Context: an optimization exercise on an open-source flow, tuned for small area. The choices shown serve that exercise and are no tape-out recipe.
In this exercise RTL edits were held to simulation tests only and were not proved equivalent to the original.
Not every run is shown, and edits may drop behaviour that the tests do not exercise.
Power and IR drop assume default switching activity.

Figure 1. Clock tree after CTS (run 1).
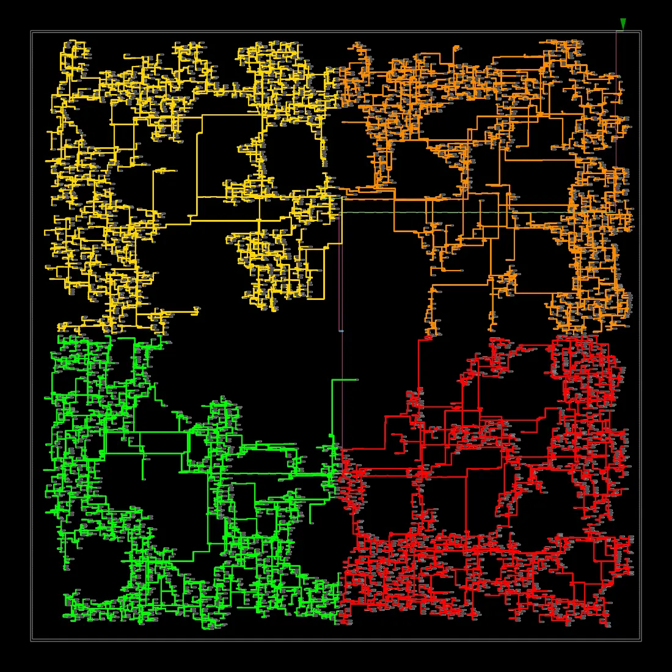
Figure 2. Met1 routing (run 1).
Bar = 500 µm. Supply wires on this layer in grey.
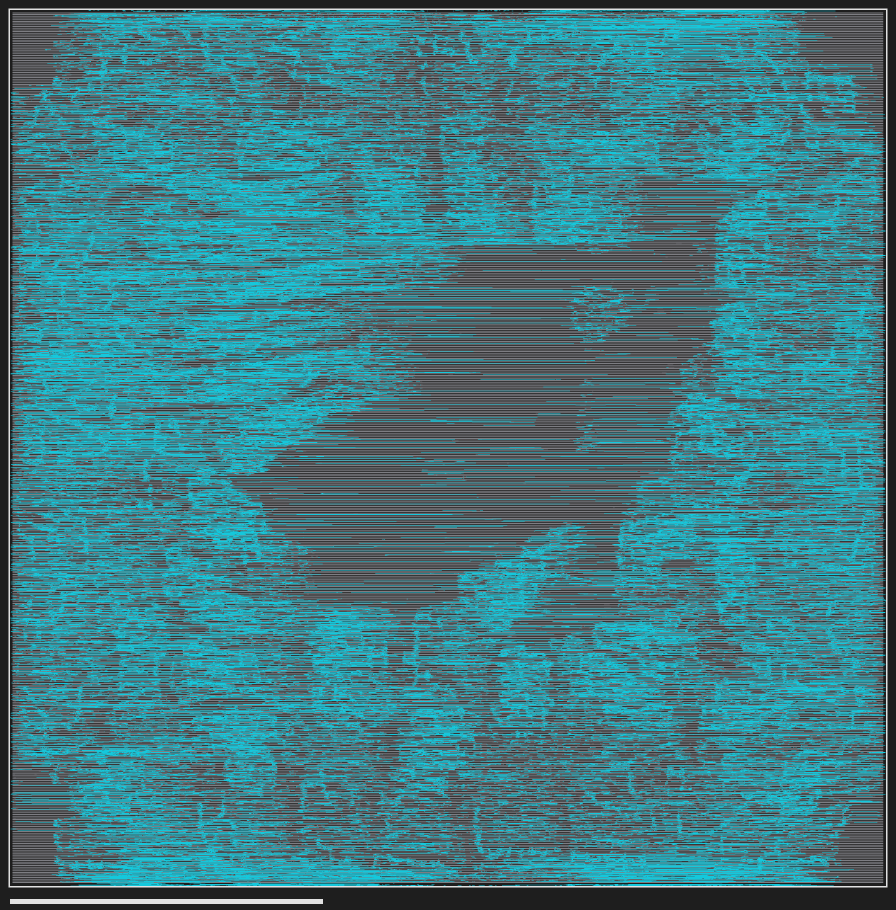
Figure 3. Clock network drawn from the DEF (run 1).
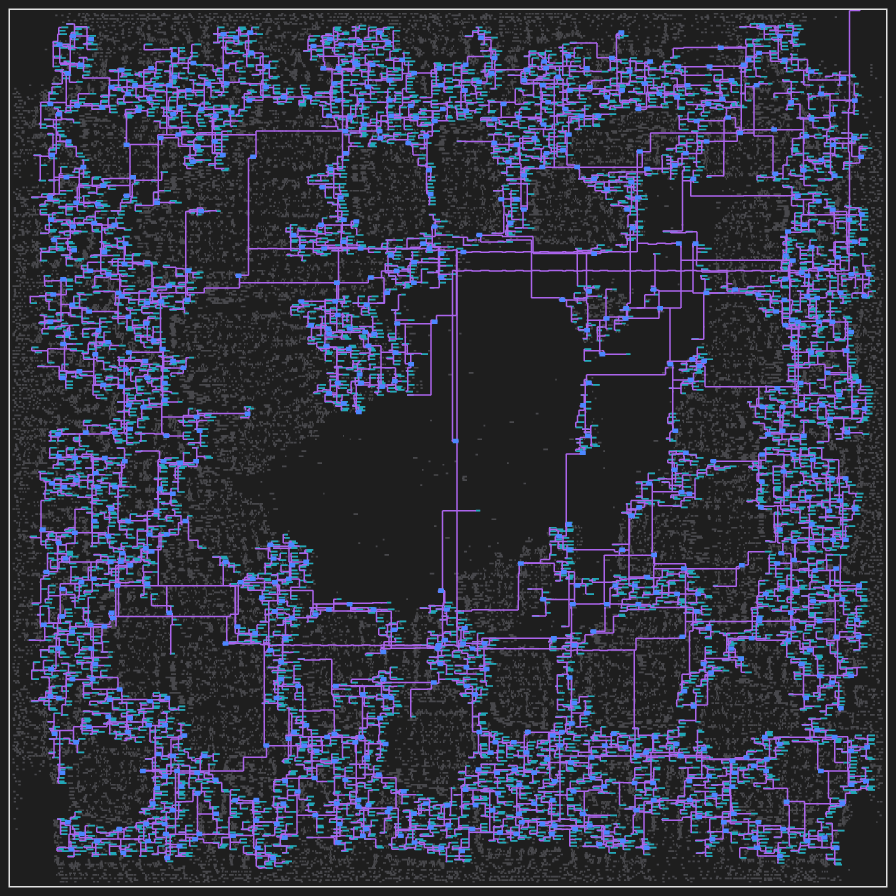
<file path="design/flow/config.mk">
export PLATFORM = sky130hd
export DESIGN_NAME = NV_soDLA_CACC_calculator_gate
export DESIGN_NICKNAME = NV_soDLA_CACC_calculator_gate
export VERILOG_FILES = /design/flow/design.v
export SDC_FILE = /design/flow/constraint.sdc
export NUM_CORES = 8
export LEC_CHECK = 0
export CAP_MARGIN = 20
export CORE_AREA = 4 4 1396 1396
export DIE_AREA = 0 0 1400 1400
export PLACE_DENSITY = 0.3
export SLEW_MARGIN = 20
</file>
<file path="design/flow/constraint.sdc">
create_clock -name core_clock -period 10.0 [get_ports {io_nvdla_core_clk}]
set_input_delay 2.0000 -clock core_clock [delete_from_list [all_inputs] [get_ports {io_nvdla_core_clk}]]
set_output_delay 2.0000 -clock core_clock [all_outputs]
set_load 0.01 [all_outputs]
</file>
<file path="design/flow/design.v">
module NV_soDLA_CACC_CALC_int8_gate(  
  input         io_nvdla_core_clk,  
  input         io_nvdla_core_rstn,  
  input  [4:0]  io_cfg_truncate,  
  input  [21:0] io_in_data,  
  input  [33:0] io_in_op,  
  input         io_in_op_valid,  
  input         io_in_sel,  
  input         io_in_valid,  
  output [31:0] io_out_final_data,  
  output        io_out_final_sat,  
  output        io_out_final_valid,  
  output [33:0] io_out_partial_data,  
  output        io_out_partial_valid  
);
  wire  _T_32;  
  reg  i_sat_vld;  
  reg [31:0] _RAND_0;
  reg  i_sat_sel;  
  reg [31:0] _RAND_1;
  reg [34:0] i_sum_pd;  
  reg [63:0] _RAND_2;
  wire [21:0] _T_38;  
  wire [33:0] _T_40;  
  wire [33:0] _T_41;  
  wire [33:0] _GEN_5;  
  wire [34:0] _T_42;  
  wire [34:0] _T_43;  
  wire  _GEN_0;  
  wire  i_sum_sign;  
  wire  i_sum_msb;  
  wire  _T_46;  
  wire  _T_47;  
  wire [32:0] _T_51;  
  wire [32:0] _T_52;  
  wire [32:0] i_sat_bits;  
  wire [33:0] i_sat_pd;  
  wire [33:0] i_pre_sft_pd;  
  wire [49:0] _T_61;  
  wire [49:0] _T_62;  
  wire [49:0] i_pre_sft_pd_pack;  
  wire [49:0] _T_63;  
  wire [33:0] i_sft_pd;  
  wire  i_guide;  
  wire [14:0] i_stick;  
  wire [1:0] _T_66;  
  wire [1:0] _T_67;  
  wire  _T_69;  
  wire  _T_70;  
  wire  _T_71;  
  wire  _T_75;  
  wire  _T_76;  
  wire  _T_77;  
  wire [30:0] _T_79;  
  wire  _T_92;  
  wire  _T_95;  
  wire  _T_96;  
  wire  i_point5;  
  wire [31:0] _T_80;  
  wire [31:0] _T_81;  
  wire  _T_83;  
  wire  _T_84;  
  wire  i_sft_need_sat;  
  wire [31:0] i_sft_max;  
  wire [31:0] _T_98;  
  wire [31:0] _GEN_6;  
  wire [32:0] _T_99;  
  wire [31:0] i_pos_pd;  
  wire [31:0] i_final_result;  
  wire  _T_100;  
  wire  i_partial_vld;  
  wire  i_final_vld;  
  reg  _T_103;  
  reg [31:0] _RAND_3;
  reg [33:0] _T_105;  
  reg [63:0] _RAND_4;
  reg  _T_108;  
  reg [31:0] _RAND_5;
  wire  _T_109;  
  reg  _T_112;  
  reg [31:0] _RAND_6;
  reg [31:0] _T_114;  
  reg [31:0] _RAND_7;
  assign _T_32 = io_nvdla_core_rstn == 1'h0;  
  assign _T_38 = $signed(io_in_data);  
  assign _T_40 = io_in_op_valid ? io_in_op : 34'h0;  
  assign _T_41 = $signed(_T_40);  
  assign _GEN_5 = {{12{_T_38[21]}},_T_38};  
  assign _T_42 = $signed(_GEN_5) + $signed(_T_41);  
  assign _T_43 = $unsigned(_T_42);  
  assign _GEN_0 = io_in_valid ? io_in_sel : i_sat_sel;  
  assign i_sum_sign = i_sum_pd[34];  
  assign i_sum_msb = i_sum_pd[33];  
  assign _T_46 = i_sum_sign ^ i_sum_msb;  
  assign _T_47 = ~ i_sum_sign;  
  assign _T_51 = _T_47 ? 33'h1ffffffff : 33'h0;  
  assign _T_52 = i_sum_pd[32:0];  
  assign i_sat_bits = _T_46 ? _T_51 : _T_52;  
  assign i_sat_pd = {i_sum_sign,i_sat_bits};  
  assign i_pre_sft_pd = i_sat_sel ? i_sat_pd : 34'h0;  
  assign _T_61 = {i_pre_sft_pd,16'h0};  
  assign _T_62 = $signed(_T_61);  
  assign i_pre_sft_pd_pack = $signed(_T_62) >>> io_cfg_truncate;  
  assign _T_63 = $unsigned(i_pre_sft_pd_pack);  
  assign i_sft_pd = _T_63[49:16];  
  assign i_guide = _T_63[15];  
  assign i_stick = _T_63[14:0];  
  assign _T_66 = i_sft_pd[32:31];  
  assign _T_67 = ~ _T_66;  
  assign _T_69 = _T_67 == 2'h0;  
  assign _T_70 = ~ _T_69;  
  assign _T_71 = i_sum_sign & _T_70;  
  assign _T_75 = _T_66 != 2'h0;  
  assign _T_76 = _T_47 & _T_75;  
  assign _T_77 = _T_71 | _T_76;  
  assign _T_79 = i_sft_pd[30:0];  
  assign _T_92 = i_sat_sel & i_guide;  
  assign _T_95 = i_stick != 15'h0;  
  assign _T_96 = _T_47 | _T_95;  
  assign i_point5 = _T_92 & _T_96;  
  assign _T_80 = {_T_79,i_point5};  
  assign _T_81 = ~ _T_80;  
  assign _T_83 = _T_81 == 32'h0;  
  assign _T_84 = _T_47 & _T_83;  
  assign i_sft_need_sat = _T_77 | _T_84;  
  assign i_sft_max = i_sum_sign ? 32'h80000000 : 32'h7fffffff;  
  assign _T_98 = i_sft_pd[31:0];  
  assign _GEN_6 = {{31'd0}, i_point5};  
  assign _T_99 = _T_98 + _GEN_6;  
  assign i_pos_pd = _T_98 + _GEN_6;  
  assign i_final_result = i_sft_need_sat ? i_sft_max : i_pos_pd;  
  assign _T_100 = ~ i_sat_sel;  
  assign i_partial_vld = i_sat_vld & _T_100;  
  assign i_final_vld = i_sat_vld & i_sat_sel;  
  assign _T_109 = i_final_vld & i_sft_need_sat;  
  assign io_out_final_data = _T_114;  
  assign io_out_final_sat = _T_112;  
  assign io_out_final_valid = _T_108;  
  assign io_out_partial_data = _T_105;  
  assign io_out_partial_valid = _T_103;  
  always @(posedge io_nvdla_core_clk) begin
    if (_T_32) begin
      i_sat_vld <= 1'h0;
    end else begin
      i_sat_vld <= io_in_valid;
    end
    if (_T_32) begin
      i_sat_sel <= 1'h0;
    end else begin
      if (io_in_valid) begin
        i_sat_sel <= io_in_sel;
      end
    end
    if (io_in_valid) begin
      i_sum_pd <= _T_43;
    end
    if (_T_32) begin
      _T_103 <= 1'h0;
    end else begin
      _T_103 <= i_partial_vld;
    end
    if (i_partial_vld) begin
      _T_105 <= i_sat_pd;
    end
    if (_T_32) begin
      _T_108 <= 1'h0;
    end else begin
      _T_108 <= i_final_vld;
    end
    if (_T_32) begin
      _T_112 <= 1'h0;
    end else begin
      _T_112 <= _T_109;
    end
    if (i_final_vld) begin
      if (i_sft_need_sat) begin
        if (i_sum_sign) begin
          _T_114 <= 32'h80000000;
        end else begin
          _T_114 <= 32'h7fffffff;
        end
      end else begin
        _T_114 <= i_pos_pd;
      end
    end
  end
endmodule
module NV_soDLA_CACC_calculator_gate(  
  input           io_nvdla_core_clk,  
  input           io_nvdla_core_rstn,  
  input  [1087:0] io_abuf_rd_data,  
  output          io_abuf_wr_addr_valid,  
  output [5:0]    io_abuf_wr_addr_bits,  
  output [1087:0] io_abuf_wr_data,  
  output          io_dlv_valid,  
  output          io_dlv_mask,  
  output [1023:0] io_dlv_data,  
  output [1:0]    io_dlv_pd,  
  input           io_accu_ctrl_valid,  
  input  [12:0]   io_accu_ctrl_pd,  
  input           io_accu_ctrl_ram_valid,  
  input  [4:0]    io_cfg_truncate,  
  input  [21:0]   io_mac_a2accu_data_0,  
  input  [21:0]   io_mac_a2accu_data_1,  
  input  [21:0]   io_mac_a2accu_data_2,  
  input  [21:0]   io_mac_a2accu_data_3,  
  input  [21:0]   io_mac_a2accu_data_4,  
  input  [21:0]   io_mac_a2accu_data_5,  
  input  [21:0]   io_mac_a2accu_data_6,  
  input  [21:0]   io_mac_a2accu_data_7,  
  input  [21:0]   io_mac_a2accu_data_8,  
  input  [21:0]   io_mac_a2accu_data_9,  
  input  [21:0]   io_mac_a2accu_data_10,  
  input  [21:0]   io_mac_a2accu_data_11,  
  input  [21:0]   io_mac_a2accu_data_12,  
  input  [21:0]   io_mac_a2accu_data_13,  
  input  [21:0]   io_mac_a2accu_data_14,  
  input  [21:0]   io_mac_a2accu_data_15,  
  input  [15:0]   io_mac_a2accu_mask,  
  input           io_mac_a2accu_pvld,  
  input  [21:0]   io_mac_b2accu_data_0,  
  input  [21:0]   io_mac_b2accu_data_1,  
  input  [21:0]   io_mac_b2accu_data_2,  
  input  [21:0]   io_mac_b2accu_data_3,  
  input  [21:0]   io_mac_b2accu_data_4,  
  input  [21:0]   io_mac_b2accu_data_5,  
  input  [21:0]   io_mac_b2accu_data_6,  
  input  [21:0]   io_mac_b2accu_data_7,  
  input  [21:0]   io_mac_b2accu_data_8,  
  input  [21:0]   io_mac_b2accu_data_9,  
  input  [21:0]   io_mac_b2accu_data_10,  
  input  [21:0]   io_mac_b2accu_data_11,  
  input  [21:0]   io_mac_b2accu_data_12,  
  input  [21:0]   io_mac_b2accu_data_13,  
  input  [21:0]   io_mac_b2accu_data_14,  
  input  [21:0]   io_mac_b2accu_data_15,  
  input  [15:0]   io_mac_b2accu_mask,  
  input           io_mac_b2accu_pvld,  
  output [31:0]   io_dp2reg_sat_count  
);
  wire  NV_soDLA_CACC_CALC_int8_gate_io_nvdla_core_clk;  
  wire  NV_soDLA_CACC_CALC_int8_gate_io_nvdla_core_rstn;  
  wire [4:0] NV_soDLA_CACC_CALC_int8_gate_io_cfg_truncate;  
  wire [21:0] NV_soDLA_CACC_CALC_int8_gate_io_in_data;  
  wire [33:0] NV_soDLA_CACC_CALC_int8_gate_io_in_op;  
  wire  NV_soDLA_CACC_CALC_int8_gate_io_in_op_valid;  
  wire  NV_soDLA_CACC_CALC_int8_gate_io_in_sel;  
  wire  NV_soDLA_CACC_CALC_int8_gate_io_in_valid;  
  wire [31:0] NV_soDLA_CACC_CALC_int8_gate_io_out_final_data;  
  wire  NV_soDLA_CACC_CALC_int8_gate_io_out_final_sat;  
  wire  NV_soDLA_CACC_CALC_int8_gate_io_out_final_valid;  
  wire [33:0] NV_soDLA_CACC_CALC_int8_gate_io_out_partial_data;  
  wire  NV_soDLA_CACC_CALC_int8_gate_io_out_partial_valid;  
  wire  NV_soDLA_CACC_CALC_int8_gate_1_io_nvdla_core_clk;  
  wire  NV_soDLA_CACC_CALC_int8_gate_1_io_nvdla_core_rstn;  
  wire [4:0] NV_soDLA_CACC_CALC_int8_gate_1_io_cfg_truncate;  
  wire [21:0] NV_soDLA_CACC_CALC_int8_gate_1_io_in_data;  
  wire [33:0] NV_soDLA_CACC_CALC_int8_gate_1_io_in_op;  
  wire  NV_soDLA_CACC_CALC_int8_gate_1_io_in_op_valid;  
  wire  NV_soDLA_CACC_CALC_int8_gate_1_io_in_sel;  
  wire  NV_soDLA_CACC_CALC_int8_gate_1_io_in_valid;  
  wire [31:0] NV_soDLA_CACC_CALC_int8_gate_1_io_out_final_data;  
  wire  NV_soDLA_CACC_CALC_int8_gate_1_io_out_final_sat;  
  wire  NV_soDLA_CACC_CALC_int8_gate_1_io_out_final_valid;  
  wire [33:0] NV_soDLA_CACC_CALC_int8_gate_1_io_out_partial_data;  
  wire  NV_soDLA_CACC_CALC_int8_gate_1_io_out_partial_valid;  
  wire  NV_soDLA_CACC_CALC_int8_gate_2_io_nvdla_core_clk;  
  wire  NV_soDLA_CACC_CALC_int8_gate_2_io_nvdla_core_rstn;  
  wire [4:0] NV_soDLA_CACC_CALC_int8_gate_2_io_cfg_truncate;  
  wire [21:0] NV_soDLA_CACC_CALC_int8_gate_2_io_in_data;  
  wire [33:0] NV_soDLA_CACC_CALC_int8_gate_2_io_in_op;  
  wire  NV_soDLA_CACC_CALC_int8_gate_2_io_in_op_valid;  
  wire  NV_soDLA_CACC_CALC_int8_gate_2_io_in_sel;  
  wire  NV_soDLA_CACC_CALC_int8_gate_2_io_in_valid;  
  wire [31:0] NV_soDLA_CACC_CALC_int8_gate_2_io_out_final_data;  
  wire  NV_soDLA_CACC_CALC_int8_gate_2_io_out_final_sat;  
  wire  NV_soDLA_CACC_CALC_int8_gate_2_io_out_final_valid;  
  wire [33:0] NV_soDLA_CACC_CALC_int8_gate_2_io_out_partial_data;  
  wire  NV_soDLA_CACC_CALC_int8_gate_2_io_out_partial_valid;  
  wire  NV_soDLA_CACC_CALC_int8_gate_3_io_nvdla_core_clk;  
  wire  NV_soDLA_CACC_CALC_int8_gate_3_io_nvdla_core_rstn;  
  wire [4:0] NV_soDLA_CACC_CALC_int8_gate_3_io_cfg_truncate;  
  wire [21:0] NV_soDLA_CACC_CALC_int8_gate_3_io_in_data;  
  wire [33:0] NV_soDLA_CACC_CALC_int8_gate_3_io_in_op;  
  wire  NV_soDLA_CACC_CALC_int8_gate_3_io_in_op_valid;  
  wire  NV_soDLA_CACC_CALC_int8_gate_3_io_in_sel;  
  wire  NV_soDLA_CACC_CALC_int8_gate_3_io_in_valid;  
  wire [31:0] NV_soDLA_CACC_CALC_int8_gate_3_io_out_final_data;  
  wire  NV_soDLA_CACC_CALC_int8_gate_3_io_out_final_sat;  
  wire  NV_soDLA_CACC_CALC_int8_gate_3_io_out_final_valid;  
  wire [33:0] NV_soDLA_CACC_CALC_int8_gate_3_io_out_partial_data;  
  wire  NV_soDLA_CACC_CALC_int8_gate_3_io_out_partial_valid;  
  wire  NV_soDLA_CACC_CALC_int8_gate_4_io_nvdla_core_clk;  
  wire  NV_soDLA_CACC_CALC_int8_gate_4_io_nvdla_core_rstn;  
  wire [4:0] NV_soDLA_CACC_CALC_int8_gate_4_io_cfg_truncate;  
  wire [21:0] NV_soDLA_CACC_CALC_int8_gate_4_io_in_data;  
  wire [33:0] NV_soDLA_CACC_CALC_int8_gate_4_io_in_op;  
  wire  NV_soDLA_CACC_CALC_int8_gate_4_io_in_op_valid;  
  wire  NV_soDLA_CACC_CALC_int8_gate_4_io_in_sel;  
  wire  NV_soDLA_CACC_CALC_int8_gate_4_io_in_valid;  
  wire [31:0] NV_soDLA_CACC_CALC_int8_gate_4_io_out_final_data;  
  wire  NV_soDLA_CACC_CALC_int8_gate_4_io_out_final_sat;  
  wire  NV_soDLA_CACC_CALC_int8_gate_4_io_out_final_valid;  
  wire [33:0] NV_soDLA_CACC_CALC_int8_gate_4_io_out_partial_data;  
  wire  NV_soDLA_CACC_CALC_int8_gate_4_io_out_partial_valid;  
  wire  NV_soDLA_CACC_CALC_int8_gate_5_io_nvdla_core_clk;  
  wire  NV_soDLA_CACC_CALC_int8_gate_5_io_nvdla_core_rstn;  
  wire [4:0] NV_soDLA_CACC_CALC_int8_gate_5_io_cfg_truncate;  
  wire [21:0] NV_soDLA_CACC_CALC_int8_gate_5_io_in_data;  
  wire [33:0] NV_soDLA_CACC_CALC_int8_gate_5_io_in_op;  
  wire  NV_soDLA_CACC_CALC_int8_gate_5_io_in_op_valid;  
  wire  NV_soDLA_CACC_CALC_int8_gate_5_io_in_sel;  
  wire  NV_soDLA_CACC_CALC_int8_gate_5_io_in_valid;  
  wire [31:0] NV_soDLA_CACC_CALC_int8_gate_5_io_out_final_data;  
  wire  NV_soDLA_CACC_CALC_int8_gate_5_io_out_final_sat;  
  wire  NV_soDLA_CACC_CALC_int8_gate_5_io_out_final_valid;  
  wire [33:0] NV_soDLA_CACC_CALC_int8_gate_5_io_out_partial_data;  
  wire  NV_soDLA_CACC_CALC_int8_gate_5_io_out_partial_valid;  
  wire  NV_soDLA_CACC_CALC_int8_gate_6_io_nvdla_core_clk;  
  wire  NV_soDLA_CACC_CALC_int8_gate_6_io_nvdla_core_rstn;  
  wire [4:0] NV_soDLA_CACC_CALC_int8_gate_6_io_cfg_truncate;  
  wire [21:0] NV_soDLA_CACC_CALC_int8_gate_6_io_in_data;  
  wire [33:0] NV_soDLA_CACC_CALC_int8_gate_6_io_in_op;  
  wire  NV_soDLA_CACC_CALC_int8_gate_6_io_in_op_valid;  
  wire  NV_soDLA_CACC_CALC_int8_gate_6_io_in_sel;  
  wire  NV_soDLA_CACC_CALC_int8_gate_6_io_in_valid;  
  wire [31:0] NV_soDLA_CACC_CALC_int8_gate_6_io_out_final_data;  
  wire  NV_soDLA_CACC_CALC_int8_gate_6_io_out_final_sat;  
  wire  NV_soDLA_CACC_CALC_int8_gate_6_io_out_final_valid;  
  wire [33:0] NV_soDLA_CACC_CALC_int8_gate_6_io_out_partial_data;  
  wire  NV_soDLA_CACC_CALC_int8_gate_6_io_out_partial_valid;  
  wire  NV_soDLA_CACC_CALC_int8_gate_7_io_nvdla_core_clk;  
  wire  NV_soDLA_CACC_CALC_int8_gate_7_io_nvdla_core_rstn;  
  wire [4:0] NV_soDLA_CACC_CALC_int8_gate_7_io_cfg_truncate;  
  wire [21:0] NV_soDLA_CACC_CALC_int8_gate_7_io_in_data;  
  wire [33:0] NV_soDLA_CACC_CALC_int8_gate_7_io_in_op;  
  wire  NV_soDLA_CACC_CALC_int8_gate_7_io_in_op_valid;  
  wire  NV_soDLA_CACC_CALC_int8_gate_7_io_in_sel;  
  wire  NV_soDLA_CACC_CALC_int8_gate_7_io_in_valid;  
  wire [31:0] NV_soDLA_CACC_CALC_int8_gate_7_io_out_final_data;  
  wire  NV_soDLA_CACC_CALC_int8_gate_7_io_out_final_sat;  
  wire  NV_soDLA_CACC_CALC_int8_gate_7_io_out_final_valid;  
  wire [33:0] NV_soDLA_CACC_CALC_int8_gate_7_io_out_partial_data;  
  wire  NV_soDLA_CACC_CALC_int8_gate_7_io_out_partial_valid;  
  wire  NV_soDLA_CACC_CALC_int8_gate_8_io_nvdla_core_clk;  
  wire  NV_soDLA_CACC_CALC_int8_gate_8_io_nvdla_core_rstn;  
  wire [4:0] NV_soDLA_CACC_CALC_int8_gate_8_io_cfg_truncate;  
  wire [21:0] NV_soDLA_CACC_CALC_int8_gate_8_io_in_data;  
  wire [33:0] NV_soDLA_CACC_CALC_int8_gate_8_io_in_op;  
  wire  NV_soDLA_CACC_CALC_int8_gate_8_io_in_op_valid;  
  wire  NV_soDLA_CACC_CALC_int8_gate_8_io_in_sel;  
  wire  NV_soDLA_CACC_CALC_int8_gate_8_io_in_valid;  
  wire [31:0] NV_soDLA_CACC_CALC_int8_gate_8_io_out_final_data;  
  wire  NV_soDLA_CACC_CALC_int8_gate_8_io_out_final_sat;  
  wire  NV_soDLA_CACC_CALC_int8_gate_8_io_out_final_valid;  
  wire [33:0] NV_soDLA_CACC_CALC_int8_gate_8_io_out_partial_data;  
  wire  NV_soDLA_CACC_CALC_int8_gate_8_io_out_partial_valid;  
  wire  NV_soDLA_CACC_CALC_int8_gate_9_io_nvdla_core_clk;  
  wire  NV_soDLA_CACC_CALC_int8_gate_9_io_nvdla_core_rstn;  
  wire [4:0] NV_soDLA_CACC_CALC_int8_gate_9_io_cfg_truncate;  
  wire [21:0] NV_soDLA_CACC_CALC_int8_gate_9_io_in_data;  
  wire [33:0] NV_soDLA_CACC_CALC_int8_gate_9_io_in_op;  
  wire  NV_soDLA_CACC_CALC_int8_gate_9_io_in_op_valid;  
  wire  NV_soDLA_CACC_CALC_int8_gate_9_io_in_sel;  
  wire  NV_soDLA_CACC_CALC_int8_gate_9_io_in_valid;  
  wire [31:0] NV_soDLA_CACC_CALC_int8_gate_9_io_out_final_data;  
  wire  NV_soDLA_CACC_CALC_int8_gate_9_io_out_final_sat;  
  wire  NV_soDLA_CACC_CALC_int8_gate_9_io_out_final_valid;  
  wire [33:0] NV_soDLA_CACC_CALC_int8_gate_9_io_out_partial_data;  
  wire  NV_soDLA_CACC_CALC_int8_gate_9_io_out_partial_valid;  
  wire  NV_soDLA_CACC_CALC_int8_gate_10_io_nvdla_core_clk;  
  wire  NV_soDLA_CACC_CALC_int8_gate_10_io_nvdla_core_rstn;  
  wire [4:0] NV_soDLA_CACC_CALC_int8_gate_10_io_cfg_truncate;  
  wire [21:0] NV_soDLA_CACC_CALC_int8_gate_10_io_in_data;  
  wire [33:0] NV_soDLA_CACC_CALC_int8_gate_10_io_in_op;  
  wire  NV_soDLA_CACC_CALC_int8_gate_10_io_in_op_valid;  
  wire  NV_soDLA_CACC_CALC_int8_gate_10_io_in_sel;  
  wire  NV_soDLA_CACC_CALC_int8_gate_10_io_in_valid;  
  wire [31:0] NV_soDLA_CACC_CALC_int8_gate_10_io_out_final_data;  
  wire  NV_soDLA_CACC_CALC_int8_gate_10_io_out_final_sat;  
  wire  NV_soDLA_CACC_CALC_int8_gate_10_io_out_final_valid;  
  wire [33:0] NV_soDLA_CACC_CALC_int8_gate_10_io_out_partial_data;  
  wire  NV_soDLA_CACC_CALC_int8_gate_10_io_out_partial_valid;  
  wire  NV_soDLA_CACC_CALC_int8_gate_11_io_nvdla_core_clk;  
  wire  NV_soDLA_CACC_CALC_int8_gate_11_io_nvdla_core_rstn;  
  wire [4:0] NV_soDLA_CACC_CALC_int8_gate_11_io_cfg_truncate;  
  wire [21:0] NV_soDLA_CACC_CALC_int8_gate_11_io_in_data;  
  wire [33:0] NV_soDLA_CACC_CALC_int8_gate_11_io_in_op;  
  wire  NV_soDLA_CACC_CALC_int8_gate_11_io_in_op_valid;  
  wire  NV_soDLA_CACC_CALC_int8_gate_11_io_in_sel;  
  wire  NV_soDLA_CACC_CALC_int8_gate_11_io_in_valid;  
  wire [31:0] NV_soDLA_CACC_CALC_int8_gate_11_io_out_final_data;  
  wire  NV_soDLA_CACC_CALC_int8_gate_11_io_out_final_sat;  
  wire  NV_soDLA_CACC_CALC_int8_gate_11_io_out_final_valid;  
  wire [33:0] NV_soDLA_CACC_CALC_int8_gate_11_io_out_partial_data;  
  wire  NV_soDLA_CACC_CALC_int8_gate_11_io_out_partial_valid;  
  wire  NV_soDLA_CACC_CALC_int8_gate_12_io_nvdla_core_clk;  
  wire  NV_soDLA_CACC_CALC_int8_gate_12_io_nvdla_core_rstn;  
  wire [4:0] NV_soDLA_CACC_CALC_int8_gate_12_io_cfg_truncate;  
  wire [21:0] NV_soDLA_CACC_CALC_int8_gate_12_io_in_data;  
  wire [33:0] NV_soDLA_CACC_CALC_int8_gate_12_io_in_op;  
  wire  NV_soDLA_CACC_CALC_int8_gate_12_io_in_op_valid;  
  wire  NV_soDLA_CACC_CALC_int8_gate_12_io_in_sel;  
  wire  NV_soDLA_CACC_CALC_int8_gate_12_io_in_valid;  
  wire [31:0] NV_soDLA_CACC_CALC_int8_gate_12_io_out_final_data;  
  wire  NV_soDLA_CACC_CALC_int8_gate_12_io_out_final_sat;  
  wire  NV_soDLA_CACC_CALC_int8_gate_12_io_out_final_valid;  
  wire [33:0] NV_soDLA_CACC_CALC_int8_gate_12_io_out_partial_data;  
  wire  NV_soDLA_CACC_CALC_int8_gate_12_io_out_partial_valid;  
  wire  NV_soDLA_CACC_CALC_int8_gate_13_io_nvdla_core_clk;  
  wire  NV_soDLA_CACC_CALC_int8_gate_13_io_nvdla_core_rstn;  
  wire [4:0] NV_soDLA_CACC_CALC_int8_gate_13_io_cfg_truncate;  
  wire [21:0] NV_soDLA_CACC_CALC_int8_gate_13_io_in_data;  
  wire [33:0] NV_soDLA_CACC_CALC_int8_gate_13_io_in_op;  
  wire  NV_soDLA_CACC_CALC_int8_gate_13_io_in_op_valid;  
  wire  NV_soDLA_CACC_CALC_int8_gate_13_io_in_sel;  
  wire  NV_soDLA_CACC_CALC_int8_gate_13_io_in_valid;  
  wire [31:0] NV_soDLA_CACC_CALC_int8_gate_13_io_out_final_data;  
  wire  NV_soDLA_CACC_CALC_int8_gate_13_io_out_final_sat;  
  wire  NV_soDLA_CACC_CALC_int8_gate_13_io_out_final_valid;  
  wire [33:0] NV_soDLA_CACC_CALC_int8_gate_13_io_out_partial_data;  
  wire  NV_soDLA_CACC_CALC_int8_gate_13_io_out_partial_valid;  
  wire  NV_soDLA_CACC_CALC_int8_gate_14_io_nvdla_core_clk;  
  wire  NV_soDLA_CACC_CALC_int8_gate_14_io_nvdla_core_rstn;  
  wire [4:0] NV_soDLA_CACC_CALC_int8_gate_14_io_cfg_truncate;  
  wire [21:0] NV_soDLA_CACC_CALC_int8_gate_14_io_in_data;  
  wire [33:0] NV_soDLA_CACC_CALC_int8_gate_14_io_in_op;  
  wire  NV_soDLA_CACC_CALC_int8_gate_14_io_in_op_valid;  
  wire  NV_soDLA_CACC_CALC_int8_gate_14_io_in_sel;  
  wire  NV_soDLA_CACC_CALC_int8_gate_14_io_in_valid;  
  wire [31:0] NV_soDLA_CACC_CALC_int8_gate_14_io_out_final_data;  
  wire  NV_soDLA_CACC_CALC_int8_gate_14_io_out_final_sat;  
  wire  NV_soDLA_CACC_CALC_int8_gate_14_io_out_final_valid;  
  wire [33:0] NV_soDLA_CACC_CALC_int8_gate_14_io_out_partial_data;  
  wire  NV_soDLA_CACC_CALC_int8_gate_14_io_out_partial_valid;  
  wire  NV_soDLA_CACC_CALC_int8_gate_15_io_nvdla_core_clk;  
  wire  NV_soDLA_CACC_CALC_int8_gate_15_io_nvdla_core_rstn;  
  wire [4:0] NV_soDLA_CACC_CALC_int8_gate_15_io_cfg_truncate;  
  wire [21:0] NV_soDLA_CACC_CALC_int8_gate_15_io_in_data;  
  wire [33:0] NV_soDLA_CACC_CALC_int8_gate_15_io_in_op;  
  wire  NV_soDLA_CACC_CALC_int8_gate_15_io_in_op_valid;  
  wire  NV_soDLA_CACC_CALC_int8_gate_15_io_in_sel;  
  wire  NV_soDLA_CACC_CALC_int8_gate_15_io_in_valid;  
  wire [31:0] NV_soDLA_CACC_CALC_int8_gate_15_io_out_final_data;  
  wire  NV_soDLA_CACC_CALC_int8_gate_15_io_out_final_sat;  
  wire  NV_soDLA_CACC_CALC_int8_gate_15_io_out_final_valid;  
  wire [33:0] NV_soDLA_CACC_CALC_int8_gate_15_io_out_partial_data;  
  wire  NV_soDLA_CACC_CALC_int8_gate_15_io_out_partial_valid;  
  wire  NV_soDLA_CACC_CALC_int8_gate_16_io_nvdla_core_clk;  
  wire  NV_soDLA_CACC_CALC_int8_gate_16_io_nvdla_core_rstn;  
  wire [4:0] NV_soDLA_CACC_CALC_int8_gate_16_io_cfg_truncate;  
  wire [21:0] NV_soDLA_CACC_CALC_int8_gate_16_io_in_data;  
  wire [33:0] NV_soDLA_CACC_CALC_int8_gate_16_io_in_op;  
  wire  NV_soDLA_CACC_CALC_int8_gate_16_io_in_op_valid;  
  wire  NV_soDLA_CACC_CALC_int8_gate_16_io_in_sel;  
  wire  NV_soDLA_CACC_CALC_int8_gate_16_io_in_valid;  
  wire [31:0] NV_soDLA_CACC_CALC_int8_gate_16_io_out_final_data;  
  wire  NV_soDLA_CACC_CALC_int8_gate_16_io_out_final_sat;  
  wire  NV_soDLA_CACC_CALC_int8_gate_16_io_out_final_valid;  
  wire [33:0] NV_soDLA_CACC_CALC_int8_gate_16_io_out_partial_data;  
  wire  NV_soDLA_CACC_CALC_int8_gate_16_io_out_partial_valid;  
  wire  NV_soDLA_CACC_CALC_int8_gate_17_io_nvdla_core_clk;  
  wire  NV_soDLA_CACC_CALC_int8_gate_17_io_nvdla_core_rstn;  
  wire [4:0] NV_soDLA_CACC_CALC_int8_gate_17_io_cfg_truncate;  
  wire [21:0] NV_soDLA_CACC_CALC_int8_gate_17_io_in_data;  
  wire [33:0] NV_soDLA_CACC_CALC_int8_gate_17_io_in_op;  
  wire  NV_soDLA_CACC_CALC_int8_gate_17_io_in_op_valid;  
  wire  NV_soDLA_CACC_CALC_int8_gate_17_io_in_sel;  
  wire  NV_soDLA_CACC_CALC_int8_gate_17_io_in_valid;  
  wire [31:0] NV_soDLA_CACC_CALC_int8_gate_17_io_out_final_data;  
  wire  NV_soDLA_CACC_CALC_int8_gate_17_io_out_final_sat;  
  wire  NV_soDLA_CACC_CALC_int8_gate_17_io_out_final_valid;  
  wire [33:0] NV_soDLA_CACC_CALC_int8_gate_17_io_out_partial_data;  
  wire  NV_soDLA_CACC_CALC_int8_gate_17_io_out_partial_valid;  
  wire  NV_soDLA_CACC_CALC_int8_gate_18_io_nvdla_core_clk;  
  wire  NV_soDLA_CACC_CALC_int8_gate_18_io_nvdla_core_rstn;  
  wire [4:0] NV_soDLA_CACC_CALC_int8_gate_18_io_cfg_truncate;  
  wire [21:0] NV_soDLA_CACC_CALC_int8_gate_18_io_in_data;  
  wire [33:0] NV_soDLA_CACC_CALC_int8_gate_18_io_in_op;  
  wire  NV_soDLA_CACC_CALC_int8_gate_18_io_in_op_valid;  
  wire  NV_soDLA_CACC_CALC_int8_gate_18_io_in_sel;  
  wire  NV_soDLA_CACC_CALC_int8_gate_18_io_in_valid;  
  wire [31:0] NV_soDLA_CACC_CALC_int8_gate_18_io_out_final_data;  
  wire  NV_soDLA_CACC_CALC_int8_gate_18_io_out_final_sat;  
  wire  NV_soDLA_CACC_CALC_int8_gate_18_io_out_final_valid;  
  wire [33:0] NV_soDLA_CACC_CALC_int8_gate_18_io_out_partial_data;  
  wire  NV_soDLA_CACC_CALC_int8_gate_18_io_out_partial_valid;  
  wire  NV_soDLA_CACC_CALC_int8_gate_19_io_nvdla_core_clk;  
  wire  NV_soDLA_CACC_CALC_int8_gate_19_io_nvdla_core_rstn;  
  wire [4:0] NV_soDLA_CACC_CALC_int8_gate_19_io_cfg_truncate;  
  wire [21:0] NV_soDLA_CACC_CALC_int8_gate_19_io_in_data;  
  wire [33:0] NV_soDLA_CACC_CALC_int8_gate_19_io_in_op;  
  wire  NV_soDLA_CACC_CALC_int8_gate_19_io_in_op_valid;  
  wire  NV_soDLA_CACC_CALC_int8_gate_19_io_in_sel;  
  wire  NV_soDLA_CACC_CALC_int8_gate_19_io_in_valid;  
  wire [31:0] NV_soDLA_CACC_CALC_int8_gate_19_io_out_final_data;  
  wire  NV_soDLA_CACC_CALC_int8_gate_19_io_out_final_sat;  
  wire  NV_soDLA_CACC_CALC_int8_gate_19_io_out_final_valid;  
  wire [33:0] NV_soDLA_CACC_CALC_int8_gate_19_io_out_partial_data;  
  wire  NV_soDLA_CACC_CALC_int8_gate_19_io_out_partial_valid;  
  wire  NV_soDLA_CACC_CALC_int8_gate_20_io_nvdla_core_clk;  
  wire  NV_soDLA_CACC_CALC_int8_gate_20_io_nvdla_core_rstn;  
  wire [4:0] NV_soDLA_CACC_CALC_int8_gate_20_io_cfg_truncate;  
  wire [21:0] NV_soDLA_CACC_CALC_int8_gate_20_io_in_data;  
  wire [33:0] NV_soDLA_CACC_CALC_int8_gate_20_io_in_op;  
  wire  NV_soDLA_CACC_CALC_int8_gate_20_io_in_op_valid;  
  wire  NV_soDLA_CACC_CALC_int8_gate_20_io_in_sel;  
  wire  NV_soDLA_CACC_CALC_int8_gate_20_io_in_valid;  
  wire [31:0] NV_soDLA_CACC_CALC_int8_gate_20_io_out_final_data;  
  wire  NV_soDLA_CACC_CALC_int8_gate_20_io_out_final_sat;  
  wire  NV_soDLA_CACC_CALC_int8_gate_20_io_out_final_valid;  
  wire [33:0] NV_soDLA_CACC_CALC_int8_gate_20_io_out_partial_data;  
  wire  NV_soDLA_CACC_CALC_int8_gate_20_io_out_partial_valid;  
  wire  NV_soDLA_CACC_CALC_int8_gate_21_io_nvdla_core_clk;  
  wire  NV_soDLA_CACC_CALC_int8_gate_21_io_nvdla_core_rstn;  
  wire [4:0] NV_soDLA_CACC_CALC_int8_gate_21_io_cfg_truncate;  
  wire [21:0] NV_soDLA_CACC_CALC_int8_gate_21_io_in_data;  
  wire [33:0] NV_soDLA_CACC_CALC_int8_gate_21_io_in_op;  
  wire  NV_soDLA_CACC_CALC_int8_gate_21_io_in_op_valid;  
  wire  NV_soDLA_CACC_CALC_int8_gate_21_io_in_sel;  
  wire  NV_soDLA_CACC_CALC_int8_gate_21_io_in_valid;  
  wire [31:0] NV_soDLA_CACC_CALC_int8_gate_21_io_out_final_data;  
  wire  NV_soDLA_CACC_CALC_int8_gate_21_io_out_final_sat;  
  wire  NV_soDLA_CACC_CALC_int8_gate_21_io_out_final_valid;  
  wire [33:0] NV_soDLA_CACC_CALC_int8_gate_21_io_out_partial_data;  
  wire  NV_soDLA_CACC_CALC_int8_gate_21_io_out_partial_valid;  
  wire  NV_soDLA_CACC_CALC_int8_gate_22_io_nvdla_core_clk;  
  wire  NV_soDLA_CACC_CALC_int8_gate_22_io_nvdla_core_rstn;  
  wire [4:0] NV_soDLA_CACC_CALC_int8_gate_22_io_cfg_truncate;  
  wire [21:0] NV_soDLA_CACC_CALC_int8_gate_22_io_in_data;  
  wire [33:0] NV_soDLA_CACC_CALC_int8_gate_22_io_in_op;  
  wire  NV_soDLA_CACC_CALC_int8_gate_22_io_in_op_valid;  
  wire  NV_soDLA_CACC_CALC_int8_gate_22_io_in_sel;  
  wire  NV_soDLA_CACC_CALC_int8_gate_22_io_in_valid;  
  wire [31:0] NV_soDLA_CACC_CALC_int8_gate_22_io_out_final_data;  
  wire  NV_soDLA_CACC_CALC_int8_gate_22_io_out_final_sat;  
  wire  NV_soDLA_CACC_CALC_int8_gate_22_io_out_final_valid;  
  wire [33:0] NV_soDLA_CACC_CALC_int8_gate_22_io_out_partial_data;  
  wire  NV_soDLA_CACC_CALC_int8_gate_22_io_out_partial_valid;  
  wire  NV_soDLA_CACC_CALC_int8_gate_23_io_nvdla_core_clk;  
  wire  NV_soDLA_CACC_CALC_int8_gate_23_io_nvdla_core_rstn;  
  wire [4:0] NV_soDLA_CACC_CALC_int8_gate_23_io_cfg_truncate;  
  wire [21:0] NV_soDLA_CACC_CALC_int8_gate_23_io_in_data;  
  wire [33:0] NV_soDLA_CACC_CALC_int8_gate_23_io_in_op;  
  wire  NV_soDLA_CACC_CALC_int8_gate_23_io_in_op_valid;  
  wire  NV_soDLA_CACC_CALC_int8_gate_23_io_in_sel;  
  wire  NV_soDLA_CACC_CALC_int8_gate_23_io_in_valid;  
  wire [31:0] NV_soDLA_CACC_CALC_int8_gate_23_io_out_final_data;  
  wire  NV_soDLA_CACC_CALC_int8_gate_23_io_out_final_sat;  
  wire  NV_soDLA_CACC_CALC_int8_gate_23_io_out_final_valid;  
  wire [33:0] NV_soDLA_CACC_CALC_int8_gate_23_io_out_partial_data;  
  wire  NV_soDLA_CACC_CALC_int8_gate_23_io_out_partial_valid;  
  wire  NV_soDLA_CACC_CALC_int8_gate_24_io_nvdla_core_clk;  
  wire  NV_soDLA_CACC_CALC_int8_gate_24_io_nvdla_core_rstn;  
  wire [4:0] NV_soDLA_CACC_CALC_int8_gate_24_io_cfg_truncate;  
  wire [21:0] NV_soDLA_CACC_CALC_int8_gate_24_io_in_data;  
  wire [33:0] NV_soDLA_CACC_CALC_int8_gate_24_io_in_op;  
  wire  NV_soDLA_CACC_CALC_int8_gate_24_io_in_op_valid;  
  wire  NV_soDLA_CACC_CALC_int8_gate_24_io_in_sel;  
  wire  NV_soDLA_CACC_CALC_int8_gate_24_io_in_valid;  
  wire [31:0] NV_soDLA_CACC_CALC_int8_gate_24_io_out_final_data;  
  wire  NV_soDLA_CACC_CALC_int8_gate_24_io_out_final_sat;  
  wire  NV_soDLA_CACC_CALC_int8_gate_24_io_out_final_valid;  
  wire [33:0] NV_soDLA_CACC_CALC_int8_gate_24_io_out_partial_data;  
  wire  NV_soDLA_CACC_CALC_int8_gate_24_io_out_partial_valid;  
  wire  NV_soDLA_CACC_CALC_int8_gate_25_io_nvdla_core_clk;  
  wire  NV_soDLA_CACC_CALC_int8_gate_25_io_nvdla_core_rstn;  
  wire [4:0] NV_soDLA_CACC_CALC_int8_gate_25_io_cfg_truncate;  
  wire [21:0] NV_soDLA_CACC_CALC_int8_gate_25_io_in_data;  
  wire [33:0] NV_soDLA_CACC_CALC_int8_gate_25_io_in_op;  
  wire  NV_soDLA_CACC_CALC_int8_gate_25_io_in_op_valid;  
  wire  NV_soDLA_CACC_CALC_int8_gate_25_io_in_sel;  
  wire  NV_soDLA_CACC_CALC_int8_gate_25_io_in_valid;  
  wire [31:0] NV_soDLA_CACC_CALC_int8_gate_25_io_out_final_data;  
  wire  NV_soDLA_CACC_CALC_int8_gate_25_io_out_final_sat;  
  wire  NV_soDLA_CACC_CALC_int8_gate_25_io_out_final_valid;  
  wire [33:0] NV_soDLA_CACC_CALC_int8_gate_25_io_out_partial_data;  
  wire  NV_soDLA_CACC_CALC_int8_gate_25_io_out_partial_valid;  
  wire  NV_soDLA_CACC_CALC_int8_gate_26_io_nvdla_core_clk;  
  wire  NV_soDLA_CACC_CALC_int8_gate_26_io_nvdla_core_rstn;  
  wire [4:0] NV_soDLA_CACC_CALC_int8_gate_26_io_cfg_truncate;  
  wire [21:0] NV_soDLA_CACC_CALC_int8_gate_26_io_in_data;  
  wire [33:0] NV_soDLA_CACC_CALC_int8_gate_26_io_in_op;  
  wire  NV_soDLA_CACC_CALC_int8_gate_26_io_in_op_valid;  
  wire  NV_soDLA_CACC_CALC_int8_gate_26_io_in_sel;  
  wire  NV_soDLA_CACC_CALC_int8_gate_26_io_in_valid;  
  wire [31:0] NV_soDLA_CACC_CALC_int8_gate_26_io_out_final_data;  
  wire  NV_soDLA_CACC_CALC_int8_gate_26_io_out_final_sat;  
  wire  NV_soDLA_CACC_CALC_int8_gate_26_io_out_final_valid;  
  wire [33:0] NV_soDLA_CACC_CALC_int8_gate_26_io_out_partial_data;  
  wire  NV_soDLA_CACC_CALC_int8_gate_26_io_out_partial_valid;  
  wire  NV_soDLA_CACC_CALC_int8_gate_27_io_nvdla_core_clk;  
  wire  NV_soDLA_CACC_CALC_int8_gate_27_io_nvdla_core_rstn;  
  wire [4:0] NV_soDLA_CACC_CALC_int8_gate_27_io_cfg_truncate;  
  wire [21:0] NV_soDLA_CACC_CALC_int8_gate_27_io_in_data;  
  wire [33:0] NV_soDLA_CACC_CALC_int8_gate_27_io_in_op;  
  wire  NV_soDLA_CACC_CALC_int8_gate_27_io_in_op_valid;  
  wire  NV_soDLA_CACC_CALC_int8_gate_27_io_in_sel;  
  wire  NV_soDLA_CACC_CALC_int8_gate_27_io_in_valid;  
  wire [31:0] NV_soDLA_CACC_CALC_int8_gate_27_io_out_final_data;  
  wire  NV_soDLA_CACC_CALC_int8_gate_27_io_out_final_sat;  
  wire  NV_soDLA_CACC_CALC_int8_gate_27_io_out_final_valid;  
  wire [33:0] NV_soDLA_CACC_CALC_int8_gate_27_io_out_partial_data;  
  wire  NV_soDLA_CACC_CALC_int8_gate_27_io_out_partial_valid;  
  wire  NV_soDLA_CACC_CALC_int8_gate_28_io_nvdla_core_clk;  
  wire  NV_soDLA_CACC_CALC_int8_gate_28_io_nvdla_core_rstn;  
  wire [4:0] NV_soDLA_CACC_CALC_int8_gate_28_io_cfg_truncate;  
  wire [21:0] NV_soDLA_CACC_CALC_int8_gate_28_io_in_data;  
  wire [33:0] NV_soDLA_CACC_CALC_int8_gate_28_io_in_op;  
  wire  NV_soDLA_CACC_CALC_int8_gate_28_io_in_op_valid;  
  wire  NV_soDLA_CACC_CALC_int8_gate_28_io_in_sel;  
  wire  NV_soDLA_CACC_CALC_int8_gate_28_io_in_valid;  
  wire [31:0] NV_soDLA_CACC_CALC_int8_gate_28_io_out_final_data;  
  wire  NV_soDLA_CACC_CALC_int8_gate_28_io_out_final_sat;  
  wire  NV_soDLA_CACC_CALC_int8_gate_28_io_out_final_valid;  
  wire [33:0] NV_soDLA_CACC_CALC_int8_gate_28_io_out_partial_data;  
  wire  NV_soDLA_CACC_CALC_int8_gate_28_io_out_partial_valid;  
  wire  NV_soDLA_CACC_CALC_int8_gate_29_io_nvdla_core_clk;  
  wire  NV_soDLA_CACC_CALC_int8_gate_29_io_nvdla_core_rstn;  
  wire [4:0] NV_soDLA_CACC_CALC_int8_gate_29_io_cfg_truncate;  
  wire [21:0] NV_soDLA_CACC_CALC_int8_gate_29_io_in_data;  
  wire [33:0] NV_soDLA_CACC_CALC_int8_gate_29_io_in_op;  
  wire  NV_soDLA_CACC_CALC_int8_gate_29_io_in_op_valid;  
  wire  NV_soDLA_CACC_CALC_int8_gate_29_io_in_sel;  
  wire  NV_soDLA_CACC_CALC_int8_gate_29_io_in_valid;  
  wire [31:0] NV_soDLA_CACC_CALC_int8_gate_29_io_out_final_data;  
  wire  NV_soDLA_CACC_CALC_int8_gate_29_io_out_final_sat;  
  wire  NV_soDLA_CACC_CALC_int8_gate_29_io_out_final_valid;  
  wire [33:0] NV_soDLA_CACC_CALC_int8_gate_29_io_out_partial_data;  
  wire  NV_soDLA_CACC_CALC_int8_gate_29_io_out_partial_valid;  
  wire  NV_soDLA_CACC_CALC_int8_gate_30_io_nvdla_core_clk;  
  wire  NV_soDLA_CACC_CALC_int8_gate_30_io_nvdla_core_rstn;  
  wire [4:0] NV_soDLA_CACC_CALC_int8_gate_30_io_cfg_truncate;  
  wire [21:0] NV_soDLA_CACC_CALC_int8_gate_30_io_in_data;  
  wire [33:0] NV_soDLA_CACC_CALC_int8_gate_30_io_in_op;  
  wire  NV_soDLA_CACC_CALC_int8_gate_30_io_in_op_valid;  
  wire  NV_soDLA_CACC_CALC_int8_gate_30_io_in_sel;  
  wire  NV_soDLA_CACC_CALC_int8_gate_30_io_in_valid;  
  wire [31:0] NV_soDLA_CACC_CALC_int8_gate_30_io_out_final_data;  
  wire  NV_soDLA_CACC_CALC_int8_gate_30_io_out_final_sat;  
  wire  NV_soDLA_CACC_CALC_int8_gate_30_io_out_final_valid;  
  wire [33:0] NV_soDLA_CACC_CALC_int8_gate_30_io_out_partial_data;  
  wire  NV_soDLA_CACC_CALC_int8_gate_30_io_out_partial_valid;  
  wire  NV_soDLA_CACC_CALC_int8_gate_31_io_nvdla_core_clk;  
  wire  NV_soDLA_CACC_CALC_int8_gate_31_io_nvdla_core_rstn;  
  wire [4:0] NV_soDLA_CACC_CALC_int8_gate_31_io_cfg_truncate;  
  wire [21:0] NV_soDLA_CACC_CALC_int8_gate_31_io_in_data;  
  wire [33:0] NV_soDLA_CACC_CALC_int8_gate_31_io_in_op;  
  wire  NV_soDLA_CACC_CALC_int8_gate_31_io_in_op_valid;  
  wire  NV_soDLA_CACC_CALC_int8_gate_31_io_in_sel;  
  wire  NV_soDLA_CACC_CALC_int8_gate_31_io_in_valid;  
  wire [31:0] NV_soDLA_CACC_CALC_int8_gate_31_io_out_final_data;  
  wire  NV_soDLA_CACC_CALC_int8_gate_31_io_out_final_sat;  
  wire  NV_soDLA_CACC_CALC_int8_gate_31_io_out_final_valid;  
  wire [33:0] NV_soDLA_CACC_CALC_int8_gate_31_io_out_partial_data;  
  wire  NV_soDLA_CACC_CALC_int8_gate_31_io_out_partial_valid;  
  wire  _T_130;  
  reg [12:0] accu_ctrl_pd_d1;  
  reg [31:0] _RAND_0;
  wire [12:0] _GEN_0;  
  reg  _T_204;  
  reg [31:0] _RAND_1;
  reg  _T_206;  
  reg [31:0] _RAND_2;
  reg  calc_valid;  
  reg [31:0] _RAND_3;
  wire [5:0] calc_addr;  
  wire  calc_stripe_end;  
  wire  calc_channel_end;  
  wire  calc_layer_end;  
  wire  calc_in_mask_0;  
  wire  calc_in_mask_16;  
  wire  calc_in_mask_1;  
  wire  calc_in_mask_17;  
  wire  calc_in_mask_2;  
  wire  calc_in_mask_18;  
  wire  calc_in_mask_3;  
  wire  calc_in_mask_19;  
  wire  calc_in_mask_4;  
  wire  calc_in_mask_20;  
  wire  calc_in_mask_5;  
  wire  calc_in_mask_21;  
  wire  calc_in_mask_6;  
  wire  calc_in_mask_22;  
  wire  calc_in_mask_7;  
  wire  calc_in_mask_23;  
  wire  calc_in_mask_8;  
  wire  calc_in_mask_24;  
  wire  calc_in_mask_9;  
  wire  calc_in_mask_25;  
  wire  calc_in_mask_10;  
  wire  calc_in_mask_26;  
  wire  calc_in_mask_11;  
  wire  calc_in_mask_27;  
  wire  calc_in_mask_12;  
  wire  calc_in_mask_28;  
  wire  calc_in_mask_13;  
  wire  calc_in_mask_29;  
  wire  calc_in_mask_14;  
  wire  calc_in_mask_30;  
  wire  calc_in_mask_15;  
  wire  calc_in_mask_31;  
  wire  calc_dlv_valid;  
  wire  _T_420;  
  wire  calc_wr_en;  
  reg  _T_610;  
  reg [31:0] _RAND_4;
  reg  _T_617;  
  reg [31:0] _RAND_5;
  reg  calc_wr_en_out;  
  reg [31:0] _RAND_6;
  reg [5:0] _T_624;  
  reg [31:0] _RAND_7;
  reg [5:0] calc_addr_out;  
  reg [31:0] _RAND_8;
  wire [5:0] _GEN_4;  
  wire [5:0] _GEN_5;  
  reg  _T_631;  
  reg [31:0] _RAND_9;
  reg  calc_dlv_valid_out;  
  reg [31:0] _RAND_10;
  reg  _T_638;  
  reg [31:0] _RAND_11;
  reg  calc_stripe_end_out;  
  reg [31:0] _RAND_12;
  reg  _T_645;  
  reg [31:0] _RAND_13;
  reg  calc_layer_end_out;  
  reg [31:0] _RAND_14;
  wire  _GEN_6;  
  wire  _GEN_7;  
  wire  _GEN_8;  
  wire  _GEN_9;  
  wire  calc_pout_vld_0;  
  wire [33:0] _T_688;  
  wire [33:0] calc_pout_sum_0;  
  wire [33:0] calc_pout_0;  
  wire  calc_pout_vld_1;  
  wire [33:0] _T_693;  
  wire [33:0] calc_pout_sum_1;  
  wire [33:0] calc_pout_1;  
  wire  calc_pout_vld_2;  
  wire [33:0] _T_698;  
  wire [33:0] calc_pout_sum_2;  
  wire [33:0] calc_pout_2;  
  wire  calc_pout_vld_3;  
  wire [33:0] _T_703;  
  wire [33:0] calc_pout_sum_3;  
  wire [33:0] calc_pout_3;  
  wire  calc_pout_vld_4;  
  wire [33:0] _T_708;  
  wire [33:0] calc_pout_sum_4;  
  wire [33:0] calc_pout_4;  
  wire  calc_pout_vld_5;  
  wire [33:0] _T_713;  
  wire [33:0] calc_pout_sum_5;  
  wire [33:0] calc_pout_5;  
  wire  calc_pout_vld_6;  
  wire [33:0] _T_718;  
  wire [33:0] calc_pout_sum_6;  
  wire [33:0] calc_pout_6;  
  wire  calc_pout_vld_7;  
  wire [33:0] _T_723;  
  wire [33:0] calc_pout_sum_7;  
  wire [33:0] calc_pout_7;  
  wire  calc_pout_vld_8;  
  wire [33:0] _T_728;  
  wire [33:0] calc_pout_sum_8;  
  wire [33:0] calc_pout_8;  
  wire  calc_pout_vld_9;  
  wire [33:0] _T_733;  
  wire [33:0] calc_pout_sum_9;  
  wire [33:0] calc_pout_9;  
  wire  calc_pout_vld_10;  
  wire [33:0] _T_738;  
  wire [33:0] calc_pout_sum_10;  
  wire [33:0] calc_pout_10;  
  wire  calc_pout_vld_11;  
  wire [33:0] _T_743;  
  wire [33:0] calc_pout_sum_11;  
  wire [33:0] calc_pout_11;  
  wire  calc_pout_vld_12;  
  wire [33:0] _T_748;  
  wire [33:0] calc_pout_sum_12;  
  wire [33:0] calc_pout_12;  
  wire  calc_pout_vld_13;  
  wire [33:0] _T_753;  
  wire [33:0] calc_pout_sum_13;  
  wire [33:0] calc_pout_13;  
  wire  calc_pout_vld_14;  
  wire [33:0] _T_758;  
  wire [33:0] calc_pout_sum_14;  
  wire [33:0] calc_pout_14;  
  wire  calc_pout_vld_15;  
  wire [33:0] _T_763;  
  wire [33:0] calc_pout_sum_15;  
  wire [33:0] calc_pout_15;  
  wire  calc_pout_vld_16;  
  wire [33:0] _T_768;  
  wire [33:0] calc_pout_sum_16;  
  wire [33:0] calc_pout_16;  
  wire  calc_pout_vld_17;  
  wire [33:0] _T_773;  
  wire [33:0] calc_pout_sum_17;  
  wire [33:0] calc_pout_17;  
  wire  calc_pout_vld_18;  
  wire [33:0] _T_778;  
  wire [33:0] calc_pout_sum_18;  
  wire [33:0] calc_pout_18;  
  wire  calc_pout_vld_19;  
  wire [33:0] _T_783;  
  wire [33:0] calc_pout_sum_19;  
  wire [33:0] calc_pout_19;  
  wire  calc_pout_vld_20;  
  wire [33:0] _T_788;  
  wire [33:0] calc_pout_sum_20;  
  wire [33:0] calc_pout_20;  
  wire  calc_pout_vld_21;  
  wire [33:0] _T_793;  
  wire [33:0] calc_pout_sum_21;  
  wire [33:0] calc_pout_21;  
  wire  calc_pout_vld_22;  
  wire [33:0] _T_798;  
  wire [33:0] calc_pout_sum_22;  
  wire [33:0] calc_pout_22;  
  wire  calc_pout_vld_23;  
  wire [33:0] _T_803;  
  wire [33:0] calc_pout_sum_23;  
  wire [33:0] calc_pout_23;  
  wire  calc_pout_vld_24;  
  wire [33:0] _T_808;  
  wire [33:0] calc_pout_sum_24;  
  wire [33:0] calc_pout_24;  
  wire  calc_pout_vld_25;  
  wire [33:0] _T_813;  
  wire [33:0] calc_pout_sum_25;  
  wire [33:0] calc_pout_25;  
  wire  calc_pout_vld_26;  
  wire [33:0] _T_818;  
  wire [33:0] calc_pout_sum_26;  
  wire [33:0] calc_pout_26;  
  wire  calc_pout_vld_27;  
  wire [33:0] _T_823;  
  wire [33:0] calc_pout_sum_27;  
  wire [33:0] calc_pout_27;  
  wire  calc_pout_vld_28;  
  wire [33:0] _T_828;  
  wire [33:0] calc_pout_sum_28;  
  wire [33:0] calc_pout_28;  
  wire  calc_pout_vld_29;  
  wire [33:0] _T_833;  
  wire [33:0] calc_pout_sum_29;  
  wire [33:0] calc_pout_29;  
  wire  calc_pout_vld_30;  
  wire [33:0] _T_838;  
  wire [33:0] calc_pout_sum_30;  
  wire [33:0] calc_pout_30;  
  wire  calc_pout_vld_31;  
  wire [33:0] _T_843;  
  wire [33:0] calc_pout_sum_31;  
  wire [33:0] calc_pout_31;  
  wire  calc_fout_vld_0;  
  wire [31:0] _T_885;  
  wire [31:0] calc_fout_sum_0;  
  wire [31:0] calc_fout_0;  
  wire  calc_fout_vld_1;  
  wire [31:0] _T_890;  
  wire [31:0] calc_fout_sum_1;  
  wire [31:0] calc_fout_1;  
  wire  calc_fout_vld_2;  
  wire [31:0] _T_895;  
  wire [31:0] calc_fout_sum_2;  
  wire [31:0] calc_fout_2;  
  wire  calc_fout_vld_3;  
  wire [31:0] _T_900;  
  wire [31:0] calc_fout_sum_3;  
  wire [31:0] calc_fout_3;  
  wire  calc_fout_vld_4;  
  wire [31:0] _T_905;  
  wire [31:0] calc_fout_sum_4;  
  wire [31:0] calc_fout_4;  
  wire  calc_fout_vld_5;  
  wire [31:0] _T_910;  
  wire [31:0] calc_fout_sum_5;  
  wire [31:0] calc_fout_5;  
  wire  calc_fout_vld_6;  
  wire [31:0] _T_915;  
  wire [31:0] calc_fout_sum_6;  
  wire [31:0] calc_fout_6;  
  wire  calc_fout_vld_7;  
  wire [31:0] _T_920;  
  wire [31:0] calc_fout_sum_7;  
  wire [31:0] calc_fout_7;  
  wire  calc_fout_vld_8;  
  wire [31:0] _T_925;  
  wire [31:0] calc_fout_sum_8;  
  wire [31:0] calc_fout_8;  
  wire  calc_fout_vld_9;  
  wire [31:0] _T_930;  
  wire [31:0] calc_fout_sum_9;  
  wire [31:0] calc_fout_9;  
  wire  calc_fout_vld_10;  
  wire [31:0] _T_935;  
  wire [31:0] calc_fout_sum_10;  
  wire [31:0] calc_fout_10;  
  wire  calc_fout_vld_11;  
  wire [31:0] _T_940;  
  wire [31:0] calc_fout_sum_11;  
  wire [31:0] calc_fout_11;  
  wire  calc_fout_vld_12;  
  wire [31:0] _T_945;  
  wire [31:0] calc_fout_sum_12;  
  wire [31:0] calc_fout_12;  
  wire  calc_fout_vld_13;  
  wire [31:0] _T_950;  
  wire [31:0] calc_fout_sum_13;  
  wire [31:0] calc_fout_13;  
  wire  calc_fout_vld_14;  
  wire [31:0] _T_955;  
  wire [31:0] calc_fout_sum_14;  
  wire [31:0] calc_fout_14;  
  wire  calc_fout_vld_15;  
  wire [31:0] _T_960;  
  wire [31:0] calc_fout_sum_15;  
  wire [31:0] calc_fout_15;  
  wire  calc_fout_vld_16;  
  wire [31:0] _T_965;  
  wire [31:0] calc_fout_sum_16;  
  wire [31:0] calc_fout_16;  
  wire  calc_fout_vld_17;  
  wire [31:0] _T_970;  
  wire [31:0] calc_fout_sum_17;  
  wire [31:0] calc_fout_17;  
  wire  calc_fout_vld_18;  
  wire [31:0] _T_975;  
  wire [31:0] calc_fout_sum_18;  
  wire [31:0] calc_fout_18;  
  wire  calc_fout_vld_19;  
  wire [31:0] _T_980;  
  wire [31:0] calc_fout_sum_19;  
  wire [31:0] calc_fout_19;  
  wire  calc_fout_vld_20;  
  wire [31:0] _T_985;  
  wire [31:0] calc_fout_sum_20;  
  wire [31:0] calc_fout_20;  
  wire  calc_fout_vld_21;  
  wire [31:0] _T_990;  
  wire [31:0] calc_fout_sum_21;  
  wire [31:0] calc_fout_21;  
  wire  calc_fout_vld_22;  
  wire [31:0] _T_995;  
  wire [31:0] calc_fout_sum_22;  
  wire [31:0] calc_fout_22;  
  wire  calc_fout_vld_23;  
  wire [31:0] _T_1000;  
  wire [31:0] calc_fout_sum_23;  
  wire [31:0] calc_fout_23;  
  wire  calc_fout_vld_24;  
  wire [31:0] _T_1005;  
  wire [31:0] calc_fout_sum_24;  
  wire [31:0] calc_fout_24;  
  wire  calc_fout_vld_25;  
  wire [31:0] _T_1010;  
  wire [31:0] calc_fout_sum_25;  
  wire [31:0] calc_fout_25;  
  wire  calc_fout_vld_26;  
  wire [31:0] _T_1015;  
  wire [31:0] calc_fout_sum_26;  
  wire [31:0] calc_fout_26;  
  wire  calc_fout_vld_27;  
  wire [31:0] _T_1020;  
  wire [31:0] calc_fout_sum_27;  
  wire [31:0] calc_fout_27;  
  wire  calc_fout_vld_28;  
  wire [31:0] _T_1025;  
  wire [31:0] calc_fout_sum_28;  
  wire [31:0] calc_fout_28;  
  wire  calc_fout_vld_29;  
  wire [31:0] _T_1030;  
  wire [31:0] calc_fout_sum_29;  
  wire [31:0] calc_fout_29;  
  wire  calc_fout_vld_30;  
  wire [31:0] _T_1035;  
  wire [31:0] calc_fout_sum_30;  
  wire [31:0] calc_fout_30;  
  wire  calc_fout_vld_31;  
  wire [31:0] _T_1040;  
  wire [31:0] calc_fout_sum_31;  
  wire [31:0] calc_fout_31;  
  reg  _T_1044;  
  reg [31:0] _RAND_15;
  reg [5:0] _T_1047;  
  reg [31:0] _RAND_16;
  wire [5:0] _GEN_10;  
  wire [271:0] _T_1054;  
  wire [543:0] _T_1062;  
  wire [271:0] _T_1069;  
  wire [1087:0] _T_1078;  
  reg [1087:0] _T_1080;  
  reg [1087:0] _RAND_17;
  wire [255:0] _T_1087;  
  wire [511:0] _T_1095;  
  wire [255:0] _T_1102;  
  wire [1023:0] _T_1111;  
  reg [1023:0] _T_1113;  
  reg [1023:0] _RAND_18;
  reg  _T_1116;  
  reg [31:0] _RAND_19;
  reg  _T_1119;  
  reg [31:0] _RAND_20;
  reg  dlv_stripe_end;  
  reg [31:0] _RAND_21;
  wire  _GEN_13;  
  reg  dlv_layer_end;  
  reg [31:0] _RAND_22;
  wire  _GEN_14;  
  reg  dlv_sat_vld_d1;  
  reg [31:0] _RAND_23;
  reg  dlv_sat_end_d1;  
  reg [31:0] _RAND_24;
  reg  dlv_sat_bit_d1_0;  
  reg [31:0] _RAND_25;
  reg  dlv_sat_bit_d1_1;  
  reg [31:0] _RAND_26;
  reg  dlv_sat_bit_d1_2;  
  reg [31:0] _RAND_27;
  reg  dlv_sat_bit_d1_3;  
  reg [31:0] _RAND_28;
  reg  dlv_sat_bit_d1_4;  
  reg [31:0] _RAND_29;
  reg  dlv_sat_bit_d1_5;  
  reg [31:0] _RAND_30;
  reg  dlv_sat_bit_d1_6;  
  reg [31:0] _RAND_31;
  reg  dlv_sat_bit_d1_7;  
  reg [31:0] _RAND_32;
  reg  dlv_sat_bit_d1_8;  
  reg [31:0] _RAND_33;
  reg  dlv_sat_bit_d1_9;  
  reg [31:0] _RAND_34;
  reg  dlv_sat_bit_d1_10;  
  reg [31:0] _RAND_35;
  reg  dlv_sat_bit_d1_11;  
  reg [31:0] _RAND_36;
  reg  dlv_sat_bit_d1_12;  
  reg [31:0] _RAND_37;
  reg  dlv_sat_bit_d1_13;  
  reg [31:0] _RAND_38;
  reg  dlv_sat_bit_d1_14;  
  reg [31:0] _RAND_39;
  reg  dlv_sat_bit_d1_15;  
  reg [31:0] _RAND_40;
  reg  dlv_sat_bit_d1_16;  
  reg [31:0] _RAND_41;
  reg  dlv_sat_bit_d1_17;  
  reg [31:0] _RAND_42;
  reg  dlv_sat_bit_d1_18;  
  reg [31:0] _RAND_43;
  reg  dlv_sat_bit_d1_19;  
  reg [31:0] _RAND_44;
  reg  dlv_sat_bit_d1_20;  
  reg [31:0] _RAND_45;
  reg  dlv_sat_bit_d1_21;  
  reg [31:0] _RAND_46;
  reg  dlv_sat_bit_d1_22;  
  reg [31:0] _RAND_47;
  reg  dlv_sat_bit_d1_23;  
  reg [31:0] _RAND_48;
  reg  dlv_sat_bit_d1_24;  
  reg [31:0] _RAND_49;
  reg  dlv_sat_bit_d1_25;  
  reg [31:0] _RAND_50;
  reg  dlv_sat_bit_d1_26;  
  reg [31:0] _RAND_51;
  reg  dlv_sat_bit_d1_27;  
  reg [31:0] _RAND_52;
  reg  dlv_sat_bit_d1_28;  
  reg [31:0] _RAND_53;
  reg  dlv_sat_bit_d1_29;  
  reg [31:0] _RAND_54;
  reg  dlv_sat_bit_d1_30;  
  reg [31:0] _RAND_55;
  reg  dlv_sat_bit_d1_31;  
  reg [31:0] _RAND_56;
  reg  dlv_sat_clr_d1;  
  reg [31:0] _RAND_57;
  wire  dlv_sat_end;  
  wire  _T_1369;  
  wire  _T_1370;  
  wire  dlv_sat_clr;  
  wire  _GEN_15;  
  wire  calc_fout_sat_0;  
  wire  _GEN_16;  
  wire  calc_fout_sat_1;  
  wire  _GEN_17;  
  wire  calc_fout_sat_2;  
  wire  _GEN_18;  
  wire  calc_fout_sat_3;  
  wire  _GEN_19;  
  wire  calc_fout_sat_4;  
  wire  _GEN_20;  
  wire  calc_fout_sat_5;  
  wire  _GEN_21;  
  wire  calc_fout_sat_6;  
  wire  _GEN_22;  
  wire  calc_fout_sat_7;  
  wire  _GEN_23;  
  wire  calc_fout_sat_8;  
  wire  _GEN_24;  
  wire  calc_fout_sat_9;  
  wire  _GEN_25;  
  wire  calc_fout_sat_10;  
  wire  _GEN_26;  
  wire  calc_fout_sat_11;  
  wire  _GEN_27;  
  wire  calc_fout_sat_12;  
  wire  _GEN_28;  
  wire  calc_fout_sat_13;  
  wire  _GEN_29;  
  wire  calc_fout_sat_14;  
  wire  _GEN_30;  
  wire  calc_fout_sat_15;  
  wire  _GEN_31;  
  wire  calc_fout_sat_16;  
  wire  _GEN_32;  
  wire  calc_fout_sat_17;  
  wire  _GEN_33;  
  wire  calc_fout_sat_18;  
  wire  _GEN_34;  
  wire  calc_fout_sat_19;  
  wire  _GEN_35;  
  wire  calc_fout_sat_20;  
  wire  _GEN_36;  
  wire  calc_fout_sat_21;  
  wire  _GEN_37;  
  wire  calc_fout_sat_22;  
  wire  _GEN_38;  
  wire  calc_fout_sat_23;  
  wire  _GEN_39;  
  wire  calc_fout_sat_24;  
  wire  _GEN_40;  
  wire  calc_fout_sat_25;  
  wire  _GEN_41;  
  wire  calc_fout_sat_26;  
  wire  _GEN_42;  
  wire  calc_fout_sat_27;  
  wire  _GEN_43;  
  wire  calc_fout_sat_28;  
  wire  _GEN_44;  
  wire  calc_fout_sat_29;  
  wire  _GEN_45;  
  wire  calc_fout_sat_30;  
  wire  _GEN_46;  
  wire  calc_fout_sat_31;  
  wire  _GEN_47;  
  wire [1:0] _T_1409;  
  wire [1:0] _GEN_49;  
  wire [2:0] _T_1410;  
  wire [2:0] _GEN_50;  
  wire [3:0] _T_1411;  
  wire [3:0] _GEN_51;  
  wire [4:0] _T_1412;  
  wire [4:0] _GEN_52;  
  wire [5:0] _T_1413;  
  wire [5:0] _GEN_53;  
  wire [6:0] _T_1414;  
  wire [6:0] _GEN_54;  
  wire [7:0] _T_1415;  
  wire [7:0] _GEN_55;  
  wire [8:0] _T_1416;  
  wire [8:0] _GEN_56;  
  wire [9:0] _T_1417;  
  wire [9:0] _GEN_57;  
  wire [10:0] _T_1418;  
  wire [10:0] _GEN_58;  
  wire [11:0] _T_1419;  
  wire [11:0] _GEN_59;  
  wire [12:0] _T_1420;  
  wire [12:0] _GEN_60;  
  wire [13:0] _T_1421;  
  wire [13:0] _GEN_61;  
  wire [14:0] _T_1422;  
  wire [14:0] _GEN_62;  
  wire [15:0] _T_1423;  
  wire [15:0] _GEN_63;  
  wire [16:0] _T_1424;  
  wire [16:0] _GEN_64;  
  wire [17:0] _T_1425;  
  wire [17:0] _GEN_65;  
  wire [18:0] _T_1426;  
  wire [18:0] _GEN_66;  
  wire [19:0] _T_1427;  
  wire [19:0] _GEN_67;  
  wire [20:0] _T_1428;  
  wire [20:0] _GEN_68;  
  wire [21:0] _T_1429;  
  wire [21:0] _GEN_69;  
  wire [22:0] _T_1430;  
  wire [22:0] _GEN_70;  
  wire [23:0] _T_1431;  
  wire [23:0] _GEN_71;  
  wire [24:0] _T_1432;  
  wire [24:0] _GEN_72;  
  wire [25:0] _T_1433;  
  wire [25:0] _GEN_73;  
  wire [26:0] _T_1434;  
  wire [26:0] _GEN_74;  
  wire [27:0] _T_1435;  
  wire [27:0] _GEN_75;  
  wire [28:0] _T_1436;  
  wire [28:0] _GEN_76;  
  wire [29:0] _T_1437;  
  wire [29:0] _GEN_77;  
  wire [30:0] _T_1438;  
  wire [30:0] _GEN_78;  
  wire [31:0] sat_sum;  
  reg [31:0] sat_count;  
  reg [31:0] _RAND_58;
  wire [32:0] _T_1441;  
  wire [31:0] sat_count_inc;  
  wire  sat_carry;  
  wire [31:0] _T_1448;  
  wire [31:0] sat_count_w;  
  wire  _T_1450;  
  wire  _T_1451;  
  wire  sat_reg_en;  
  wire [31:0] _GEN_48;  
  NV_soDLA_CACC_CALC_int8_gate NV_soDLA_CACC_CALC_int8_gate (  
    .io_nvdla_core_clk(NV_soDLA_CACC_CALC_int8_gate_io_nvdla_core_clk),
    .io_nvdla_core_rstn(NV_soDLA_CACC_CALC_int8_gate_io_nvdla_core_rstn),
    .io_cfg_truncate(NV_soDLA_CACC_CALC_int8_gate_io_cfg_truncate),
    .io_in_data(NV_soDLA_CACC_CALC_int8_gate_io_in_data),
    .io_in_op(NV_soDLA_CACC_CALC_int8_gate_io_in_op),
    .io_in_op_valid(NV_soDLA_CACC_CALC_int8_gate_io_in_op_valid),
    .io_in_sel(NV_soDLA_CACC_CALC_int8_gate_io_in_sel),
    .io_in_valid(NV_soDLA_CACC_CALC_int8_gate_io_in_valid),
    .io_out_final_data(NV_soDLA_CACC_CALC_int8_gate_io_out_final_data),
    .io_out_final_sat(NV_soDLA_CACC_CALC_int8_gate_io_out_final_sat),
    .io_out_final_valid(NV_soDLA_CACC_CALC_int8_gate_io_out_final_valid),
    .io_out_partial_data(NV_soDLA_CACC_CALC_int8_gate_io_out_partial_data),
    .io_out_partial_valid(NV_soDLA_CACC_CALC_int8_gate_io_out_partial_valid)
  );
  NV_soDLA_CACC_CALC_int8_gate NV_soDLA_CACC_CALC_int8_gate_1 (  
    .io_nvdla_core_clk(NV_soDLA_CACC_CALC_int8_gate_1_io_nvdla_core_clk),
    .io_nvdla_core_rstn(NV_soDLA_CACC_CALC_int8_gate_1_io_nvdla_core_rstn),
    .io_cfg_truncate(NV_soDLA_CACC_CALC_int8_gate_1_io_cfg_truncate),
    .io_in_data(NV_soDLA_CACC_CALC_int8_gate_1_io_in_data),
    .io_in_op(NV_soDLA_CACC_CALC_int8_gate_1_io_in_op),
    .io_in_op_valid(NV_soDLA_CACC_CALC_int8_gate_1_io_in_op_valid),
    .io_in_sel(NV_soDLA_CACC_CALC_int8_gate_1_io_in_sel),
    .io_in_valid(NV_soDLA_CACC_CALC_int8_gate_1_io_in_valid),
    .io_out_final_data(NV_soDLA_CACC_CALC_int8_gate_1_io_out_final_data),
    .io_out_final_sat(NV_soDLA_CACC_CALC_int8_gate_1_io_out_final_sat),
    .io_out_final_valid(NV_soDLA_CACC_CALC_int8_gate_1_io_out_final_valid),
    .io_out_partial_data(NV_soDLA_CACC_CALC_int8_gate_1_io_out_partial_data),
    .io_out_partial_valid(NV_soDLA_CACC_CALC_int8_gate_1_io_out_partial_valid)
  );
  NV_soDLA_CACC_CALC_int8_gate NV_soDLA_CACC_CALC_int8_gate_2 (  
    .io_nvdla_core_clk(NV_soDLA_CACC_CALC_int8_gate_2_io_nvdla_core_clk),
    .io_nvdla_core_rstn(NV_soDLA_CACC_CALC_int8_gate_2_io_nvdla_core_rstn),
    .io_cfg_truncate(NV_soDLA_CACC_CALC_int8_gate_2_io_cfg_truncate),
    .io_in_data(NV_soDLA_CACC_CALC_int8_gate_2_io_in_data),
    .io_in_op(NV_soDLA_CACC_CALC_int8_gate_2_io_in_op),
    .io_in_op_valid(NV_soDLA_CACC_CALC_int8_gate_2_io_in_op_valid),
    .io_in_sel(NV_soDLA_CACC_CALC_int8_gate_2_io_in_sel),
    .io_in_valid(NV_soDLA_CACC_CALC_int8_gate_2_io_in_valid),
    .io_out_final_data(NV_soDLA_CACC_CALC_int8_gate_2_io_out_final_data),
    .io_out_final_sat(NV_soDLA_CACC_CALC_int8_gate_2_io_out_final_sat),
    .io_out_final_valid(NV_soDLA_CACC_CALC_int8_gate_2_io_out_final_valid),
    .io_out_partial_data(NV_soDLA_CACC_CALC_int8_gate_2_io_out_partial_data),
    .io_out_partial_valid(NV_soDLA_CACC_CALC_int8_gate_2_io_out_partial_valid)
  );
  NV_soDLA_CACC_CALC_int8_gate NV_soDLA_CACC_CALC_int8_gate_3 (  
    .io_nvdla_core_clk(NV_soDLA_CACC_CALC_int8_gate_3_io_nvdla_core_clk),
    .io_nvdla_core_rstn(NV_soDLA_CACC_CALC_int8_gate_3_io_nvdla_core_rstn),
    .io_cfg_truncate(NV_soDLA_CACC_CALC_int8_gate_3_io_cfg_truncate),
    .io_in_data(NV_soDLA_CACC_CALC_int8_gate_3_io_in_data),
    .io_in_op(NV_soDLA_CACC_CALC_int8_gate_3_io_in_op),
    .io_in_op_valid(NV_soDLA_CACC_CALC_int8_gate_3_io_in_op_valid),
    .io_in_sel(NV_soDLA_CACC_CALC_int8_gate_3_io_in_sel),
    .io_in_valid(NV_soDLA_CACC_CALC_int8_gate_3_io_in_valid),
    .io_out_final_data(NV_soDLA_CACC_CALC_int8_gate_3_io_out_final_data),
    .io_out_final_sat(NV_soDLA_CACC_CALC_int8_gate_3_io_out_final_sat),
    .io_out_final_valid(NV_soDLA_CACC_CALC_int8_gate_3_io_out_final_valid),
    .io_out_partial_data(NV_soDLA_CACC_CALC_int8_gate_3_io_out_partial_data),
    .io_out_partial_valid(NV_soDLA_CACC_CALC_int8_gate_3_io_out_partial_valid)
  );
  NV_soDLA_CACC_CALC_int8_gate NV_soDLA_CACC_CALC_int8_gate_4 (  
    .io_nvdla_core_clk(NV_soDLA_CACC_CALC_int8_gate_4_io_nvdla_core_clk),
    .io_nvdla_core_rstn(NV_soDLA_CACC_CALC_int8_gate_4_io_nvdla_core_rstn),
    .io_cfg_truncate(NV_soDLA_CACC_CALC_int8_gate_4_io_cfg_truncate),
    .io_in_data(NV_soDLA_CACC_CALC_int8_gate_4_io_in_data),
    .io_in_op(NV_soDLA_CACC_CALC_int8_gate_4_io_in_op),
    .io_in_op_valid(NV_soDLA_CACC_CALC_int8_gate_4_io_in_op_valid),
    .io_in_sel(NV_soDLA_CACC_CALC_int8_gate_4_io_in_sel),
    .io_in_valid(NV_soDLA_CACC_CALC_int8_gate_4_io_in_valid),
    .io_out_final_data(NV_soDLA_CACC_CALC_int8_gate_4_io_out_final_data),
    .io_out_final_sat(NV_soDLA_CACC_CALC_int8_gate_4_io_out_final_sat),
    .io_out_final_valid(NV_soDLA_CACC_CALC_int8_gate_4_io_out_final_valid),
    .io_out_partial_data(NV_soDLA_CACC_CALC_int8_gate_4_io_out_partial_data),
    .io_out_partial_valid(NV_soDLA_CACC_CALC_int8_gate_4_io_out_partial_valid)
  );
  NV_soDLA_CACC_CALC_int8_gate NV_soDLA_CACC_CALC_int8_gate_5 (  
    .io_nvdla_core_clk(NV_soDLA_CACC_CALC_int8_gate_5_io_nvdla_core_clk),
    .io_nvdla_core_rstn(NV_soDLA_CACC_CALC_int8_gate_5_io_nvdla_core_rstn),
    .io_cfg_truncate(NV_soDLA_CACC_CALC_int8_gate_5_io_cfg_truncate),
    .io_in_data(NV_soDLA_CACC_CALC_int8_gate_5_io_in_data),
    .io_in_op(NV_soDLA_CACC_CALC_int8_gate_5_io_in_op),
    .io_in_op_valid(NV_soDLA_CACC_CALC_int8_gate_5_io_in_op_valid),
    .io_in_sel(NV_soDLA_CACC_CALC_int8_gate_5_io_in_sel),
    .io_in_valid(NV_soDLA_CACC_CALC_int8_gate_5_io_in_valid),
    .io_out_final_data(NV_soDLA_CACC_CALC_int8_gate_5_io_out_final_data),
    .io_out_final_sat(NV_soDLA_CACC_CALC_int8_gate_5_io_out_final_sat),
    .io_out_final_valid(NV_soDLA_CACC_CALC_int8_gate_5_io_out_final_valid),
    .io_out_partial_data(NV_soDLA_CACC_CALC_int8_gate_5_io_out_partial_data),
    .io_out_partial_valid(NV_soDLA_CACC_CALC_int8_gate_5_io_out_partial_valid)
  );
  NV_soDLA_CACC_CALC_int8_gate NV_soDLA_CACC_CALC_int8_gate_6 (  
    .io_nvdla_core_clk(NV_soDLA_CACC_CALC_int8_gate_6_io_nvdla_core_clk),
    .io_nvdla_core_rstn(NV_soDLA_CACC_CALC_int8_gate_6_io_nvdla_core_rstn),
    .io_cfg_truncate(NV_soDLA_CACC_CALC_int8_gate_6_io_cfg_truncate),
    .io_in_data(NV_soDLA_CACC_CALC_int8_gate_6_io_in_data),
    .io_in_op(NV_soDLA_CACC_CALC_int8_gate_6_io_in_op),
    .io_in_op_valid(NV_soDLA_CACC_CALC_int8_gate_6_io_in_op_valid),
    .io_in_sel(NV_soDLA_CACC_CALC_int8_gate_6_io_in_sel),
    .io_in_valid(NV_soDLA_CACC_CALC_int8_gate_6_io_in_valid),
    .io_out_final_data(NV_soDLA_CACC_CALC_int8_gate_6_io_out_final_data),
    .io_out_final_sat(NV_soDLA_CACC_CALC_int8_gate_6_io_out_final_sat),
    .io_out_final_valid(NV_soDLA_CACC_CALC_int8_gate_6_io_out_final_valid),
    .io_out_partial_data(NV_soDLA_CACC_CALC_int8_gate_6_io_out_partial_data),
    .io_out_partial_valid(NV_soDLA_CACC_CALC_int8_gate_6_io_out_partial_valid)
  );
  NV_soDLA_CACC_CALC_int8_gate NV_soDLA_CACC_CALC_int8_gate_7 (  
    .io_nvdla_core_clk(NV_soDLA_CACC_CALC_int8_gate_7_io_nvdla_core_clk),
    .io_nvdla_core_rstn(NV_soDLA_CACC_CALC_int8_gate_7_io_nvdla_core_rstn),
    .io_cfg_truncate(NV_soDLA_CACC_CALC_int8_gate_7_io_cfg_truncate),
    .io_in_data(NV_soDLA_CACC_CALC_int8_gate_7_io_in_data),
    .io_in_op(NV_soDLA_CACC_CALC_int8_gate_7_io_in_op),
    .io_in_op_valid(NV_soDLA_CACC_CALC_int8_gate_7_io_in_op_valid),
    .io_in_sel(NV_soDLA_CACC_CALC_int8_gate_7_io_in_sel),
    .io_in_valid(NV_soDLA_CACC_CALC_int8_gate_7_io_in_valid),
    .io_out_final_data(NV_soDLA_CACC_CALC_int8_gate_7_io_out_final_data),
    .io_out_final_sat(NV_soDLA_CACC_CALC_int8_gate_7_io_out_final_sat),
    .io_out_final_valid(NV_soDLA_CACC_CALC_int8_gate_7_io_out_final_valid),
    .io_out_partial_data(NV_soDLA_CACC_CALC_int8_gate_7_io_out_partial_data),
    .io_out_partial_valid(NV_soDLA_CACC_CALC_int8_gate_7_io_out_partial_valid)
  );
  NV_soDLA_CACC_CALC_int8_gate NV_soDLA_CACC_CALC_int8_gate_8 (  
    .io_nvdla_core_clk(NV_soDLA_CACC_CALC_int8_gate_8_io_nvdla_core_clk),
    .io_nvdla_core_rstn(NV_soDLA_CACC_CALC_int8_gate_8_io_nvdla_core_rstn),
    .io_cfg_truncate(NV_soDLA_CACC_CALC_int8_gate_8_io_cfg_truncate),
    .io_in_data(NV_soDLA_CACC_CALC_int8_gate_8_io_in_data),
    .io_in_op(NV_soDLA_CACC_CALC_int8_gate_8_io_in_op),
    .io_in_op_valid(NV_soDLA_CACC_CALC_int8_gate_8_io_in_op_valid),
    .io_in_sel(NV_soDLA_CACC_CALC_int8_gate_8_io_in_sel),
    .io_in_valid(NV_soDLA_CACC_CALC_int8_gate_8_io_in_valid),
    .io_out_final_data(NV_soDLA_CACC_CALC_int8_gate_8_io_out_final_data),
    .io_out_final_sat(NV_soDLA_CACC_CALC_int8_gate_8_io_out_final_sat),
    .io_out_final_valid(NV_soDLA_CACC_CALC_int8_gate_8_io_out_final_valid),
    .io_out_partial_data(NV_soDLA_CACC_CALC_int8_gate_8_io_out_partial_data),
    .io_out_partial_valid(NV_soDLA_CACC_CALC_int8_gate_8_io_out_partial_valid)
  );
  NV_soDLA_CACC_CALC_int8_gate NV_soDLA_CACC_CALC_int8_gate_9 (  
    .io_nvdla_core_clk(NV_soDLA_CACC_CALC_int8_gate_9_io_nvdla_core_clk),
    .io_nvdla_core_rstn(NV_soDLA_CACC_CALC_int8_gate_9_io_nvdla_core_rstn),
    .io_cfg_truncate(NV_soDLA_CACC_CALC_int8_gate_9_io_cfg_truncate),
    .io_in_data(NV_soDLA_CACC_CALC_int8_gate_9_io_in_data),
    .io_in_op(NV_soDLA_CACC_CALC_int8_gate_9_io_in_op),
    .io_in_op_valid(NV_soDLA_CACC_CALC_int8_gate_9_io_in_op_valid),
    .io_in_sel(NV_soDLA_CACC_CALC_int8_gate_9_io_in_sel),
    .io_in_valid(NV_soDLA_CACC_CALC_int8_gate_9_io_in_valid),
    .io_out_final_data(NV_soDLA_CACC_CALC_int8_gate_9_io_out_final_data),
    .io_out_final_sat(NV_soDLA_CACC_CALC_int8_gate_9_io_out_final_sat),
    .io_out_final_valid(NV_soDLA_CACC_CALC_int8_gate_9_io_out_final_valid),
    .io_out_partial_data(NV_soDLA_CACC_CALC_int8_gate_9_io_out_partial_data),
    .io_out_partial_valid(NV_soDLA_CACC_CALC_int8_gate_9_io_out_partial_valid)
  );
  NV_soDLA_CACC_CALC_int8_gate NV_soDLA_CACC_CALC_int8_gate_10 (  
    .io_nvdla_core_clk(NV_soDLA_CACC_CALC_int8_gate_10_io_nvdla_core_clk),
    .io_nvdla_core_rstn(NV_soDLA_CACC_CALC_int8_gate_10_io_nvdla_core_rstn),
    .io_cfg_truncate(NV_soDLA_CACC_CALC_int8_gate_10_io_cfg_truncate),
    .io_in_data(NV_soDLA_CACC_CALC_int8_gate_10_io_in_data),
    .io_in_op(NV_soDLA_CACC_CALC_int8_gate_10_io_in_op),
    .io_in_op_valid(NV_soDLA_CACC_CALC_int8_gate_10_io_in_op_valid),
    .io_in_sel(NV_soDLA_CACC_CALC_int8_gate_10_io_in_sel),
    .io_in_valid(NV_soDLA_CACC_CALC_int8_gate_10_io_in_valid),
    .io_out_final_data(NV_soDLA_CACC_CALC_int8_gate_10_io_out_final_data),
    .io_out_final_sat(NV_soDLA_CACC_CALC_int8_gate_10_io_out_final_sat),
    .io_out_final_valid(NV_soDLA_CACC_CALC_int8_gate_10_io_out_final_valid),
    .io_out_partial_data(NV_soDLA_CACC_CALC_int8_gate_10_io_out_partial_data),
    .io_out_partial_valid(NV_soDLA_CACC_CALC_int8_gate_10_io_out_partial_valid)
  );
  NV_soDLA_CACC_CALC_int8_gate NV_soDLA_CACC_CALC_int8_gate_11 (  
    .io_nvdla_core_clk(NV_soDLA_CACC_CALC_int8_gate_11_io_nvdla_core_clk),
    .io_nvdla_core_rstn(NV_soDLA_CACC_CALC_int8_gate_11_io_nvdla_core_rstn),
    .io_cfg_truncate(NV_soDLA_CACC_CALC_int8_gate_11_io_cfg_truncate),
    .io_in_data(NV_soDLA_CACC_CALC_int8_gate_11_io_in_data),
    .io_in_op(NV_soDLA_CACC_CALC_int8_gate_11_io_in_op),
    .io_in_op_valid(NV_soDLA_CACC_CALC_int8_gate_11_io_in_op_valid),
    .io_in_sel(NV_soDLA_CACC_CALC_int8_gate_11_io_in_sel),
    .io_in_valid(NV_soDLA_CACC_CALC_int8_gate_11_io_in_valid),
    .io_out_final_data(NV_soDLA_CACC_CALC_int8_gate_11_io_out_final_data),
    .io_out_final_sat(NV_soDLA_CACC_CALC_int8_gate_11_io_out_final_sat),
    .io_out_final_valid(NV_soDLA_CACC_CALC_int8_gate_11_io_out_final_valid),
    .io_out_partial_data(NV_soDLA_CACC_CALC_int8_gate_11_io_out_partial_data),
    .io_out_partial_valid(NV_soDLA_CACC_CALC_int8_gate_11_io_out_partial_valid)
  );
  NV_soDLA_CACC_CALC_int8_gate NV_soDLA_CACC_CALC_int8_gate_12 (  
    .io_nvdla_core_clk(NV_soDLA_CACC_CALC_int8_gate_12_io_nvdla_core_clk),
    .io_nvdla_core_rstn(NV_soDLA_CACC_CALC_int8_gate_12_io_nvdla_core_rstn),
    .io_cfg_truncate(NV_soDLA_CACC_CALC_int8_gate_12_io_cfg_truncate),
    .io_in_data(NV_soDLA_CACC_CALC_int8_gate_12_io_in_data),
    .io_in_op(NV_soDLA_CACC_CALC_int8_gate_12_io_in_op),
    .io_in_op_valid(NV_soDLA_CACC_CALC_int8_gate_12_io_in_op_valid),
    .io_in_sel(NV_soDLA_CACC_CALC_int8_gate_12_io_in_sel),
    .io_in_valid(NV_soDLA_CACC_CALC_int8_gate_12_io_in_valid),
    .io_out_final_data(NV_soDLA_CACC_CALC_int8_gate_12_io_out_final_data),
    .io_out_final_sat(NV_soDLA_CACC_CALC_int8_gate_12_io_out_final_sat),
    .io_out_final_valid(NV_soDLA_CACC_CALC_int8_gate_12_io_out_final_valid),
    .io_out_partial_data(NV_soDLA_CACC_CALC_int8_gate_12_io_out_partial_data),
    .io_out_partial_valid(NV_soDLA_CACC_CALC_int8_gate_12_io_out_partial_valid)
  );
  NV_soDLA_CACC_CALC_int8_gate NV_soDLA_CACC_CALC_int8_gate_13 (  
    .io_nvdla_core_clk(NV_soDLA_CACC_CALC_int8_gate_13_io_nvdla_core_clk),
    .io_nvdla_core_rstn(NV_soDLA_CACC_CALC_int8_gate_13_io_nvdla_core_rstn),
    .io_cfg_truncate(NV_soDLA_CACC_CALC_int8_gate_13_io_cfg_truncate),
    .io_in_data(NV_soDLA_CACC_CALC_int8_gate_13_io_in_data),
    .io_in_op(NV_soDLA_CACC_CALC_int8_gate_13_io_in_op),
    .io_in_op_valid(NV_soDLA_CACC_CALC_int8_gate_13_io_in_op_valid),
    .io_in_sel(NV_soDLA_CACC_CALC_int8_gate_13_io_in_sel),
    .io_in_valid(NV_soDLA_CACC_CALC_int8_gate_13_io_in_valid),
    .io_out_final_data(NV_soDLA_CACC_CALC_int8_gate_13_io_out_final_data),
    .io_out_final_sat(NV_soDLA_CACC_CALC_int8_gate_13_io_out_final_sat),
    .io_out_final_valid(NV_soDLA_CACC_CALC_int8_gate_13_io_out_final_valid),
    .io_out_partial_data(NV_soDLA_CACC_CALC_int8_gate_13_io_out_partial_data),
    .io_out_partial_valid(NV_soDLA_CACC_CALC_int8_gate_13_io_out_partial_valid)
  );
  NV_soDLA_CACC_CALC_int8_gate NV_soDLA_CACC_CALC_int8_gate_14 (  
    .io_nvdla_core_clk(NV_soDLA_CACC_CALC_int8_gate_14_io_nvdla_core_clk),
    .io_nvdla_core_rstn(NV_soDLA_CACC_CALC_int8_gate_14_io_nvdla_core_rstn),
    .io_cfg_truncate(NV_soDLA_CACC_CALC_int8_gate_14_io_cfg_truncate),
    .io_in_data(NV_soDLA_CACC_CALC_int8_gate_14_io_in_data),
    .io_in_op(NV_soDLA_CACC_CALC_int8_gate_14_io_in_op),
    .io_in_op_valid(NV_soDLA_CACC_CALC_int8_gate_14_io_in_op_valid),
    .io_in_sel(NV_soDLA_CACC_CALC_int8_gate_14_io_in_sel),
    .io_in_valid(NV_soDLA_CACC_CALC_int8_gate_14_io_in_valid),
    .io_out_final_data(NV_soDLA_CACC_CALC_int8_gate_14_io_out_final_data),
    .io_out_final_sat(NV_soDLA_CACC_CALC_int8_gate_14_io_out_final_sat),
    .io_out_final_valid(NV_soDLA_CACC_CALC_int8_gate_14_io_out_final_valid),
    .io_out_partial_data(NV_soDLA_CACC_CALC_int8_gate_14_io_out_partial_data),
    .io_out_partial_valid(NV_soDLA_CACC_CALC_int8_gate_14_io_out_partial_valid)
  );
  NV_soDLA_CACC_CALC_int8_gate NV_soDLA_CACC_CALC_int8_gate_15 (  
    .io_nvdla_core_clk(NV_soDLA_CACC_CALC_int8_gate_15_io_nvdla_core_clk),
    .io_nvdla_core_rstn(NV_soDLA_CACC_CALC_int8_gate_15_io_nvdla_core_rstn),
    .io_cfg_truncate(NV_soDLA_CACC_CALC_int8_gate_15_io_cfg_truncate),
    .io_in_data(NV_soDLA_CACC_CALC_int8_gate_15_io_in_data),
    .io_in_op(NV_soDLA_CACC_CALC_int8_gate_15_io_in_op),
    .io_in_op_valid(NV_soDLA_CACC_CALC_int8_gate_15_io_in_op_valid),
    .io_in_sel(NV_soDLA_CACC_CALC_int8_gate_15_io_in_sel),
    .io_in_valid(NV_soDLA_CACC_CALC_int8_gate_15_io_in_valid),
    .io_out_final_data(NV_soDLA_CACC_CALC_int8_gate_15_io_out_final_data),
    .io_out_final_sat(NV_soDLA_CACC_CALC_int8_gate_15_io_out_final_sat),
    .io_out_final_valid(NV_soDLA_CACC_CALC_int8_gate_15_io_out_final_valid),
    .io_out_partial_data(NV_soDLA_CACC_CALC_int8_gate_15_io_out_partial_data),
    .io_out_partial_valid(NV_soDLA_CACC_CALC_int8_gate_15_io_out_partial_valid)
  );
  NV_soDLA_CACC_CALC_int8_gate NV_soDLA_CACC_CALC_int8_gate_16 (  
    .io_nvdla_core_clk(NV_soDLA_CACC_CALC_int8_gate_16_io_nvdla_core_clk),
    .io_nvdla_core_rstn(NV_soDLA_CACC_CALC_int8_gate_16_io_nvdla_core_rstn),
    .io_cfg_truncate(NV_soDLA_CACC_CALC_int8_gate_16_io_cfg_truncate),
    .io_in_data(NV_soDLA_CACC_CALC_int8_gate_16_io_in_data),
    .io_in_op(NV_soDLA_CACC_CALC_int8_gate_16_io_in_op),
    .io_in_op_valid(NV_soDLA_CACC_CALC_int8_gate_16_io_in_op_valid),
    .io_in_sel(NV_soDLA_CACC_CALC_int8_gate_16_io_in_sel),
    .io_in_valid(NV_soDLA_CACC_CALC_int8_gate_16_io_in_valid),
    .io_out_final_data(NV_soDLA_CACC_CALC_int8_gate_16_io_out_final_data),
    .io_out_final_sat(NV_soDLA_CACC_CALC_int8_gate_16_io_out_final_sat),
    .io_out_final_valid(NV_soDLA_CACC_CALC_int8_gate_16_io_out_final_valid),
    .io_out_partial_data(NV_soDLA_CACC_CALC_int8_gate_16_io_out_partial_data),
    .io_out_partial_valid(NV_soDLA_CACC_CALC_int8_gate_16_io_out_partial_valid)
  );
  NV_soDLA_CACC_CALC_int8_gate NV_soDLA_CACC_CALC_int8_gate_17 (  
    .io_nvdla_core_clk(NV_soDLA_CACC_CALC_int8_gate_17_io_nvdla_core_clk),
    .io_nvdla_core_rstn(NV_soDLA_CACC_CALC_int8_gate_17_io_nvdla_core_rstn),
    .io_cfg_truncate(NV_soDLA_CACC_CALC_int8_gate_17_io_cfg_truncate),
    .io_in_data(NV_soDLA_CACC_CALC_int8_gate_17_io_in_data),
    .io_in_op(NV_soDLA_CACC_CALC_int8_gate_17_io_in_op),
    .io_in_op_valid(NV_soDLA_CACC_CALC_int8_gate_17_io_in_op_valid),
    .io_in_sel(NV_soDLA_CACC_CALC_int8_gate_17_io_in_sel),
    .io_in_valid(NV_soDLA_CACC_CALC_int8_gate_17_io_in_valid),
    .io_out_final_data(NV_soDLA_CACC_CALC_int8_gate_17_io_out_final_data),
    .io_out_final_sat(NV_soDLA_CACC_CALC_int8_gate_17_io_out_final_sat),
    .io_out_final_valid(NV_soDLA_CACC_CALC_int8_gate_17_io_out_final_valid),
    .io_out_partial_data(NV_soDLA_CACC_CALC_int8_gate_17_io_out_partial_data),
    .io_out_partial_valid(NV_soDLA_CACC_CALC_int8_gate_17_io_out_partial_valid)
  );
  NV_soDLA_CACC_CALC_int8_gate NV_soDLA_CACC_CALC_int8_gate_18 (  
    .io_nvdla_core_clk(NV_soDLA_CACC_CALC_int8_gate_18_io_nvdla_core_clk),
    .io_nvdla_core_rstn(NV_soDLA_CACC_CALC_int8_gate_18_io_nvdla_core_rstn),
    .io_cfg_truncate(NV_soDLA_CACC_CALC_int8_gate_18_io_cfg_truncate),
    .io_in_data(NV_soDLA_CACC_CALC_int8_gate_18_io_in_data),
    .io_in_op(NV_soDLA_CACC_CALC_int8_gate_18_io_in_op),
    .io_in_op_valid(NV_soDLA_CACC_CALC_int8_gate_18_io_in_op_valid),
    .io_in_sel(NV_soDLA_CACC_CALC_int8_gate_18_io_in_sel),
    .io_in_valid(NV_soDLA_CACC_CALC_int8_gate_18_io_in_valid),
    .io_out_final_data(NV_soDLA_CACC_CALC_int8_gate_18_io_out_final_data),
    .io_out_final_sat(NV_soDLA_CACC_CALC_int8_gate_18_io_out_final_sat),
    .io_out_final_valid(NV_soDLA_CACC_CALC_int8_gate_18_io_out_final_valid),
    .io_out_partial_data(NV_soDLA_CACC_CALC_int8_gate_18_io_out_partial_data),
    .io_out_partial_valid(NV_soDLA_CACC_CALC_int8_gate_18_io_out_partial_valid)
  );
  NV_soDLA_CACC_CALC_int8_gate NV_soDLA_CACC_CALC_int8_gate_19 (  
    .io_nvdla_core_clk(NV_soDLA_CACC_CALC_int8_gate_19_io_nvdla_core_clk),
    .io_nvdla_core_rstn(NV_soDLA_CACC_CALC_int8_gate_19_io_nvdla_core_rstn),
    .io_cfg_truncate(NV_soDLA_CACC_CALC_int8_gate_19_io_cfg_truncate),
    .io_in_data(NV_soDLA_CACC_CALC_int8_gate_19_io_in_data),
    .io_in_op(NV_soDLA_CACC_CALC_int8_gate_19_io_in_op),
    .io_in_op_valid(NV_soDLA_CACC_CALC_int8_gate_19_io_in_op_valid),
    .io_in_sel(NV_soDLA_CACC_CALC_int8_gate_19_io_in_sel),
    .io_in_valid(NV_soDLA_CACC_CALC_int8_gate_19_io_in_valid),
    .io_out_final_data(NV_soDLA_CACC_CALC_int8_gate_19_io_out_final_data),
    .io_out_final_sat(NV_soDLA_CACC_CALC_int8_gate_19_io_out_final_sat),
    .io_out_final_valid(NV_soDLA_CACC_CALC_int8_gate_19_io_out_final_valid),
    .io_out_partial_data(NV_soDLA_CACC_CALC_int8_gate_19_io_out_partial_data),
    .io_out_partial_valid(NV_soDLA_CACC_CALC_int8_gate_19_io_out_partial_valid)
  );
  NV_soDLA_CACC_CALC_int8_gate NV_soDLA_CACC_CALC_int8_gate_20 (  
    .io_nvdla_core_clk(NV_soDLA_CACC_CALC_int8_gate_20_io_nvdla_core_clk),
    .io_nvdla_core_rstn(NV_soDLA_CACC_CALC_int8_gate_20_io_nvdla_core_rstn),
    .io_cfg_truncate(NV_soDLA_CACC_CALC_int8_gate_20_io_cfg_truncate),
    .io_in_data(NV_soDLA_CACC_CALC_int8_gate_20_io_in_data),
    .io_in_op(NV_soDLA_CACC_CALC_int8_gate_20_io_in_op),
    .io_in_op_valid(NV_soDLA_CACC_CALC_int8_gate_20_io_in_op_valid),
    .io_in_sel(NV_soDLA_CACC_CALC_int8_gate_20_io_in_sel),
    .io_in_valid(NV_soDLA_CACC_CALC_int8_gate_20_io_in_valid),
    .io_out_final_data(NV_soDLA_CACC_CALC_int8_gate_20_io_out_final_data),
    .io_out_final_sat(NV_soDLA_CACC_CALC_int8_gate_20_io_out_final_sat),
    .io_out_final_valid(NV_soDLA_CACC_CALC_int8_gate_20_io_out_final_valid),
    .io_out_partial_data(NV_soDLA_CACC_CALC_int8_gate_20_io_out_partial_data),
    .io_out_partial_valid(NV_soDLA_CACC_CALC_int8_gate_20_io_out_partial_valid)
  );
  NV_soDLA_CACC_CALC_int8_gate NV_soDLA_CACC_CALC_int8_gate_21 (  
    .io_nvdla_core_clk(NV_soDLA_CACC_CALC_int8_gate_21_io_nvdla_core_clk),
    .io_nvdla_core_rstn(NV_soDLA_CACC_CALC_int8_gate_21_io_nvdla_core_rstn),
    .io_cfg_truncate(NV_soDLA_CACC_CALC_int8_gate_21_io_cfg_truncate),
    .io_in_data(NV_soDLA_CACC_CALC_int8_gate_21_io_in_data),
    .io_in_op(NV_soDLA_CACC_CALC_int8_gate_21_io_in_op),
    .io_in_op_valid(NV_soDLA_CACC_CALC_int8_gate_21_io_in_op_valid),
    .io_in_sel(NV_soDLA_CACC_CALC_int8_gate_21_io_in_sel),
    .io_in_valid(NV_soDLA_CACC_CALC_int8_gate_21_io_in_valid),
    .io_out_final_data(NV_soDLA_CACC_CALC_int8_gate_21_io_out_final_data),
    .io_out_final_sat(NV_soDLA_CACC_CALC_int8_gate_21_io_out_final_sat),
    .io_out_final_valid(NV_soDLA_CACC_CALC_int8_gate_21_io_out_final_valid),
    .io_out_partial_data(NV_soDLA_CACC_CALC_int8_gate_21_io_out_partial_data),
    .io_out_partial_valid(NV_soDLA_CACC_CALC_int8_gate_21_io_out_partial_valid)
  );
  NV_soDLA_CACC_CALC_int8_gate NV_soDLA_CACC_CALC_int8_gate_22 (  
    .io_nvdla_core_clk(NV_soDLA_CACC_CALC_int8_gate_22_io_nvdla_core_clk),
    .io_nvdla_core_rstn(NV_soDLA_CACC_CALC_int8_gate_22_io_nvdla_core_rstn),
    .io_cfg_truncate(NV_soDLA_CACC_CALC_int8_gate_22_io_cfg_truncate),
    .io_in_data(NV_soDLA_CACC_CALC_int8_gate_22_io_in_data),
    .io_in_op(NV_soDLA_CACC_CALC_int8_gate_22_io_in_op),
    .io_in_op_valid(NV_soDLA_CACC_CALC_int8_gate_22_io_in_op_valid),
    .io_in_sel(NV_soDLA_CACC_CALC_int8_gate_22_io_in_sel),
    .io_in_valid(NV_soDLA_CACC_CALC_int8_gate_22_io_in_valid),
    .io_out_final_data(NV_soDLA_CACC_CALC_int8_gate_22_io_out_final_data),
    .io_out_final_sat(NV_soDLA_CACC_CALC_int8_gate_22_io_out_final_sat),
    .io_out_final_valid(NV_soDLA_CACC_CALC_int8_gate_22_io_out_final_valid),
    .io_out_partial_data(NV_soDLA_CACC_CALC_int8_gate_22_io_out_partial_data),
    .io_out_partial_valid(NV_soDLA_CACC_CALC_int8_gate_22_io_out_partial_valid)
  );
  NV_soDLA_CACC_CALC_int8_gate NV_soDLA_CACC_CALC_int8_gate_23 (  
    .io_nvdla_core_clk(NV_soDLA_CACC_CALC_int8_gate_23_io_nvdla_core_clk),
    .io_nvdla_core_rstn(NV_soDLA_CACC_CALC_int8_gate_23_io_nvdla_core_rstn),
    .io_cfg_truncate(NV_soDLA_CACC_CALC_int8_gate_23_io_cfg_truncate),
    .io_in_data(NV_soDLA_CACC_CALC_int8_gate_23_io_in_data),
    .io_in_op(NV_soDLA_CACC_CALC_int8_gate_23_io_in_op),
    .io_in_op_valid(NV_soDLA_CACC_CALC_int8_gate_23_io_in_op_valid),
    .io_in_sel(NV_soDLA_CACC_CALC_int8_gate_23_io_in_sel),
    .io_in_valid(NV_soDLA_CACC_CALC_int8_gate_23_io_in_valid),
    .io_out_final_data(NV_soDLA_CACC_CALC_int8_gate_23_io_out_final_data),
    .io_out_final_sat(NV_soDLA_CACC_CALC_int8_gate_23_io_out_final_sat),
    .io_out_final_valid(NV_soDLA_CACC_CALC_int8_gate_23_io_out_final_valid),
    .io_out_partial_data(NV_soDLA_CACC_CALC_int8_gate_23_io_out_partial_data),
    .io_out_partial_valid(NV_soDLA_CACC_CALC_int8_gate_23_io_out_partial_valid)
  );
  NV_soDLA_CACC_CALC_int8_gate NV_soDLA_CACC_CALC_int8_gate_24 (  
    .io_nvdla_core_clk(NV_soDLA_CACC_CALC_int8_gate_24_io_nvdla_core_clk),
    .io_nvdla_core_rstn(NV_soDLA_CACC_CALC_int8_gate_24_io_nvdla_core_rstn),
    .io_cfg_truncate(NV_soDLA_CACC_CALC_int8_gate_24_io_cfg_truncate),
    .io_in_data(NV_soDLA_CACC_CALC_int8_gate_24_io_in_data),
    .io_in_op(NV_soDLA_CACC_CALC_int8_gate_24_io_in_op),
    .io_in_op_valid(NV_soDLA_CACC_CALC_int8_gate_24_io_in_op_valid),
    .io_in_sel(NV_soDLA_CACC_CALC_int8_gate_24_io_in_sel),
    .io_in_valid(NV_soDLA_CACC_CALC_int8_gate_24_io_in_valid),
    .io_out_final_data(NV_soDLA_CACC_CALC_int8_gate_24_io_out_final_data),
    .io_out_final_sat(NV_soDLA_CACC_CALC_int8_gate_24_io_out_final_sat),
    .io_out_final_valid(NV_soDLA_CACC_CALC_int8_gate_24_io_out_final_valid),
    .io_out_partial_data(NV_soDLA_CACC_CALC_int8_gate_24_io_out_partial_data),
    .io_out_partial_valid(NV_soDLA_CACC_CALC_int8_gate_24_io_out_partial_valid)
  );
  NV_soDLA_CACC_CALC_int8_gate NV_soDLA_CACC_CALC_int8_gate_25 (  
    .io_nvdla_core_clk(NV_soDLA_CACC_CALC_int8_gate_25_io_nvdla_core_clk),
    .io_nvdla_core_rstn(NV_soDLA_CACC_CALC_int8_gate_25_io_nvdla_core_rstn),
    .io_cfg_truncate(NV_soDLA_CACC_CALC_int8_gate_25_io_cfg_truncate),
    .io_in_data(NV_soDLA_CACC_CALC_int8_gate_25_io_in_data),
    .io_in_op(NV_soDLA_CACC_CALC_int8_gate_25_io_in_op),
    .io_in_op_valid(NV_soDLA_CACC_CALC_int8_gate_25_io_in_op_valid),
    .io_in_sel(NV_soDLA_CACC_CALC_int8_gate_25_io_in_sel),
    .io_in_valid(NV_soDLA_CACC_CALC_int8_gate_25_io_in_valid),
    .io_out_final_data(NV_soDLA_CACC_CALC_int8_gate_25_io_out_final_data),
    .io_out_final_sat(NV_soDLA_CACC_CALC_int8_gate_25_io_out_final_sat),
    .io_out_final_valid(NV_soDLA_CACC_CALC_int8_gate_25_io_out_final_valid),
    .io_out_partial_data(NV_soDLA_CACC_CALC_int8_gate_25_io_out_partial_data),
    .io_out_partial_valid(NV_soDLA_CACC_CALC_int8_gate_25_io_out_partial_valid)
  );
  NV_soDLA_CACC_CALC_int8_gate NV_soDLA_CACC_CALC_int8_gate_26 (  
    .io_nvdla_core_clk(NV_soDLA_CACC_CALC_int8_gate_26_io_nvdla_core_clk),
    .io_nvdla_core_rstn(NV_soDLA_CACC_CALC_int8_gate_26_io_nvdla_core_rstn),
    .io_cfg_truncate(NV_soDLA_CACC_CALC_int8_gate_26_io_cfg_truncate),
    .io_in_data(NV_soDLA_CACC_CALC_int8_gate_26_io_in_data),
    .io_in_op(NV_soDLA_CACC_CALC_int8_gate_26_io_in_op),
    .io_in_op_valid(NV_soDLA_CACC_CALC_int8_gate_26_io_in_op_valid),
    .io_in_sel(NV_soDLA_CACC_CALC_int8_gate_26_io_in_sel),
    .io_in_valid(NV_soDLA_CACC_CALC_int8_gate_26_io_in_valid),
    .io_out_final_data(NV_soDLA_CACC_CALC_int8_gate_26_io_out_final_data),
    .io_out_final_sat(NV_soDLA_CACC_CALC_int8_gate_26_io_out_final_sat),
    .io_out_final_valid(NV_soDLA_CACC_CALC_int8_gate_26_io_out_final_valid),
    .io_out_partial_data(NV_soDLA_CACC_CALC_int8_gate_26_io_out_partial_data),
    .io_out_partial_valid(NV_soDLA_CACC_CALC_int8_gate_26_io_out_partial_valid)
  );
  NV_soDLA_CACC_CALC_int8_gate NV_soDLA_CACC_CALC_int8_gate_27 (  
    .io_nvdla_core_clk(NV_soDLA_CACC_CALC_int8_gate_27_io_nvdla_core_clk),
    .io_nvdla_core_rstn(NV_soDLA_CACC_CALC_int8_gate_27_io_nvdla_core_rstn),
    .io_cfg_truncate(NV_soDLA_CACC_CALC_int8_gate_27_io_cfg_truncate),
    .io_in_data(NV_soDLA_CACC_CALC_int8_gate_27_io_in_data),
    .io_in_op(NV_soDLA_CACC_CALC_int8_gate_27_io_in_op),
    .io_in_op_valid(NV_soDLA_CACC_CALC_int8_gate_27_io_in_op_valid),
    .io_in_sel(NV_soDLA_CACC_CALC_int8_gate_27_io_in_sel),
    .io_in_valid(NV_soDLA_CACC_CALC_int8_gate_27_io_in_valid),
    .io_out_final_data(NV_soDLA_CACC_CALC_int8_gate_27_io_out_final_data),
    .io_out_final_sat(NV_soDLA_CACC_CALC_int8_gate_27_io_out_final_sat),
    .io_out_final_valid(NV_soDLA_CACC_CALC_int8_gate_27_io_out_final_valid),
    .io_out_partial_data(NV_soDLA_CACC_CALC_int8_gate_27_io_out_partial_data),
    .io_out_partial_valid(NV_soDLA_CACC_CALC_int8_gate_27_io_out_partial_valid)
  );
  NV_soDLA_CACC_CALC_int8_gate NV_soDLA_CACC_CALC_int8_gate_28 (  
    .io_nvdla_core_clk(NV_soDLA_CACC_CALC_int8_gate_28_io_nvdla_core_clk),
    .io_nvdla_core_rstn(NV_soDLA_CACC_CALC_int8_gate_28_io_nvdla_core_rstn),
    .io_cfg_truncate(NV_soDLA_CACC_CALC_int8_gate_28_io_cfg_truncate),
    .io_in_data(NV_soDLA_CACC_CALC_int8_gate_28_io_in_data),
    .io_in_op(NV_soDLA_CACC_CALC_int8_gate_28_io_in_op),
    .io_in_op_valid(NV_soDLA_CACC_CALC_int8_gate_28_io_in_op_valid),
    .io_in_sel(NV_soDLA_CACC_CALC_int8_gate_28_io_in_sel),
    .io_in_valid(NV_soDLA_CACC_CALC_int8_gate_28_io_in_valid),
    .io_out_final_data(NV_soDLA_CACC_CALC_int8_gate_28_io_out_final_data),
    .io_out_final_sat(NV_soDLA_CACC_CALC_int8_gate_28_io_out_final_sat),
    .io_out_final_valid(NV_soDLA_CACC_CALC_int8_gate_28_io_out_final_valid),
    .io_out_partial_data(NV_soDLA_CACC_CALC_int8_gate_28_io_out_partial_data),
    .io_out_partial_valid(NV_soDLA_CACC_CALC_int8_gate_28_io_out_partial_valid)
  );
  NV_soDLA_CACC_CALC_int8_gate NV_soDLA_CACC_CALC_int8_gate_29 (  
    .io_nvdla_core_clk(NV_soDLA_CACC_CALC_int8_gate_29_io_nvdla_core_clk),
    .io_nvdla_core_rstn(NV_soDLA_CACC_CALC_int8_gate_29_io_nvdla_core_rstn),
    .io_cfg_truncate(NV_soDLA_CACC_CALC_int8_gate_29_io_cfg_truncate),
    .io_in_data(NV_soDLA_CACC_CALC_int8_gate_29_io_in_data),
    .io_in_op(NV_soDLA_CACC_CALC_int8_gate_29_io_in_op),
    .io_in_op_valid(NV_soDLA_CACC_CALC_int8_gate_29_io_in_op_valid),
    .io_in_sel(NV_soDLA_CACC_CALC_int8_gate_29_io_in_sel),
    .io_in_valid(NV_soDLA_CACC_CALC_int8_gate_29_io_in_valid),
    .io_out_final_data(NV_soDLA_CACC_CALC_int8_gate_29_io_out_final_data),
    .io_out_final_sat(NV_soDLA_CACC_CALC_int8_gate_29_io_out_final_sat),
    .io_out_final_valid(NV_soDLA_CACC_CALC_int8_gate_29_io_out_final_valid),
    .io_out_partial_data(NV_soDLA_CACC_CALC_int8_gate_29_io_out_partial_data),
    .io_out_partial_valid(NV_soDLA_CACC_CALC_int8_gate_29_io_out_partial_valid)
  );
  NV_soDLA_CACC_CALC_int8_gate NV_soDLA_CACC_CALC_int8_gate_30 (  
    .io_nvdla_core_clk(NV_soDLA_CACC_CALC_int8_gate_30_io_nvdla_core_clk),
    .io_nvdla_core_rstn(NV_soDLA_CACC_CALC_int8_gate_30_io_nvdla_core_rstn),
    .io_cfg_truncate(NV_soDLA_CACC_CALC_int8_gate_30_io_cfg_truncate),
    .io_in_data(NV_soDLA_CACC_CALC_int8_gate_30_io_in_data),
    .io_in_op(NV_soDLA_CACC_CALC_int8_gate_30_io_in_op),
    .io_in_op_valid(NV_soDLA_CACC_CALC_int8_gate_30_io_in_op_valid),
    .io_in_sel(NV_soDLA_CACC_CALC_int8_gate_30_io_in_sel),
    .io_in_valid(NV_soDLA_CACC_CALC_int8_gate_30_io_in_valid),
    .io_out_final_data(NV_soDLA_CACC_CALC_int8_gate_30_io_out_final_data),
    .io_out_final_sat(NV_soDLA_CACC_CALC_int8_gate_30_io_out_final_sat),
    .io_out_final_valid(NV_soDLA_CACC_CALC_int8_gate_30_io_out_final_valid),
    .io_out_partial_data(NV_soDLA_CACC_CALC_int8_gate_30_io_out_partial_data),
    .io_out_partial_valid(NV_soDLA_CACC_CALC_int8_gate_30_io_out_partial_valid)
  );
  NV_soDLA_CACC_CALC_int8_gate NV_soDLA_CACC_CALC_int8_gate_31 (  
    .io_nvdla_core_clk(NV_soDLA_CACC_CALC_int8_gate_31_io_nvdla_core_clk),
    .io_nvdla_core_rstn(NV_soDLA_CACC_CALC_int8_gate_31_io_nvdla_core_rstn),
    .io_cfg_truncate(NV_soDLA_CACC_CALC_int8_gate_31_io_cfg_truncate),
    .io_in_data(NV_soDLA_CACC_CALC_int8_gate_31_io_in_data),
    .io_in_op(NV_soDLA_CACC_CALC_int8_gate_31_io_in_op),
    .io_in_op_valid(NV_soDLA_CACC_CALC_int8_gate_31_io_in_op_valid),
    .io_in_sel(NV_soDLA_CACC_CALC_int8_gate_31_io_in_sel),
    .io_in_valid(NV_soDLA_CACC_CALC_int8_gate_31_io_in_valid),
    .io_out_final_data(NV_soDLA_CACC_CALC_int8_gate_31_io_out_final_data),
    .io_out_final_sat(NV_soDLA_CACC_CALC_int8_gate_31_io_out_final_sat),
    .io_out_final_valid(NV_soDLA_CACC_CALC_int8_gate_31_io_out_final_valid),
    .io_out_partial_data(NV_soDLA_CACC_CALC_int8_gate_31_io_out_partial_data),
    .io_out_partial_valid(NV_soDLA_CACC_CALC_int8_gate_31_io_out_partial_valid)
  );
  assign _T_130 = io_nvdla_core_rstn == 1'h0;  
  assign _GEN_0 = io_accu_ctrl_valid ? io_accu_ctrl_pd : accu_ctrl_pd_d1;  
  assign calc_addr = accu_ctrl_pd_d1[5:0];  
  assign calc_stripe_end = accu_ctrl_pd_d1[9];  
  assign calc_channel_end = accu_ctrl_pd_d1[10];  
  assign calc_layer_end = accu_ctrl_pd_d1[11];  
  assign calc_in_mask_0 = io_mac_a2accu_mask[0];  
  assign calc_in_mask_16 = io_mac_b2accu_mask[0];  
  assign calc_in_mask_1 = io_mac_a2accu_mask[1];  
  assign calc_in_mask_17 = io_mac_b2accu_mask[1];  
  assign calc_in_mask_2 = io_mac_a2accu_mask[2];  
  assign calc_in_mask_18 = io_mac_b2accu_mask[2];  
  assign calc_in_mask_3 = io_mac_a2accu_mask[3];  
  assign calc_in_mask_19 = io_mac_b2accu_mask[3];  
  assign calc_in_mask_4 = io_mac_a2accu_mask[4];  
  assign calc_in_mask_20 = io_mac_b2accu_mask[4];  
  assign calc_in_mask_5 = io_mac_a2accu_mask[5];  
  assign calc_in_mask_21 = io_mac_b2accu_mask[5];  
  assign calc_in_mask_6 = io_mac_a2accu_mask[6];  
  assign calc_in_mask_22 = io_mac_b2accu_mask[6];  
  assign calc_in_mask_7 = io_mac_a2accu_mask[7];  
  assign calc_in_mask_23 = io_mac_b2accu_mask[7];  
  assign calc_in_mask_8 = io_mac_a2accu_mask[8];  
  assign calc_in_mask_24 = io_mac_b2accu_mask[8];  
  assign calc_in_mask_9 = io_mac_a2accu_mask[9];  
  assign calc_in_mask_25 = io_mac_b2accu_mask[9];  
  assign calc_in_mask_10 = io_mac_a2accu_mask[10];  
  assign calc_in_mask_26 = io_mac_b2accu_mask[10];  
  assign calc_in_mask_11 = io_mac_a2accu_mask[11];  
  assign calc_in_mask_27 = io_mac_b2accu_mask[11];  
  assign calc_in_mask_12 = io_mac_a2accu_mask[12];  
  assign calc_in_mask_28 = io_mac_b2accu_mask[12];  
  assign calc_in_mask_13 = io_mac_a2accu_mask[13];  
  assign calc_in_mask_29 = io_mac_b2accu_mask[13];  
  assign calc_in_mask_14 = io_mac_a2accu_mask[14];  
  assign calc_in_mask_30 = io_mac_b2accu_mask[14];  
  assign calc_in_mask_15 = io_mac_a2accu_mask[15];  
  assign calc_in_mask_31 = io_mac_b2accu_mask[15];  
  assign calc_dlv_valid = calc_valid & calc_channel_end;  
  assign _T_420 = ~ calc_channel_end;  
  assign calc_wr_en = calc_valid & _T_420;  
  assign _GEN_4 = calc_valid ? calc_addr : _T_624;  
  assign _GEN_5 = _T_610 ? _T_624 : calc_addr_out;  
  assign _GEN_6 = calc_dlv_valid ? calc_stripe_end : _T_638;  
  assign _GEN_7 = calc_dlv_valid ? calc_layer_end : _T_645;  
  assign _GEN_8 = _T_631 ? _T_638 : calc_stripe_end_out;  
  assign _GEN_9 = _T_631 ? _T_645 : calc_layer_end_out;  
  assign calc_pout_vld_0 = NV_soDLA_CACC_CALC_int8_gate_io_out_partial_valid;  
  assign _T_688 = calc_pout_vld_0 ? 34'h3ffffffff : 34'h0;  
  assign calc_pout_sum_0 = NV_soDLA_CACC_CALC_int8_gate_io_out_partial_data;  
  assign calc_pout_0 = _T_688 & calc_pout_sum_0;  
  assign calc_pout_vld_1 = NV_soDLA_CACC_CALC_int8_gate_1_io_out_partial_valid;  
  assign _T_693 = calc_pout_vld_1 ? 34'h3ffffffff : 34'h0;  
  assign calc_pout_sum_1 = NV_soDLA_CACC_CALC_int8_gate_1_io_out_partial_data;  
  assign calc_pout_1 = _T_693 & calc_pout_sum_1;  
  assign calc_pout_vld_2 = NV_soDLA_CACC_CALC_int8_gate_2_io_out_partial_valid;  
  assign _T_698 = calc_pout_vld_2 ? 34'h3ffffffff : 34'h0;  
  assign calc_pout_sum_2 = NV_soDLA_CACC_CALC_int8_gate_2_io_out_partial_data;  
  assign calc_pout_2 = _T_698 & calc_pout_sum_2;  
  assign calc_pout_vld_3 = NV_soDLA_CACC_CALC_int8_gate_3_io_out_partial_valid;  
  assign _T_703 = calc_pout_vld_3 ? 34'h3ffffffff : 34'h0;  
  assign calc_pout_sum_3 = NV_soDLA_CACC_CALC_int8_gate_3_io_out_partial_data;  
  assign calc_pout_3 = _T_703 & calc_pout_sum_3;  
  assign calc_pout_vld_4 = NV_soDLA_CACC_CALC_int8_gate_4_io_out_partial_valid;  
  assign _T_708 = calc_pout_vld_4 ? 34'h3ffffffff : 34'h0;  
  assign calc_pout_sum_4 = NV_soDLA_CACC_CALC_int8_gate_4_io_out_partial_data;  
  assign calc_pout_4 = _T_708 & calc_pout_sum_4;  
  assign calc_pout_vld_5 = NV_soDLA_CACC_CALC_int8_gate_5_io_out_partial_valid;  
  assign _T_713 = calc_pout_vld_5 ? 34'h3ffffffff : 34'h0;  
  assign calc_pout_sum_5 = NV_soDLA_CACC_CALC_int8_gate_5_io_out_partial_data;  
  assign calc_pout_5 = _T_713 & calc_pout_sum_5;  
  assign calc_pout_vld_6 = NV_soDLA_CACC_CALC_int8_gate_6_io_out_partial_valid;  
  assign _T_718 = calc_pout_vld_6 ? 34'h3ffffffff : 34'h0;  
  assign calc_pout_sum_6 = NV_soDLA_CACC_CALC_int8_gate_6_io_out_partial_data;  
  assign calc_pout_6 = _T_718 & calc_pout_sum_6;  
  assign calc_pout_vld_7 = NV_soDLA_CACC_CALC_int8_gate_7_io_out_partial_valid;  
  assign _T_723 = calc_pout_vld_7 ? 34'h3ffffffff : 34'h0;  
  assign calc_pout_sum_7 = NV_soDLA_CACC_CALC_int8_gate_7_io_out_partial_data;  
  assign calc_pout_7 = _T_723 & calc_pout_sum_7;  
  assign calc_pout_vld_8 = NV_soDLA_CACC_CALC_int8_gate_8_io_out_partial_valid;  
  assign _T_728 = calc_pout_vld_8 ? 34'h3ffffffff : 34'h0;  
  assign calc_pout_sum_8 = NV_soDLA_CACC_CALC_int8_gate_8_io_out_partial_data;  
  assign calc_pout_8 = _T_728 & calc_pout_sum_8;  
  assign calc_pout_vld_9 = NV_soDLA_CACC_CALC_int8_gate_9_io_out_partial_valid;  
  assign _T_733 = calc_pout_vld_9 ? 34'h3ffffffff : 34'h0;  
  assign calc_pout_sum_9 = NV_soDLA_CACC_CALC_int8_gate_9_io_out_partial_data;  
  assign calc_pout_9 = _T_733 & calc_pout_sum_9;  
  assign calc_pout_vld_10 = NV_soDLA_CACC_CALC_int8_gate_10_io_out_partial_valid;  
  assign _T_738 = calc_pout_vld_10 ? 34'h3ffffffff : 34'h0;  
  assign calc_pout_sum_10 = NV_soDLA_CACC_CALC_int8_gate_10_io_out_partial_data;  
  assign calc_pout_10 = _T_738 & calc_pout_sum_10;  
  assign calc_pout_vld_11 = NV_soDLA_CACC_CALC_int8_gate_11_io_out_partial_valid;  
  assign _T_743 = calc_pout_vld_11 ? 34'h3ffffffff : 34'h0;  
  assign calc_pout_sum_11 = NV_soDLA_CACC_CALC_int8_gate_11_io_out_partial_data;  
  assign calc_pout_11 = _T_743 & calc_pout_sum_11;  
  assign calc_pout_vld_12 = NV_soDLA_CACC_CALC_int8_gate_12_io_out_partial_valid;  
  assign _T_748 = calc_pout_vld_12 ? 34'h3ffffffff : 34'h0;  
  assign calc_pout_sum_12 = NV_soDLA_CACC_CALC_int8_gate_12_io_out_partial_data;  
  assign calc_pout_12 = _T_748 & calc_pout_sum_12;  
  assign calc_pout_vld_13 = NV_soDLA_CACC_CALC_int8_gate_13_io_out_partial_valid;  
  assign _T_753 = calc_pout_vld_13 ? 34'h3ffffffff : 34'h0;  
  assign calc_pout_sum_13 = NV_soDLA_CACC_CALC_int8_gate_13_io_out_partial_data;  
  assign calc_pout_13 = _T_753 & calc_pout_sum_13;  
  assign calc_pout_vld_14 = NV_soDLA_CACC_CALC_int8_gate_14_io_out_partial_valid;  
  assign _T_758 = calc_pout_vld_14 ? 34'h3ffffffff : 34'h0;  
  assign calc_pout_sum_14 = NV_soDLA_CACC_CALC_int8_gate_14_io_out_partial_data;  
  assign calc_pout_14 = _T_758 & calc_pout_sum_14;  
  assign calc_pout_vld_15 = NV_soDLA_CACC_CALC_int8_gate_15_io_out_partial_valid;  
  assign _T_763 = calc_pout_vld_15 ? 34'h3ffffffff : 34'h0;  
  assign calc_pout_sum_15 = NV_soDLA_CACC_CALC_int8_gate_15_io_out_partial_data;  
  assign calc_pout_15 = _T_763 & calc_pout_sum_15;  
  assign calc_pout_vld_16 = NV_soDLA_CACC_CALC_int8_gate_16_io_out_partial_valid;  
  assign _T_768 = calc_pout_vld_16 ? 34'h3ffffffff : 34'h0;  
  assign calc_pout_sum_16 = NV_soDLA_CACC_CALC_int8_gate_16_io_out_partial_data;  
  assign calc_pout_16 = _T_768 & calc_pout_sum_16;  
  assign calc_pout_vld_17 = NV_soDLA_CACC_CALC_int8_gate_17_io_out_partial_valid;  
  assign _T_773 = calc_pout_vld_17 ? 34'h3ffffffff : 34'h0;  
  assign calc_pout_sum_17 = NV_soDLA_CACC_CALC_int8_gate_17_io_out_partial_data;  
  assign calc_pout_17 = _T_773 & calc_pout_sum_17;  
  assign calc_pout_vld_18 = NV_soDLA_CACC_CALC_int8_gate_18_io_out_partial_valid;  
  assign _T_778 = calc_pout_vld_18 ? 34'h3ffffffff : 34'h0;  
  assign calc_pout_sum_18 = NV_soDLA_CACC_CALC_int8_gate_18_io_out_partial_data;  
  assign calc_pout_18 = _T_778 & calc_pout_sum_18;  
  assign calc_pout_vld_19 = NV_soDLA_CACC_CALC_int8_gate_19_io_out_partial_valid;  
  assign _T_783 = calc_pout_vld_19 ? 34'h3ffffffff : 34'h0;  
  assign calc_pout_sum_19 = NV_soDLA_CACC_CALC_int8_gate_19_io_out_partial_data;  
  assign calc_pout_19 = _T_783 & calc_pout_sum_19;  
  assign calc_pout_vld_20 = NV_soDLA_CACC_CALC_int8_gate_20_io_out_partial_valid;  
  assign _T_788 = calc_pout_vld_20 ? 34'h3ffffffff : 34'h0;  
  assign calc_pout_sum_20 = NV_soDLA_CACC_CALC_int8_gate_20_io_out_partial_data;  
  assign calc_pout_20 = _T_788 & calc_pout_sum_20;  
  assign calc_pout_vld_21 = NV_soDLA_CACC_CALC_int8_gate_21_io_out_partial_valid;  
  assign _T_793 = calc_pout_vld_21 ? 34'h3ffffffff : 34'h0;  
  assign calc_pout_sum_21 = NV_soDLA_CACC_CALC_int8_gate_21_io_out_partial_data;  
  assign calc_pout_21 = _T_793 & calc_pout_sum_21;  
  assign calc_pout_vld_22 = NV_soDLA_CACC_CALC_int8_gate_22_io_out_partial_valid;  
  assign _T_798 = calc_pout_vld_22 ? 34'h3ffffffff : 34'h0;  
  assign calc_pout_sum_22 = NV_soDLA_CACC_CALC_int8_gate_22_io_out_partial_data;  
  assign calc_pout_22 = _T_798 & calc_pout_sum_22;  
  assign calc_pout_vld_23 = NV_soDLA_CACC_CALC_int8_gate_23_io_out_partial_valid;  
  assign _T_803 = calc_pout_vld_23 ? 34'h3ffffffff : 34'h0;  
  assign calc_pout_sum_23 = NV_soDLA_CACC_CALC_int8_gate_23_io_out_partial_data;  
  assign calc_pout_23 = _T_803 & calc_pout_sum_23;  
  assign calc_pout_vld_24 = NV_soDLA_CACC_CALC_int8_gate_24_io_out_partial_valid;  
  assign _T_808 = calc_pout_vld_24 ? 34'h3ffffffff : 34'h0;  
  assign calc_pout_sum_24 = NV_soDLA_CACC_CALC_int8_gate_24_io_out_partial_data;  
  assign calc_pout_24 = _T_808 & calc_pout_sum_24;  
  assign calc_pout_vld_25 = NV_soDLA_CACC_CALC_int8_gate_25_io_out_partial_valid;  
  assign _T_813 = calc_pout_vld_25 ? 34'h3ffffffff : 34'h0;  
  assign calc_pout_sum_25 = NV_soDLA_CACC_CALC_int8_gate_25_io_out_partial_data;  
  assign calc_pout_25 = _T_813 & calc_pout_sum_25;  
  assign calc_pout_vld_26 = NV_soDLA_CACC_CALC_int8_gate_26_io_out_partial_valid;  
  assign _T_818 = calc_pout_vld_26 ? 34'h3ffffffff : 34'h0;  
  assign calc_pout_sum_26 = NV_soDLA_CACC_CALC_int8_gate_26_io_out_partial_data;  
  assign calc_pout_26 = _T_818 & calc_pout_sum_26;  
  assign calc_pout_vld_27 = NV_soDLA_CACC_CALC_int8_gate_27_io_out_partial_valid;  
  assign _T_823 = calc_pout_vld_27 ? 34'h3ffffffff : 34'h0;  
  assign calc_pout_sum_27 = NV_soDLA_CACC_CALC_int8_gate_27_io_out_partial_data;  
  assign calc_pout_27 = _T_823 & calc_pout_sum_27;  
  assign calc_pout_vld_28 = NV_soDLA_CACC_CALC_int8_gate_28_io_out_partial_valid;  
  assign _T_828 = calc_pout_vld_28 ? 34'h3ffffffff : 34'h0;  
  assign calc_pout_sum_28 = NV_soDLA_CACC_CALC_int8_gate_28_io_out_partial_data;  
  assign calc_pout_28 = _T_828 & calc_pout_sum_28;  
  assign calc_pout_vld_29 = NV_soDLA_CACC_CALC_int8_gate_29_io_out_partial_valid;  
  assign _T_833 = calc_pout_vld_29 ? 34'h3ffffffff : 34'h0;  
  assign calc_pout_sum_29 = NV_soDLA_CACC_CALC_int8_gate_29_io_out_partial_data;  
  assign calc_pout_29 = _T_833 & calc_pout_sum_29;  
  assign calc_pout_vld_30 = NV_soDLA_CACC_CALC_int8_gate_30_io_out_partial_valid;  
  assign _T_838 = calc_pout_vld_30 ? 34'h3ffffffff : 34'h0;  
  assign calc_pout_sum_30 = NV_soDLA_CACC_CALC_int8_gate_30_io_out_partial_data;  
  assign calc_pout_30 = _T_838 & calc_pout_sum_30;  
  assign calc_pout_vld_31 = NV_soDLA_CACC_CALC_int8_gate_31_io_out_partial_valid;  
  assign _T_843 = calc_pout_vld_31 ? 34'h3ffffffff : 34'h0;  
  assign calc_pout_sum_31 = NV_soDLA_CACC_CALC_int8_gate_31_io_out_partial_data;  
  assign calc_pout_31 = _T_843 & calc_pout_sum_31;  
  assign calc_fout_vld_0 = NV_soDLA_CACC_CALC_int8_gate_io_out_final_valid;  
  assign _T_885 = calc_fout_vld_0 ? 32'hffffffff : 32'h0;  
  assign calc_fout_sum_0 = NV_soDLA_CACC_CALC_int8_gate_io_out_final_data;  
  assign calc_fout_0 = _T_885 & calc_fout_sum_0;  
  assign calc_fout_vld_1 = NV_soDLA_CACC_CALC_int8_gate_1_io_out_final_valid;  
  assign _T_890 = calc_fout_vld_1 ? 32'hffffffff : 32'h0;  
  assign calc_fout_sum_1 = NV_soDLA_CACC_CALC_int8_gate_1_io_out_final_data;  
  assign calc_fout_1 = _T_890 & calc_fout_sum_1;  
  assign calc_fout_vld_2 = NV_soDLA_CACC_CALC_int8_gate_2_io_out_final_valid;  
  assign _T_895 = calc_fout_vld_2 ? 32'hffffffff : 32'h0;  
  assign calc_fout_sum_2 = NV_soDLA_CACC_CALC_int8_gate_2_io_out_final_data;  
  assign calc_fout_2 = _T_895 & calc_fout_sum_2;  
  assign calc_fout_vld_3 = NV_soDLA_CACC_CALC_int8_gate_3_io_out_final_valid;  
  assign _T_900 = calc_fout_vld_3 ? 32'hffffffff : 32'h0;  
  assign calc_fout_sum_3 = NV_soDLA_CACC_CALC_int8_gate_3_io_out_final_data;  
  assign calc_fout_3 = _T_900 & calc_fout_sum_3;  
  assign calc_fout_vld_4 = NV_soDLA_CACC_CALC_int8_gate_4_io_out_final_valid;  
  assign _T_905 = calc_fout_vld_4 ? 32'hffffffff : 32'h0;  
  assign calc_fout_sum_4 = NV_soDLA_CACC_CALC_int8_gate_4_io_out_final_data;  
  assign calc_fout_4 = _T_905 & calc_fout_sum_4;  
  assign calc_fout_vld_5 = NV_soDLA_CACC_CALC_int8_gate_5_io_out_final_valid;  
  assign _T_910 = calc_fout_vld_5 ? 32'hffffffff : 32'h0;  
  assign calc_fout_sum_5 = NV_soDLA_CACC_CALC_int8_gate_5_io_out_final_data;  
  assign calc_fout_5 = _T_910 & calc_fout_sum_5;  
  assign calc_fout_vld_6 = NV_soDLA_CACC_CALC_int8_gate_6_io_out_final_valid;  
  assign _T_915 = calc_fout_vld_6 ? 32'hffffffff : 32'h0;  
  assign calc_fout_sum_6 = NV_soDLA_CACC_CALC_int8_gate_6_io_out_final_data;  
  assign calc_fout_6 = _T_915 & calc_fout_sum_6;  
  assign calc_fout_vld_7 = NV_soDLA_CACC_CALC_int8_gate_7_io_out_final_valid;  
  assign _T_920 = calc_fout_vld_7 ? 32'hffffffff : 32'h0;  
  assign calc_fout_sum_7 = NV_soDLA_CACC_CALC_int8_gate_7_io_out_final_data;  
  assign calc_fout_7 = _T_920 & calc_fout_sum_7;  
  assign calc_fout_vld_8 = NV_soDLA_CACC_CALC_int8_gate_8_io_out_final_valid;  
  assign _T_925 = calc_fout_vld_8 ? 32'hffffffff : 32'h0;  
  assign calc_fout_sum_8 = NV_soDLA_CACC_CALC_int8_gate_8_io_out_final_data;  
  assign calc_fout_8 = _T_925 & calc_fout_sum_8;  
  assign calc_fout_vld_9 = NV_soDLA_CACC_CALC_int8_gate_9_io_out_final_valid;  
  assign _T_930 = calc_fout_vld_9 ? 32'hffffffff : 32'h0;  
  assign calc_fout_sum_9 = NV_soDLA_CACC_CALC_int8_gate_9_io_out_final_data;  
  assign calc_fout_9 = _T_930 & calc_fout_sum_9;  
  assign calc_fout_vld_10 = NV_soDLA_CACC_CALC_int8_gate_10_io_out_final_valid;  
  assign _T_935 = calc_fout_vld_10 ? 32'hffffffff : 32'h0;  
  assign calc_fout_sum_10 = NV_soDLA_CACC_CALC_int8_gate_10_io_out_final_data;  
  assign calc_fout_10 = _T_935 & calc_fout_sum_10;  
  assign calc_fout_vld_11 = NV_soDLA_CACC_CALC_int8_gate_11_io_out_final_valid;  
  assign _T_940 = calc_fout_vld_11 ? 32'hffffffff : 32'h0;  
  assign calc_fout_sum_11 = NV_soDLA_CACC_CALC_int8_gate_11_io_out_final_data;  
  assign calc_fout_11 = _T_940 & calc_fout_sum_11;  
  assign calc_fout_vld_12 = NV_soDLA_CACC_CALC_int8_gate_12_io_out_final_valid;  
  assign _T_945 = calc_fout_vld_12 ? 32'hffffffff : 32'h0;  
  assign calc_fout_sum_12 = NV_soDLA_CACC_CALC_int8_gate_12_io_out_final_data;  
  assign calc_fout_12 = _T_945 & calc_fout_sum_12;  
  assign calc_fout_vld_13 = NV_soDLA_CACC_CALC_int8_gate_13_io_out_final_valid;  
  assign _T_950 = calc_fout_vld_13 ? 32'hffffffff : 32'h0;  
  assign calc_fout_sum_13 = NV_soDLA_CACC_CALC_int8_gate_13_io_out_final_data;  
  assign calc_fout_13 = _T_950 & calc_fout_sum_13;  
  assign calc_fout_vld_14 = NV_soDLA_CACC_CALC_int8_gate_14_io_out_final_valid;  
  assign _T_955 = calc_fout_vld_14 ? 32'hffffffff : 32'h0;  
  assign calc_fout_sum_14 = NV_soDLA_CACC_CALC_int8_gate_14_io_out_final_data;  
  assign calc_fout_14 = _T_955 & calc_fout_sum_14;  
  assign calc_fout_vld_15 = NV_soDLA_CACC_CALC_int8_gate_15_io_out_final_valid;  
  assign _T_960 = calc_fout_vld_15 ? 32'hffffffff : 32'h0;  
  assign calc_fout_sum_15 = NV_soDLA_CACC_CALC_int8_gate_15_io_out_final_data;  
  assign calc_fout_15 = _T_960 & calc_fout_sum_15;  
  assign calc_fout_vld_16 = NV_soDLA_CACC_CALC_int8_gate_16_io_out_final_valid;  
  assign _T_965 = calc_fout_vld_16 ? 32'hffffffff : 32'h0;  
  assign calc_fout_sum_16 = NV_soDLA_CACC_CALC_int8_gate_16_io_out_final_data;  
  assign calc_fout_16 = _T_965 & calc_fout_sum_16;  
  assign calc_fout_vld_17 = NV_soDLA_CACC_CALC_int8_gate_17_io_out_final_valid;  
  assign _T_970 = calc_fout_vld_17 ? 32'hffffffff : 32'h0;  
  assign calc_fout_sum_17 = NV_soDLA_CACC_CALC_int8_gate_17_io_out_final_data;  
  assign calc_fout_17 = _T_970 & calc_fout_sum_17;  
  assign calc_fout_vld_18 = NV_soDLA_CACC_CALC_int8_gate_18_io_out_final_valid;  
  assign _T_975 = calc_fout_vld_18 ? 32'hffffffff : 32'h0;  
  assign calc_fout_sum_18 = NV_soDLA_CACC_CALC_int8_gate_18_io_out_final_data;  
  assign calc_fout_18 = _T_975 & calc_fout_sum_18;  
  assign calc_fout_vld_19 = NV_soDLA_CACC_CALC_int8_gate_19_io_out_final_valid;  
  assign _T_980 = calc_fout_vld_19 ? 32'hffffffff : 32'h0;  
  assign calc_fout_sum_19 = NV_soDLA_CACC_CALC_int8_gate_19_io_out_final_data;  
  assign calc_fout_19 = _T_980 & calc_fout_sum_19;  
  assign calc_fout_vld_20 = NV_soDLA_CACC_CALC_int8_gate_20_io_out_final_valid;  
  assign _T_985 = calc_fout_vld_20 ? 32'hffffffff : 32'h0;  
  assign calc_fout_sum_20 = NV_soDLA_CACC_CALC_int8_gate_20_io_out_final_data;  
  assign calc_fout_20 = _T_985 & calc_fout_sum_20;  
  assign calc_fout_vld_21 = NV_soDLA_CACC_CALC_int8_gate_21_io_out_final_valid;  
  assign _T_990 = calc_fout_vld_21 ? 32'hffffffff : 32'h0;  
  assign calc_fout_sum_21 = NV_soDLA_CACC_CALC_int8_gate_21_io_out_final_data;  
  assign calc_fout_21 = _T_990 & calc_fout_sum_21;  
  assign calc_fout_vld_22 = NV_soDLA_CACC_CALC_int8_gate_22_io_out_final_valid;  
  assign _T_995 = calc_fout_vld_22 ? 32'hffffffff : 32'h0;  
  assign calc_fout_sum_22 = NV_soDLA_CACC_CALC_int8_gate_22_io_out_final_data;  
  assign calc_fout_22 = _T_995 & calc_fout_sum_22;  
  assign calc_fout_vld_23 = NV_soDLA_CACC_CALC_int8_gate_23_io_out_final_valid;  
  assign _T_1000 = calc_fout_vld_23 ? 32'hffffffff : 32'h0;  
  assign calc_fout_sum_23 = NV_soDLA_CACC_CALC_int8_gate_23_io_out_final_data;  
  assign calc_fout_23 = _T_1000 & calc_fout_sum_23;  
  assign calc_fout_vld_24 = NV_soDLA_CACC_CALC_int8_gate_24_io_out_final_valid;  
  assign _T_1005 = calc_fout_vld_24 ? 32'hffffffff : 32'h0;  
  assign calc_fout_sum_24 = NV_soDLA_CACC_CALC_int8_gate_24_io_out_final_data;  
  assign calc_fout_24 = _T_1005 & calc_fout_sum_24;  
  assign calc_fout_vld_25 = NV_soDLA_CACC_CALC_int8_gate_25_io_out_final_valid;  
  assign _T_1010 = calc_fout_vld_25 ? 32'hffffffff : 32'h0;  
  assign calc_fout_sum_25 = NV_soDLA_CACC_CALC_int8_gate_25_io_out_final_data;  
  assign calc_fout_25 = _T_1010 & calc_fout_sum_25;  
  assign calc_fout_vld_26 = NV_soDLA_CACC_CALC_int8_gate_26_io_out_final_valid;  
  assign _T_1015 = calc_fout_vld_26 ? 32'hffffffff : 32'h0;  
  assign calc_fout_sum_26 = NV_soDLA_CACC_CALC_int8_gate_26_io_out_final_data;  
  assign calc_fout_26 = _T_1015 & calc_fout_sum_26;  
  assign calc_fout_vld_27 = NV_soDLA_CACC_CALC_int8_gate_27_io_out_final_valid;  
  assign _T_1020 = calc_fout_vld_27 ? 32'hffffffff : 32'h0;  
  assign calc_fout_sum_27 = NV_soDLA_CACC_CALC_int8_gate_27_io_out_final_data;  
  assign calc_fout_27 = _T_1020 & calc_fout_sum_27;  
  assign calc_fout_vld_28 = NV_soDLA_CACC_CALC_int8_gate_28_io_out_final_valid;  
  assign _T_1025 = calc_fout_vld_28 ? 32'hffffffff : 32'h0;  
  assign calc_fout_sum_28 = NV_soDLA_CACC_CALC_int8_gate_28_io_out_final_data;  
  assign calc_fout_28 = _T_1025 & calc_fout_sum_28;  
  assign calc_fout_vld_29 = NV_soDLA_CACC_CALC_int8_gate_29_io_out_final_valid;  
  assign _T_1030 = calc_fout_vld_29 ? 32'hffffffff : 32'h0;  
  assign calc_fout_sum_29 = NV_soDLA_CACC_CALC_int8_gate_29_io_out_final_data;  
  assign calc_fout_29 = _T_1030 & calc_fout_sum_29;  
  assign calc_fout_vld_30 = NV_soDLA_CACC_CALC_int8_gate_30_io_out_final_valid;  
  assign _T_1035 = calc_fout_vld_30 ? 32'hffffffff : 32'h0;  
  assign calc_fout_sum_30 = NV_soDLA_CACC_CALC_int8_gate_30_io_out_final_data;  
  assign calc_fout_30 = _T_1035 & calc_fout_sum_30;  
  assign calc_fout_vld_31 = NV_soDLA_CACC_CALC_int8_gate_31_io_out_final_valid;  
  assign _T_1040 = calc_fout_vld_31 ? 32'hffffffff : 32'h0;  
  assign calc_fout_sum_31 = NV_soDLA_CACC_CALC_int8_gate_31_io_out_final_data;  
  assign calc_fout_31 = _T_1040 & calc_fout_sum_31;  
  assign _GEN_10 = calc_wr_en_out ? calc_addr_out : _T_1047;  
  assign _T_1054 = {calc_pout_7,calc_pout_6,calc_pout_5,calc_pout_4,calc_pout_3,calc_pout_2,calc_pout_1,calc_pout_0};  
  assign _T_1062 = {calc_pout_15,calc_pout_14,calc_pout_13,calc_pout_12,calc_pout_11,calc_pout_10,calc_pout_9,calc_pout_8,_T_1054};  
  assign _T_1069 = {calc_pout_23,calc_pout_22,calc_pout_21,calc_pout_20,calc_pout_19,calc_pout_18,calc_pout_17,calc_pout_16};  
  assign _T_1078 = {calc_pout_31,calc_pout_30,calc_pout_29,calc_pout_28,calc_pout_27,calc_pout_26,calc_pout_25,calc_pout_24,_T_1069,_T_1062};  
  assign _T_1087 = {calc_fout_7,calc_fout_6,calc_fout_5,calc_fout_4,calc_fout_3,calc_fout_2,calc_fout_1,calc_fout_0};  
  assign _T_1095 = {calc_fout_15,calc_fout_14,calc_fout_13,calc_fout_12,calc_fout_11,calc_fout_10,calc_fout_9,calc_fout_8,_T_1087};  
  assign _T_1102 = {calc_fout_23,calc_fout_22,calc_fout_21,calc_fout_20,calc_fout_19,calc_fout_18,calc_fout_17,calc_fout_16};  
  assign _T_1111 = {calc_fout_31,calc_fout_30,calc_fout_29,calc_fout_28,calc_fout_27,calc_fout_26,calc_fout_25,calc_fout_24,_T_1102,_T_1095};  
  assign _GEN_13 = calc_dlv_valid_out ? calc_stripe_end_out : dlv_stripe_end;  
  assign _GEN_14 = calc_dlv_valid_out ? calc_layer_end_out : dlv_layer_end;  
  assign dlv_sat_end = calc_layer_end_out & calc_stripe_end_out;  
  assign _T_1369 = ~ dlv_sat_end;  
  assign _T_1370 = calc_dlv_valid_out & _T_1369;  
  assign dlv_sat_clr = _T_1370 & dlv_sat_end_d1;  
  assign _GEN_15 = calc_dlv_valid_out ? dlv_sat_end : dlv_sat_end_d1;  
  assign calc_fout_sat_0 = NV_soDLA_CACC_CALC_int8_gate_io_out_final_sat;  
  assign _GEN_16 = calc_dlv_valid_out ? calc_fout_sat_0 : dlv_sat_bit_d1_0;  
  assign calc_fout_sat_1 = NV_soDLA_CACC_CALC_int8_gate_1_io_out_final_sat;  
  assign _GEN_17 = calc_dlv_valid_out ? calc_fout_sat_1 : dlv_sat_bit_d1_1;  
  assign calc_fout_sat_2 = NV_soDLA_CACC_CALC_int8_gate_2_io_out_final_sat;  
  assign _GEN_18 = calc_dlv_valid_out ? calc_fout_sat_2 : dlv_sat_bit_d1_2;  
  assign calc_fout_sat_3 = NV_soDLA_CACC_CALC_int8_gate_3_io_out_final_sat;  
  assign _GEN_19 = calc_dlv_valid_out ? calc_fout_sat_3 : dlv_sat_bit_d1_3;  
  assign calc_fout_sat_4 = NV_soDLA_CACC_CALC_int8_gate_4_io_out_final_sat;  
  assign _GEN_20 = calc_dlv_valid_out ? calc_fout_sat_4 : dlv_sat_bit_d1_4;  
  assign calc_fout_sat_5 = NV_soDLA_CACC_CALC_int8_gate_5_io_out_final_sat;  
  assign _GEN_21 = calc_dlv_valid_out ? calc_fout_sat_5 : dlv_sat_bit_d1_5;  
  assign calc_fout_sat_6 = NV_soDLA_CACC_CALC_int8_gate_6_io_out_final_sat;  
  assign _GEN_22 = calc_dlv_valid_out ? calc_fout_sat_6 : dlv_sat_bit_d1_6;  
  assign calc_fout_sat_7 = NV_soDLA_CACC_CALC_int8_gate_7_io_out_final_sat;  
  assign _GEN_23 = calc_dlv_valid_out ? calc_fout_sat_7 : dlv_sat_bit_d1_7;  
  assign calc_fout_sat_8 = NV_soDLA_CACC_CALC_int8_gate_8_io_out_final_sat;  
  assign _GEN_24 = calc_dlv_valid_out ? calc_fout_sat_8 : dlv_sat_bit_d1_8;  
  assign calc_fout_sat_9 = NV_soDLA_CACC_CALC_int8_gate_9_io_out_final_sat;  
  assign _GEN_25 = calc_dlv_valid_out ? calc_fout_sat_9 : dlv_sat_bit_d1_9;  
  assign calc_fout_sat_10 = NV_soDLA_CACC_CALC_int8_gate_10_io_out_final_sat;  
  assign _GEN_26 = calc_dlv_valid_out ? calc_fout_sat_10 : dlv_sat_bit_d1_10;  
  assign calc_fout_sat_11 = NV_soDLA_CACC_CALC_int8_gate_11_io_out_final_sat;  
  assign _GEN_27 = calc_dlv_valid_out ? calc_fout_sat_11 : dlv_sat_bit_d1_11;  
  assign calc_fout_sat_12 = NV_soDLA_CACC_CALC_int8_gate_12_io_out_final_sat;  
  assign _GEN_28 = calc_dlv_valid_out ? calc_fout_sat_12 : dlv_sat_bit_d1_12;  
  assign calc_fout_sat_13 = NV_soDLA_CACC_CALC_int8_gate_13_io_out_final_sat;  
  assign _GEN_29 = calc_dlv_valid_out ? calc_fout_sat_13 : dlv_sat_bit_d1_13;  
  assign calc_fout_sat_14 = NV_soDLA_CACC_CALC_int8_gate_14_io_out_final_sat;  
  assign _GEN_30 = calc_dlv_valid_out ? calc_fout_sat_14 : dlv_sat_bit_d1_14;  
  assign calc_fout_sat_15 = NV_soDLA_CACC_CALC_int8_gate_15_io_out_final_sat;  
  assign _GEN_31 = calc_dlv_valid_out ? calc_fout_sat_15 : dlv_sat_bit_d1_15;  
  assign calc_fout_sat_16 = NV_soDLA_CACC_CALC_int8_gate_16_io_out_final_sat;  
  assign _GEN_32 = calc_dlv_valid_out ? calc_fout_sat_16 : dlv_sat_bit_d1_16;  
  assign calc_fout_sat_17 = NV_soDLA_CACC_CALC_int8_gate_17_io_out_final_sat;  
  assign _GEN_33 = calc_dlv_valid_out ? calc_fout_sat_17 : dlv_sat_bit_d1_17;  
  assign calc_fout_sat_18 = NV_soDLA_CACC_CALC_int8_gate_18_io_out_final_sat;  
  assign _GEN_34 = calc_dlv_valid_out ? calc_fout_sat_18 : dlv_sat_bit_d1_18;  
  assign calc_fout_sat_19 = NV_soDLA_CACC_CALC_int8_gate_19_io_out_final_sat;  
  assign _GEN_35 = calc_dlv_valid_out ? calc_fout_sat_19 : dlv_sat_bit_d1_19;  
  assign calc_fout_sat_20 = NV_soDLA_CACC_CALC_int8_gate_20_io_out_final_sat;  
  assign _GEN_36 = calc_dlv_valid_out ? calc_fout_sat_20 : dlv_sat_bit_d1_20;  
  assign calc_fout_sat_21 = NV_soDLA_CACC_CALC_int8_gate_21_io_out_final_sat;  
  assign _GEN_37 = calc_dlv_valid_out ? calc_fout_sat_21 : dlv_sat_bit_d1_21;  
  assign calc_fout_sat_22 = NV_soDLA_CACC_CALC_int8_gate_22_io_out_final_sat;  
  assign _GEN_38 = calc_dlv_valid_out ? calc_fout_sat_22 : dlv_sat_bit_d1_22;  
  assign calc_fout_sat_23 = NV_soDLA_CACC_CALC_int8_gate_23_io_out_final_sat;  
  assign _GEN_39 = calc_dlv_valid_out ? calc_fout_sat_23 : dlv_sat_bit_d1_23;  
  assign calc_fout_sat_24 = NV_soDLA_CACC_CALC_int8_gate_24_io_out_final_sat;  
  assign _GEN_40 = calc_dlv_valid_out ? calc_fout_sat_24 : dlv_sat_bit_d1_24;  
  assign calc_fout_sat_25 = NV_soDLA_CACC_CALC_int8_gate_25_io_out_final_sat;  
  assign _GEN_41 = calc_dlv_valid_out ? calc_fout_sat_25 : dlv_sat_bit_d1_25;  
  assign calc_fout_sat_26 = NV_soDLA_CACC_CALC_int8_gate_26_io_out_final_sat;  
  assign _GEN_42 = calc_dlv_valid_out ? calc_fout_sat_26 : dlv_sat_bit_d1_26;  
  assign calc_fout_sat_27 = NV_soDLA_CACC_CALC_int8_gate_27_io_out_final_sat;  
  assign _GEN_43 = calc_dlv_valid_out ? calc_fout_sat_27 : dlv_sat_bit_d1_27;  
  assign calc_fout_sat_28 = NV_soDLA_CACC_CALC_int8_gate_28_io_out_final_sat;  
  assign _GEN_44 = calc_dlv_valid_out ? calc_fout_sat_28 : dlv_sat_bit_d1_28;  
  assign calc_fout_sat_29 = NV_soDLA_CACC_CALC_int8_gate_29_io_out_final_sat;  
  assign _GEN_45 = calc_dlv_valid_out ? calc_fout_sat_29 : dlv_sat_bit_d1_29;  
  assign calc_fout_sat_30 = NV_soDLA_CACC_CALC_int8_gate_30_io_out_final_sat;  
  assign _GEN_46 = calc_dlv_valid_out ? calc_fout_sat_30 : dlv_sat_bit_d1_30;  
  assign calc_fout_sat_31 = NV_soDLA_CACC_CALC_int8_gate_31_io_out_final_sat;  
  assign _GEN_47 = calc_dlv_valid_out ? calc_fout_sat_31 : dlv_sat_bit_d1_31;  
  assign _T_1409 = dlv_sat_bit_d1_0 + dlv_sat_bit_d1_1;  
  assign _GEN_49 = {{1'd0}, dlv_sat_bit_d1_2};  
  assign _T_1410 = _T_1409 + _GEN_49;  
  assign _GEN_50 = {{2'd0}, dlv_sat_bit_d1_3};  
  assign _T_1411 = _T_1410 + _GEN_50;  
  assign _GEN_51 = {{3'd0}, dlv_sat_bit_d1_4};  
  assign _T_1412 = _T_1411 + _GEN_51;  
  assign _GEN_52 = {{4'd0}, dlv_sat_bit_d1_5};  
  assign _T_1413 = _T_1412 + _GEN_52;  
  assign _GEN_53 = {{5'd0}, dlv_sat_bit_d1_6};  
  assign _T_1414 = _T_1413 + _GEN_53;  
  assign _GEN_54 = {{6'd0}, dlv_sat_bit_d1_7};  
  assign _T_1415 = _T_1414 + _GEN_54;  
  assign _GEN_55 = {{7'd0}, dlv_sat_bit_d1_8};  
  assign _T_1416 = _T_1415 + _GEN_55;  
  assign _GEN_56 = {{8'd0}, dlv_sat_bit_d1_9};  
  assign _T_1417 = _T_1416 + _GEN_56;  
  assign _GEN_57 = {{9'd0}, dlv_sat_bit_d1_10};  
  assign _T_1418 = _T_1417 + _GEN_57;  
  assign _GEN_58 = {{10'd0}, dlv_sat_bit_d1_11};  
  assign _T_1419 = _T_1418 + _GEN_58;  
  assign _GEN_59 = {{11'd0}, dlv_sat_bit_d1_12};  
  assign _T_1420 = _T_1419 + _GEN_59;  
  assign _GEN_60 = {{12'd0}, dlv_sat_bit_d1_13};  
  assign _T_1421 = _T_1420 + _GEN_60;  
  assign _GEN_61 = {{13'd0}, dlv_sat_bit_d1_14};  
  assign _T_1422 = _T_1421 + _GEN_61;  
  assign _GEN_62 = {{14'd0}, dlv_sat_bit_d1_15};  
  assign _T_1423 = _T_1422 + _GEN_62;  
  assign _GEN_63 = {{15'd0}, dlv_sat_bit_d1_16};  
  assign _T_1424 = _T_1423 + _GEN_63;  
  assign _GEN_64 = {{16'd0}, dlv_sat_bit_d1_17};  
  assign _T_1425 = _T_1424 + _GEN_64;  
  assign _GEN_65 = {{17'd0}, dlv_sat_bit_d1_18};  
  assign _T_1426 = _T_1425 + _GEN_65;  
  assign _GEN_66 = {{18'd0}, dlv_sat_bit_d1_19};  
  assign _T_1427 = _T_1426 + _GEN_66;  
  assign _GEN_67 = {{19'd0}, dlv_sat_bit_d1_20};  
  assign _T_1428 = _T_1427 + _GEN_67;  
  assign _GEN_68 = {{20'd0}, dlv_sat_bit_d1_21};  
  assign _T_1429 = _T_1428 + _GEN_68;  
  assign _GEN_69 = {{21'd0}, dlv_sat_bit_d1_22};  
  assign _T_1430 = _T_1429 + _GEN_69;  
  assign _GEN_70 = {{22'd0}, dlv_sat_bit_d1_23};  
  assign _T_1431 = _T_1430 + _GEN_70;  
  assign _GEN_71 = {{23'd0}, dlv_sat_bit_d1_24};  
  assign _T_1432 = _T_1431 + _GEN_71;  
  assign _GEN_72 = {{24'd0}, dlv_sat_bit_d1_25};  
  assign _T_1433 = _T_1432 + _GEN_72;  
  assign _GEN_73 = {{25'd0}, dlv_sat_bit_d1_26};  
  assign _T_1434 = _T_1433 + _GEN_73;  
  assign _GEN_74 = {{26'd0}, dlv_sat_bit_d1_27};  
  assign _T_1435 = _T_1434 + _GEN_74;  
  assign _GEN_75 = {{27'd0}, dlv_sat_bit_d1_28};  
  assign _T_1436 = _T_1435 + _GEN_75;  
  assign _GEN_76 = {{28'd0}, dlv_sat_bit_d1_29};  
  assign _T_1437 = _T_1436 + _GEN_76;  
  assign _GEN_77 = {{29'd0}, dlv_sat_bit_d1_30};  
  assign _T_1438 = _T_1437 + _GEN_77;  
  assign _GEN_78 = {{30'd0}, dlv_sat_bit_d1_31};  
  assign sat_sum = _T_1438 + _GEN_78;  
  assign _T_1441 = sat_count + sat_sum;  
  assign sat_count_inc = _T_1441[31:0];  
  assign sat_carry = _T_1441[32];  
  assign _T_1448 = sat_carry ? 32'hffffffff : sat_count_inc;  
  assign sat_count_w = dlv_sat_clr_d1 ? sat_sum : _T_1448;  
  assign _T_1450 = sat_sum != 32'h0;  
  assign _T_1451 = _T_1450 | dlv_sat_clr_d1;  
  assign sat_reg_en = dlv_sat_vld_d1 & _T_1451;  
  assign _GEN_48 = sat_reg_en ? sat_count_w : sat_count;  
  assign io_abuf_wr_addr_valid = _T_1044;  
  assign io_abuf_wr_addr_bits = _T_1047;  
  assign io_abuf_wr_data = _T_1080;  
  assign io_dlv_valid = _T_1116;  
  assign io_dlv_mask = _T_1119;  
  assign io_dlv_data = _T_1113;  
  assign io_dlv_pd = {dlv_layer_end,dlv_stripe_end};  
  assign io_dp2reg_sat_count = sat_count;  
  assign NV_soDLA_CACC_CALC_int8_gate_io_nvdla_core_clk = io_nvdla_core_clk;  
  assign NV_soDLA_CACC_CALC_int8_gate_io_nvdla_core_rstn = io_nvdla_core_rstn;  
  assign NV_soDLA_CACC_CALC_int8_gate_io_cfg_truncate = io_cfg_truncate;  
  assign NV_soDLA_CACC_CALC_int8_gate_io_in_data = io_mac_a2accu_data_0;  
  assign NV_soDLA_CACC_CALC_int8_gate_io_in_op = io_abuf_rd_data[33:0];  
  assign NV_soDLA_CACC_CALC_int8_gate_io_in_op_valid = calc_in_mask_0 & io_accu_ctrl_ram_valid;  
  assign NV_soDLA_CACC_CALC_int8_gate_io_in_sel = calc_valid & calc_channel_end;  
  assign NV_soDLA_CACC_CALC_int8_gate_io_in_valid = io_mac_a2accu_mask[0];  
  assign NV_soDLA_CACC_CALC_int8_gate_1_io_nvdla_core_clk = io_nvdla_core_clk;  
  assign NV_soDLA_CACC_CALC_int8_gate_1_io_nvdla_core_rstn = io_nvdla_core_rstn;  
  assign NV_soDLA_CACC_CALC_int8_gate_1_io_cfg_truncate = io_cfg_truncate;  
  assign NV_soDLA_CACC_CALC_int8_gate_1_io_in_data = io_mac_a2accu_data_1;  
  assign NV_soDLA_CACC_CALC_int8_gate_1_io_in_op = io_abuf_rd_data[67:34];  
  assign NV_soDLA_CACC_CALC_int8_gate_1_io_in_op_valid = calc_in_mask_1 & io_accu_ctrl_ram_valid;  
  assign NV_soDLA_CACC_CALC_int8_gate_1_io_in_sel = calc_valid & calc_channel_end;  
  assign NV_soDLA_CACC_CALC_int8_gate_1_io_in_valid = io_mac_a2accu_mask[1];  
  assign NV_soDLA_CACC_CALC_int8_gate_2_io_nvdla_core_clk = io_nvdla_core_clk;  
  assign NV_soDLA_CACC_CALC_int8_gate_2_io_nvdla_core_rstn = io_nvdla_core_rstn;  
  assign NV_soDLA_CACC_CALC_int8_gate_2_io_cfg_truncate = io_cfg_truncate;  
  assign NV_soDLA_CACC_CALC_int8_gate_2_io_in_data = io_mac_a2accu_data_2;  
  assign NV_soDLA_CACC_CALC_int8_gate_2_io_in_op = io_abuf_rd_data[101:68];  
  assign NV_soDLA_CACC_CALC_int8_gate_2_io_in_op_valid = calc_in_mask_2 & io_accu_ctrl_ram_valid;  
  assign NV_soDLA_CACC_CALC_int8_gate_2_io_in_sel = calc_valid & calc_channel_end;  
  assign NV_soDLA_CACC_CALC_int8_gate_2_io_in_valid = io_mac_a2accu_mask[2];  
  assign NV_soDLA_CACC_CALC_int8_gate_3_io_nvdla_core_clk = io_nvdla_core_clk;  
  assign NV_soDLA_CACC_CALC_int8_gate_3_io_nvdla_core_rstn = io_nvdla_core_rstn;  
  assign NV_soDLA_CACC_CALC_int8_gate_3_io_cfg_truncate = io_cfg_truncate;  
  assign NV_soDLA_CACC_CALC_int8_gate_3_io_in_data = io_mac_a2accu_data_3;  
  assign NV_soDLA_CACC_CALC_int8_gate_3_io_in_op = io_abuf_rd_data[135:102];  
  assign NV_soDLA_CACC_CALC_int8_gate_3_io_in_op_valid = calc_in_mask_3 & io_accu_ctrl_ram_valid;  
  assign NV_soDLA_CACC_CALC_int8_gate_3_io_in_sel = calc_valid & calc_channel_end;  
  assign NV_soDLA_CACC_CALC_int8_gate_3_io_in_valid = io_mac_a2accu_mask[3];  
  assign NV_soDLA_CACC_CALC_int8_gate_4_io_nvdla_core_clk = io_nvdla_core_clk;  
  assign NV_soDLA_CACC_CALC_int8_gate_4_io_nvdla_core_rstn = io_nvdla_core_rstn;  
  assign NV_soDLA_CACC_CALC_int8_gate_4_io_cfg_truncate = io_cfg_truncate;  
  assign NV_soDLA_CACC_CALC_int8_gate_4_io_in_data = io_mac_a2accu_data_4;  
  assign NV_soDLA_CACC_CALC_int8_gate_4_io_in_op = io_abuf_rd_data[169:136];  
  assign NV_soDLA_CACC_CALC_int8_gate_4_io_in_op_valid = calc_in_mask_4 & io_accu_ctrl_ram_valid;  
  assign NV_soDLA_CACC_CALC_int8_gate_4_io_in_sel = calc_valid & calc_channel_end;  
  assign NV_soDLA_CACC_CALC_int8_gate_4_io_in_valid = io_mac_a2accu_mask[4];  
  assign NV_soDLA_CACC_CALC_int8_gate_5_io_nvdla_core_clk = io_nvdla_core_clk;  
  assign NV_soDLA_CACC_CALC_int8_gate_5_io_nvdla_core_rstn = io_nvdla_core_rstn;  
  assign NV_soDLA_CACC_CALC_int8_gate_5_io_cfg_truncate = io_cfg_truncate;  
  assign NV_soDLA_CACC_CALC_int8_gate_5_io_in_data = io_mac_a2accu_data_5;  
  assign NV_soDLA_CACC_CALC_int8_gate_5_io_in_op = io_abuf_rd_data[203:170];  
  assign NV_soDLA_CACC_CALC_int8_gate_5_io_in_op_valid = calc_in_mask_5 & io_accu_ctrl_ram_valid;  
  assign NV_soDLA_CACC_CALC_int8_gate_5_io_in_sel = calc_valid & calc_channel_end;  
  assign NV_soDLA_CACC_CALC_int8_gate_5_io_in_valid = io_mac_a2accu_mask[5];  
  assign NV_soDLA_CACC_CALC_int8_gate_6_io_nvdla_core_clk = io_nvdla_core_clk;  
  assign NV_soDLA_CACC_CALC_int8_gate_6_io_nvdla_core_rstn = io_nvdla_core_rstn;  
  assign NV_soDLA_CACC_CALC_int8_gate_6_io_cfg_truncate = io_cfg_truncate;  
  assign NV_soDLA_CACC_CALC_int8_gate_6_io_in_data = io_mac_a2accu_data_6;  
  assign NV_soDLA_CACC_CALC_int8_gate_6_io_in_op = io_abuf_rd_data[237:204];  
  assign NV_soDLA_CACC_CALC_int8_gate_6_io_in_op_valid = calc_in_mask_6 & io_accu_ctrl_ram_valid;  
  assign NV_soDLA_CACC_CALC_int8_gate_6_io_in_sel = calc_valid & calc_channel_end;  
  assign NV_soDLA_CACC_CALC_int8_gate_6_io_in_valid = io_mac_a2accu_mask[6];  
  assign NV_soDLA_CACC_CALC_int8_gate_7_io_nvdla_core_clk = io_nvdla_core_clk;  
  assign NV_soDLA_CACC_CALC_int8_gate_7_io_nvdla_core_rstn = io_nvdla_core_rstn;  
  assign NV_soDLA_CACC_CALC_int8_gate_7_io_cfg_truncate = io_cfg_truncate;  
  assign NV_soDLA_CACC_CALC_int8_gate_7_io_in_data = io_mac_a2accu_data_7;  
  assign NV_soDLA_CACC_CALC_int8_gate_7_io_in_op = io_abuf_rd_data[271:238];  
  assign NV_soDLA_CACC_CALC_int8_gate_7_io_in_op_valid = calc_in_mask_7 & io_accu_ctrl_ram_valid;  
  assign NV_soDLA_CACC_CALC_int8_gate_7_io_in_sel = calc_valid & calc_channel_end;  
  assign NV_soDLA_CACC_CALC_int8_gate_7_io_in_valid = io_mac_a2accu_mask[7];  
  assign NV_soDLA_CACC_CALC_int8_gate_8_io_nvdla_core_clk = io_nvdla_core_clk;  
  assign NV_soDLA_CACC_CALC_int8_gate_8_io_nvdla_core_rstn = io_nvdla_core_rstn;  
  assign NV_soDLA_CACC_CALC_int8_gate_8_io_cfg_truncate = io_cfg_truncate;  
  assign NV_soDLA_CACC_CALC_int8_gate_8_io_in_data = io_mac_a2accu_data_8;  
  assign NV_soDLA_CACC_CALC_int8_gate_8_io_in_op = io_abuf_rd_data[305:272];  
  assign NV_soDLA_CACC_CALC_int8_gate_8_io_in_op_valid = calc_in_mask_8 & io_accu_ctrl_ram_valid;  
  assign NV_soDLA_CACC_CALC_int8_gate_8_io_in_sel = calc_valid & calc_channel_end;  
  assign NV_soDLA_CACC_CALC_int8_gate_8_io_in_valid = io_mac_a2accu_mask[8];  
  assign NV_soDLA_CACC_CALC_int8_gate_9_io_nvdla_core_clk = io_nvdla_core_clk;  
  assign NV_soDLA_CACC_CALC_int8_gate_9_io_nvdla_core_rstn = io_nvdla_core_rstn;  
  assign NV_soDLA_CACC_CALC_int8_gate_9_io_cfg_truncate = io_cfg_truncate;  
  assign NV_soDLA_CACC_CALC_int8_gate_9_io_in_data = io_mac_a2accu_data_9;  
  assign NV_soDLA_CACC_CALC_int8_gate_9_io_in_op = io_abuf_rd_data[339:306];  
  assign NV_soDLA_CACC_CALC_int8_gate_9_io_in_op_valid = calc_in_mask_9 & io_accu_ctrl_ram_valid;  
  assign NV_soDLA_CACC_CALC_int8_gate_9_io_in_sel = calc_valid & calc_channel_end;  
  assign NV_soDLA_CACC_CALC_int8_gate_9_io_in_valid = io_mac_a2accu_mask[9];  
  assign NV_soDLA_CACC_CALC_int8_gate_10_io_nvdla_core_clk = io_nvdla_core_clk;  
  assign NV_soDLA_CACC_CALC_int8_gate_10_io_nvdla_core_rstn = io_nvdla_core_rstn;  
  assign NV_soDLA_CACC_CALC_int8_gate_10_io_cfg_truncate = io_cfg_truncate;  
  assign NV_soDLA_CACC_CALC_int8_gate_10_io_in_data = io_mac_a2accu_data_10;  
  assign NV_soDLA_CACC_CALC_int8_gate_10_io_in_op = io_abuf_rd_data[373:340];  
  assign NV_soDLA_CACC_CALC_int8_gate_10_io_in_op_valid = calc_in_mask_10 & io_accu_ctrl_ram_valid;  
  assign NV_soDLA_CACC_CALC_int8_gate_10_io_in_sel = calc_valid & calc_channel_end;  
  assign NV_soDLA_CACC_CALC_int8_gate_10_io_in_valid = io_mac_a2accu_mask[10];  
  assign NV_soDLA_CACC_CALC_int8_gate_11_io_nvdla_core_clk = io_nvdla_core_clk;  
  assign NV_soDLA_CACC_CALC_int8_gate_11_io_nvdla_core_rstn = io_nvdla_core_rstn;  
  assign NV_soDLA_CACC_CALC_int8_gate_11_io_cfg_truncate = io_cfg_truncate;  
  assign NV_soDLA_CACC_CALC_int8_gate_11_io_in_data = io_mac_a2accu_data_11;  
  assign NV_soDLA_CACC_CALC_int8_gate_11_io_in_op = io_abuf_rd_data[407:374];  
  assign NV_soDLA_CACC_CALC_int8_gate_11_io_in_op_valid = calc_in_mask_11 & io_accu_ctrl_ram_valid;  
  assign NV_soDLA_CACC_CALC_int8_gate_11_io_in_sel = calc_valid & calc_channel_end;  
  assign NV_soDLA_CACC_CALC_int8_gate_11_io_in_valid = io_mac_a2accu_mask[11];  
  assign NV_soDLA_CACC_CALC_int8_gate_12_io_nvdla_core_clk = io_nvdla_core_clk;  
  assign NV_soDLA_CACC_CALC_int8_gate_12_io_nvdla_core_rstn = io_nvdla_core_rstn;  
  assign NV_soDLA_CACC_CALC_int8_gate_12_io_cfg_truncate = io_cfg_truncate;  
  assign NV_soDLA_CACC_CALC_int8_gate_12_io_in_data = io_mac_a2accu_data_12;  
  assign NV_soDLA_CACC_CALC_int8_gate_12_io_in_op = io_abuf_rd_data[441:408];  
  assign NV_soDLA_CACC_CALC_int8_gate_12_io_in_op_valid = calc_in_mask_12 & io_accu_ctrl_ram_valid;  
  assign NV_soDLA_CACC_CALC_int8_gate_12_io_in_sel = calc_valid & calc_channel_end;  
  assign NV_soDLA_CACC_CALC_int8_gate_12_io_in_valid = io_mac_a2accu_mask[12];  
  assign NV_soDLA_CACC_CALC_int8_gate_13_io_nvdla_core_clk = io_nvdla_core_clk;  
  assign NV_soDLA_CACC_CALC_int8_gate_13_io_nvdla_core_rstn = io_nvdla_core_rstn;  
  assign NV_soDLA_CACC_CALC_int8_gate_13_io_cfg_truncate = io_cfg_truncate;  
  assign NV_soDLA_CACC_CALC_int8_gate_13_io_in_data = io_mac_a2accu_data_13;  
  assign NV_soDLA_CACC_CALC_int8_gate_13_io_in_op = io_abuf_rd_data[475:442];  
  assign NV_soDLA_CACC_CALC_int8_gate_13_io_in_op_valid = calc_in_mask_13 & io_accu_ctrl_ram_valid;  
  assign NV_soDLA_CACC_CALC_int8_gate_13_io_in_sel = calc_valid & calc_channel_end;  
  assign NV_soDLA_CACC_CALC_int8_gate_13_io_in_valid = io_mac_a2accu_mask[13];  
  assign NV_soDLA_CACC_CALC_int8_gate_14_io_nvdla_core_clk = io_nvdla_core_clk;  
  assign NV_soDLA_CACC_CALC_int8_gate_14_io_nvdla_core_rstn = io_nvdla_core_rstn;  
  assign NV_soDLA_CACC_CALC_int8_gate_14_io_cfg_truncate = io_cfg_truncate;  
  assign NV_soDLA_CACC_CALC_int8_gate_14_io_in_data = io_mac_a2accu_data_14;  
  assign NV_soDLA_CACC_CALC_int8_gate_14_io_in_op = io_abuf_rd_data[509:476];  
  assign NV_soDLA_CACC_CALC_int8_gate_14_io_in_op_valid = calc_in_mask_14 & io_accu_ctrl_ram_valid;  
  assign NV_soDLA_CACC_CALC_int8_gate_14_io_in_sel = calc_valid & calc_channel_end;  
  assign NV_soDLA_CACC_CALC_int8_gate_14_io_in_valid = io_mac_a2accu_mask[14];  
  assign NV_soDLA_CACC_CALC_int8_gate_15_io_nvdla_core_clk = io_nvdla_core_clk;  
  assign NV_soDLA_CACC_CALC_int8_gate_15_io_nvdla_core_rstn = io_nvdla_core_rstn;  
  assign NV_soDLA_CACC_CALC_int8_gate_15_io_cfg_truncate = io_cfg_truncate;  
  assign NV_soDLA_CACC_CALC_int8_gate_15_io_in_data = io_mac_a2accu_data_15;  
  assign NV_soDLA_CACC_CALC_int8_gate_15_io_in_op = io_abuf_rd_data[543:510];  
  assign NV_soDLA_CACC_CALC_int8_gate_15_io_in_op_valid = calc_in_mask_15 & io_accu_ctrl_ram_valid;  
  assign NV_soDLA_CACC_CALC_int8_gate_15_io_in_sel = calc_valid & calc_channel_end;  
  assign NV_soDLA_CACC_CALC_int8_gate_15_io_in_valid = io_mac_a2accu_mask[15];  
  assign NV_soDLA_CACC_CALC_int8_gate_16_io_nvdla_core_clk = io_nvdla_core_clk;  
  assign NV_soDLA_CACC_CALC_int8_gate_16_io_nvdla_core_rstn = io_nvdla_core_rstn;  
  assign NV_soDLA_CACC_CALC_int8_gate_16_io_cfg_truncate = io_cfg_truncate;  
  assign NV_soDLA_CACC_CALC_int8_gate_16_io_in_data = io_mac_b2accu_data_0;  
  assign NV_soDLA_CACC_CALC_int8_gate_16_io_in_op = io_abuf_rd_data[577:544];  
  assign NV_soDLA_CACC_CALC_int8_gate_16_io_in_op_valid = calc_in_mask_16 & io_accu_ctrl_ram_valid;  
  assign NV_soDLA_CACC_CALC_int8_gate_16_io_in_sel = calc_valid & calc_channel_end;  
  assign NV_soDLA_CACC_CALC_int8_gate_16_io_in_valid = io_mac_b2accu_mask[0];  
  assign NV_soDLA_CACC_CALC_int8_gate_17_io_nvdla_core_clk = io_nvdla_core_clk;  
  assign NV_soDLA_CACC_CALC_int8_gate_17_io_nvdla_core_rstn = io_nvdla_core_rstn;  
  assign NV_soDLA_CACC_CALC_int8_gate_17_io_cfg_truncate = io_cfg_truncate;  
  assign NV_soDLA_CACC_CALC_int8_gate_17_io_in_data = io_mac_b2accu_data_1;  
  assign NV_soDLA_CACC_CALC_int8_gate_17_io_in_op = io_abuf_rd_data[611:578];  
  assign NV_soDLA_CACC_CALC_int8_gate_17_io_in_op_valid = calc_in_mask_17 & io_accu_ctrl_ram_valid;  
  assign NV_soDLA_CACC_CALC_int8_gate_17_io_in_sel = calc_valid & calc_channel_end;  
  assign NV_soDLA_CACC_CALC_int8_gate_17_io_in_valid = io_mac_b2accu_mask[1];  
  assign NV_soDLA_CACC_CALC_int8_gate_18_io_nvdla_core_clk = io_nvdla_core_clk;  
  assign NV_soDLA_CACC_CALC_int8_gate_18_io_nvdla_core_rstn = io_nvdla_core_rstn;  
  assign NV_soDLA_CACC_CALC_int8_gate_18_io_cfg_truncate = io_cfg_truncate;  
  assign NV_soDLA_CACC_CALC_int8_gate_18_io_in_data = io_mac_b2accu_data_2;  
  assign NV_soDLA_CACC_CALC_int8_gate_18_io_in_op = io_abuf_rd_data[645:612];  
  assign NV_soDLA_CACC_CALC_int8_gate_18_io_in_op_valid = calc_in_mask_18 & io_accu_ctrl_ram_valid;  
  assign NV_soDLA_CACC_CALC_int8_gate_18_io_in_sel = calc_valid & calc_channel_end;  
  assign NV_soDLA_CACC_CALC_int8_gate_18_io_in_valid = io_mac_b2accu_mask[2];  
  assign NV_soDLA_CACC_CALC_int8_gate_19_io_nvdla_core_clk = io_nvdla_core_clk;  
  assign NV_soDLA_CACC_CALC_int8_gate_19_io_nvdla_core_rstn = io_nvdla_core_rstn;  
  assign NV_soDLA_CACC_CALC_int8_gate_19_io_cfg_truncate = io_cfg_truncate;  
  assign NV_soDLA_CACC_CALC_int8_gate_19_io_in_data = io_mac_b2accu_data_3;  
  assign NV_soDLA_CACC_CALC_int8_gate_19_io_in_op = io_abuf_rd_data[679:646];  
  assign NV_soDLA_CACC_CALC_int8_gate_19_io_in_op_valid = calc_in_mask_19 & io_accu_ctrl_ram_valid;  
  assign NV_soDLA_CACC_CALC_int8_gate_19_io_in_sel = calc_valid & calc_channel_end;  
  assign NV_soDLA_CACC_CALC_int8_gate_19_io_in_valid = io_mac_b2accu_mask[3];  
  assign NV_soDLA_CACC_CALC_int8_gate_20_io_nvdla_core_clk = io_nvdla_core_clk;  
  assign NV_soDLA_CACC_CALC_int8_gate_20_io_nvdla_core_rstn = io_nvdla_core_rstn;  
  assign NV_soDLA_CACC_CALC_int8_gate_20_io_cfg_truncate = io_cfg_truncate;  
  assign NV_soDLA_CACC_CALC_int8_gate_20_io_in_data = io_mac_b2accu_data_4;  
  assign NV_soDLA_CACC_CALC_int8_gate_20_io_in_op = io_abuf_rd_data[713:680];  
  assign NV_soDLA_CACC_CALC_int8_gate_20_io_in_op_valid = calc_in_mask_20 & io_accu_ctrl_ram_valid;  
  assign NV_soDLA_CACC_CALC_int8_gate_20_io_in_sel = calc_valid & calc_channel_end;  
  assign NV_soDLA_CACC_CALC_int8_gate_20_io_in_valid = io_mac_b2accu_mask[4];  
  assign NV_soDLA_CACC_CALC_int8_gate_21_io_nvdla_core_clk = io_nvdla_core_clk;  
  assign NV_soDLA_CACC_CALC_int8_gate_21_io_nvdla_core_rstn = io_nvdla_core_rstn;  
  assign NV_soDLA_CACC_CALC_int8_gate_21_io_cfg_truncate = io_cfg_truncate;  
  assign NV_soDLA_CACC_CALC_int8_gate_21_io_in_data = io_mac_b2accu_data_5;  
  assign NV_soDLA_CACC_CALC_int8_gate_21_io_in_op = io_abuf_rd_data[747:714];  
  assign NV_soDLA_CACC_CALC_int8_gate_21_io_in_op_valid = calc_in_mask_21 & io_accu_ctrl_ram_valid;  
  assign NV_soDLA_CACC_CALC_int8_gate_21_io_in_sel = calc_valid & calc_channel_end;  
  assign NV_soDLA_CACC_CALC_int8_gate_21_io_in_valid = io_mac_b2accu_mask[5];  
  assign NV_soDLA_CACC_CALC_int8_gate_22_io_nvdla_core_clk = io_nvdla_core_clk;  
  assign NV_soDLA_CACC_CALC_int8_gate_22_io_nvdla_core_rstn = io_nvdla_core_rstn;  
  assign NV_soDLA_CACC_CALC_int8_gate_22_io_cfg_truncate = io_cfg_truncate;  
  assign NV_soDLA_CACC_CALC_int8_gate_22_io_in_data = io_mac_b2accu_data_6;  
  assign NV_soDLA_CACC_CALC_int8_gate_22_io_in_op = io_abuf_rd_data[781:748];  
  assign NV_soDLA_CACC_CALC_int8_gate_22_io_in_op_valid = calc_in_mask_22 & io_accu_ctrl_ram_valid;  
  assign NV_soDLA_CACC_CALC_int8_gate_22_io_in_sel = calc_valid & calc_channel_end;  
  assign NV_soDLA_CACC_CALC_int8_gate_22_io_in_valid = io_mac_b2accu_mask[6];  
  assign NV_soDLA_CACC_CALC_int8_gate_23_io_nvdla_core_clk = io_nvdla_core_clk;  
  assign NV_soDLA_CACC_CALC_int8_gate_23_io_nvdla_core_rstn = io_nvdla_core_rstn;  
  assign NV_soDLA_CACC_CALC_int8_gate_23_io_cfg_truncate = io_cfg_truncate;  
  assign NV_soDLA_CACC_CALC_int8_gate_23_io_in_data = io_mac_b2accu_data_7;  
  assign NV_soDLA_CACC_CALC_int8_gate_23_io_in_op = io_abuf_rd_data[815:782];  
  assign NV_soDLA_CACC_CALC_int8_gate_23_io_in_op_valid = calc_in_mask_23 & io_accu_ctrl_ram_valid;  
  assign NV_soDLA_CACC_CALC_int8_gate_23_io_in_sel = calc_valid & calc_channel_end;  
  assign NV_soDLA_CACC_CALC_int8_gate_23_io_in_valid = io_mac_b2accu_mask[7];  
  assign NV_soDLA_CACC_CALC_int8_gate_24_io_nvdla_core_clk = io_nvdla_core_clk;  
  assign NV_soDLA_CACC_CALC_int8_gate_24_io_nvdla_core_rstn = io_nvdla_core_rstn;  
  assign NV_soDLA_CACC_CALC_int8_gate_24_io_cfg_truncate = io_cfg_truncate;  
  assign NV_soDLA_CACC_CALC_int8_gate_24_io_in_data = io_mac_b2accu_data_8;  
  assign NV_soDLA_CACC_CALC_int8_gate_24_io_in_op = io_abuf_rd_data[849:816];  
  assign NV_soDLA_CACC_CALC_int8_gate_24_io_in_op_valid = calc_in_mask_24 & io_accu_ctrl_ram_valid;  
  assign NV_soDLA_CACC_CALC_int8_gate_24_io_in_sel = calc_valid & calc_channel_end;  
  assign NV_soDLA_CACC_CALC_int8_gate_24_io_in_valid = io_mac_b2accu_mask[8];  
  assign NV_soDLA_CACC_CALC_int8_gate_25_io_nvdla_core_clk = io_nvdla_core_clk;  
  assign NV_soDLA_CACC_CALC_int8_gate_25_io_nvdla_core_rstn = io_nvdla_core_rstn;  
  assign NV_soDLA_CACC_CALC_int8_gate_25_io_cfg_truncate = io_cfg_truncate;  
  assign NV_soDLA_CACC_CALC_int8_gate_25_io_in_data = io_mac_b2accu_data_9;  
  assign NV_soDLA_CACC_CALC_int8_gate_25_io_in_op = io_abuf_rd_data[883:850];  
  assign NV_soDLA_CACC_CALC_int8_gate_25_io_in_op_valid = calc_in_mask_25 & io_accu_ctrl_ram_valid;  
  assign NV_soDLA_CACC_CALC_int8_gate_25_io_in_sel = calc_valid & calc_channel_end;  
  assign NV_soDLA_CACC_CALC_int8_gate_25_io_in_valid = io_mac_b2accu_mask[9];  
  assign NV_soDLA_CACC_CALC_int8_gate_26_io_nvdla_core_clk = io_nvdla_core_clk;  
  assign NV_soDLA_CACC_CALC_int8_gate_26_io_nvdla_core_rstn = io_nvdla_core_rstn;  
  assign NV_soDLA_CACC_CALC_int8_gate_26_io_cfg_truncate = io_cfg_truncate;  
  assign NV_soDLA_CACC_CALC_int8_gate_26_io_in_data = io_mac_b2accu_data_10;  
  assign NV_soDLA_CACC_CALC_int8_gate_26_io_in_op = io_abuf_rd_data[917:884];  
  assign NV_soDLA_CACC_CALC_int8_gate_26_io_in_op_valid = calc_in_mask_26 & io_accu_ctrl_ram_valid;  
  assign NV_soDLA_CACC_CALC_int8_gate_26_io_in_sel = calc_valid & calc_channel_end;  
  assign NV_soDLA_CACC_CALC_int8_gate_26_io_in_valid = io_mac_b2accu_mask[10];  
  assign NV_soDLA_CACC_CALC_int8_gate_27_io_nvdla_core_clk = io_nvdla_core_clk;  
  assign NV_soDLA_CACC_CALC_int8_gate_27_io_nvdla_core_rstn = io_nvdla_core_rstn;  
  assign NV_soDLA_CACC_CALC_int8_gate_27_io_cfg_truncate = io_cfg_truncate;  
  assign NV_soDLA_CACC_CALC_int8_gate_27_io_in_data = io_mac_b2accu_data_11;  
  assign NV_soDLA_CACC_CALC_int8_gate_27_io_in_op = io_abuf_rd_data[951:918];  
  assign NV_soDLA_CACC_CALC_int8_gate_27_io_in_op_valid = calc_in_mask_27 & io_accu_ctrl_ram_valid;  
  assign NV_soDLA_CACC_CALC_int8_gate_27_io_in_sel = calc_valid & calc_channel_end;  
  assign NV_soDLA_CACC_CALC_int8_gate_27_io_in_valid = io_mac_b2accu_mask[11];  
  assign NV_soDLA_CACC_CALC_int8_gate_28_io_nvdla_core_clk = io_nvdla_core_clk;  
  assign NV_soDLA_CACC_CALC_int8_gate_28_io_nvdla_core_rstn = io_nvdla_core_rstn;  
  assign NV_soDLA_CACC_CALC_int8_gate_28_io_cfg_truncate = io_cfg_truncate;  
  assign NV_soDLA_CACC_CALC_int8_gate_28_io_in_data = io_mac_b2accu_data_12;  
  assign NV_soDLA_CACC_CALC_int8_gate_28_io_in_op = io_abuf_rd_data[985:952];  
  assign NV_soDLA_CACC_CALC_int8_gate_28_io_in_op_valid = calc_in_mask_28 & io_accu_ctrl_ram_valid;  
  assign NV_soDLA_CACC_CALC_int8_gate_28_io_in_sel = calc_valid & calc_channel_end;  
  assign NV_soDLA_CACC_CALC_int8_gate_28_io_in_valid = io_mac_b2accu_mask[12];  
  assign NV_soDLA_CACC_CALC_int8_gate_29_io_nvdla_core_clk = io_nvdla_core_clk;  
  assign NV_soDLA_CACC_CALC_int8_gate_29_io_nvdla_core_rstn = io_nvdla_core_rstn;  
  assign NV_soDLA_CACC_CALC_int8_gate_29_io_cfg_truncate = io_cfg_truncate;  
  assign NV_soDLA_CACC_CALC_int8_gate_29_io_in_data = io_mac_b2accu_data_13;  
  assign NV_soDLA_CACC_CALC_int8_gate_29_io_in_op = io_abuf_rd_data[1019:986];  
  assign NV_soDLA_CACC_CALC_int8_gate_29_io_in_op_valid = calc_in_mask_29 & io_accu_ctrl_ram_valid;  
  assign NV_soDLA_CACC_CALC_int8_gate_29_io_in_sel = calc_valid & calc_channel_end;  
  assign NV_soDLA_CACC_CALC_int8_gate_29_io_in_valid = io_mac_b2accu_mask[13];  
  assign NV_soDLA_CACC_CALC_int8_gate_30_io_nvdla_core_clk = io_nvdla_core_clk;  
  assign NV_soDLA_CACC_CALC_int8_gate_30_io_nvdla_core_rstn = io_nvdla_core_rstn;  
  assign NV_soDLA_CACC_CALC_int8_gate_30_io_cfg_truncate = io_cfg_truncate;  
  assign NV_soDLA_CACC_CALC_int8_gate_30_io_in_data = io_mac_b2accu_data_14;  
  assign NV_soDLA_CACC_CALC_int8_gate_30_io_in_op = io_abuf_rd_data[1053:1020];  
  assign NV_soDLA_CACC_CALC_int8_gate_30_io_in_op_valid = calc_in_mask_30 & io_accu_ctrl_ram_valid;  
  assign NV_soDLA_CACC_CALC_int8_gate_30_io_in_sel = calc_valid & calc_channel_end;  
  assign NV_soDLA_CACC_CALC_int8_gate_30_io_in_valid = io_mac_b2accu_mask[14];  
  assign NV_soDLA_CACC_CALC_int8_gate_31_io_nvdla_core_clk = io_nvdla_core_clk;  
  assign NV_soDLA_CACC_CALC_int8_gate_31_io_nvdla_core_rstn = io_nvdla_core_rstn;  
  assign NV_soDLA_CACC_CALC_int8_gate_31_io_cfg_truncate = io_cfg_truncate;  
  assign NV_soDLA_CACC_CALC_int8_gate_31_io_in_data = io_mac_b2accu_data_15;  
  assign NV_soDLA_CACC_CALC_int8_gate_31_io_in_op = io_abuf_rd_data[1087:1054];  
  assign NV_soDLA_CACC_CALC_int8_gate_31_io_in_op_valid = calc_in_mask_31 & io_accu_ctrl_ram_valid;  
  assign NV_soDLA_CACC_CALC_int8_gate_31_io_in_sel = calc_valid & calc_channel_end;  
  assign NV_soDLA_CACC_CALC_int8_gate_31_io_in_valid = io_mac_b2accu_mask[15];  
  always @(posedge io_nvdla_core_clk) begin
    if (_T_130) begin
      accu_ctrl_pd_d1 <= 13'h0;
    end else begin
      if (io_accu_ctrl_valid) begin
        accu_ctrl_pd_d1 <= io_accu_ctrl_pd;
      end
    end
    _T_204 <= io_mac_b2accu_pvld | io_mac_a2accu_pvld;
    _T_206 <= _T_204;
    calc_valid <= _T_206;
    if (_T_130) begin
      _T_610 <= 1'h0;
    end else begin
      _T_610 <= calc_valid;
    end
    if (_T_130) begin
      _T_617 <= 1'h0;
    end else begin
      _T_617 <= calc_wr_en;
    end
    if (_T_130) begin
      calc_wr_en_out <= 1'h0;
    end else begin
      calc_wr_en_out <= _T_617;
    end
    if (_T_130) begin
      _T_624 <= 6'h0;
    end else begin
      if (calc_valid) begin
        _T_624 <= calc_addr;
      end
    end
    if (_T_130) begin
      calc_addr_out <= 6'h0;
    end else begin
      if (_T_610) begin
        calc_addr_out <= _T_624;
      end
    end
    if (_T_130) begin
      _T_631 <= 1'h0;
    end else begin
      _T_631 <= calc_dlv_valid;
    end
    if (_T_130) begin
      calc_dlv_valid_out <= 1'h0;
    end else begin
      calc_dlv_valid_out <= _T_631;
    end
    if (_T_130) begin
      _T_638 <= 1'h0;
    end else begin
      if (calc_dlv_valid) begin
        _T_638 <= calc_stripe_end;
      end
    end
    if (_T_130) begin
      calc_stripe_end_out <= 1'h0;
    end else begin
      if (_T_631) begin
        calc_stripe_end_out <= _T_638;
      end
    end
    if (_T_130) begin
      _T_645 <= 1'h0;
    end else begin
      if (calc_dlv_valid) begin
        _T_645 <= calc_layer_end;
      end
    end
    if (_T_130) begin
      calc_layer_end_out <= 1'h0;
    end else begin
      if (_T_631) begin
        calc_layer_end_out <= _T_645;
      end
    end
    if (_T_130) begin
      _T_1044 <= 1'h0;
    end else begin
      _T_1044 <= calc_wr_en_out;
    end
    if (_T_130) begin
      _T_1047 <= 6'h0;
    end else begin
      if (calc_wr_en_out) begin
        _T_1047 <= calc_addr_out;
      end
    end
    if (calc_wr_en_out) begin
      _T_1080 <= _T_1078;
    end
    if (calc_dlv_valid_out) begin
      _T_1113 <= _T_1111;
    end
    if (_T_130) begin
      _T_1116 <= 1'h0;
    end else begin
      _T_1116 <= calc_dlv_valid_out;
    end
    if (_T_130) begin
      _T_1119 <= 1'h0;
    end else begin
      _T_1119 <= calc_dlv_valid_out;
    end
    if (_T_130) begin
      dlv_stripe_end <= 1'h0;
    end else begin
      if (calc_dlv_valid_out) begin
        dlv_stripe_end <= calc_stripe_end_out;
      end
    end
    if (_T_130) begin
      dlv_layer_end <= 1'h0;
    end else begin
      if (calc_dlv_valid_out) begin
        dlv_layer_end <= calc_layer_end_out;
      end
    end
    if (_T_130) begin
      dlv_sat_vld_d1 <= 1'h0;
    end else begin
      dlv_sat_vld_d1 <= calc_dlv_valid_out;
    end
    if (_T_130) begin
      dlv_sat_end_d1 <= 1'h1;
    end else begin
      if (calc_dlv_valid_out) begin
        dlv_sat_end_d1 <= dlv_sat_end;
      end
    end
    if (_T_130) begin
      dlv_sat_bit_d1_0 <= 1'h0;
    end else begin
      if (calc_dlv_valid_out) begin
        dlv_sat_bit_d1_0 <= calc_fout_sat_0;
      end
    end
    if (_T_130) begin
      dlv_sat_bit_d1_1 <= 1'h0;
    end else begin
      if (calc_dlv_valid_out) begin
        dlv_sat_bit_d1_1 <= calc_fout_sat_1;
      end
    end
    if (_T_130) begin
      dlv_sat_bit_d1_2 <= 1'h0;
    end else begin
      if (calc_dlv_valid_out) begin
        dlv_sat_bit_d1_2 <= calc_fout_sat_2;
      end
    end
    if (_T_130) begin
      dlv_sat_bit_d1_3 <= 1'h0;
    end else begin
      if (calc_dlv_valid_out) begin
        dlv_sat_bit_d1_3 <= calc_fout_sat_3;
      end
    end
    if (_T_130) begin
      dlv_sat_bit_d1_4 <= 1'h0;
    end else begin
      if (calc_dlv_valid_out) begin
        dlv_sat_bit_d1_4 <= calc_fout_sat_4;
      end
    end
    if (_T_130) begin
      dlv_sat_bit_d1_5 <= 1'h0;
    end else begin
      if (calc_dlv_valid_out) begin
        dlv_sat_bit_d1_5 <= calc_fout_sat_5;
      end
    end
    if (_T_130) begin
      dlv_sat_bit_d1_6 <= 1'h0;
    end else begin
      if (calc_dlv_valid_out) begin
        dlv_sat_bit_d1_6 <= calc_fout_sat_6;
      end
    end
    if (_T_130) begin
      dlv_sat_bit_d1_7 <= 1'h0;
    end else begin
      if (calc_dlv_valid_out) begin
        dlv_sat_bit_d1_7 <= calc_fout_sat_7;
      end
    end
    if (_T_130) begin
      dlv_sat_bit_d1_8 <= 1'h0;
    end else begin
      if (calc_dlv_valid_out) begin
        dlv_sat_bit_d1_8 <= calc_fout_sat_8;
      end
    end
    if (_T_130) begin
      dlv_sat_bit_d1_9 <= 1'h0;
    end else begin
      if (calc_dlv_valid_out) begin
        dlv_sat_bit_d1_9 <= calc_fout_sat_9;
      end
    end
    if (_T_130) begin
      dlv_sat_bit_d1_10 <= 1'h0;
    end else begin
      if (calc_dlv_valid_out) begin
        dlv_sat_bit_d1_10 <= calc_fout_sat_10;
      end
    end
    if (_T_130) begin
      dlv_sat_bit_d1_11 <= 1'h0;
    end else begin
      if (calc_dlv_valid_out) begin
        dlv_sat_bit_d1_11 <= calc_fout_sat_11;
      end
    end
    if (_T_130) begin
      dlv_sat_bit_d1_12 <= 1'h0;
    end else begin
      if (calc_dlv_valid_out) begin
        dlv_sat_bit_d1_12 <= calc_fout_sat_12;
      end
    end
    if (_T_130) begin
      dlv_sat_bit_d1_13 <= 1'h0;
    end else begin
      if (calc_dlv_valid_out) begin
        dlv_sat_bit_d1_13 <= calc_fout_sat_13;
      end
    end
    if (_T_130) begin
      dlv_sat_bit_d1_14 <= 1'h0;
    end else begin
      if (calc_dlv_valid_out) begin
        dlv_sat_bit_d1_14 <= calc_fout_sat_14;
      end
    end
    if (_T_130) begin
      dlv_sat_bit_d1_15 <= 1'h0;
    end else begin
      if (calc_dlv_valid_out) begin
        dlv_sat_bit_d1_15 <= calc_fout_sat_15;
      end
    end
    if (_T_130) begin
      dlv_sat_bit_d1_16 <= 1'h0;
    end else begin
      if (calc_dlv_valid_out) begin
        dlv_sat_bit_d1_16 <= calc_fout_sat_16;
      end
    end
    if (_T_130) begin
      dlv_sat_bit_d1_17 <= 1'h0;
    end else begin
      if (calc_dlv_valid_out) begin
        dlv_sat_bit_d1_17 <= calc_fout_sat_17;
      end
    end
    if (_T_130) begin
      dlv_sat_bit_d1_18 <= 1'h0;
    end else begin
      if (calc_dlv_valid_out) begin
        dlv_sat_bit_d1_18 <= calc_fout_sat_18;
      end
    end
    if (_T_130) begin
      dlv_sat_bit_d1_19 <= 1'h0;
    end else begin
      if (calc_dlv_valid_out) begin
        dlv_sat_bit_d1_19 <= calc_fout_sat_19;
      end
    end
    if (_T_130) begin
      dlv_sat_bit_d1_20 <= 1'h0;
    end else begin
      if (calc_dlv_valid_out) begin
        dlv_sat_bit_d1_20 <= calc_fout_sat_20;
      end
    end
    if (_T_130) begin
      dlv_sat_bit_d1_21 <= 1'h0;
    end else begin
      if (calc_dlv_valid_out) begin
        dlv_sat_bit_d1_21 <= calc_fout_sat_21;
      end
    end
    if (_T_130) begin
      dlv_sat_bit_d1_22 <= 1'h0;
    end else begin
      if (calc_dlv_valid_out) begin
        dlv_sat_bit_d1_22 <= calc_fout_sat_22;
      end
    end
    if (_T_130) begin
      dlv_sat_bit_d1_23 <= 1'h0;
    end else begin
      if (calc_dlv_valid_out) begin
        dlv_sat_bit_d1_23 <= calc_fout_sat_23;
      end
    end
    if (_T_130) begin
      dlv_sat_bit_d1_24 <= 1'h0;
    end else begin
      if (calc_dlv_valid_out) begin
        dlv_sat_bit_d1_24 <= calc_fout_sat_24;
      end
    end
    if (_T_130) begin
      dlv_sat_bit_d1_25 <= 1'h0;
    end else begin
      if (calc_dlv_valid_out) begin
        dlv_sat_bit_d1_25 <= calc_fout_sat_25;
      end
    end
    if (_T_130) begin
      dlv_sat_bit_d1_26 <= 1'h0;
    end else begin
      if (calc_dlv_valid_out) begin
        dlv_sat_bit_d1_26 <= calc_fout_sat_26;
      end
    end
    if (_T_130) begin
      dlv_sat_bit_d1_27 <= 1'h0;
    end else begin
      if (calc_dlv_valid_out) begin
        dlv_sat_bit_d1_27 <= calc_fout_sat_27;
      end
    end
    if (_T_130) begin
      dlv_sat_bit_d1_28 <= 1'h0;
    end else begin
      if (calc_dlv_valid_out) begin
        dlv_sat_bit_d1_28 <= calc_fout_sat_28;
      end
    end
    if (_T_130) begin
      dlv_sat_bit_d1_29 <= 1'h0;
    end else begin
      if (calc_dlv_valid_out) begin
        dlv_sat_bit_d1_29 <= calc_fout_sat_29;
      end
    end
    if (_T_130) begin
      dlv_sat_bit_d1_30 <= 1'h0;
    end else begin
      if (calc_dlv_valid_out) begin
        dlv_sat_bit_d1_30 <= calc_fout_sat_30;
      end
    end
    if (_T_130) begin
      dlv_sat_bit_d1_31 <= 1'h0;
    end else begin
      if (calc_dlv_valid_out) begin
        dlv_sat_bit_d1_31 <= calc_fout_sat_31;
      end
    end
    if (_T_130) begin
      dlv_sat_clr_d1 <= 1'h0;
    end else begin
      dlv_sat_clr_d1 <= dlv_sat_clr;
    end
    if (_T_130) begin
      sat_count <= 32'h0;
    end else begin
      if (sat_reg_en) begin
        if (dlv_sat_clr_d1) begin
          sat_count <= sat_sum;
        end else begin
          if (sat_carry) begin
            sat_count <= 32'hffffffff;
          end else begin
            sat_count <= sat_count_inc;
          end
        end
      end
    end
  end
endmodule
</file>
<file path="design/flow/run.sh">
#!/bin/bash
# synth_recipe.tcl (not shown) runs the flow's synth.tcl, then flattens the netlist and writes it again
# the make line also repeats each setting of config.mk as NAME=value (left out here)
make -C /OpenROAD-flow-scripts/flow DESIGN_CONFIG=/design/flow/config.mk WORK_HOME=/design/flow/orfs CLKGATE_MAP_FILE= SYNTH_SCRIPT=/design/flow/synth_recipe.tcl finish
</file>
==> impl_metrics.yaml, run 1 <==
worst_hold_path:
  min_from: "_T_206$_DFF_P_"
  hold_end: "calc_valid$_DFF_P_"
  hold_path_class: "register to register"
  hold_depth: 0
pwr:
  internal_power_mw: 49.3
  p_total_mw: 73.4
  p_sw_mw: 24.1
  peakVddDrop_mv: 0.162
  power_density_nw_per_um2: 157
  combinationalPowerShare_pct: 21.9
  p_seq_share_pct: 40.4
  switching_share_pct: 32.9
grt:
  grtUsageTotal_pct: 25.0
  antenna_found_initial: 733
  grt_pass1_vias: 308836
  grt_pass1_wl_um: 3270000
  grt_max_degree: 145
synth:
  synth_mux_area_share_pct: 9.81
  synth_cell_type_count: 130
  synth-xor-area-share_pct: 4.24
  synthCells: 34968
  synth-main-ff-cell: "edfxtp_1"
  synth_top_area_share_pct: 43.1
  synth_fa_ha_area_share_pct: 8.02
  synth_edf_count: 5344
  synthTopCellsByArea: "edfxtp_1 43%, mux4_2 5.0%, and2_1 4.1%"
  yosysSeqAreaShare_pct: 44.5
  synth_compound_area_share_pct: 13.9
  yosys_warnings: 2
  synth_simple_gate_area_share_pct: 15.5
  synth_common_cells: "5,344 x edfxtp_1, 2,610 x o21ai_0, 2,455 x nand2_1"
  netlist_area_um2: 372000
  synth_largest_area_cell: "edfxtp_1"
  yosys.cell_count.top_type: "edfxtp_1"
layout:
  syn_to_final_growth_pct: 25.6
  design_area_um2: 468000
  post-route-util_pct: 24.2
  fill_cells: 206074
  layout.cells.most_common: "edfxtp_1"
  nets: 41163
  layoutNonFillerInstCount: 65057
  top_register: "_T_1080"
  final_cell_mix: "5,344 x edfxtp_1, 3,927 x clkdlybuf4s50_1, 2,591 x o21ai_0, 2,440 x nand2_1, 2,417 x and2_1"
  drive_gt1_share_pct: 9.92
clock_network:
  clk_path_buf_depth: 5
  path_clk_slew_ns: 0.08
  cts_root_buffer: "clkbuf_16"
  cts_setup_buffers: 0
  clock_latency_ns: 1.24
  cts_resized: 0
  clock-sinks: 5613
setup_path:
  crit_path_frequent_cell: "fa_1"
  critical_path_arrival_ns: 9.01
  startpoint: "dlv_sat_bit_d1_11$_SDFFE_PN0P_"
  cp-start-kind: "register"
  critPathTopFamily: "adder cells"
  path_max_fanout: 14
  path_buf_inv: 6
  crit_slowest_cell: "fa_1"
  rr_startpoint: "dlv_sat_bit_d1_11$_SDFFE_PN0P_"
  cp.depth: 26
  cp_slowest_stage_delay_ns: 1.01
  critPathCaptureType: "register"
  r2r_end: "sat_count[29]$_SDFFE_PN0P_"
  reg2reg_slack_ns: 2.06
  crit_type: "register to register"
detailed_routing:
  drcViolationCount: 0
  drt_iter0_markers: 29499
  detail_route.wl_per_cell_um: 39.3
  dr.pass1.iters: 14
  via_per_inst: 4.83
floorplanning:
  io_pins: 4003
  dieHeight_um: 1400
  start_util_pct: 19.3
  die_area_um2: 1960000
  die_x_um: 1400
  rows: 511
place:
  dp_cells: 62978
  place.gp.congestion: 0.987
  port_buffers: 3998
  pre_cts_ws_ns: 0.862
  dpl_cell_area_um2: 441000
timing:
  maxSlewHeadroom_pct: 7.65
  rsz0062_at_grt: "false"
  drv_slew: 0
  period_needed_ns: 7.94
  whs_ns: 0.329
  period_share_pct: 79.4
  fin_tns_setup_ns: 0
  setup_ws_ns: 2.06
  clock.fmax_ghz: 0.126
  setup_viol: 0
outcome:
  status: "complete, no violations"
run:
  cap_violations: 0
Back to the opening pictures, Figure 1:
CTS Buf Count: 752
H-tree depth: 6

Back to the opening pictures, Figure 2:
longest straight run: 590 µm
nets with wire on the layer: 39,587
Via Count: 314k
final WL: 2,560,000 µm
GR Util met1: 30.6%

Back to the opening pictures, Figure 3:
legend:
  clock wires:
    colour: purple
    length: 106 mm
  clock-net drivers:
    colour: blue
    count: 752
  flip-flops:
    colour: cyan
    count: 5,613
flops lie: all over the die
Final Skew: 0.152 ns
clock share of power: 37.7%

==> run 1: metal layers <==
metal / up-vias / global-route usage [%] / routed length [µm]
met5: - / 0 / 885
met4: 134 / 14.8 / 181000
met3: 2797 / 4.44 / 147000
met2: 11737 / 41.0 / 1200000
met1: 161256 / 30.6 / 1030000
li1: 138362 / - / -
==> run 1: area by class of cell <==
type / count / area [µm²] / share of cell area (%)
tap: 25650 / 32100 / 6.86
antenna: 696 / 1740 / 0.372
clock inverter: 436 / 4780 / 1.02
multi-input combinational: 26151 / 192000 / 41.1
sequential: 5613 / 166000 / 35.5
clock buffer: 936 / 19800 / 4.23
inverter: 656 / 2500 / 0.534
timing repair buffer: 4919 / 48500 / 10.4
==> run 1: power groups by stage <==
stage	combinational, mW	clock (mW)	sequential [mW]
3_3_place_gp	16.0	0	30.1
2_1_floorplan	8.61	0	28.9
5_1_grt	17.0	29.5	29.7
3_5_place_dp	16.0	0	30.1
6_report	16.0	27.7	29.6
4_1_cts	16.1	28.7	29.7
==> run 2: a larger rewrite; changed files in full <==
removed: design/flow/run.sh
==> design/flow/design.v <==
module cacc_lane(
  input         clk,
  input  [21:0] data,
  input  [33:0] op,
  input         mask,
  input         rv,
  input         f0,      
  input         f1,
  input         f2,
  input  [4:0]  ts,      
  input  [4:0]  tsn,     
  input  [29:0] smask,   
  output reg    ns,      
  output [33:0] res      
);
  genvar i;
  wire [33:0] b = op & {34{rv}};
  wire [13:0] sa;
  wire [14:0] ca;
  assign ca[0] = 1'b0;
  generate for (i = 0; i < 14; i = i + 1) begin : g_a
    assign sa[i] = data[i] ^ b[i] ^ ca[i];
    assign ca[i+1] = (data[i] & b[i]) | (ca[i] & (data[i] ^ b[i]));
  end endgenerate
  wire [7:0] sb;
  wire [8:0] cb;
  assign cb[0] = 1'b0;
  generate for (i = 0; i < 8; i = i + 1) begin : g_b
    assign sb[i] = data[14+i] ^ b[14+i] ^ cb[i];
    assign cb[i+1] = (data[14+i] & b[14+i]) | (cb[i] & (data[14+i] ^ b[14+i]));
  end endgenerate
  wire [12:0] u = {b[33], b[33:22]};
  wire [12:0] sc;
  wire [13:0] zc;    
  assign zc[0] = 1'b1;
  generate for (i = 0; i < 13; i = i + 1) begin : g_c
    assign sc[i] = u[i] ^ (data[21] & zc[i]);
    assign zc[i+1] = zc[i] & ~u[i];
  end endgenerate
  reg [13:0] r_sa;
  reg [7:0]  r_sb;
  reg        r_ca, r_cb, r_m;
  reg [12:0] r_sc;
  always @(posedge clk) begin
    r_sa <= sa; r_ca <= ca[14];
    r_sb <= sb; r_cb <= cb[8];
    r_sc <= sc; r_m <= mask;
  end
  wire [7:0] mb;
  wire [8:0] cm;
  assign cm[0] = r_ca;
  generate for (i = 0; i < 8; i = i + 1) begin : g_mb
    assign mb[i] = r_sb[i] ^ cm[i];
    assign cm[i+1] = r_sb[i] & cm[i];
  end endgenerate
  wire [12:0] mc;
  wire [13:0] cu;
  assign cu[0] = r_cb | cm[8];
  generate for (i = 0; i < 13; i = i + 1) begin : g_mc
    assign mc[i] = r_sc[i] ^ cu[i];
    assign cu[i+1] = r_sc[i] & cu[i];
  end endgenerate
  wire [34:0] sum = {mc, mb, r_sa};
  wire        sign = sum[34];
  wire        ovf = sum[34] ^ sum[33];
  wire        ones = &sum[31:1];
  wire        nf0 = ovf | (sign ^ sum[32]) | (sign ^ sum[31]);
  wire        nf1 = ovf | (sign ^ sum[32]) | (~sign & ones & sum[0]);
  wire        nf2 = ~sign & (ovf | (ones & sum[32]));
  wire        ns1 = r_m & (f0 & nf0 | f1 & nf1 | f2 & nf2);
  wire        ovr = ovf | ns1;
  wire        k1 = r_m & ~ovr;
  wire        k2 = r_m & ovr;
  wire [33:0] pat;
  assign pat[33] = sign;
  assign pat[32] = (ns1 & (f0 | f1)) ? sign : ~sign;
  assign pat[31] = (ns1 & f0) ? sign : ~sign;
  assign pat[30:2] = {29{~sign}};
  assign pat[1] = ~sign & ~(ns1 & f2);
  assign pat[0] = ~sign & ~(ns1 & (f1 | f2));
  wire [33:0] s1 = (sum[33:0] & {34{k1}}) | (pat & {34{k2}});
  wire        sp1 = ~sign | (|(sum[29:0] & smask));
  reg  [33:0] sn;    
  reg         sp;
  always @(posedge clk) begin
    sn <= ~s1;
    ns <= ns1;
    sp <= sp1;
  end
  wire [33:0] s = ~sn;
  wire        sg = s[33];
  wire [34:0] l0 = {sn, 1'b1};
  wire [34:0] l1, l2, l3, l4, l5;
  generate for (i = 0; i < 35; i = i + 1) begin : g_sh
    assign l1[i] = ~(((i + 1  < 35 ? l0[(i + 1)  % 35] : ~sg) | tsn[0]) & (l0[i] | ts[0]));
    assign l2[i] = ~(((i + 2  < 35 ? l1[(i + 2)  % 35] :  sg) | tsn[1]) & (l1[i] | ts[1]));
    assign l3[i] = ~(((i + 4  < 35 ? l2[(i + 4)  % 35] : ~sg) | tsn[2]) & (l2[i] | ts[2]));
    assign l4[i] = ~(((i + 8  < 35 ? l3[(i + 8)  % 35] :  sg) | tsn[3]) & (l3[i] | ts[3]));
    assign l5[i] = ~(((i + 16 < 35 ? l4[(i + 16) % 35] : ~sg) | tsn[4]) & (l4[i] | ts[4]));
  end endgenerate
  wire [34:0] z = l5;
  wire        guide = z[0];
  wire        point5 = guide & sp;
  wire [31:0] sft = z[32:1];
  wire [32:0] ci;
  wire [31:0] fin;
  assign ci[0] = point5;
  generate for (i = 0; i < 32; i = i + 1) begin : g_inc
    assign fin[i] = sft[i] ^ ci[i];
    if (i == 15)
      assign ci[i+1] = point5 & (&sft[15:0]);
    else
      assign ci[i+1] = sft[i] & ci[i];
  end endgenerate
  reg  [33:0] r3;
  always @(posedge clk) r3 <= {s[33:32], fin};
  assign res = r3;
endmodule
module cacc_popcount32(input [31:0] x, output [5:0] y);
  wire t1, t2, t3, t4, t5, t6, t7, t8, t9, t10, t11, t12, t13, t14, t15, t16, t17, t18, t19, t20, t21, t22, t23, t24, t25, t26, t27, t28, t29, t30, t31, t32, t33, t34, t35, t36, t37, t38, t39, t40, t41, t42, t43, t44, t45, t46, t47, t48, t49, t50, t51, t52, t53, t54, t55, t56, t57, t58, t59, t60, t61, t62;
  assign t1 = x[0] ^ x[1] ^ x[2];
  assign t2 = (x[0] & x[1]) | (x[2] & (x[0] ^ x[1]));
  assign t3 = x[3] ^ x[4] ^ x[5];
  assign t4 = (x[3] & x[4]) | (x[5] & (x[3] ^ x[4]));
  assign t5 = x[6] ^ x[7] ^ x[8];
  assign t6 = (x[6] & x[7]) | (x[8] & (x[6] ^ x[7]));
  assign t7 = x[9] ^ x[10] ^ x[11];
  assign t8 = (x[9] & x[10]) | (x[11] & (x[9] ^ x[10]));
  assign t9 = x[12] ^ x[13] ^ x[14];
  assign t10 = (x[12] & x[13]) | (x[14] & (x[12] ^ x[13]));
  assign t11 = x[15] ^ x[16] ^ x[17];
  assign t12 = (x[15] & x[16]) | (x[17] & (x[15] ^ x[16]));
  assign t13 = x[18] ^ x[19] ^ x[20];
  assign t14 = (x[18] & x[19]) | (x[20] & (x[18] ^ x[19]));
  assign t15 = x[21] ^ x[22] ^ x[23];
  assign t16 = (x[21] & x[22]) | (x[23] & (x[21] ^ x[22]));
  assign t17 = x[24] ^ x[25] ^ x[26];
  assign t18 = (x[24] & x[25]) | (x[26] & (x[24] ^ x[25]));
  assign t19 = x[27] ^ x[28] ^ x[29];
  assign t20 = (x[27] & x[28]) | (x[29] & (x[27] ^ x[28]));
  assign t21 = x[30] ^ x[31] ^ t1;
  assign t22 = (x[30] & x[31]) | (t1 & (x[30] ^ x[31]));
  assign t23 = t3 ^ t5 ^ t7;
  assign t24 = (t3 & t5) | (t7 & (t3 ^ t5));
  assign t25 = t9 ^ t11 ^ t13;
  assign t26 = (t9 & t11) | (t13 & (t9 ^ t11));
  assign t27 = t15 ^ t17 ^ t19;
  assign t28 = (t15 & t17) | (t19 & (t15 ^ t17));
  assign t29 = t21 ^ t23 ^ t25;
  assign t30 = (t21 & t23) | (t25 & (t21 ^ t23));
  assign t31 = t27 ^ t29;
  assign t32 = t27 & t29;
  assign y[0] = t31;
  assign t33 = t2 ^ t4 ^ t6;
  assign t34 = (t2 & t4) | (t6 & (t2 ^ t4));
  assign t35 = t8 ^ t10 ^ t12;
  assign t36 = (t8 & t10) | (t12 & (t8 ^ t10));
  assign t37 = t14 ^ t16 ^ t18;
  assign t38 = (t14 & t16) | (t18 & (t14 ^ t16));
  assign t39 = t20 ^ t22 ^ t24;
  assign t40 = (t20 & t22) | (t24 & (t20 ^ t22));
  assign t41 = t26 ^ t28 ^ t30;
  assign t42 = (t26 & t28) | (t30 & (t26 ^ t28));
  assign t43 = t32 ^ t33 ^ t35;
  assign t44 = (t32 & t33) | (t35 & (t32 ^ t33));
  assign t45 = t37 ^ t39 ^ t41;
  assign t46 = (t37 & t39) | (t41 & (t37 ^ t39));
  assign t47 = t43 ^ t45;
  assign t48 = t43 & t45;
  assign y[1] = t47;
  assign t49 = t34 ^ t36 ^ t38;
  assign t50 = (t34 & t36) | (t38 & (t34 ^ t36));
  assign t51 = t40 ^ t42 ^ t44;
  assign t52 = (t40 & t42) | (t44 & (t40 ^ t42));
  assign t53 = t46 ^ t48 ^ t49;
  assign t54 = (t46 & t48) | (t49 & (t46 ^ t48));
  assign t55 = t51 ^ t53;
  assign t56 = t51 & t53;
  assign y[2] = t55;
  assign t57 = t50 ^ t52 ^ t54;
  assign t58 = (t50 & t52) | (t54 & (t50 ^ t52));
  assign t59 = t56 ^ t57;
  assign t60 = t56 & t57;
  assign y[3] = t59;
  assign t61 = t58 ^ t60;
  assign t62 = t58 & t60;
  assign y[4] = t61;
  assign y[5] = t62;
endmodule
module NV_soDLA_CACC_calculator_gate(
  input           io_nvdla_core_clk,
  input           io_nvdla_core_rstn,
  input  [1087:0] io_abuf_rd_data,
  output          io_abuf_wr_addr_valid,
  output [5:0]    io_abuf_wr_addr_bits,
  output [1087:0] io_abuf_wr_data,
  output          io_dlv_valid,
  output          io_dlv_mask,
  output [1023:0] io_dlv_data,
  output [1:0]    io_dlv_pd,
  input           io_accu_ctrl_valid,
  input  [12:0]   io_accu_ctrl_pd,
  input           io_accu_ctrl_ram_valid,
  input  [4:0]    io_cfg_truncate,
  input  [21:0]   io_mac_a2accu_data_0,
  input  [21:0]   io_mac_a2accu_data_1,
  input  [21:0]   io_mac_a2accu_data_2,
  input  [21:0]   io_mac_a2accu_data_3,
  input  [21:0]   io_mac_a2accu_data_4,
  input  [21:0]   io_mac_a2accu_data_5,
  input  [21:0]   io_mac_a2accu_data_6,
  input  [21:0]   io_mac_a2accu_data_7,
  input  [21:0]   io_mac_a2accu_data_8,
  input  [21:0]   io_mac_a2accu_data_9,
  input  [21:0]   io_mac_a2accu_data_10,
  input  [21:0]   io_mac_a2accu_data_11,
  input  [21:0]   io_mac_a2accu_data_12,
  input  [21:0]   io_mac_a2accu_data_13,
  input  [21:0]   io_mac_a2accu_data_14,
  input  [21:0]   io_mac_a2accu_data_15,
  input  [15:0]   io_mac_a2accu_mask,
  input           io_mac_a2accu_pvld,
  input  [21:0]   io_mac_b2accu_data_0,
  input  [21:0]   io_mac_b2accu_data_1,
  input  [21:0]   io_mac_b2accu_data_2,
  input  [21:0]   io_mac_b2accu_data_3,
  input  [21:0]   io_mac_b2accu_data_4,
  input  [21:0]   io_mac_b2accu_data_5,
  input  [21:0]   io_mac_b2accu_data_6,
  input  [21:0]   io_mac_b2accu_data_7,
  input  [21:0]   io_mac_b2accu_data_8,
  input  [21:0]   io_mac_b2accu_data_9,
  input  [21:0]   io_mac_b2accu_data_10,
  input  [21:0]   io_mac_b2accu_data_11,
  input  [21:0]   io_mac_b2accu_data_12,
  input  [21:0]   io_mac_b2accu_data_13,
  input  [21:0]   io_mac_b2accu_data_14,
  input  [21:0]   io_mac_b2accu_data_15,
  input  [15:0]   io_mac_b2accu_mask,
  input           io_mac_b2accu_pvld,
  output [31:0]   io_dp2reg_sat_count
);
  wire clk = io_nvdla_core_clk;
  wire rst = ~io_nvdla_core_rstn;
  reg  [5:0] pd_addr;
  reg        pd_stripe, pd_chend, pd_layer;
  always @(posedge clk) begin
    if (rst) begin
      pd_addr <= 6'h0; pd_stripe <= 1'b0; pd_chend <= 1'b0; pd_layer <= 1'b0;
    end else if (io_accu_ctrl_valid) begin
      pd_addr <= io_accu_ctrl_pd[5:0];
      pd_stripe <= io_accu_ctrl_pd[9];
      pd_chend <= io_accu_ctrl_pd[10];
      pd_layer <= io_accu_ctrl_pd[11];
    end
  end
  reg pv1, pv2, calc_valid;
  always @(posedge clk) begin
    pv1 <= io_mac_a2accu_pvld | io_mac_b2accu_pvld;
    pv2 <= pv1;
    calc_valid <= pv2;
  end
  reg wr1, wr2, wr3, dl1, dl2, dl3;
  always @(posedge clk) begin
    if (rst) begin
      wr1 <= 1'b0; wr2 <= 1'b0; wr3 <= 1'b0; dl1 <= 1'b0; dl2 <= 1'b0; dl3 <= 1'b0;
    end else begin
      wr1 <= calc_valid & ~pd_chend; wr2 <= wr1; wr3 <= wr2;
      dl1 <= calc_valid & pd_chend; dl2 <= dl1; dl3 <= dl2;
    end
  end
  reg [5:0] addr1, addr2, addr3;
  reg [1:0] pe1, pe2, pe3;
  always @(posedge clk) begin
    addr1 <= pd_addr; addr2 <= addr1;
    pe1 <= {pd_layer, pd_stripe}; pe2 <= pe1;
    if (rst) begin
      addr3 <= 6'h0; pe3 <= 2'h0;
    end else begin
      if (wr2) addr3 <= addr2;
      if (dl2) pe3 <= pe2;
    end
  end
  assign io_abuf_wr_addr_valid = wr3;
  assign io_abuf_wr_addr_bits = addr3;
  assign io_dlv_valid = dl3;
  assign io_dlv_mask = dl3;
  assign io_dlv_pd = pe3;
  wire [4:0] t1 = dl1 ? io_cfg_truncate : 5'h0;
  reg  [4:0] ts, tsn;
  always @(posedge clk) begin
    ts <= t1;
    tsn <= ~t1;
  end
  wire [4:0] t = ts;
  wire f0 = dl1 & (io_cfg_truncate == 5'd0);
  wire f1 = dl1 & (io_cfg_truncate == 5'd1);
  wire f2 = dl1 & (io_cfg_truncate == 5'd2);
  wire [29:0] smask;
  genvar j;
  generate
    for (j = 0; j < 30; j = j + 1) begin : g_sm
      assign smask[j] = ({1'b0, io_cfg_truncate} >= j + 2) && ({1'b0, io_cfg_truncate} <= j + 16);
    end
  endgenerate
  wire [351:0] adata = {io_mac_a2accu_data_15, io_mac_a2accu_data_14, io_mac_a2accu_data_13, io_mac_a2accu_data_12, io_mac_a2accu_data_11, io_mac_a2accu_data_10, io_mac_a2accu_data_9, io_mac_a2accu_data_8, io_mac_a2accu_data_7, io_mac_a2accu_data_6, io_mac_a2accu_data_5, io_mac_a2accu_data_4, io_mac_a2accu_data_3, io_mac_a2accu_data_2, io_mac_a2accu_data_1, io_mac_a2accu_data_0};
  wire [351:0] bdata = {io_mac_b2accu_data_15, io_mac_b2accu_data_14, io_mac_b2accu_data_13, io_mac_b2accu_data_12, io_mac_b2accu_data_11, io_mac_b2accu_data_10, io_mac_b2accu_data_9, io_mac_b2accu_data_8, io_mac_b2accu_data_7, io_mac_b2accu_data_6, io_mac_b2accu_data_5, io_mac_b2accu_data_4, io_mac_b2accu_data_3, io_mac_b2accu_data_2, io_mac_b2accu_data_1, io_mac_b2accu_data_0};
  wire [703:0] ldata = {bdata, adata};
  wire [31:0]  lmask = {io_mac_b2accu_mask, io_mac_a2accu_mask};
  wire [31:0]  lns;
  genvar k;
  generate
    for (k = 0; k < 32; k = k + 1) begin : g_lane
      wire [33:0] res;
      cacc_lane u (
        .clk(clk), .data(ldata[22*k +: 22]), .op(io_abuf_rd_data[34*k +: 34]),
        .mask(lmask[k]), .rv(io_accu_ctrl_ram_valid), .ts(ts), .tsn(tsn), .smask(smask),
        .f0(f0), .f1(f1), .f2(f2), .ns(lns[k]), .res(res));
      assign io_abuf_wr_data[34*k +: 34] = res;
      assign io_dlv_data[32*k +: 32] = res[31:0];
    end
  endgenerate
  wire [5:0] n2;
  cacc_popcount32 u_pc (.x(lns), .y(n2));
  reg  [5:0] n3;
  always @(posedge clk) n3 <= n2;
  reg end_d1, clr3;
  reg [31:0] sat_count;
  wire end_now = &pe2;
  wire [32:0] sc_c;
  wire [31:0] sc_s;
  assign sc_c[0] = 1'b0;
  genvar m;
  generate for (m = 0; m < 32; m = m + 1) begin : g_cnt
    if (m < 6) begin
      assign sc_s[m] = sat_count[m] ^ n3[m] ^ sc_c[m];
      assign sc_c[m+1] = (sat_count[m] & n3[m]) | (sc_c[m] & (sat_count[m] ^ n3[m]));
    end else begin
      assign sc_s[m] = sat_count[m] ^ sc_c[m];
      assign sc_c[m+1] = sat_count[m] & sc_c[m];
    end
  end endgenerate
  always @(posedge clk) begin
    if (rst) begin
      end_d1 <= 1'b1; clr3 <= 1'b0; sat_count <= 32'h0;
    end else begin
      if (dl2) end_d1 <= end_now;
      clr3 <= dl2 & ~end_now & end_d1;
      sat_count <= clr3 ? {26'h0, n3} : sc_s | {32{sc_c[32]}};
    end
  end
  assign io_dp2reg_sat_count = sat_count;
endmodule
==> design/flow/flow/run.sh <==
#!/bin/bash
# The standard layout with these changes:
#  - synthesis maps with an area-oriented ABC script (flow/abc_area.script,
#    ABC's &nf mapper) in place of ORFS's, and skips the generic ABC pass
#    inside Yosys's synth (SYNTH_ARGS=-noabc) so that the adders written as
#    full and half adders map to those cells without extra inverters;
#    everything else is the standard synthesis, so the registers are
#    the same;
#  - floorplanning removes synthesis buffers instead of upsizing gates for
#    timing before placement (REMOVE_ABC_BUFFERS=1);
#  - the ports are buffered with the smallest buffer, buf_1;
#  - clock tree synthesis uses the arguments in flow/cts_args.txt (no dummy
#    loads, smaller clusters of a smaller buffer);
#  - before pin placement, flow/pins.tcl keeps each lane's ports together on
#    one stretch of the die edge, so that each lane sits next to its ports;
#  - after global routing, flow/grt_post.tcl repairs antennas once more with
#    a margin, to save rounds of antenna repair after detailed routing.
# Each step's full output goes to a log file in this folder.
set -o pipefail
here=$(pwd)
rm -rf scripts_nf
cp -r "$FLOW_HOME/scripts" scripts_nf
cp flow/abc_area.script scripts_nf/abc_area.script
SCRIPTS_DIR=$here/scripts_nf SYNTH_ARGS=-noabc bash standard.sh synth > synth.log 2>&1 || exit 1
rm -rf scripts_nf
export REMOVE_ABC_BUFFERS=1
# more rounds of antenna repair after detailed routing (the default 5 can
# leave a few violations)
export MAX_REPAIR_ANTENNAS_ITER_DRT=15
export BUFFER_PORTS_ARGS="-buffer_cell sky130_fd_sc_hd__buf_1"
if [ -f flow/cts_args.txt ]; then export CTS_ARGS="$(cat flow/cts_args.txt)"; fi
export PRE_IO_PLACEMENT_TCL=$here/flow/pins.tcl
export POST_GLOBAL_ROUTE_TCL=$here/flow/grt_post.tcl
bash standard.sh > layout.log 2>&1
==> design/flow/flow/abc_area.script <==
strash
&get -n
&syn2
&dch -f
&nf -R 1000 -p -k
&put
==> design/flow/flow/cts_args.txt <==
-sink_clustering_enable -repair_clock_nets -dont_use_dummy_load -sink_clustering_size 15 -sink_clustering_max_diameter 60 -buf_list sky130_fd_sc_hd__clkbuf_8
==> design/flow/flow/grt_post.tcl <==
# After global routing: repair antennas again with a margin on the ratios,
# so that fewer violations are left for the rounds after detailed routing,
# each of which reroutes the whole design; then rewrite the route guides
# for the detailed router.
repair_antennas -ratio_margin 30 -iterations 5
write_guides $::env(RESULTS_DIR)/route.guide
==> design/flow/flow/pins.tcl <==
# Pin plan: each lane's ports sit together on one stretch of the die edge,
# in bit order (operand, data, partial result, final result for bit 0, then
# bit 1, ...), so that each lane is laid out next to its own ports.
# Lanes 0..9 on the bottom edge, 10..15 on the right, 16..25 on the top,
# 26..31 on the left; the remaining ports go where place_pins puts them.
proc cacc_lane_pins {k} {
  if {$k < 16} {
    set d io_mac_a2accu_data_$k
    set m "io_mac_a2accu_mask\[$k\]"
  } else {
    set d io_mac_b2accu_data_[expr {$k - 16}]
    set m "io_mac_b2accu_mask\[[expr {$k - 16}]\]"
  }
  set pins [list $m]
  for {set i 0} {$i < 34} {incr i} {
    lappend pins "io_abuf_rd_data\[[expr {34 * $k + $i}]\]"
    if {$i < 22} { lappend pins "$d\[$i\]" }
    lappend pins "io_abuf_wr_data\[[expr {34 * $k + $i}]\]"
    if {$i < 32} { lappend pins "io_dlv_data\[[expr {32 * $k + $i}]\]" }
  }
  return $pins
}
set cacc_block [ord::get_db_block]
set cacc_dbu [$cacc_block getDbUnitsPerMicron]
set cacc_die [$cacc_block getDieArea]
set cacc_w [expr {double([$cacc_die dx]) / $cacc_dbu}]
set cacc_h [expr {double([$cacc_die dy]) / $cacc_dbu}]
# lanes per edge, in the order bottom, right, top, left
set cacc_edges {bottom 10 right 6 top 10 left 6}
set cacc_k 0
foreach {edge n} $cacc_edges {
  set len [expr {$edge eq "bottom" || $edge eq "top" ? $cacc_w : $cacc_h}]
  # leave room at the corners and, on the left and right edges, in the middle
  set margin 20.0
  set span [expr {($len - 2 * $margin) / $n}]
  for {set j 0} {$j < $n} {incr j} {
    set a [expr {$margin + $j * $span + 1.0}]
    set b [expr {$margin + ($j + 1) * $span - 1.0}]
    set_io_pin_constraint -pin_names [cacc_lane_pins $cacc_k] -region $edge:$a-$b
    set_io_pin_constraint -pin_names [cacc_lane_pins $cacc_k] -group -order
    incr cacc_k
  }
}
==> design/flow/standard.sh <==
#!/bin/bash
# synth_recipe.tcl (not shown) runs the flow's synth.tcl, then flattens the netlist and writes it again
# the make line also repeats each setting of config.mk as NAME=value (left out here)
make -C /OpenROAD-flow-scripts/flow DESIGN_CONFIG=/design/flow/config.mk WORK_HOME=/design/flow/orfs CLKGATE_MAP_FILE= SYNTH_SCRIPT=/design/flow/synth_recipe.tcl "${@:-finish}"
==> design/flow/config.mk <==
export PLATFORM = sky130hd
export DESIGN_NAME = NV_soDLA_CACC_calculator_gate
export DESIGN_NICKNAME = NV_soDLA_CACC_calculator_gate
export VERILOG_FILES = /design/flow/design.v
export SDC_FILE = /design/flow/constraint.sdc
export NUM_CORES = 8
export LEC_CHECK = 0
export ABC_AREA = 1
export CAP_MARGIN = 20
export CORE_AREA = 4 4 1196 1196
export DIE_AREA = 0 0 1200 1200
export PLACE_DENSITY = 0.45
export SLEW_MARGIN = 20
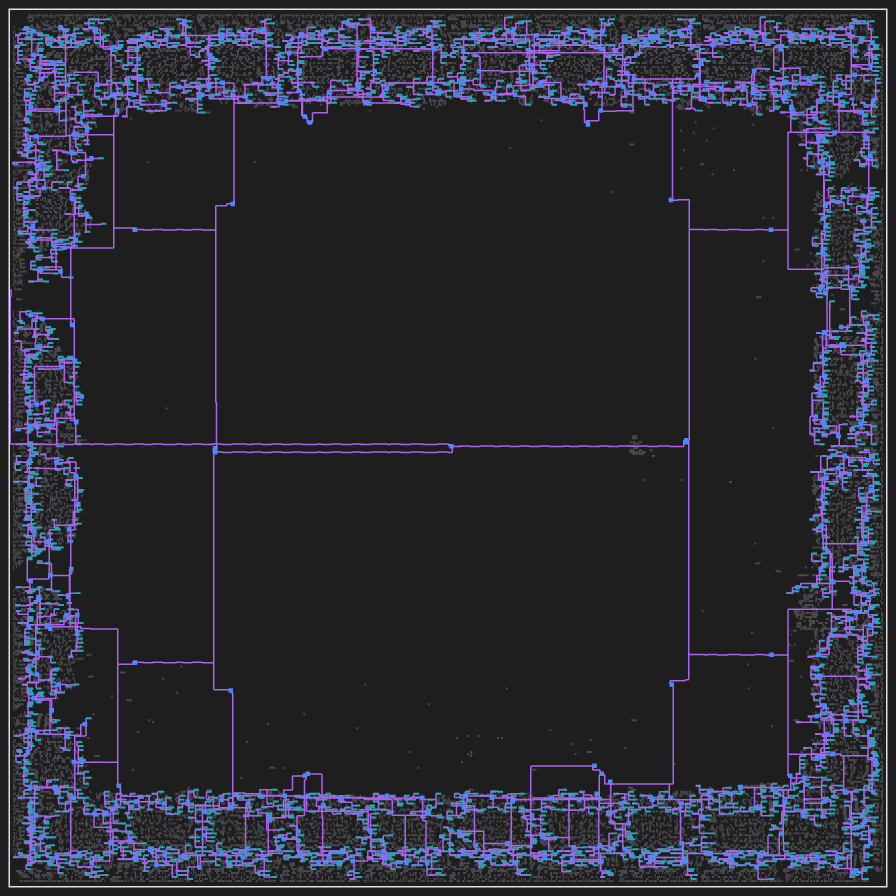
Figure 4: run 2, clock network drawn from the DEF.
legend:
  flip-flops:
    colour: cyan
    count: 3,548
  clock wires:
    colour: purple
    length: 51.7 mm
  clock-net drivers:
    colour: blue
    count: 385
routed clock nets: 386
flops lie: all over the die
Final Skew: 0.229 ns
clock share of power: 23.4%
Power Clock: 8.58 mW
Clk Latency, worst-skew pair: 1.28 ns

==> run 2 against run 1 <==
First-iteration DRC count shrank 36%. Combinational power shrank 36%. Hold slack lost 0.039 ns. Sequential power shrank about 40%. Global-route usage shrank 14 points. Synthesized cell count shrank 48%. Via count shrank 46%. Count of clock-buffer cells in the layout shrank 551. Wire length shrank 66%. Cell area shrank 53%. Power shrank 50%. Largest power group unchanged.
==> impl_metrics.yaml, run 2 <==
outcome:
  status: "complete, no violations"
place:
  dpl_cell_area_um2: 216000
  port_buffers: 3998
  dp_cells: 40389
  place.gp.congestion: 0.868
  pre_cts_ws_ns: 0.759
floorplanning:
  die_area_um2: 1440000
  io_pins: 4003
  rows: 437
  start_util_pct: 12.7
  dieHeight_um: 1200
  die_x_um: 1200
layout:
  nets: 26147
  reg_top3: "g_lane.u.r3 x1088, g_lane.u.sn x1088, g_lane.u.r_sa x448"
  final_cell_mix: "4,081 x o22ai_1, 3,995 x buf_1, 3,537 x dfxtp_1, 1,729 x ha_1, 1,174 x a21oi_1"
  layoutNonFillerInstCount: 40959
  post-route-util_pct: 15.6
  syn_to_final_growth_pct: 23.0
  drive_gt1_share_pct: 4.12
  design_area_um2: 221000
  layout.cells.most_common: "o22ai_1"
setup_path:
  critical_path_arrival_ns: 9.89
  path_max_fanout: 22
  critPathTopFamily: "adder cells"
  path_buf_inv: 1
  crit_path_frequent_cell: "ha_1"
  cp-start-kind: "register"
  reg2reg_slack_ns: 1.20
  critPathCaptureType: "register"
  r2r_end: "sat_count[2]$_SDFF_PN0_"
  cp.depth: 34
  crit_slowest_cell: "ha_1"
  cp_slowest_stage_delay_ns: 0.53
  crit_type: "register to register"
detailed_routing:
  detail_route.wl_per_cell_um: 21.1
  drt_iter0_markers: 18880
  ant_nets: 0
  via_per_inst: 4.14
  dr.pass1.iters: 10
  drcViolationCount: 0
clock_network:
  clk_path_buf_depth: 5
  cts_resized: 0
  cts_setup_buffers: 0
  path_clk_slew_ns: 0.09
  htree_num_levels: 5
  clock-sinks: 3548
worst_hold_path:
  min_from: "pe1[1]$_DFF_P_"
  hold_end: "pe2[1]$_DFF_P_"
  hold_depth: 0
synth:
  synth_cell_type_count: 48
  synth_top_area_share_pct: 39.4
  yosysSeqAreaShare_pct: 39.4
  synthCells: 18120
  synth_largest_area_cell: "dfxtp_1"
  synth-async-reset-ratio_pct: 0
  synth-main-ff-cell: "dfxtp_1"
  yosys.cell_count.top_type: "o22ai_1"
  synth_edf_count: 0
  synth_common_cells: "4,081 x o22ai_1, 3,548 x dfxtp_1, 1,729 x ha_1"
  yosys_warnings: 2
pwr:
  combinationalPowerShare_pct: 28.0
  p_seq_share_pct: 48.6
  power_density_nw_per_um2: 165
  peakVddDrop_mv: 0.115
  top_power_group: "sequential cells"
  internal_power_mw: 23.2
  switching_share_pct: 36.7
  p_comb_mw: 10.2
  p_seq_mw: 17.8
  p_total_mw: 36.6
  p_sw_mw: 13.4
timing:
  period_needed_ns: 8.80
  period_share_pct: 88.0
  fin_tns_setup_ns: 0
  maxSlewHeadroom_pct: 21.5
  drv_slew: 0
  setup_viol: 0
  clock.fmax_ghz: 0.114
  setup_ws_ns: 1.20
grt:
  grt_max_degree: 164
  grt_pass1_vias: 159471
  grt_pass1_wl_um: 1170000
  antenna_found_initial: 94
  grtUsageTotal_pct: 11.2
  grt_most_used_layer: "met2"
  grtUsageMet2_pct: 18.4
run:
  cap_violations: 0
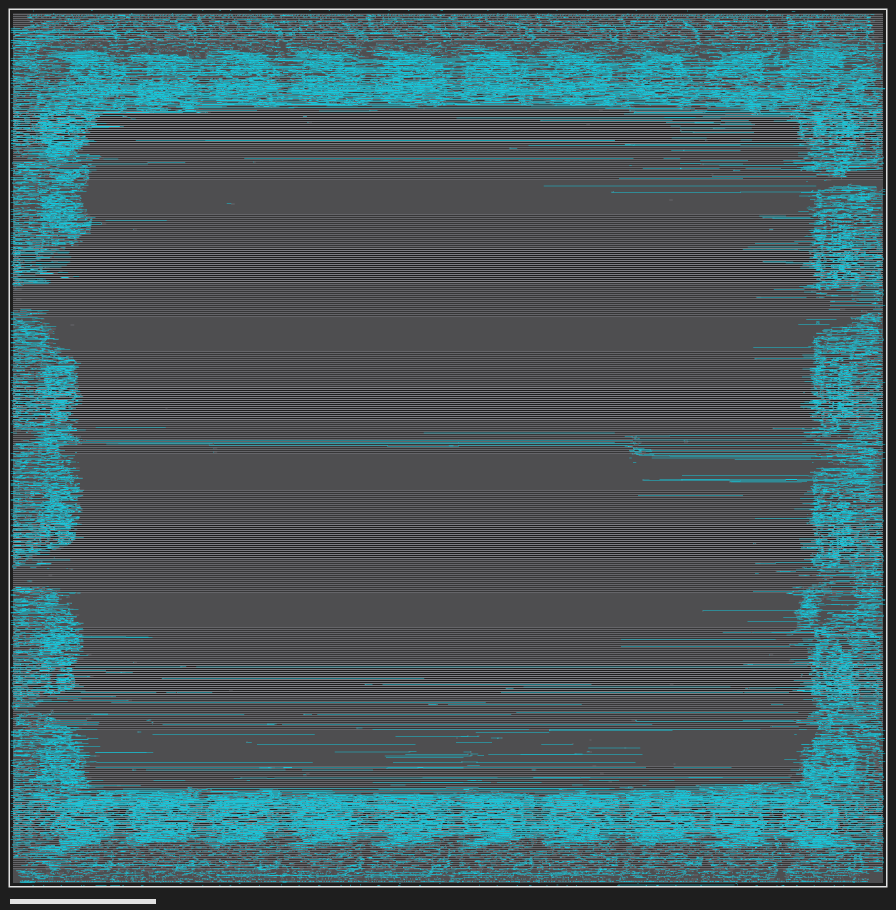
Figure 5: run 2, met1 routing.
Bar = 200 µm. Supply wires on this layer in grey.
share of all routed wire: 40%
main direction: horizontal
GR Util met1: 13.6%
Via Count: 170k
final WL: 865,000 µm

==> run 2: cell families (layout without fill, tap and decap cells) <==
family,after synthesis,after routing,share of synthesized area [%]
AO/OA/AOI/OAI,7118,7118,24.7
AND/OR/NAND/NOR,3596,3596,10.4
flip-flops,3548,3548,39.4
adder cells (fa/ha/maj),2400,2400,19.5
buffers and inverters,1152,4929,4.54
XOR/XNOR,303,303,1.47
multiplexers,3,3,0.0167
other,0,185,0
==> run 2: final cells by class <==
| class | count | area, µm² |
|---|---|---|
| fill | 161410 | 1200000 |
| multi-input combinational | 13420 | 101000 |
| sequential | 3548 | 71100 |
| tap | 18877 | 23600 |
| timing repair buffer | 4417 | 19100 |
| clock buffer | 385 | 5300 |
| inverter | 127 | 477 |
| antenna | 185 | 463 |
==> run 2: worst reg2reg max path: cells and delay by family, from the launching register on <==
family                     cells  cell delay [ns]
adders and majority gates     32             7.70
AOI/OAI and AO/OA              1             0.34
DFF                            1             0.31
buffers and inverters          1             0.35
==> run 2: layer usage <==
layer,wire (µm),part of all wire (%)
met3,81300,9.4
met4,38200,4.4
met2,402000,47
met1,343000,40
met5,198,0.023
Figure 6. Clock tree after CTS (run 2).
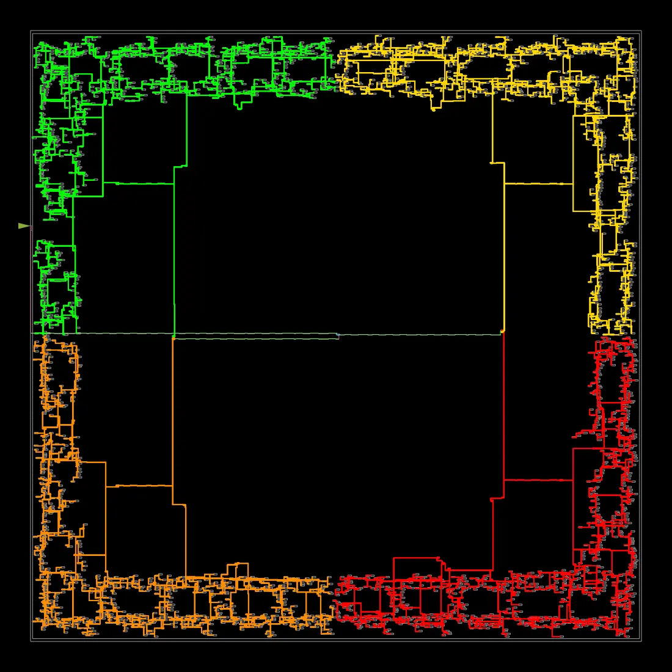

==> run 2 -> run 3 <==
--- a/design/flow/flow/run.sh
+++ b/design/flow/flow/run.sh
@@ -2,8 +2,3 @@
 # The standard layout with these changes:
-#  - synthesis maps with an area-oriented ABC script (flow/abc_area.script,
-#    ABC's &nf mapper) in place of ORFS's, and skips the generic ABC pass
-#    inside Yosys's synth (SYNTH_ARGS=-noabc) so that the adders written as
-#    full and half adders map to those cells without extra inverters;
-#    everything else is the standard synthesis, so the registers are
-#    the same;
+#  - synthesis is the standard synthesis (bash standard.sh synth);
 #  - floorplanning removes synthesis buffers instead of upsizing gates for
@@ -20,7 +15,3 @@
 here=$(pwd)
-rm -rf scripts_nf
-cp -r "$FLOW_HOME/scripts" scripts_nf
-cp flow/abc_area.script scripts_nf/abc_area.script
-SCRIPTS_DIR=$here/scripts_nf SYNTH_ARGS=-noabc bash standard.sh synth > synth.log 2>&1 || exit 1
-rm -rf scripts_nf
+bash standard.sh synth > synth.log 2>&1 || exit 1
 export REMOVE_ABC_BUFFERS=1
removed: design/flow/flow/abc_area.script
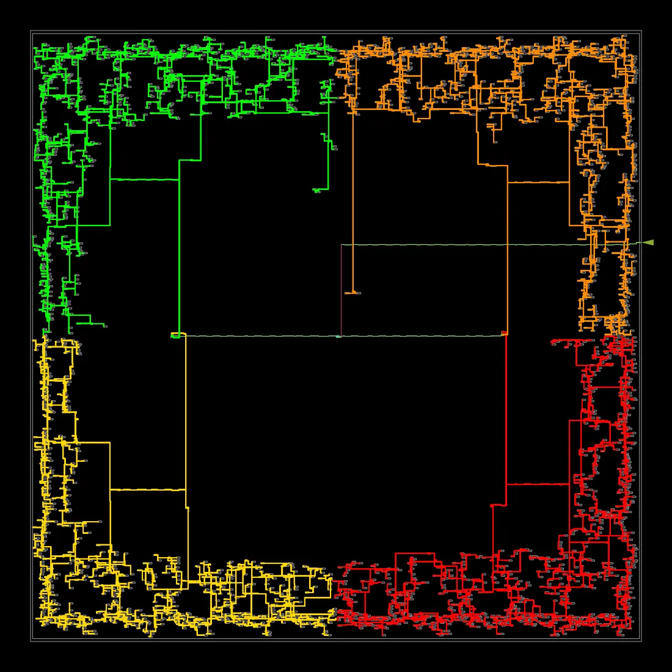
Figure 7: run 3, clock tree after CTS.
Root Driver: clkbuf_8
CTS Buf Count: 427
CTS Sinks: 3,548
H-tree depth: 5
Seq cells: 3,548

==> run 3 against run 2 <==
Hold slack worse by 0.0064 ns. Via count up 29%. Power increased by 7.9%. Flip-flop and latch count unchanged. Sequential power about the same. Cell area grew 16%. Critical endpoint is now sat_count[8]$_SDFF_PP0_. Largest power group unchanged. Highest routed layer unchanged.
==> impl_metrics.yaml, run 3 <==
floorplanning:
  die_x_um: 1200
  dieHeight_um: 1200
  io_pins: 4003
  rows: 437
  die_area_um2: 1440000
  start_util_pct: 15.7
detailed_routing:
  drcViolationCount: 0
  detail_route.wl_per_cell_um: 22.2
  drt_iter0_markers: 24013
  top_layer: "met5"
  wl_um: 1140000
  dr.pass1.iters: 7
  wl_met3_um: 95700
  route.met2.wl_um: 542000
  via_per_inst: 4.25
  ant_nets: 0
grt:
  gr-usage-met3_pct: 3.21
  antenna_found_initial: 159
  grt_max_degree: 192
  grtUsageTotal_pct: 15.0
  grt_pass1_vias: 204701
  grt_most_used_layer: "met2"
  grt_pass1_wl_um: 1550000
  grtUsageMet2_pct: 25.3
layout:
  drive_gt1_share_pct: 4.74
  nets: 36550
  post-route-util_pct: 18.1
  layoutNonFillerInstCount: 51422
  syn_to_final_growth_pct: 15.7
  reg_top3: "g_lane.u.r3 x1088, g_lane.u.sn x1088, g_lane.u.r_sa x448"
  final_cell_mix: "5,818 x nand3_1, 5,161 x nand2_1, 3,988 x buf_1, 3,538 x dfxtp_1, 3,319 x inv_1"
pwr:
  p_comb_mw: 12.1
  combinationalPowerShare_pct: 30.8
  p_seq_share_pct: 45.9
  internal_power_mw: 23.9
  switching_share_pct: 39.5
  power_clock_mw: 9.20
  power.share.clock_pct: 23.3
  top_power_group: "sequential cells"
  p_total_mw: 39.5
  peakVddDrop_mv: 0.104
  power_density_nw_per_um2: 154
synth:
  yosys.cell_count.top_type: "nand3_1"
  synth-async-reset-ratio_pct: 0
  synth_edf_count: 0
  synthTopCellsByArea: "dfxtp_1 32%, nand3_1 13%, ha_1 9.7%"
  synthCells: 30213
  yosysSeqAreaShare_pct: 32.0
  synth-main-ff-cell: "dfxtp_1"
  synth_largest_area_cell: "dfxtp_1"
  yosys_warnings: 2
  synth_common_cells: "5,819 x nand3_1, 5,182 x nand2_1, 3,548 x dfxtp_1"
  netlist_area_um2: 222000
  synth_top_area_share_pct: 32.0
clock_network:
  clock_latency_ns: 1.28
  clk_path_buf_depth: 5
  cts_tree: "yes"
  path_clk_slew_ns: 0.10
  cts_resized: 0
place:
  place.gp.congestion: 0.867
  dpl_cell_area_um2: 250000
  pre_cts_ws_ns: 1.07
timing:
  period_share_pct: 78.6
  maxSlewHeadroom_pct: 13.2
  setup_ws_ns: 2.14
  period_needed_ns: 7.86
  whs_ns: 0.284
  drv_slew: 0
  fin_tns_setup_ns: 0
  setup_viol: 0
  clock_skew_ns: 0.205
setup_path:
  critical_path_arrival_ns: 8.89
  path_buf_inv: 2
  startpoint: "sat_count[0]$_SDFF_PN0_"
  critPathCaptureType: "register"
  cp.depth: 35
  path_max_fanout: 31
  crit_type: "register to register"
  rr_startpoint: "sat_count[0]$_SDFF_PN0_"
  critPathTopFamily: "adder cells"
  cp_slowest_stage_delay_ns: 0.59
  r2r_end: "sat_count[8]$_SDFF_PP0_"
  crit_path_frequent_cell: "ha_1"
  crit_slowest_cell: "nand2_2"
worst_hold_path:
  min_from: "pe1[1]$_DFF_P_"
  hold_path_class: "register to register"
outcome:
  status: "complete, no violations"
run:
  cap_violations: 0
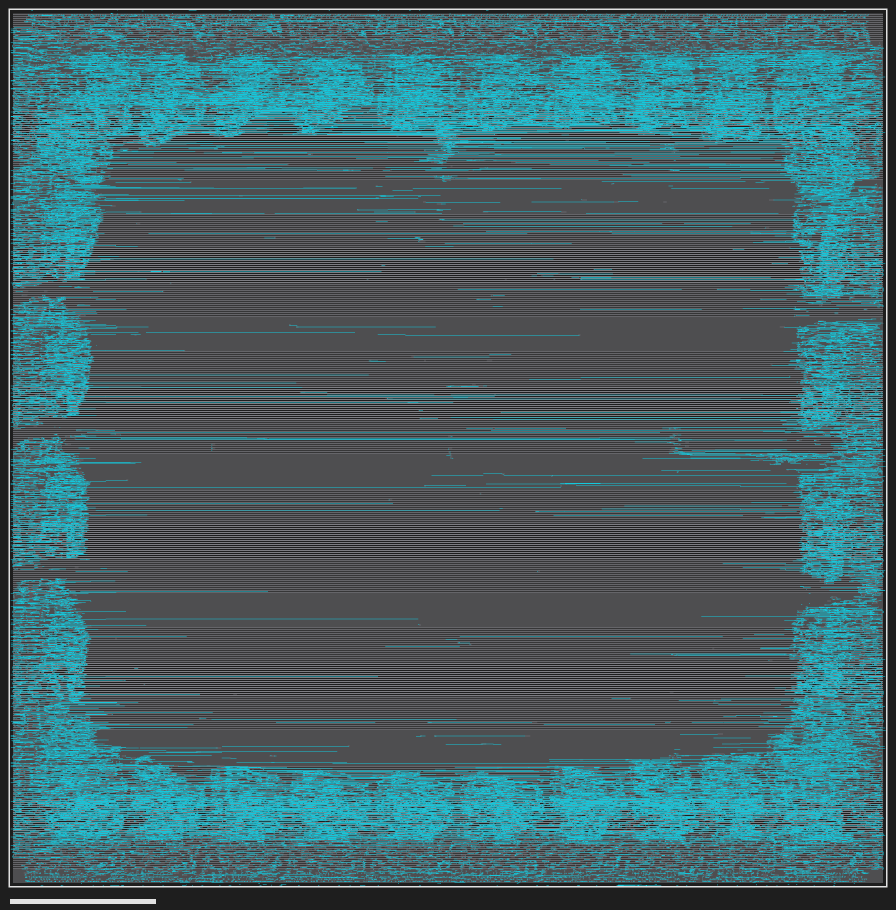
Figure 8: run 3, met1 routing.
Bar = 200 µm. Supply wires on this layer in grey.
GR Util met1: 18.0%
Via Count: 219k

[run 3: changes by cell type after synthesis, moves of 1933 or more]
cell	previous run	this run
nand3_1	236	5819
nor2_1	817	3043
o211ai_1	54	1987
o22ai_1	4081	212
inv_1	0	3339
nand2_1	583	5182
[run 3: cells by family after synthesis]
group,count (synthesis),synth area share (%)
compound gates,3047,9.55
xor+xnor,252,1.00
fa+ha+maj,2398,15.8
buf+inv,6159,12.5
flops,3548,32.0
simple gates,14809,29.2
[run 3: worst min-delay path by stage]
stage / cells past startpoint / end
after floorplan: 0 / addr2[0]$_DFF_P_
after global placement: 0 / addr2[4]$_DFF_P_
after detailed placement: 0 / addr2[0]$_DFF_P_
after CTS: 0 / pe2[1]$_DFF_P_
final: 0 / pe2[1]$_DFF_P_
[run 3: area by class of cell]
cell class | count | area [µm²]
flip-flops and latches | 3548 | 71100
multi-input cells | 20506 | 124000
inverters | 3370 | 12900
repair buffers | 4451 | 19200
fillers | 163133 | 1160000
well taps | 18877 | 23600
diodes | 243 | 608
clock buffers | 427 | 5880
Figure 9. Clock network drawn from the DEF (run 3).
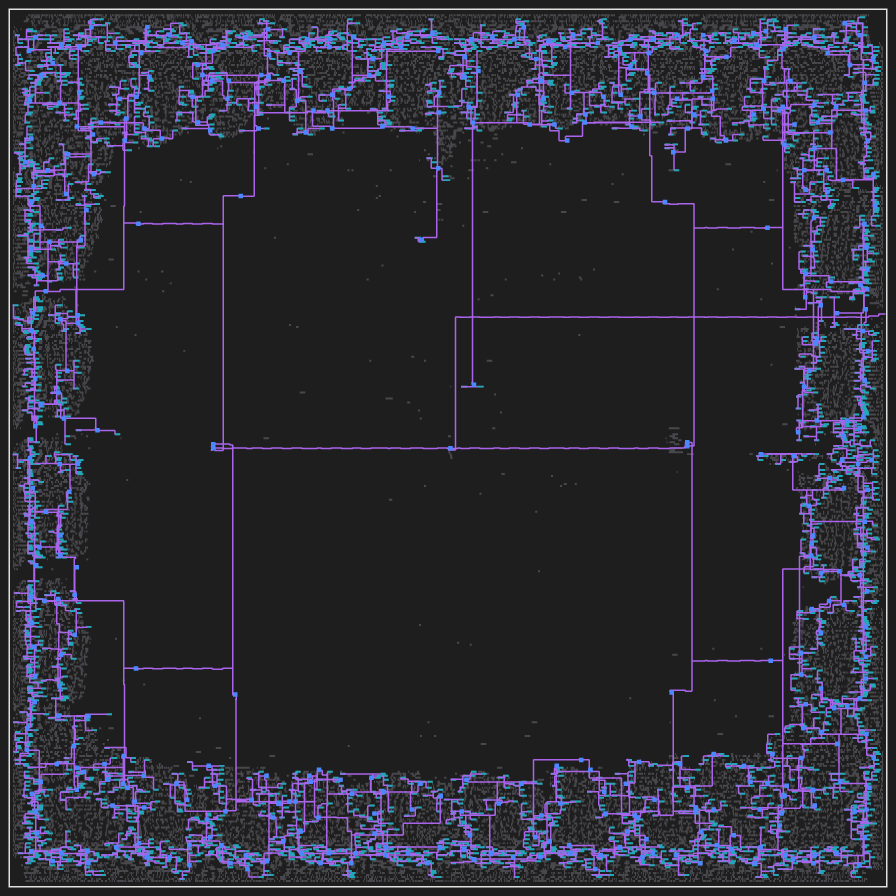

==> run 3 -> run 4 <==
--- a/design/flow/design.v
+++ b/design/flow/design.v
@@ -10,3 +10,2 @@
   input  [4:0]  ts,      
-  input  [4:0]  tsn,     
   input  [29:0] smask,   
@@ -91,12 +90,3 @@
   wire        sg = s[33];
-  wire [34:0] l0 = {sn, 1'b1};
-  wire [34:0] l1, l2, l3, l4, l5;
-  generate for (i = 0; i < 35; i = i + 1) begin : g_sh
-    assign l1[i] = ~(((i + 1  < 35 ? l0[(i + 1)  % 35] : ~sg) | tsn[0]) & (l0[i] | ts[0]));
-    assign l2[i] = ~(((i + 2  < 35 ? l1[(i + 2)  % 35] :  sg) | tsn[1]) & (l1[i] | ts[1]));
-    assign l3[i] = ~(((i + 4  < 35 ? l2[(i + 4)  % 35] : ~sg) | tsn[2]) & (l2[i] | ts[2]));
-    assign l4[i] = ~(((i + 8  < 35 ? l3[(i + 8)  % 35] :  sg) | tsn[3]) & (l3[i] | ts[3]));
-    assign l5[i] = ~(((i + 16 < 35 ? l4[(i + 16) % 35] : ~sg) | tsn[4]) & (l4[i] | ts[4]));
-  end endgenerate
-  wire [34:0] z = l5;
+  wire [34:0] z = ~($signed({sn, 1'b1}) >>> ts);
   wire        guide = z[0];
@@ -288,8 +278,4 @@
   assign io_dlv_pd = pe3;
-  wire [4:0] t1 = dl1 ? io_cfg_truncate : 5'h0;
-  reg  [4:0] ts, tsn;
-  always @(posedge clk) begin
-    ts <= t1;
-    tsn <= ~t1;
-  end
+  reg  [4:0] ts;
+  always @(posedge clk) ts <= dl1 ? io_cfg_truncate : 5'h0;
   wire [4:0] t = ts;
@@ -316,3 +302,3 @@
         .clk(clk), .data(ldata[22*k +: 22]), .op(io_abuf_rd_data[34*k +: 34]),
-        .mask(lmask[k]), .rv(io_accu_ctrl_ram_valid), .ts(ts), .tsn(tsn), .smask(smask),
+        .mask(lmask[k]), .rv(io_accu_ctrl_ram_valid), .ts(ts), .smask(smask),
         .f0(f0), .f1(f1), .f2(f2), .ns(lns[k]), .res(res));
--- a/design/flow/flow/run.sh
+++ b/design/flow/flow/run.sh
@@ -2,3 +2,8 @@
 # The standard layout with these changes:
-#  - synthesis is the standard synthesis (bash standard.sh synth);
+#  - synthesis maps with an area-oriented ABC script (flow/abc_area.script,
+#    ABC's &nf mapper) in place of ORFS's, and skips the generic ABC pass
+#    inside Yosys's synth (SYNTH_ARGS=-noabc) so that the adders written as
+#    full and half adders map to those cells without extra inverters;
+#    everything else is the standard synthesis, so the registers are
+#    the same;
 #  - floorplanning removes synthesis buffers instead of upsizing gates for
@@ -15,3 +20,7 @@
 here=$(pwd)
-bash standard.sh synth > synth.log 2>&1 || exit 1
+rm -rf scripts_nf
+cp -r "$FLOW_HOME/scripts" scripts_nf
+cp flow/abc_area.script scripts_nf/abc_area.script
+SCRIPTS_DIR=$here/scripts_nf SYNTH_ARGS=-noabc bash standard.sh synth > synth.log 2>&1 || exit 1
+rm -rf scripts_nf
 export REMOVE_ABC_BUFFERS=1
==> design/flow/flow/abc_area.script (new file) <==
strash
&get -n
&syn2
&dch -f
&nf -R 1000 -p -k
&put
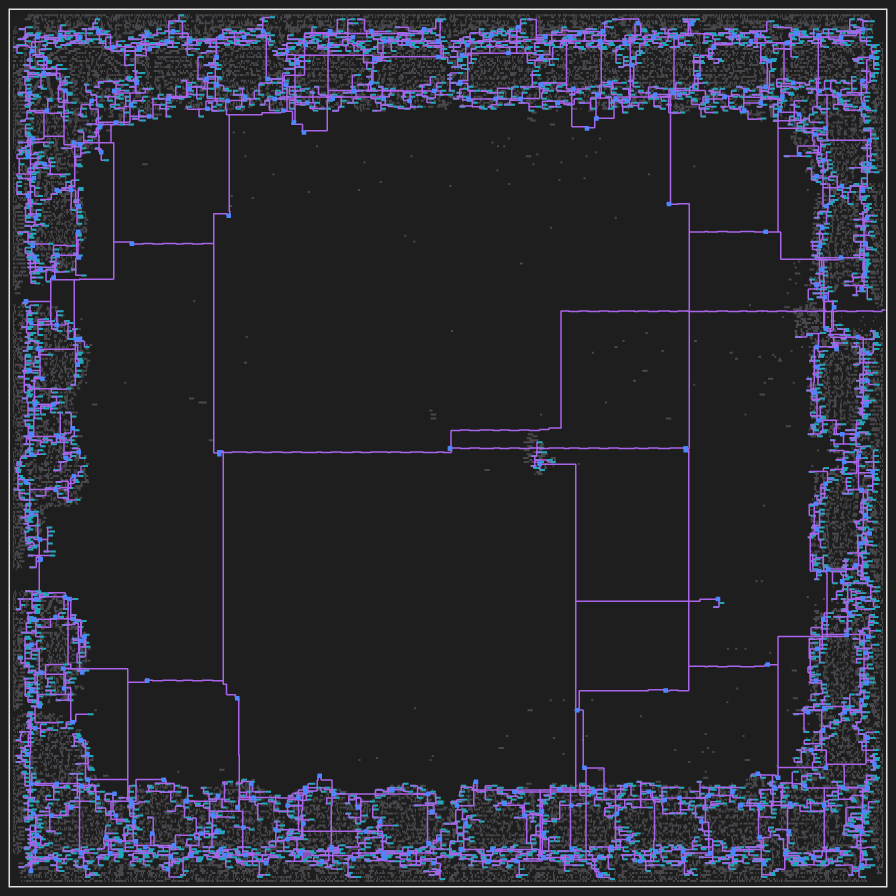
Figure 10: run 4, clock network drawn from the DEF.
Power Clock: 8.71 mW
clock share of power: 23.1%
Final Skew: 0.227 ns

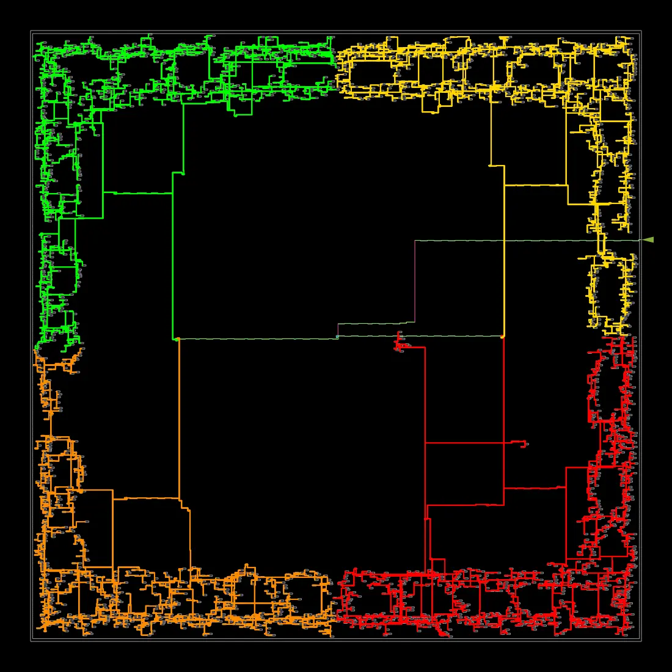
Figure 11: run 4, clock tree after CTS.
CTS Buf Count: 392
Seq cells: 3,543
CTS Sinks: 3,543

==> run 4 against run 3 <==
Still clean. Wire length decreased by 19%. Maximum frequency decreased by 8.6%. Count of clock-buffer cells in the layout decreased by 35. Cell area decreased by 8.7%. Register-to-register slack got worse by 0.74 ns. First-iteration DRC count decreased by 20%. Highest routed layer unchanged.
==> impl_metrics.yaml, run 4 <==
grt:
  grtUsageMet2_pct: 20.1
  antenna_found_initial: 116
  grtUsageTotal_pct: 12.0
  gr-usage-met3_pct: 2.73
  grt_pass1_wl_um: 1250000
synth:
  netlist_area_um2: 193000
  synth-async-reset-ratio_pct: 0
  synth_largest_area_cell: "dfxtp_1"
  synthCells: 20499
  yosys_warnings: 2
  yosysSeqAreaShare_pct: 36.7
  synth_common_cells: "3,543 x dfxtp_1, 2,612 x a21oi_1, 2,005 x nand2_1"
  synth_top_area_share_pct: 36.7
  synthTopCellsByArea: "dfxtp_1 37%, ha_1 11%, fa_1 7.0%"
detailed_routing:
  met1_length_um: 369000
  dr.pass1.iters: 9
  drcViolationCount: 0
setup_path:
  critPathTopFamily: "adder cells"
  cp_slowest_stage_delay_ns: 0.69
  crit_slowest_cell: "fa_1"
  rr_startpoint: "sat_count[0]$_SDFF_PN0_"
  cp.depth: 33
  critical_path_arrival_ns: 9.69
floorplanning:
  dieHeight_um: 1200
  die_x_um: 1200
run:
  cap_violations: 0
pwr:
  power_density_nw_per_um2: 161
  combinationalPowerShare_pct: 29.3
  top_power_group: "sequential cells"
  switching_share_pct: 37.7
  internal_power_mw: 23.5
layout:
  clock_buffers: 392
  largest_cell_class: "multi-input combinational cells"
  buffer_area_share_pct: 8.17
  reg_top3: "g_lane.u.r3 x1088, g_lane.u.sn x1088, g_lane.u.r_sa x448"
  layout.cells.most_common: "buf_1"
  fill_cells: 161416
  seq_area_um2: 70900
  syn_to_final_growth_pct: 21.4
  multi_input_area_share_pct: 48.8
  clock_area_share_pct: 2.30
  seq_area_share_pct: 30.3
  inverters_excl_clock: 150
  nets: 28547
  final_cell_mix: "3,990 x buf_1, 3,537 x dfxtp_1, 2,603 x a21oi_1, 1,998 x nand2_1, 1,780 x nor2_1"
  diodes: 139
clock_network:
  htree_num_levels: 5
  cts_root_buffer: "clkbuf_8"
  clk_path_buf_depth: 5
  clock_latency_ns: 1.28
timing:
  period_share_pct: 86.1
  setup_viol: 0
  period_needed_ns: 8.61
  drv_slew: 0
  whs_ns: 0.263
outcome:
  status: "complete, no violations"
worst_hold_path:
  min_from: "pe1[1]$_DFF_P_"
  hold_end: "pe2[1]$_DFF_P_"
## run 4: cell count changes in the layout (fill, tap and decap cells not counted), sizes merged, moves of 784 or more
| cell | previous run | this run |
|---|---|---|
| o21ai | 401 | 1564 |
| a21oi | 264 | 2612 |
| mux2i | 0 | 969 |
| nand3 | 5826 | 241 |
| o211ai | 1987 | 94 |
| inv | 3358 | 4 |
| nor2 | 3116 | 1800 |
| and2 | 1 | 785 |
| nand2 | 5214 | 2005 |
## run 4: metrics by stage
step                      setup slack [ns]  instances  cell area [µm²]  util, %  power (mW)
after CTS                             1.31      43173           234000     16.5        38.2
after floorplan                     -46.45      19474           185000        -        24.3
after global placement               0.836      42779           229000     16.1        29.4
final                                 1.39      43313           234000     16.6        37.7
after detailed placement             0.797      42781           229000     16.1        29.2
## run 4: logic make-up (layout without fill, tap and decap cells)
kind of cell	after synthesis	in the layout	synth area share, %
AO/OA/AOI/OAI	5623	5623	16.9
XOR/XNOR	314	314	1.42
AND/OR/NAND/NOR	5960	5960	14.3
multiplexers	1484	1484	8.16
other	0	139	0
flip-flops	3543	3543	36.7
buffers and inverters	1175	4973	4.28
adder cells (fa/ha/maj)	2400	2400	18.2
Figure 12. Met1 routing (run 4).
Bar = 200 µm. Supply wires on this layer in grey.
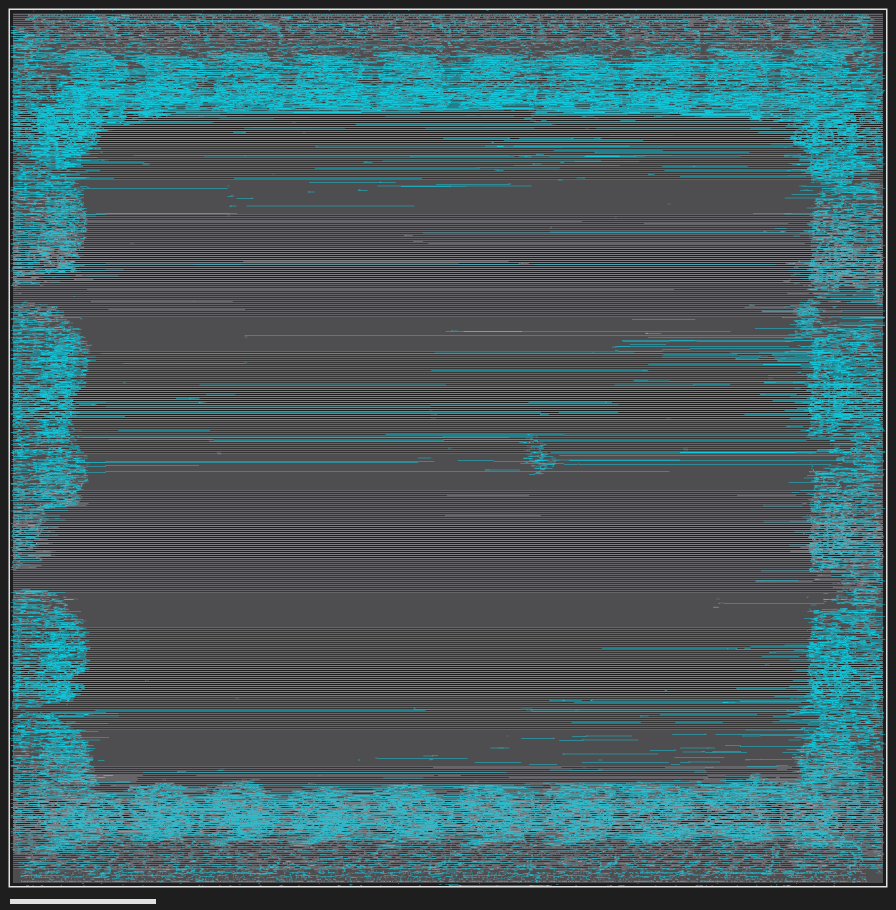

==> run 4 -> run 5 <==
--- a/design/flow/design.v
+++ b/design/flow/design.v
@@ -10,2 +10,3 @@
   input  [4:0]  ts,      
+  input  [4:0]  tsn,     
   input  [29:0] smask,   
@@ -16,6 +17,6 @@
   wire [33:0] b = op & {34{rv}};
-  wire [13:0] sa;
-  wire [14:0] ca;
+  wire [10:0] sa;
+  wire [11:0] ca;
   assign ca[0] = 1'b0;
-  generate for (i = 0; i < 14; i = i + 1) begin : g_a
+  generate for (i = 0; i < 11; i = i + 1) begin : g_a
     assign sa[i] = data[i] ^ b[i] ^ ca[i];
@@ -23,8 +24,8 @@
   end endgenerate
-  wire [7:0] sb;
-  wire [8:0] cb;
+  wire [10:0] sb;
+  wire [11:0] cb;
   assign cb[0] = 1'b0;
-  generate for (i = 0; i < 8; i = i + 1) begin : g_b
-    assign sb[i] = data[14+i] ^ b[14+i] ^ cb[i];
-    assign cb[i+1] = (data[14+i] & b[14+i]) | (cb[i] & (data[14+i] ^ b[14+i]));
+  generate for (i = 0; i < 11; i = i + 1) begin : g_b
+    assign sb[i] = data[11+i] ^ b[11+i] ^ cb[i];
+    assign cb[i+1] = (data[11+i] & b[11+i]) | (cb[i] & (data[11+i] ^ b[11+i]));
   end endgenerate
@@ -38,4 +39,3 @@
   end endgenerate
-  reg [13:0] r_sa;
-  reg [7:0]  r_sb;
+  reg [10:0] r_sa, r_sb;
   reg        r_ca, r_cb, r_m;
@@ -43,10 +43,10 @@
   always @(posedge clk) begin
-    r_sa <= sa; r_ca <= ca[14];
-    r_sb <= sb; r_cb <= cb[8];
+    r_sa <= sa; r_ca <= ca[11];
+    r_sb <= sb; r_cb <= cb[11];
     r_sc <= sc; r_m <= mask;
   end
-  wire [7:0] mb;
-  wire [8:0] cm;
+  wire [10:0] mb;
+  wire [11:0] cm;
   assign cm[0] = r_ca;
-  generate for (i = 0; i < 8; i = i + 1) begin : g_mb
+  generate for (i = 0; i < 11; i = i + 1) begin : g_mb
     assign mb[i] = r_sb[i] ^ cm[i];
@@ -56,3 +56,3 @@
   wire [13:0] cu;
-  assign cu[0] = r_cb | cm[8];
+  assign cu[0] = r_cb | cm[11];
   generate for (i = 0; i < 13; i = i + 1) begin : g_mc
@@ -90,3 +90,12 @@
   wire        sg = s[33];
-  wire [34:0] z = ~($signed({sn, 1'b1}) >>> ts);
+  wire [34:0] l0 = {sn, 1'b1};
+  wire [34:0] l1, l2, l3, l4, l5;
+  generate for (i = 0; i < 35; i = i + 1) begin : g_sh
+    assign l1[i] = ~(((i + 1  < 35 ? l0[(i + 1)  % 35] : ~sg) | tsn[0]) & (l0[i] | ts[0]));
+    assign l2[i] = ~(((i + 2  < 35 ? l1[(i + 2)  % 35] :  sg) | tsn[1]) & (l1[i] | ts[1]));
+    assign l3[i] = ~(((i + 4  < 35 ? l2[(i + 4)  % 35] : ~sg) | tsn[2]) & (l2[i] | ts[2]));
+    assign l4[i] = ~(((i + 8  < 35 ? l3[(i + 8)  % 35] :  sg) | tsn[3]) & (l3[i] | ts[3]));
+    assign l5[i] = ~(((i + 16 < 35 ? l4[(i + 16) % 35] : ~sg) | tsn[4]) & (l4[i] | ts[4]));
+  end endgenerate
+  wire [34:0] z = l5;
   wire        guide = z[0];
@@ -278,4 +287,8 @@
   assign io_dlv_pd = pe3;
-  reg  [4:0] ts;
-  always @(posedge clk) ts <= dl1 ? io_cfg_truncate : 5'h0;
+  wire [4:0] t1 = dl1 ? io_cfg_truncate : 5'h0;
+  reg  [4:0] ts, tsn;
+  always @(posedge clk) begin
+    ts <= t1;
+    tsn <= ~t1;
+  end
   wire [4:0] t = ts;
@@ -302,3 +315,3 @@
         .clk(clk), .data(ldata[22*k +: 22]), .op(io_abuf_rd_data[34*k +: 34]),
-        .mask(lmask[k]), .rv(io_accu_ctrl_ram_valid), .ts(ts), .smask(smask),
+        .mask(lmask[k]), .rv(io_accu_ctrl_ram_valid), .ts(ts), .tsn(tsn), .smask(smask),
         .f0(f0), .f1(f1), .f2(f2), .ns(lns[k]), .res(res));
--- a/design/flow/flow/run.sh
+++ b/design/flow/flow/run.sh
@@ -14,5 +14,3 @@
 #  - before pin placement, flow/pins.tcl keeps each lane's ports together on
-#    one stretch of the die edge, so that each lane sits next to its ports;
-#  - after global routing, flow/grt_post.tcl repairs antennas once more with
-#    a margin, to save rounds of antenna repair after detailed routing.
+#    one stretch of the die edge, so that each lane sits next to its ports.
 # Each step's full output goes to a log file in this folder.
@@ -32,3 +30,2 @@
 export PRE_IO_PLACEMENT_TCL=$here/flow/pins.tcl
-export POST_GLOBAL_ROUTE_TCL=$here/flow/grt_post.tcl
 bash standard.sh > layout.log 2>&1
removed: design/flow/flow/grt_post.tcl
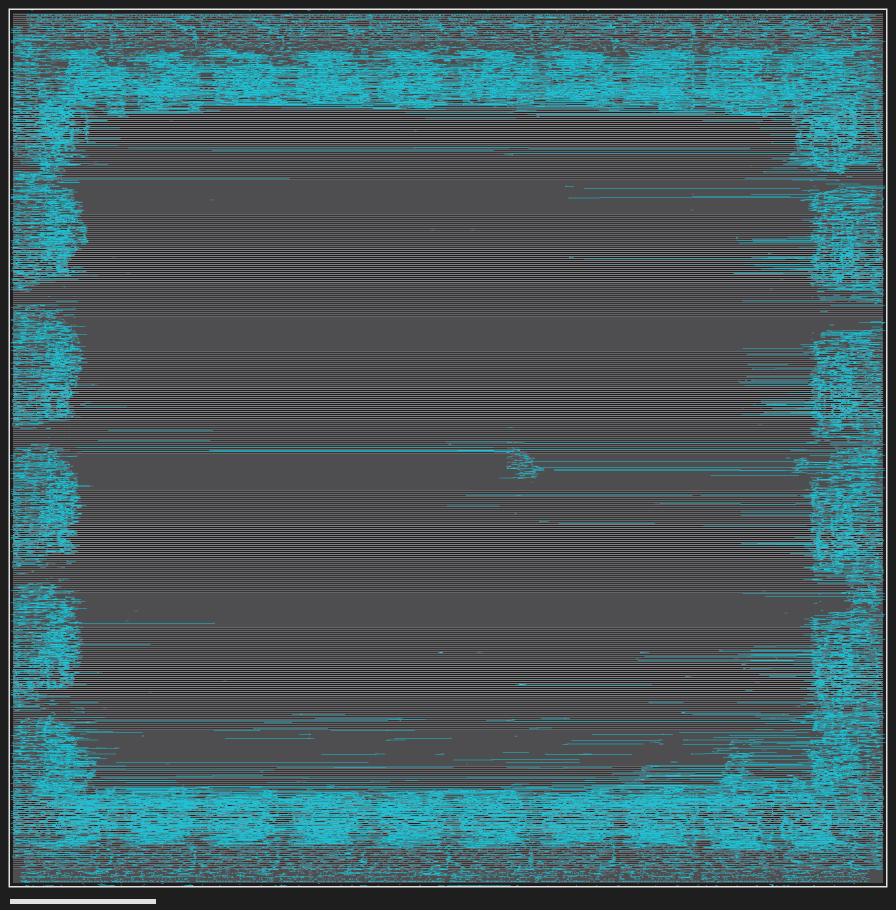
Figure 13: run 5, met1 routing.
Bar = 200 µm. Supply wires on this layer in grey.
GR Util met1: 13.9%
final WL: 885,000 µm
Via Count: 170k

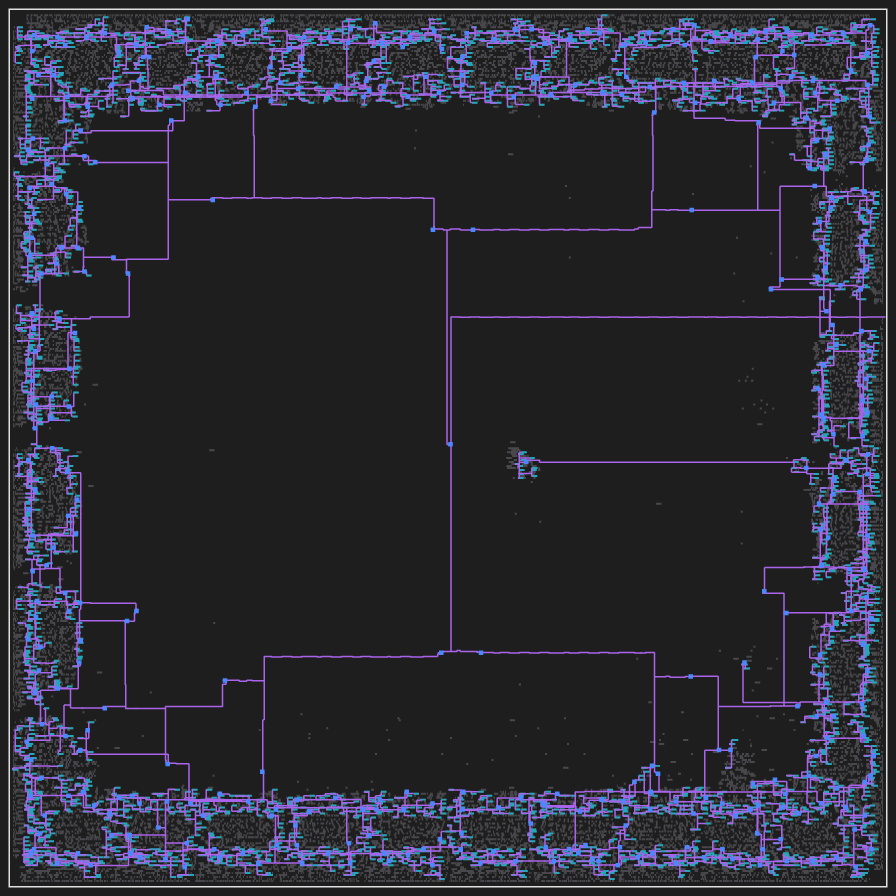
Figure 14: run 5, clock network drawn from the DEF.
legend:
  clock-net drivers:
    colour: blue
    count: 397
  clock wires:
    colour: purple
    length: 52.9 mm
  flip-flops:
    colour: cyan
    count: 3,548
routed clock nets: 398
clock share of power: 23.8%
Clk Latency, worst-skew pair: 1.32 ns
Final Skew: 0.293 ns

==> run 5 against run 4 <==
First-iteration DRC count decreased by 6.3%. Critical path depth stayed put. Register-to-register slack got worse by 0.14 ns. Worst setup slack got worse by 0.14 ns. Maximum frequency down 1.6%. Count of clock-buffer cells in the layout rose by 5. Via count decreased by 1.8%.
==> impl_metrics.yaml, run 5 <==
outcome:
  status: "complete, no violations"
pwr:
  internal_power_mw: 23.3
  combinationalPowerShare_pct: 28.3
  p_seq_share_pct: 47.9
  switching_share_pct: 36.6
  peakVddDrop_mv: 0.122
  top_power_group: "sequential cells"
  p_seq_mw: 17.6
  power_clock_mw: 8.76
  p_comb_mw: 10.4
  p_sw_mw: 13.5
layout:
  design.seq.count: 3548
  drive_gt1_share_pct: 4.35
  buffers_excl_clock: 4449
  multi_input_area_um2: 103000
  seq_area_um2: 71100
  fill_cells: 161297
  nets: 26393
  buffer_area_share_pct: 8.65
  clock_area_share_pct: 2.45
  layout.cells.most_common: "o22ai_1"
  inverters_excl_clock: 134
  design_area_um2: 223000
  reg_top3: "g_lane.u.r3 x1088, g_lane.u.sn x1088, g_lane.u.r_sc x416"
  final_cell_mix: "4,103 x o22ai_1, 3,989 x buf_1, 3,537 x dfxtp_1, 1,824 x ha_1, 1,214 x a21oi_1"
  multi_input_area_share_pct: 46.0
synth:
  synthTopCellsByArea: "dfxtp_1 39%, o22ai_1 14%, ha_1 13%"
  synth_top_area_share_pct: 39.2
  synth_largest_area_cell: "dfxtp_1"
  yosys.cell_count.top_type: "o22ai_1"
  synthCells: 18226
  yosysSeqAreaShare_pct: 39.2
  synth_cell_type_count: 47
  netlist_area_um2: 181000
  synth_edf_count: 0
  synth-main-ff-cell: "dfxtp_1"
detailed_routing:
  via_per_inst: 4.14
  drt_iter0_markers: 18026
  wl_met3_um: 74700
  dr.pass1.iters: 7
  detail_route.wl_per_cell_um: 21.5
  top_layer: "met5"
  route.met2.wl_um: 417000
grt:
  grtUsageMet2_pct: 19.2
  grt_pass1_wl_um: 1190000
  grtUsageTotal_pct: 11.4
  grt_pass1_vias: 160136
  grt_most_used_layer: "met2"
clock_network:
  clk_path_buf_depth: 5
  cts_root_buffer: "clkbuf_8"
  cts_resized: 0
  clock-sinks: 3548
  cts_setup_buffers: 0
  path_clk_slew_ns: 0.09
setup_path:
  crit_path_frequent_cell: "ha_1"
  crit_type: "register to register"
  critical_path_arrival_ns: 9.93
  r2r_end: "sat_count[5]$_SDFF_PN0_"
  path_max_fanout: 31
  startpoint: "sat_count[0]$_SDFF_PN0_"
  cp_slowest_stage_delay_ns: 0.68
floorplanning:
  io_pins: 4003
  start_util_pct: 12.8
  die_x_um: 1200
  dieHeight_um: 1200
timing:
  maxSlewHeadroom_pct: 7.75
  period_needed_ns: 8.75
  setup_ws_ns: 1.25
run:
  cap_violations: 0
worst_hold_path:
  min_from: "g_lane[7].u.sn[32]$_DFF_P_"
place:
  pre_cts_ws_ns: 1.26
  dp_cells: 40527
  port_buffers: 3998
## run 5: stage by stage
step           hold WS (ns)  total power [mW]  util [%]
2_1_floorplan         0.310              23.4         -
3_3_place_gp          0.310              28.4      15.3
3_5_place_dp          0.312              28.2      15.3
4_1_cts               0.195              37.2      15.7
5_1_grt               0.214              38.8      15.7
6_report              0.215              36.8      15.7
## run 5: logic make-up after synthesis
| group | synth area share, % |
|---|---|
| muxes | 0.0221 |
| buffers and inverters | 4.52 |
| xor gates and xnor gates | 1.42 |
| and+or+nand+nor | 10.3 |
| AOI/OAI and AO/OA | 24.5 |
| DFF | 39.2 |
| adders and majority gates | 20.0 |
## run 5: how the worst min path moves through the flow
stage	end	slack, ns	cells past startpoint
floorplan	addr2[0]$_DFF_P_	0.31	0
global placement	addr2[3]$_DFF_P_	0.31	0
detailed placement	addr2[3]$_DFF_P_	0.31	0
CTS	addr1[4]$_DFF_P_	0.20	0
global route	addr1[4]$_DFF_P_	0.21	0
finish	g_lane[7].u.r3[32]$_DFF_P_	0.21	1
## run 5: critical path: cells and delay by family, from the launching register on
family	cells	cell delay [ns]
fa+ha+maj	32	7.76
compound gates	1	0.47
flops	1	0.35

separate check: timing with driven ports:
How much do the figures lean on ideal ports? The routed layouts below were timed once more, with nothing changed but the port constraints. Step 1 (the two cells are an assumption about what drives the block):
set clk [get_ports {io_nvdla_core_clk}]
set_driving_cell -lib_cell sky130_fd_sc_hd__clkbuf_16 $clk
set_driving_cell -lib_cell sky130_fd_sc_hd__buf_2 [delete_from_list [all_inputs] $clk]
Step 2 moves the port delays by t, midway between the first and last clock arrival at a register: inputs arrive t later, outputs are due t later. That takes back most of the time a late clock gives input paths. Slacks: no drivers / after step 1 / after step 2; pairs: no drivers / after step 1.
run	shift t [ns]	slack for setup (ns)	worst register clock-pin slew, ns	pins driven straight from the clock port
run 1	1.365	2.064 / 2.064 / 0.829	0.09 / 0.09	1
run 2	1.319	1.200 / 1.200 / 0.730	0.11 / 0.11	1
run 3	1.315	2.138 / 2.138 / 1.207	0.11 / 0.11	1
run 4	1.290	1.394 / 1.394 / 0.755	0.11 / 0.11	1
run 5	1.290	1.252 / 1.252 / 1.252	0.11 / 0.11	1
After both steps setup and hold are still met in every run listed. The setup slack of run 1, which loses most, moves by 0.000 ns with the drivers and by -1.235 ns with both steps.
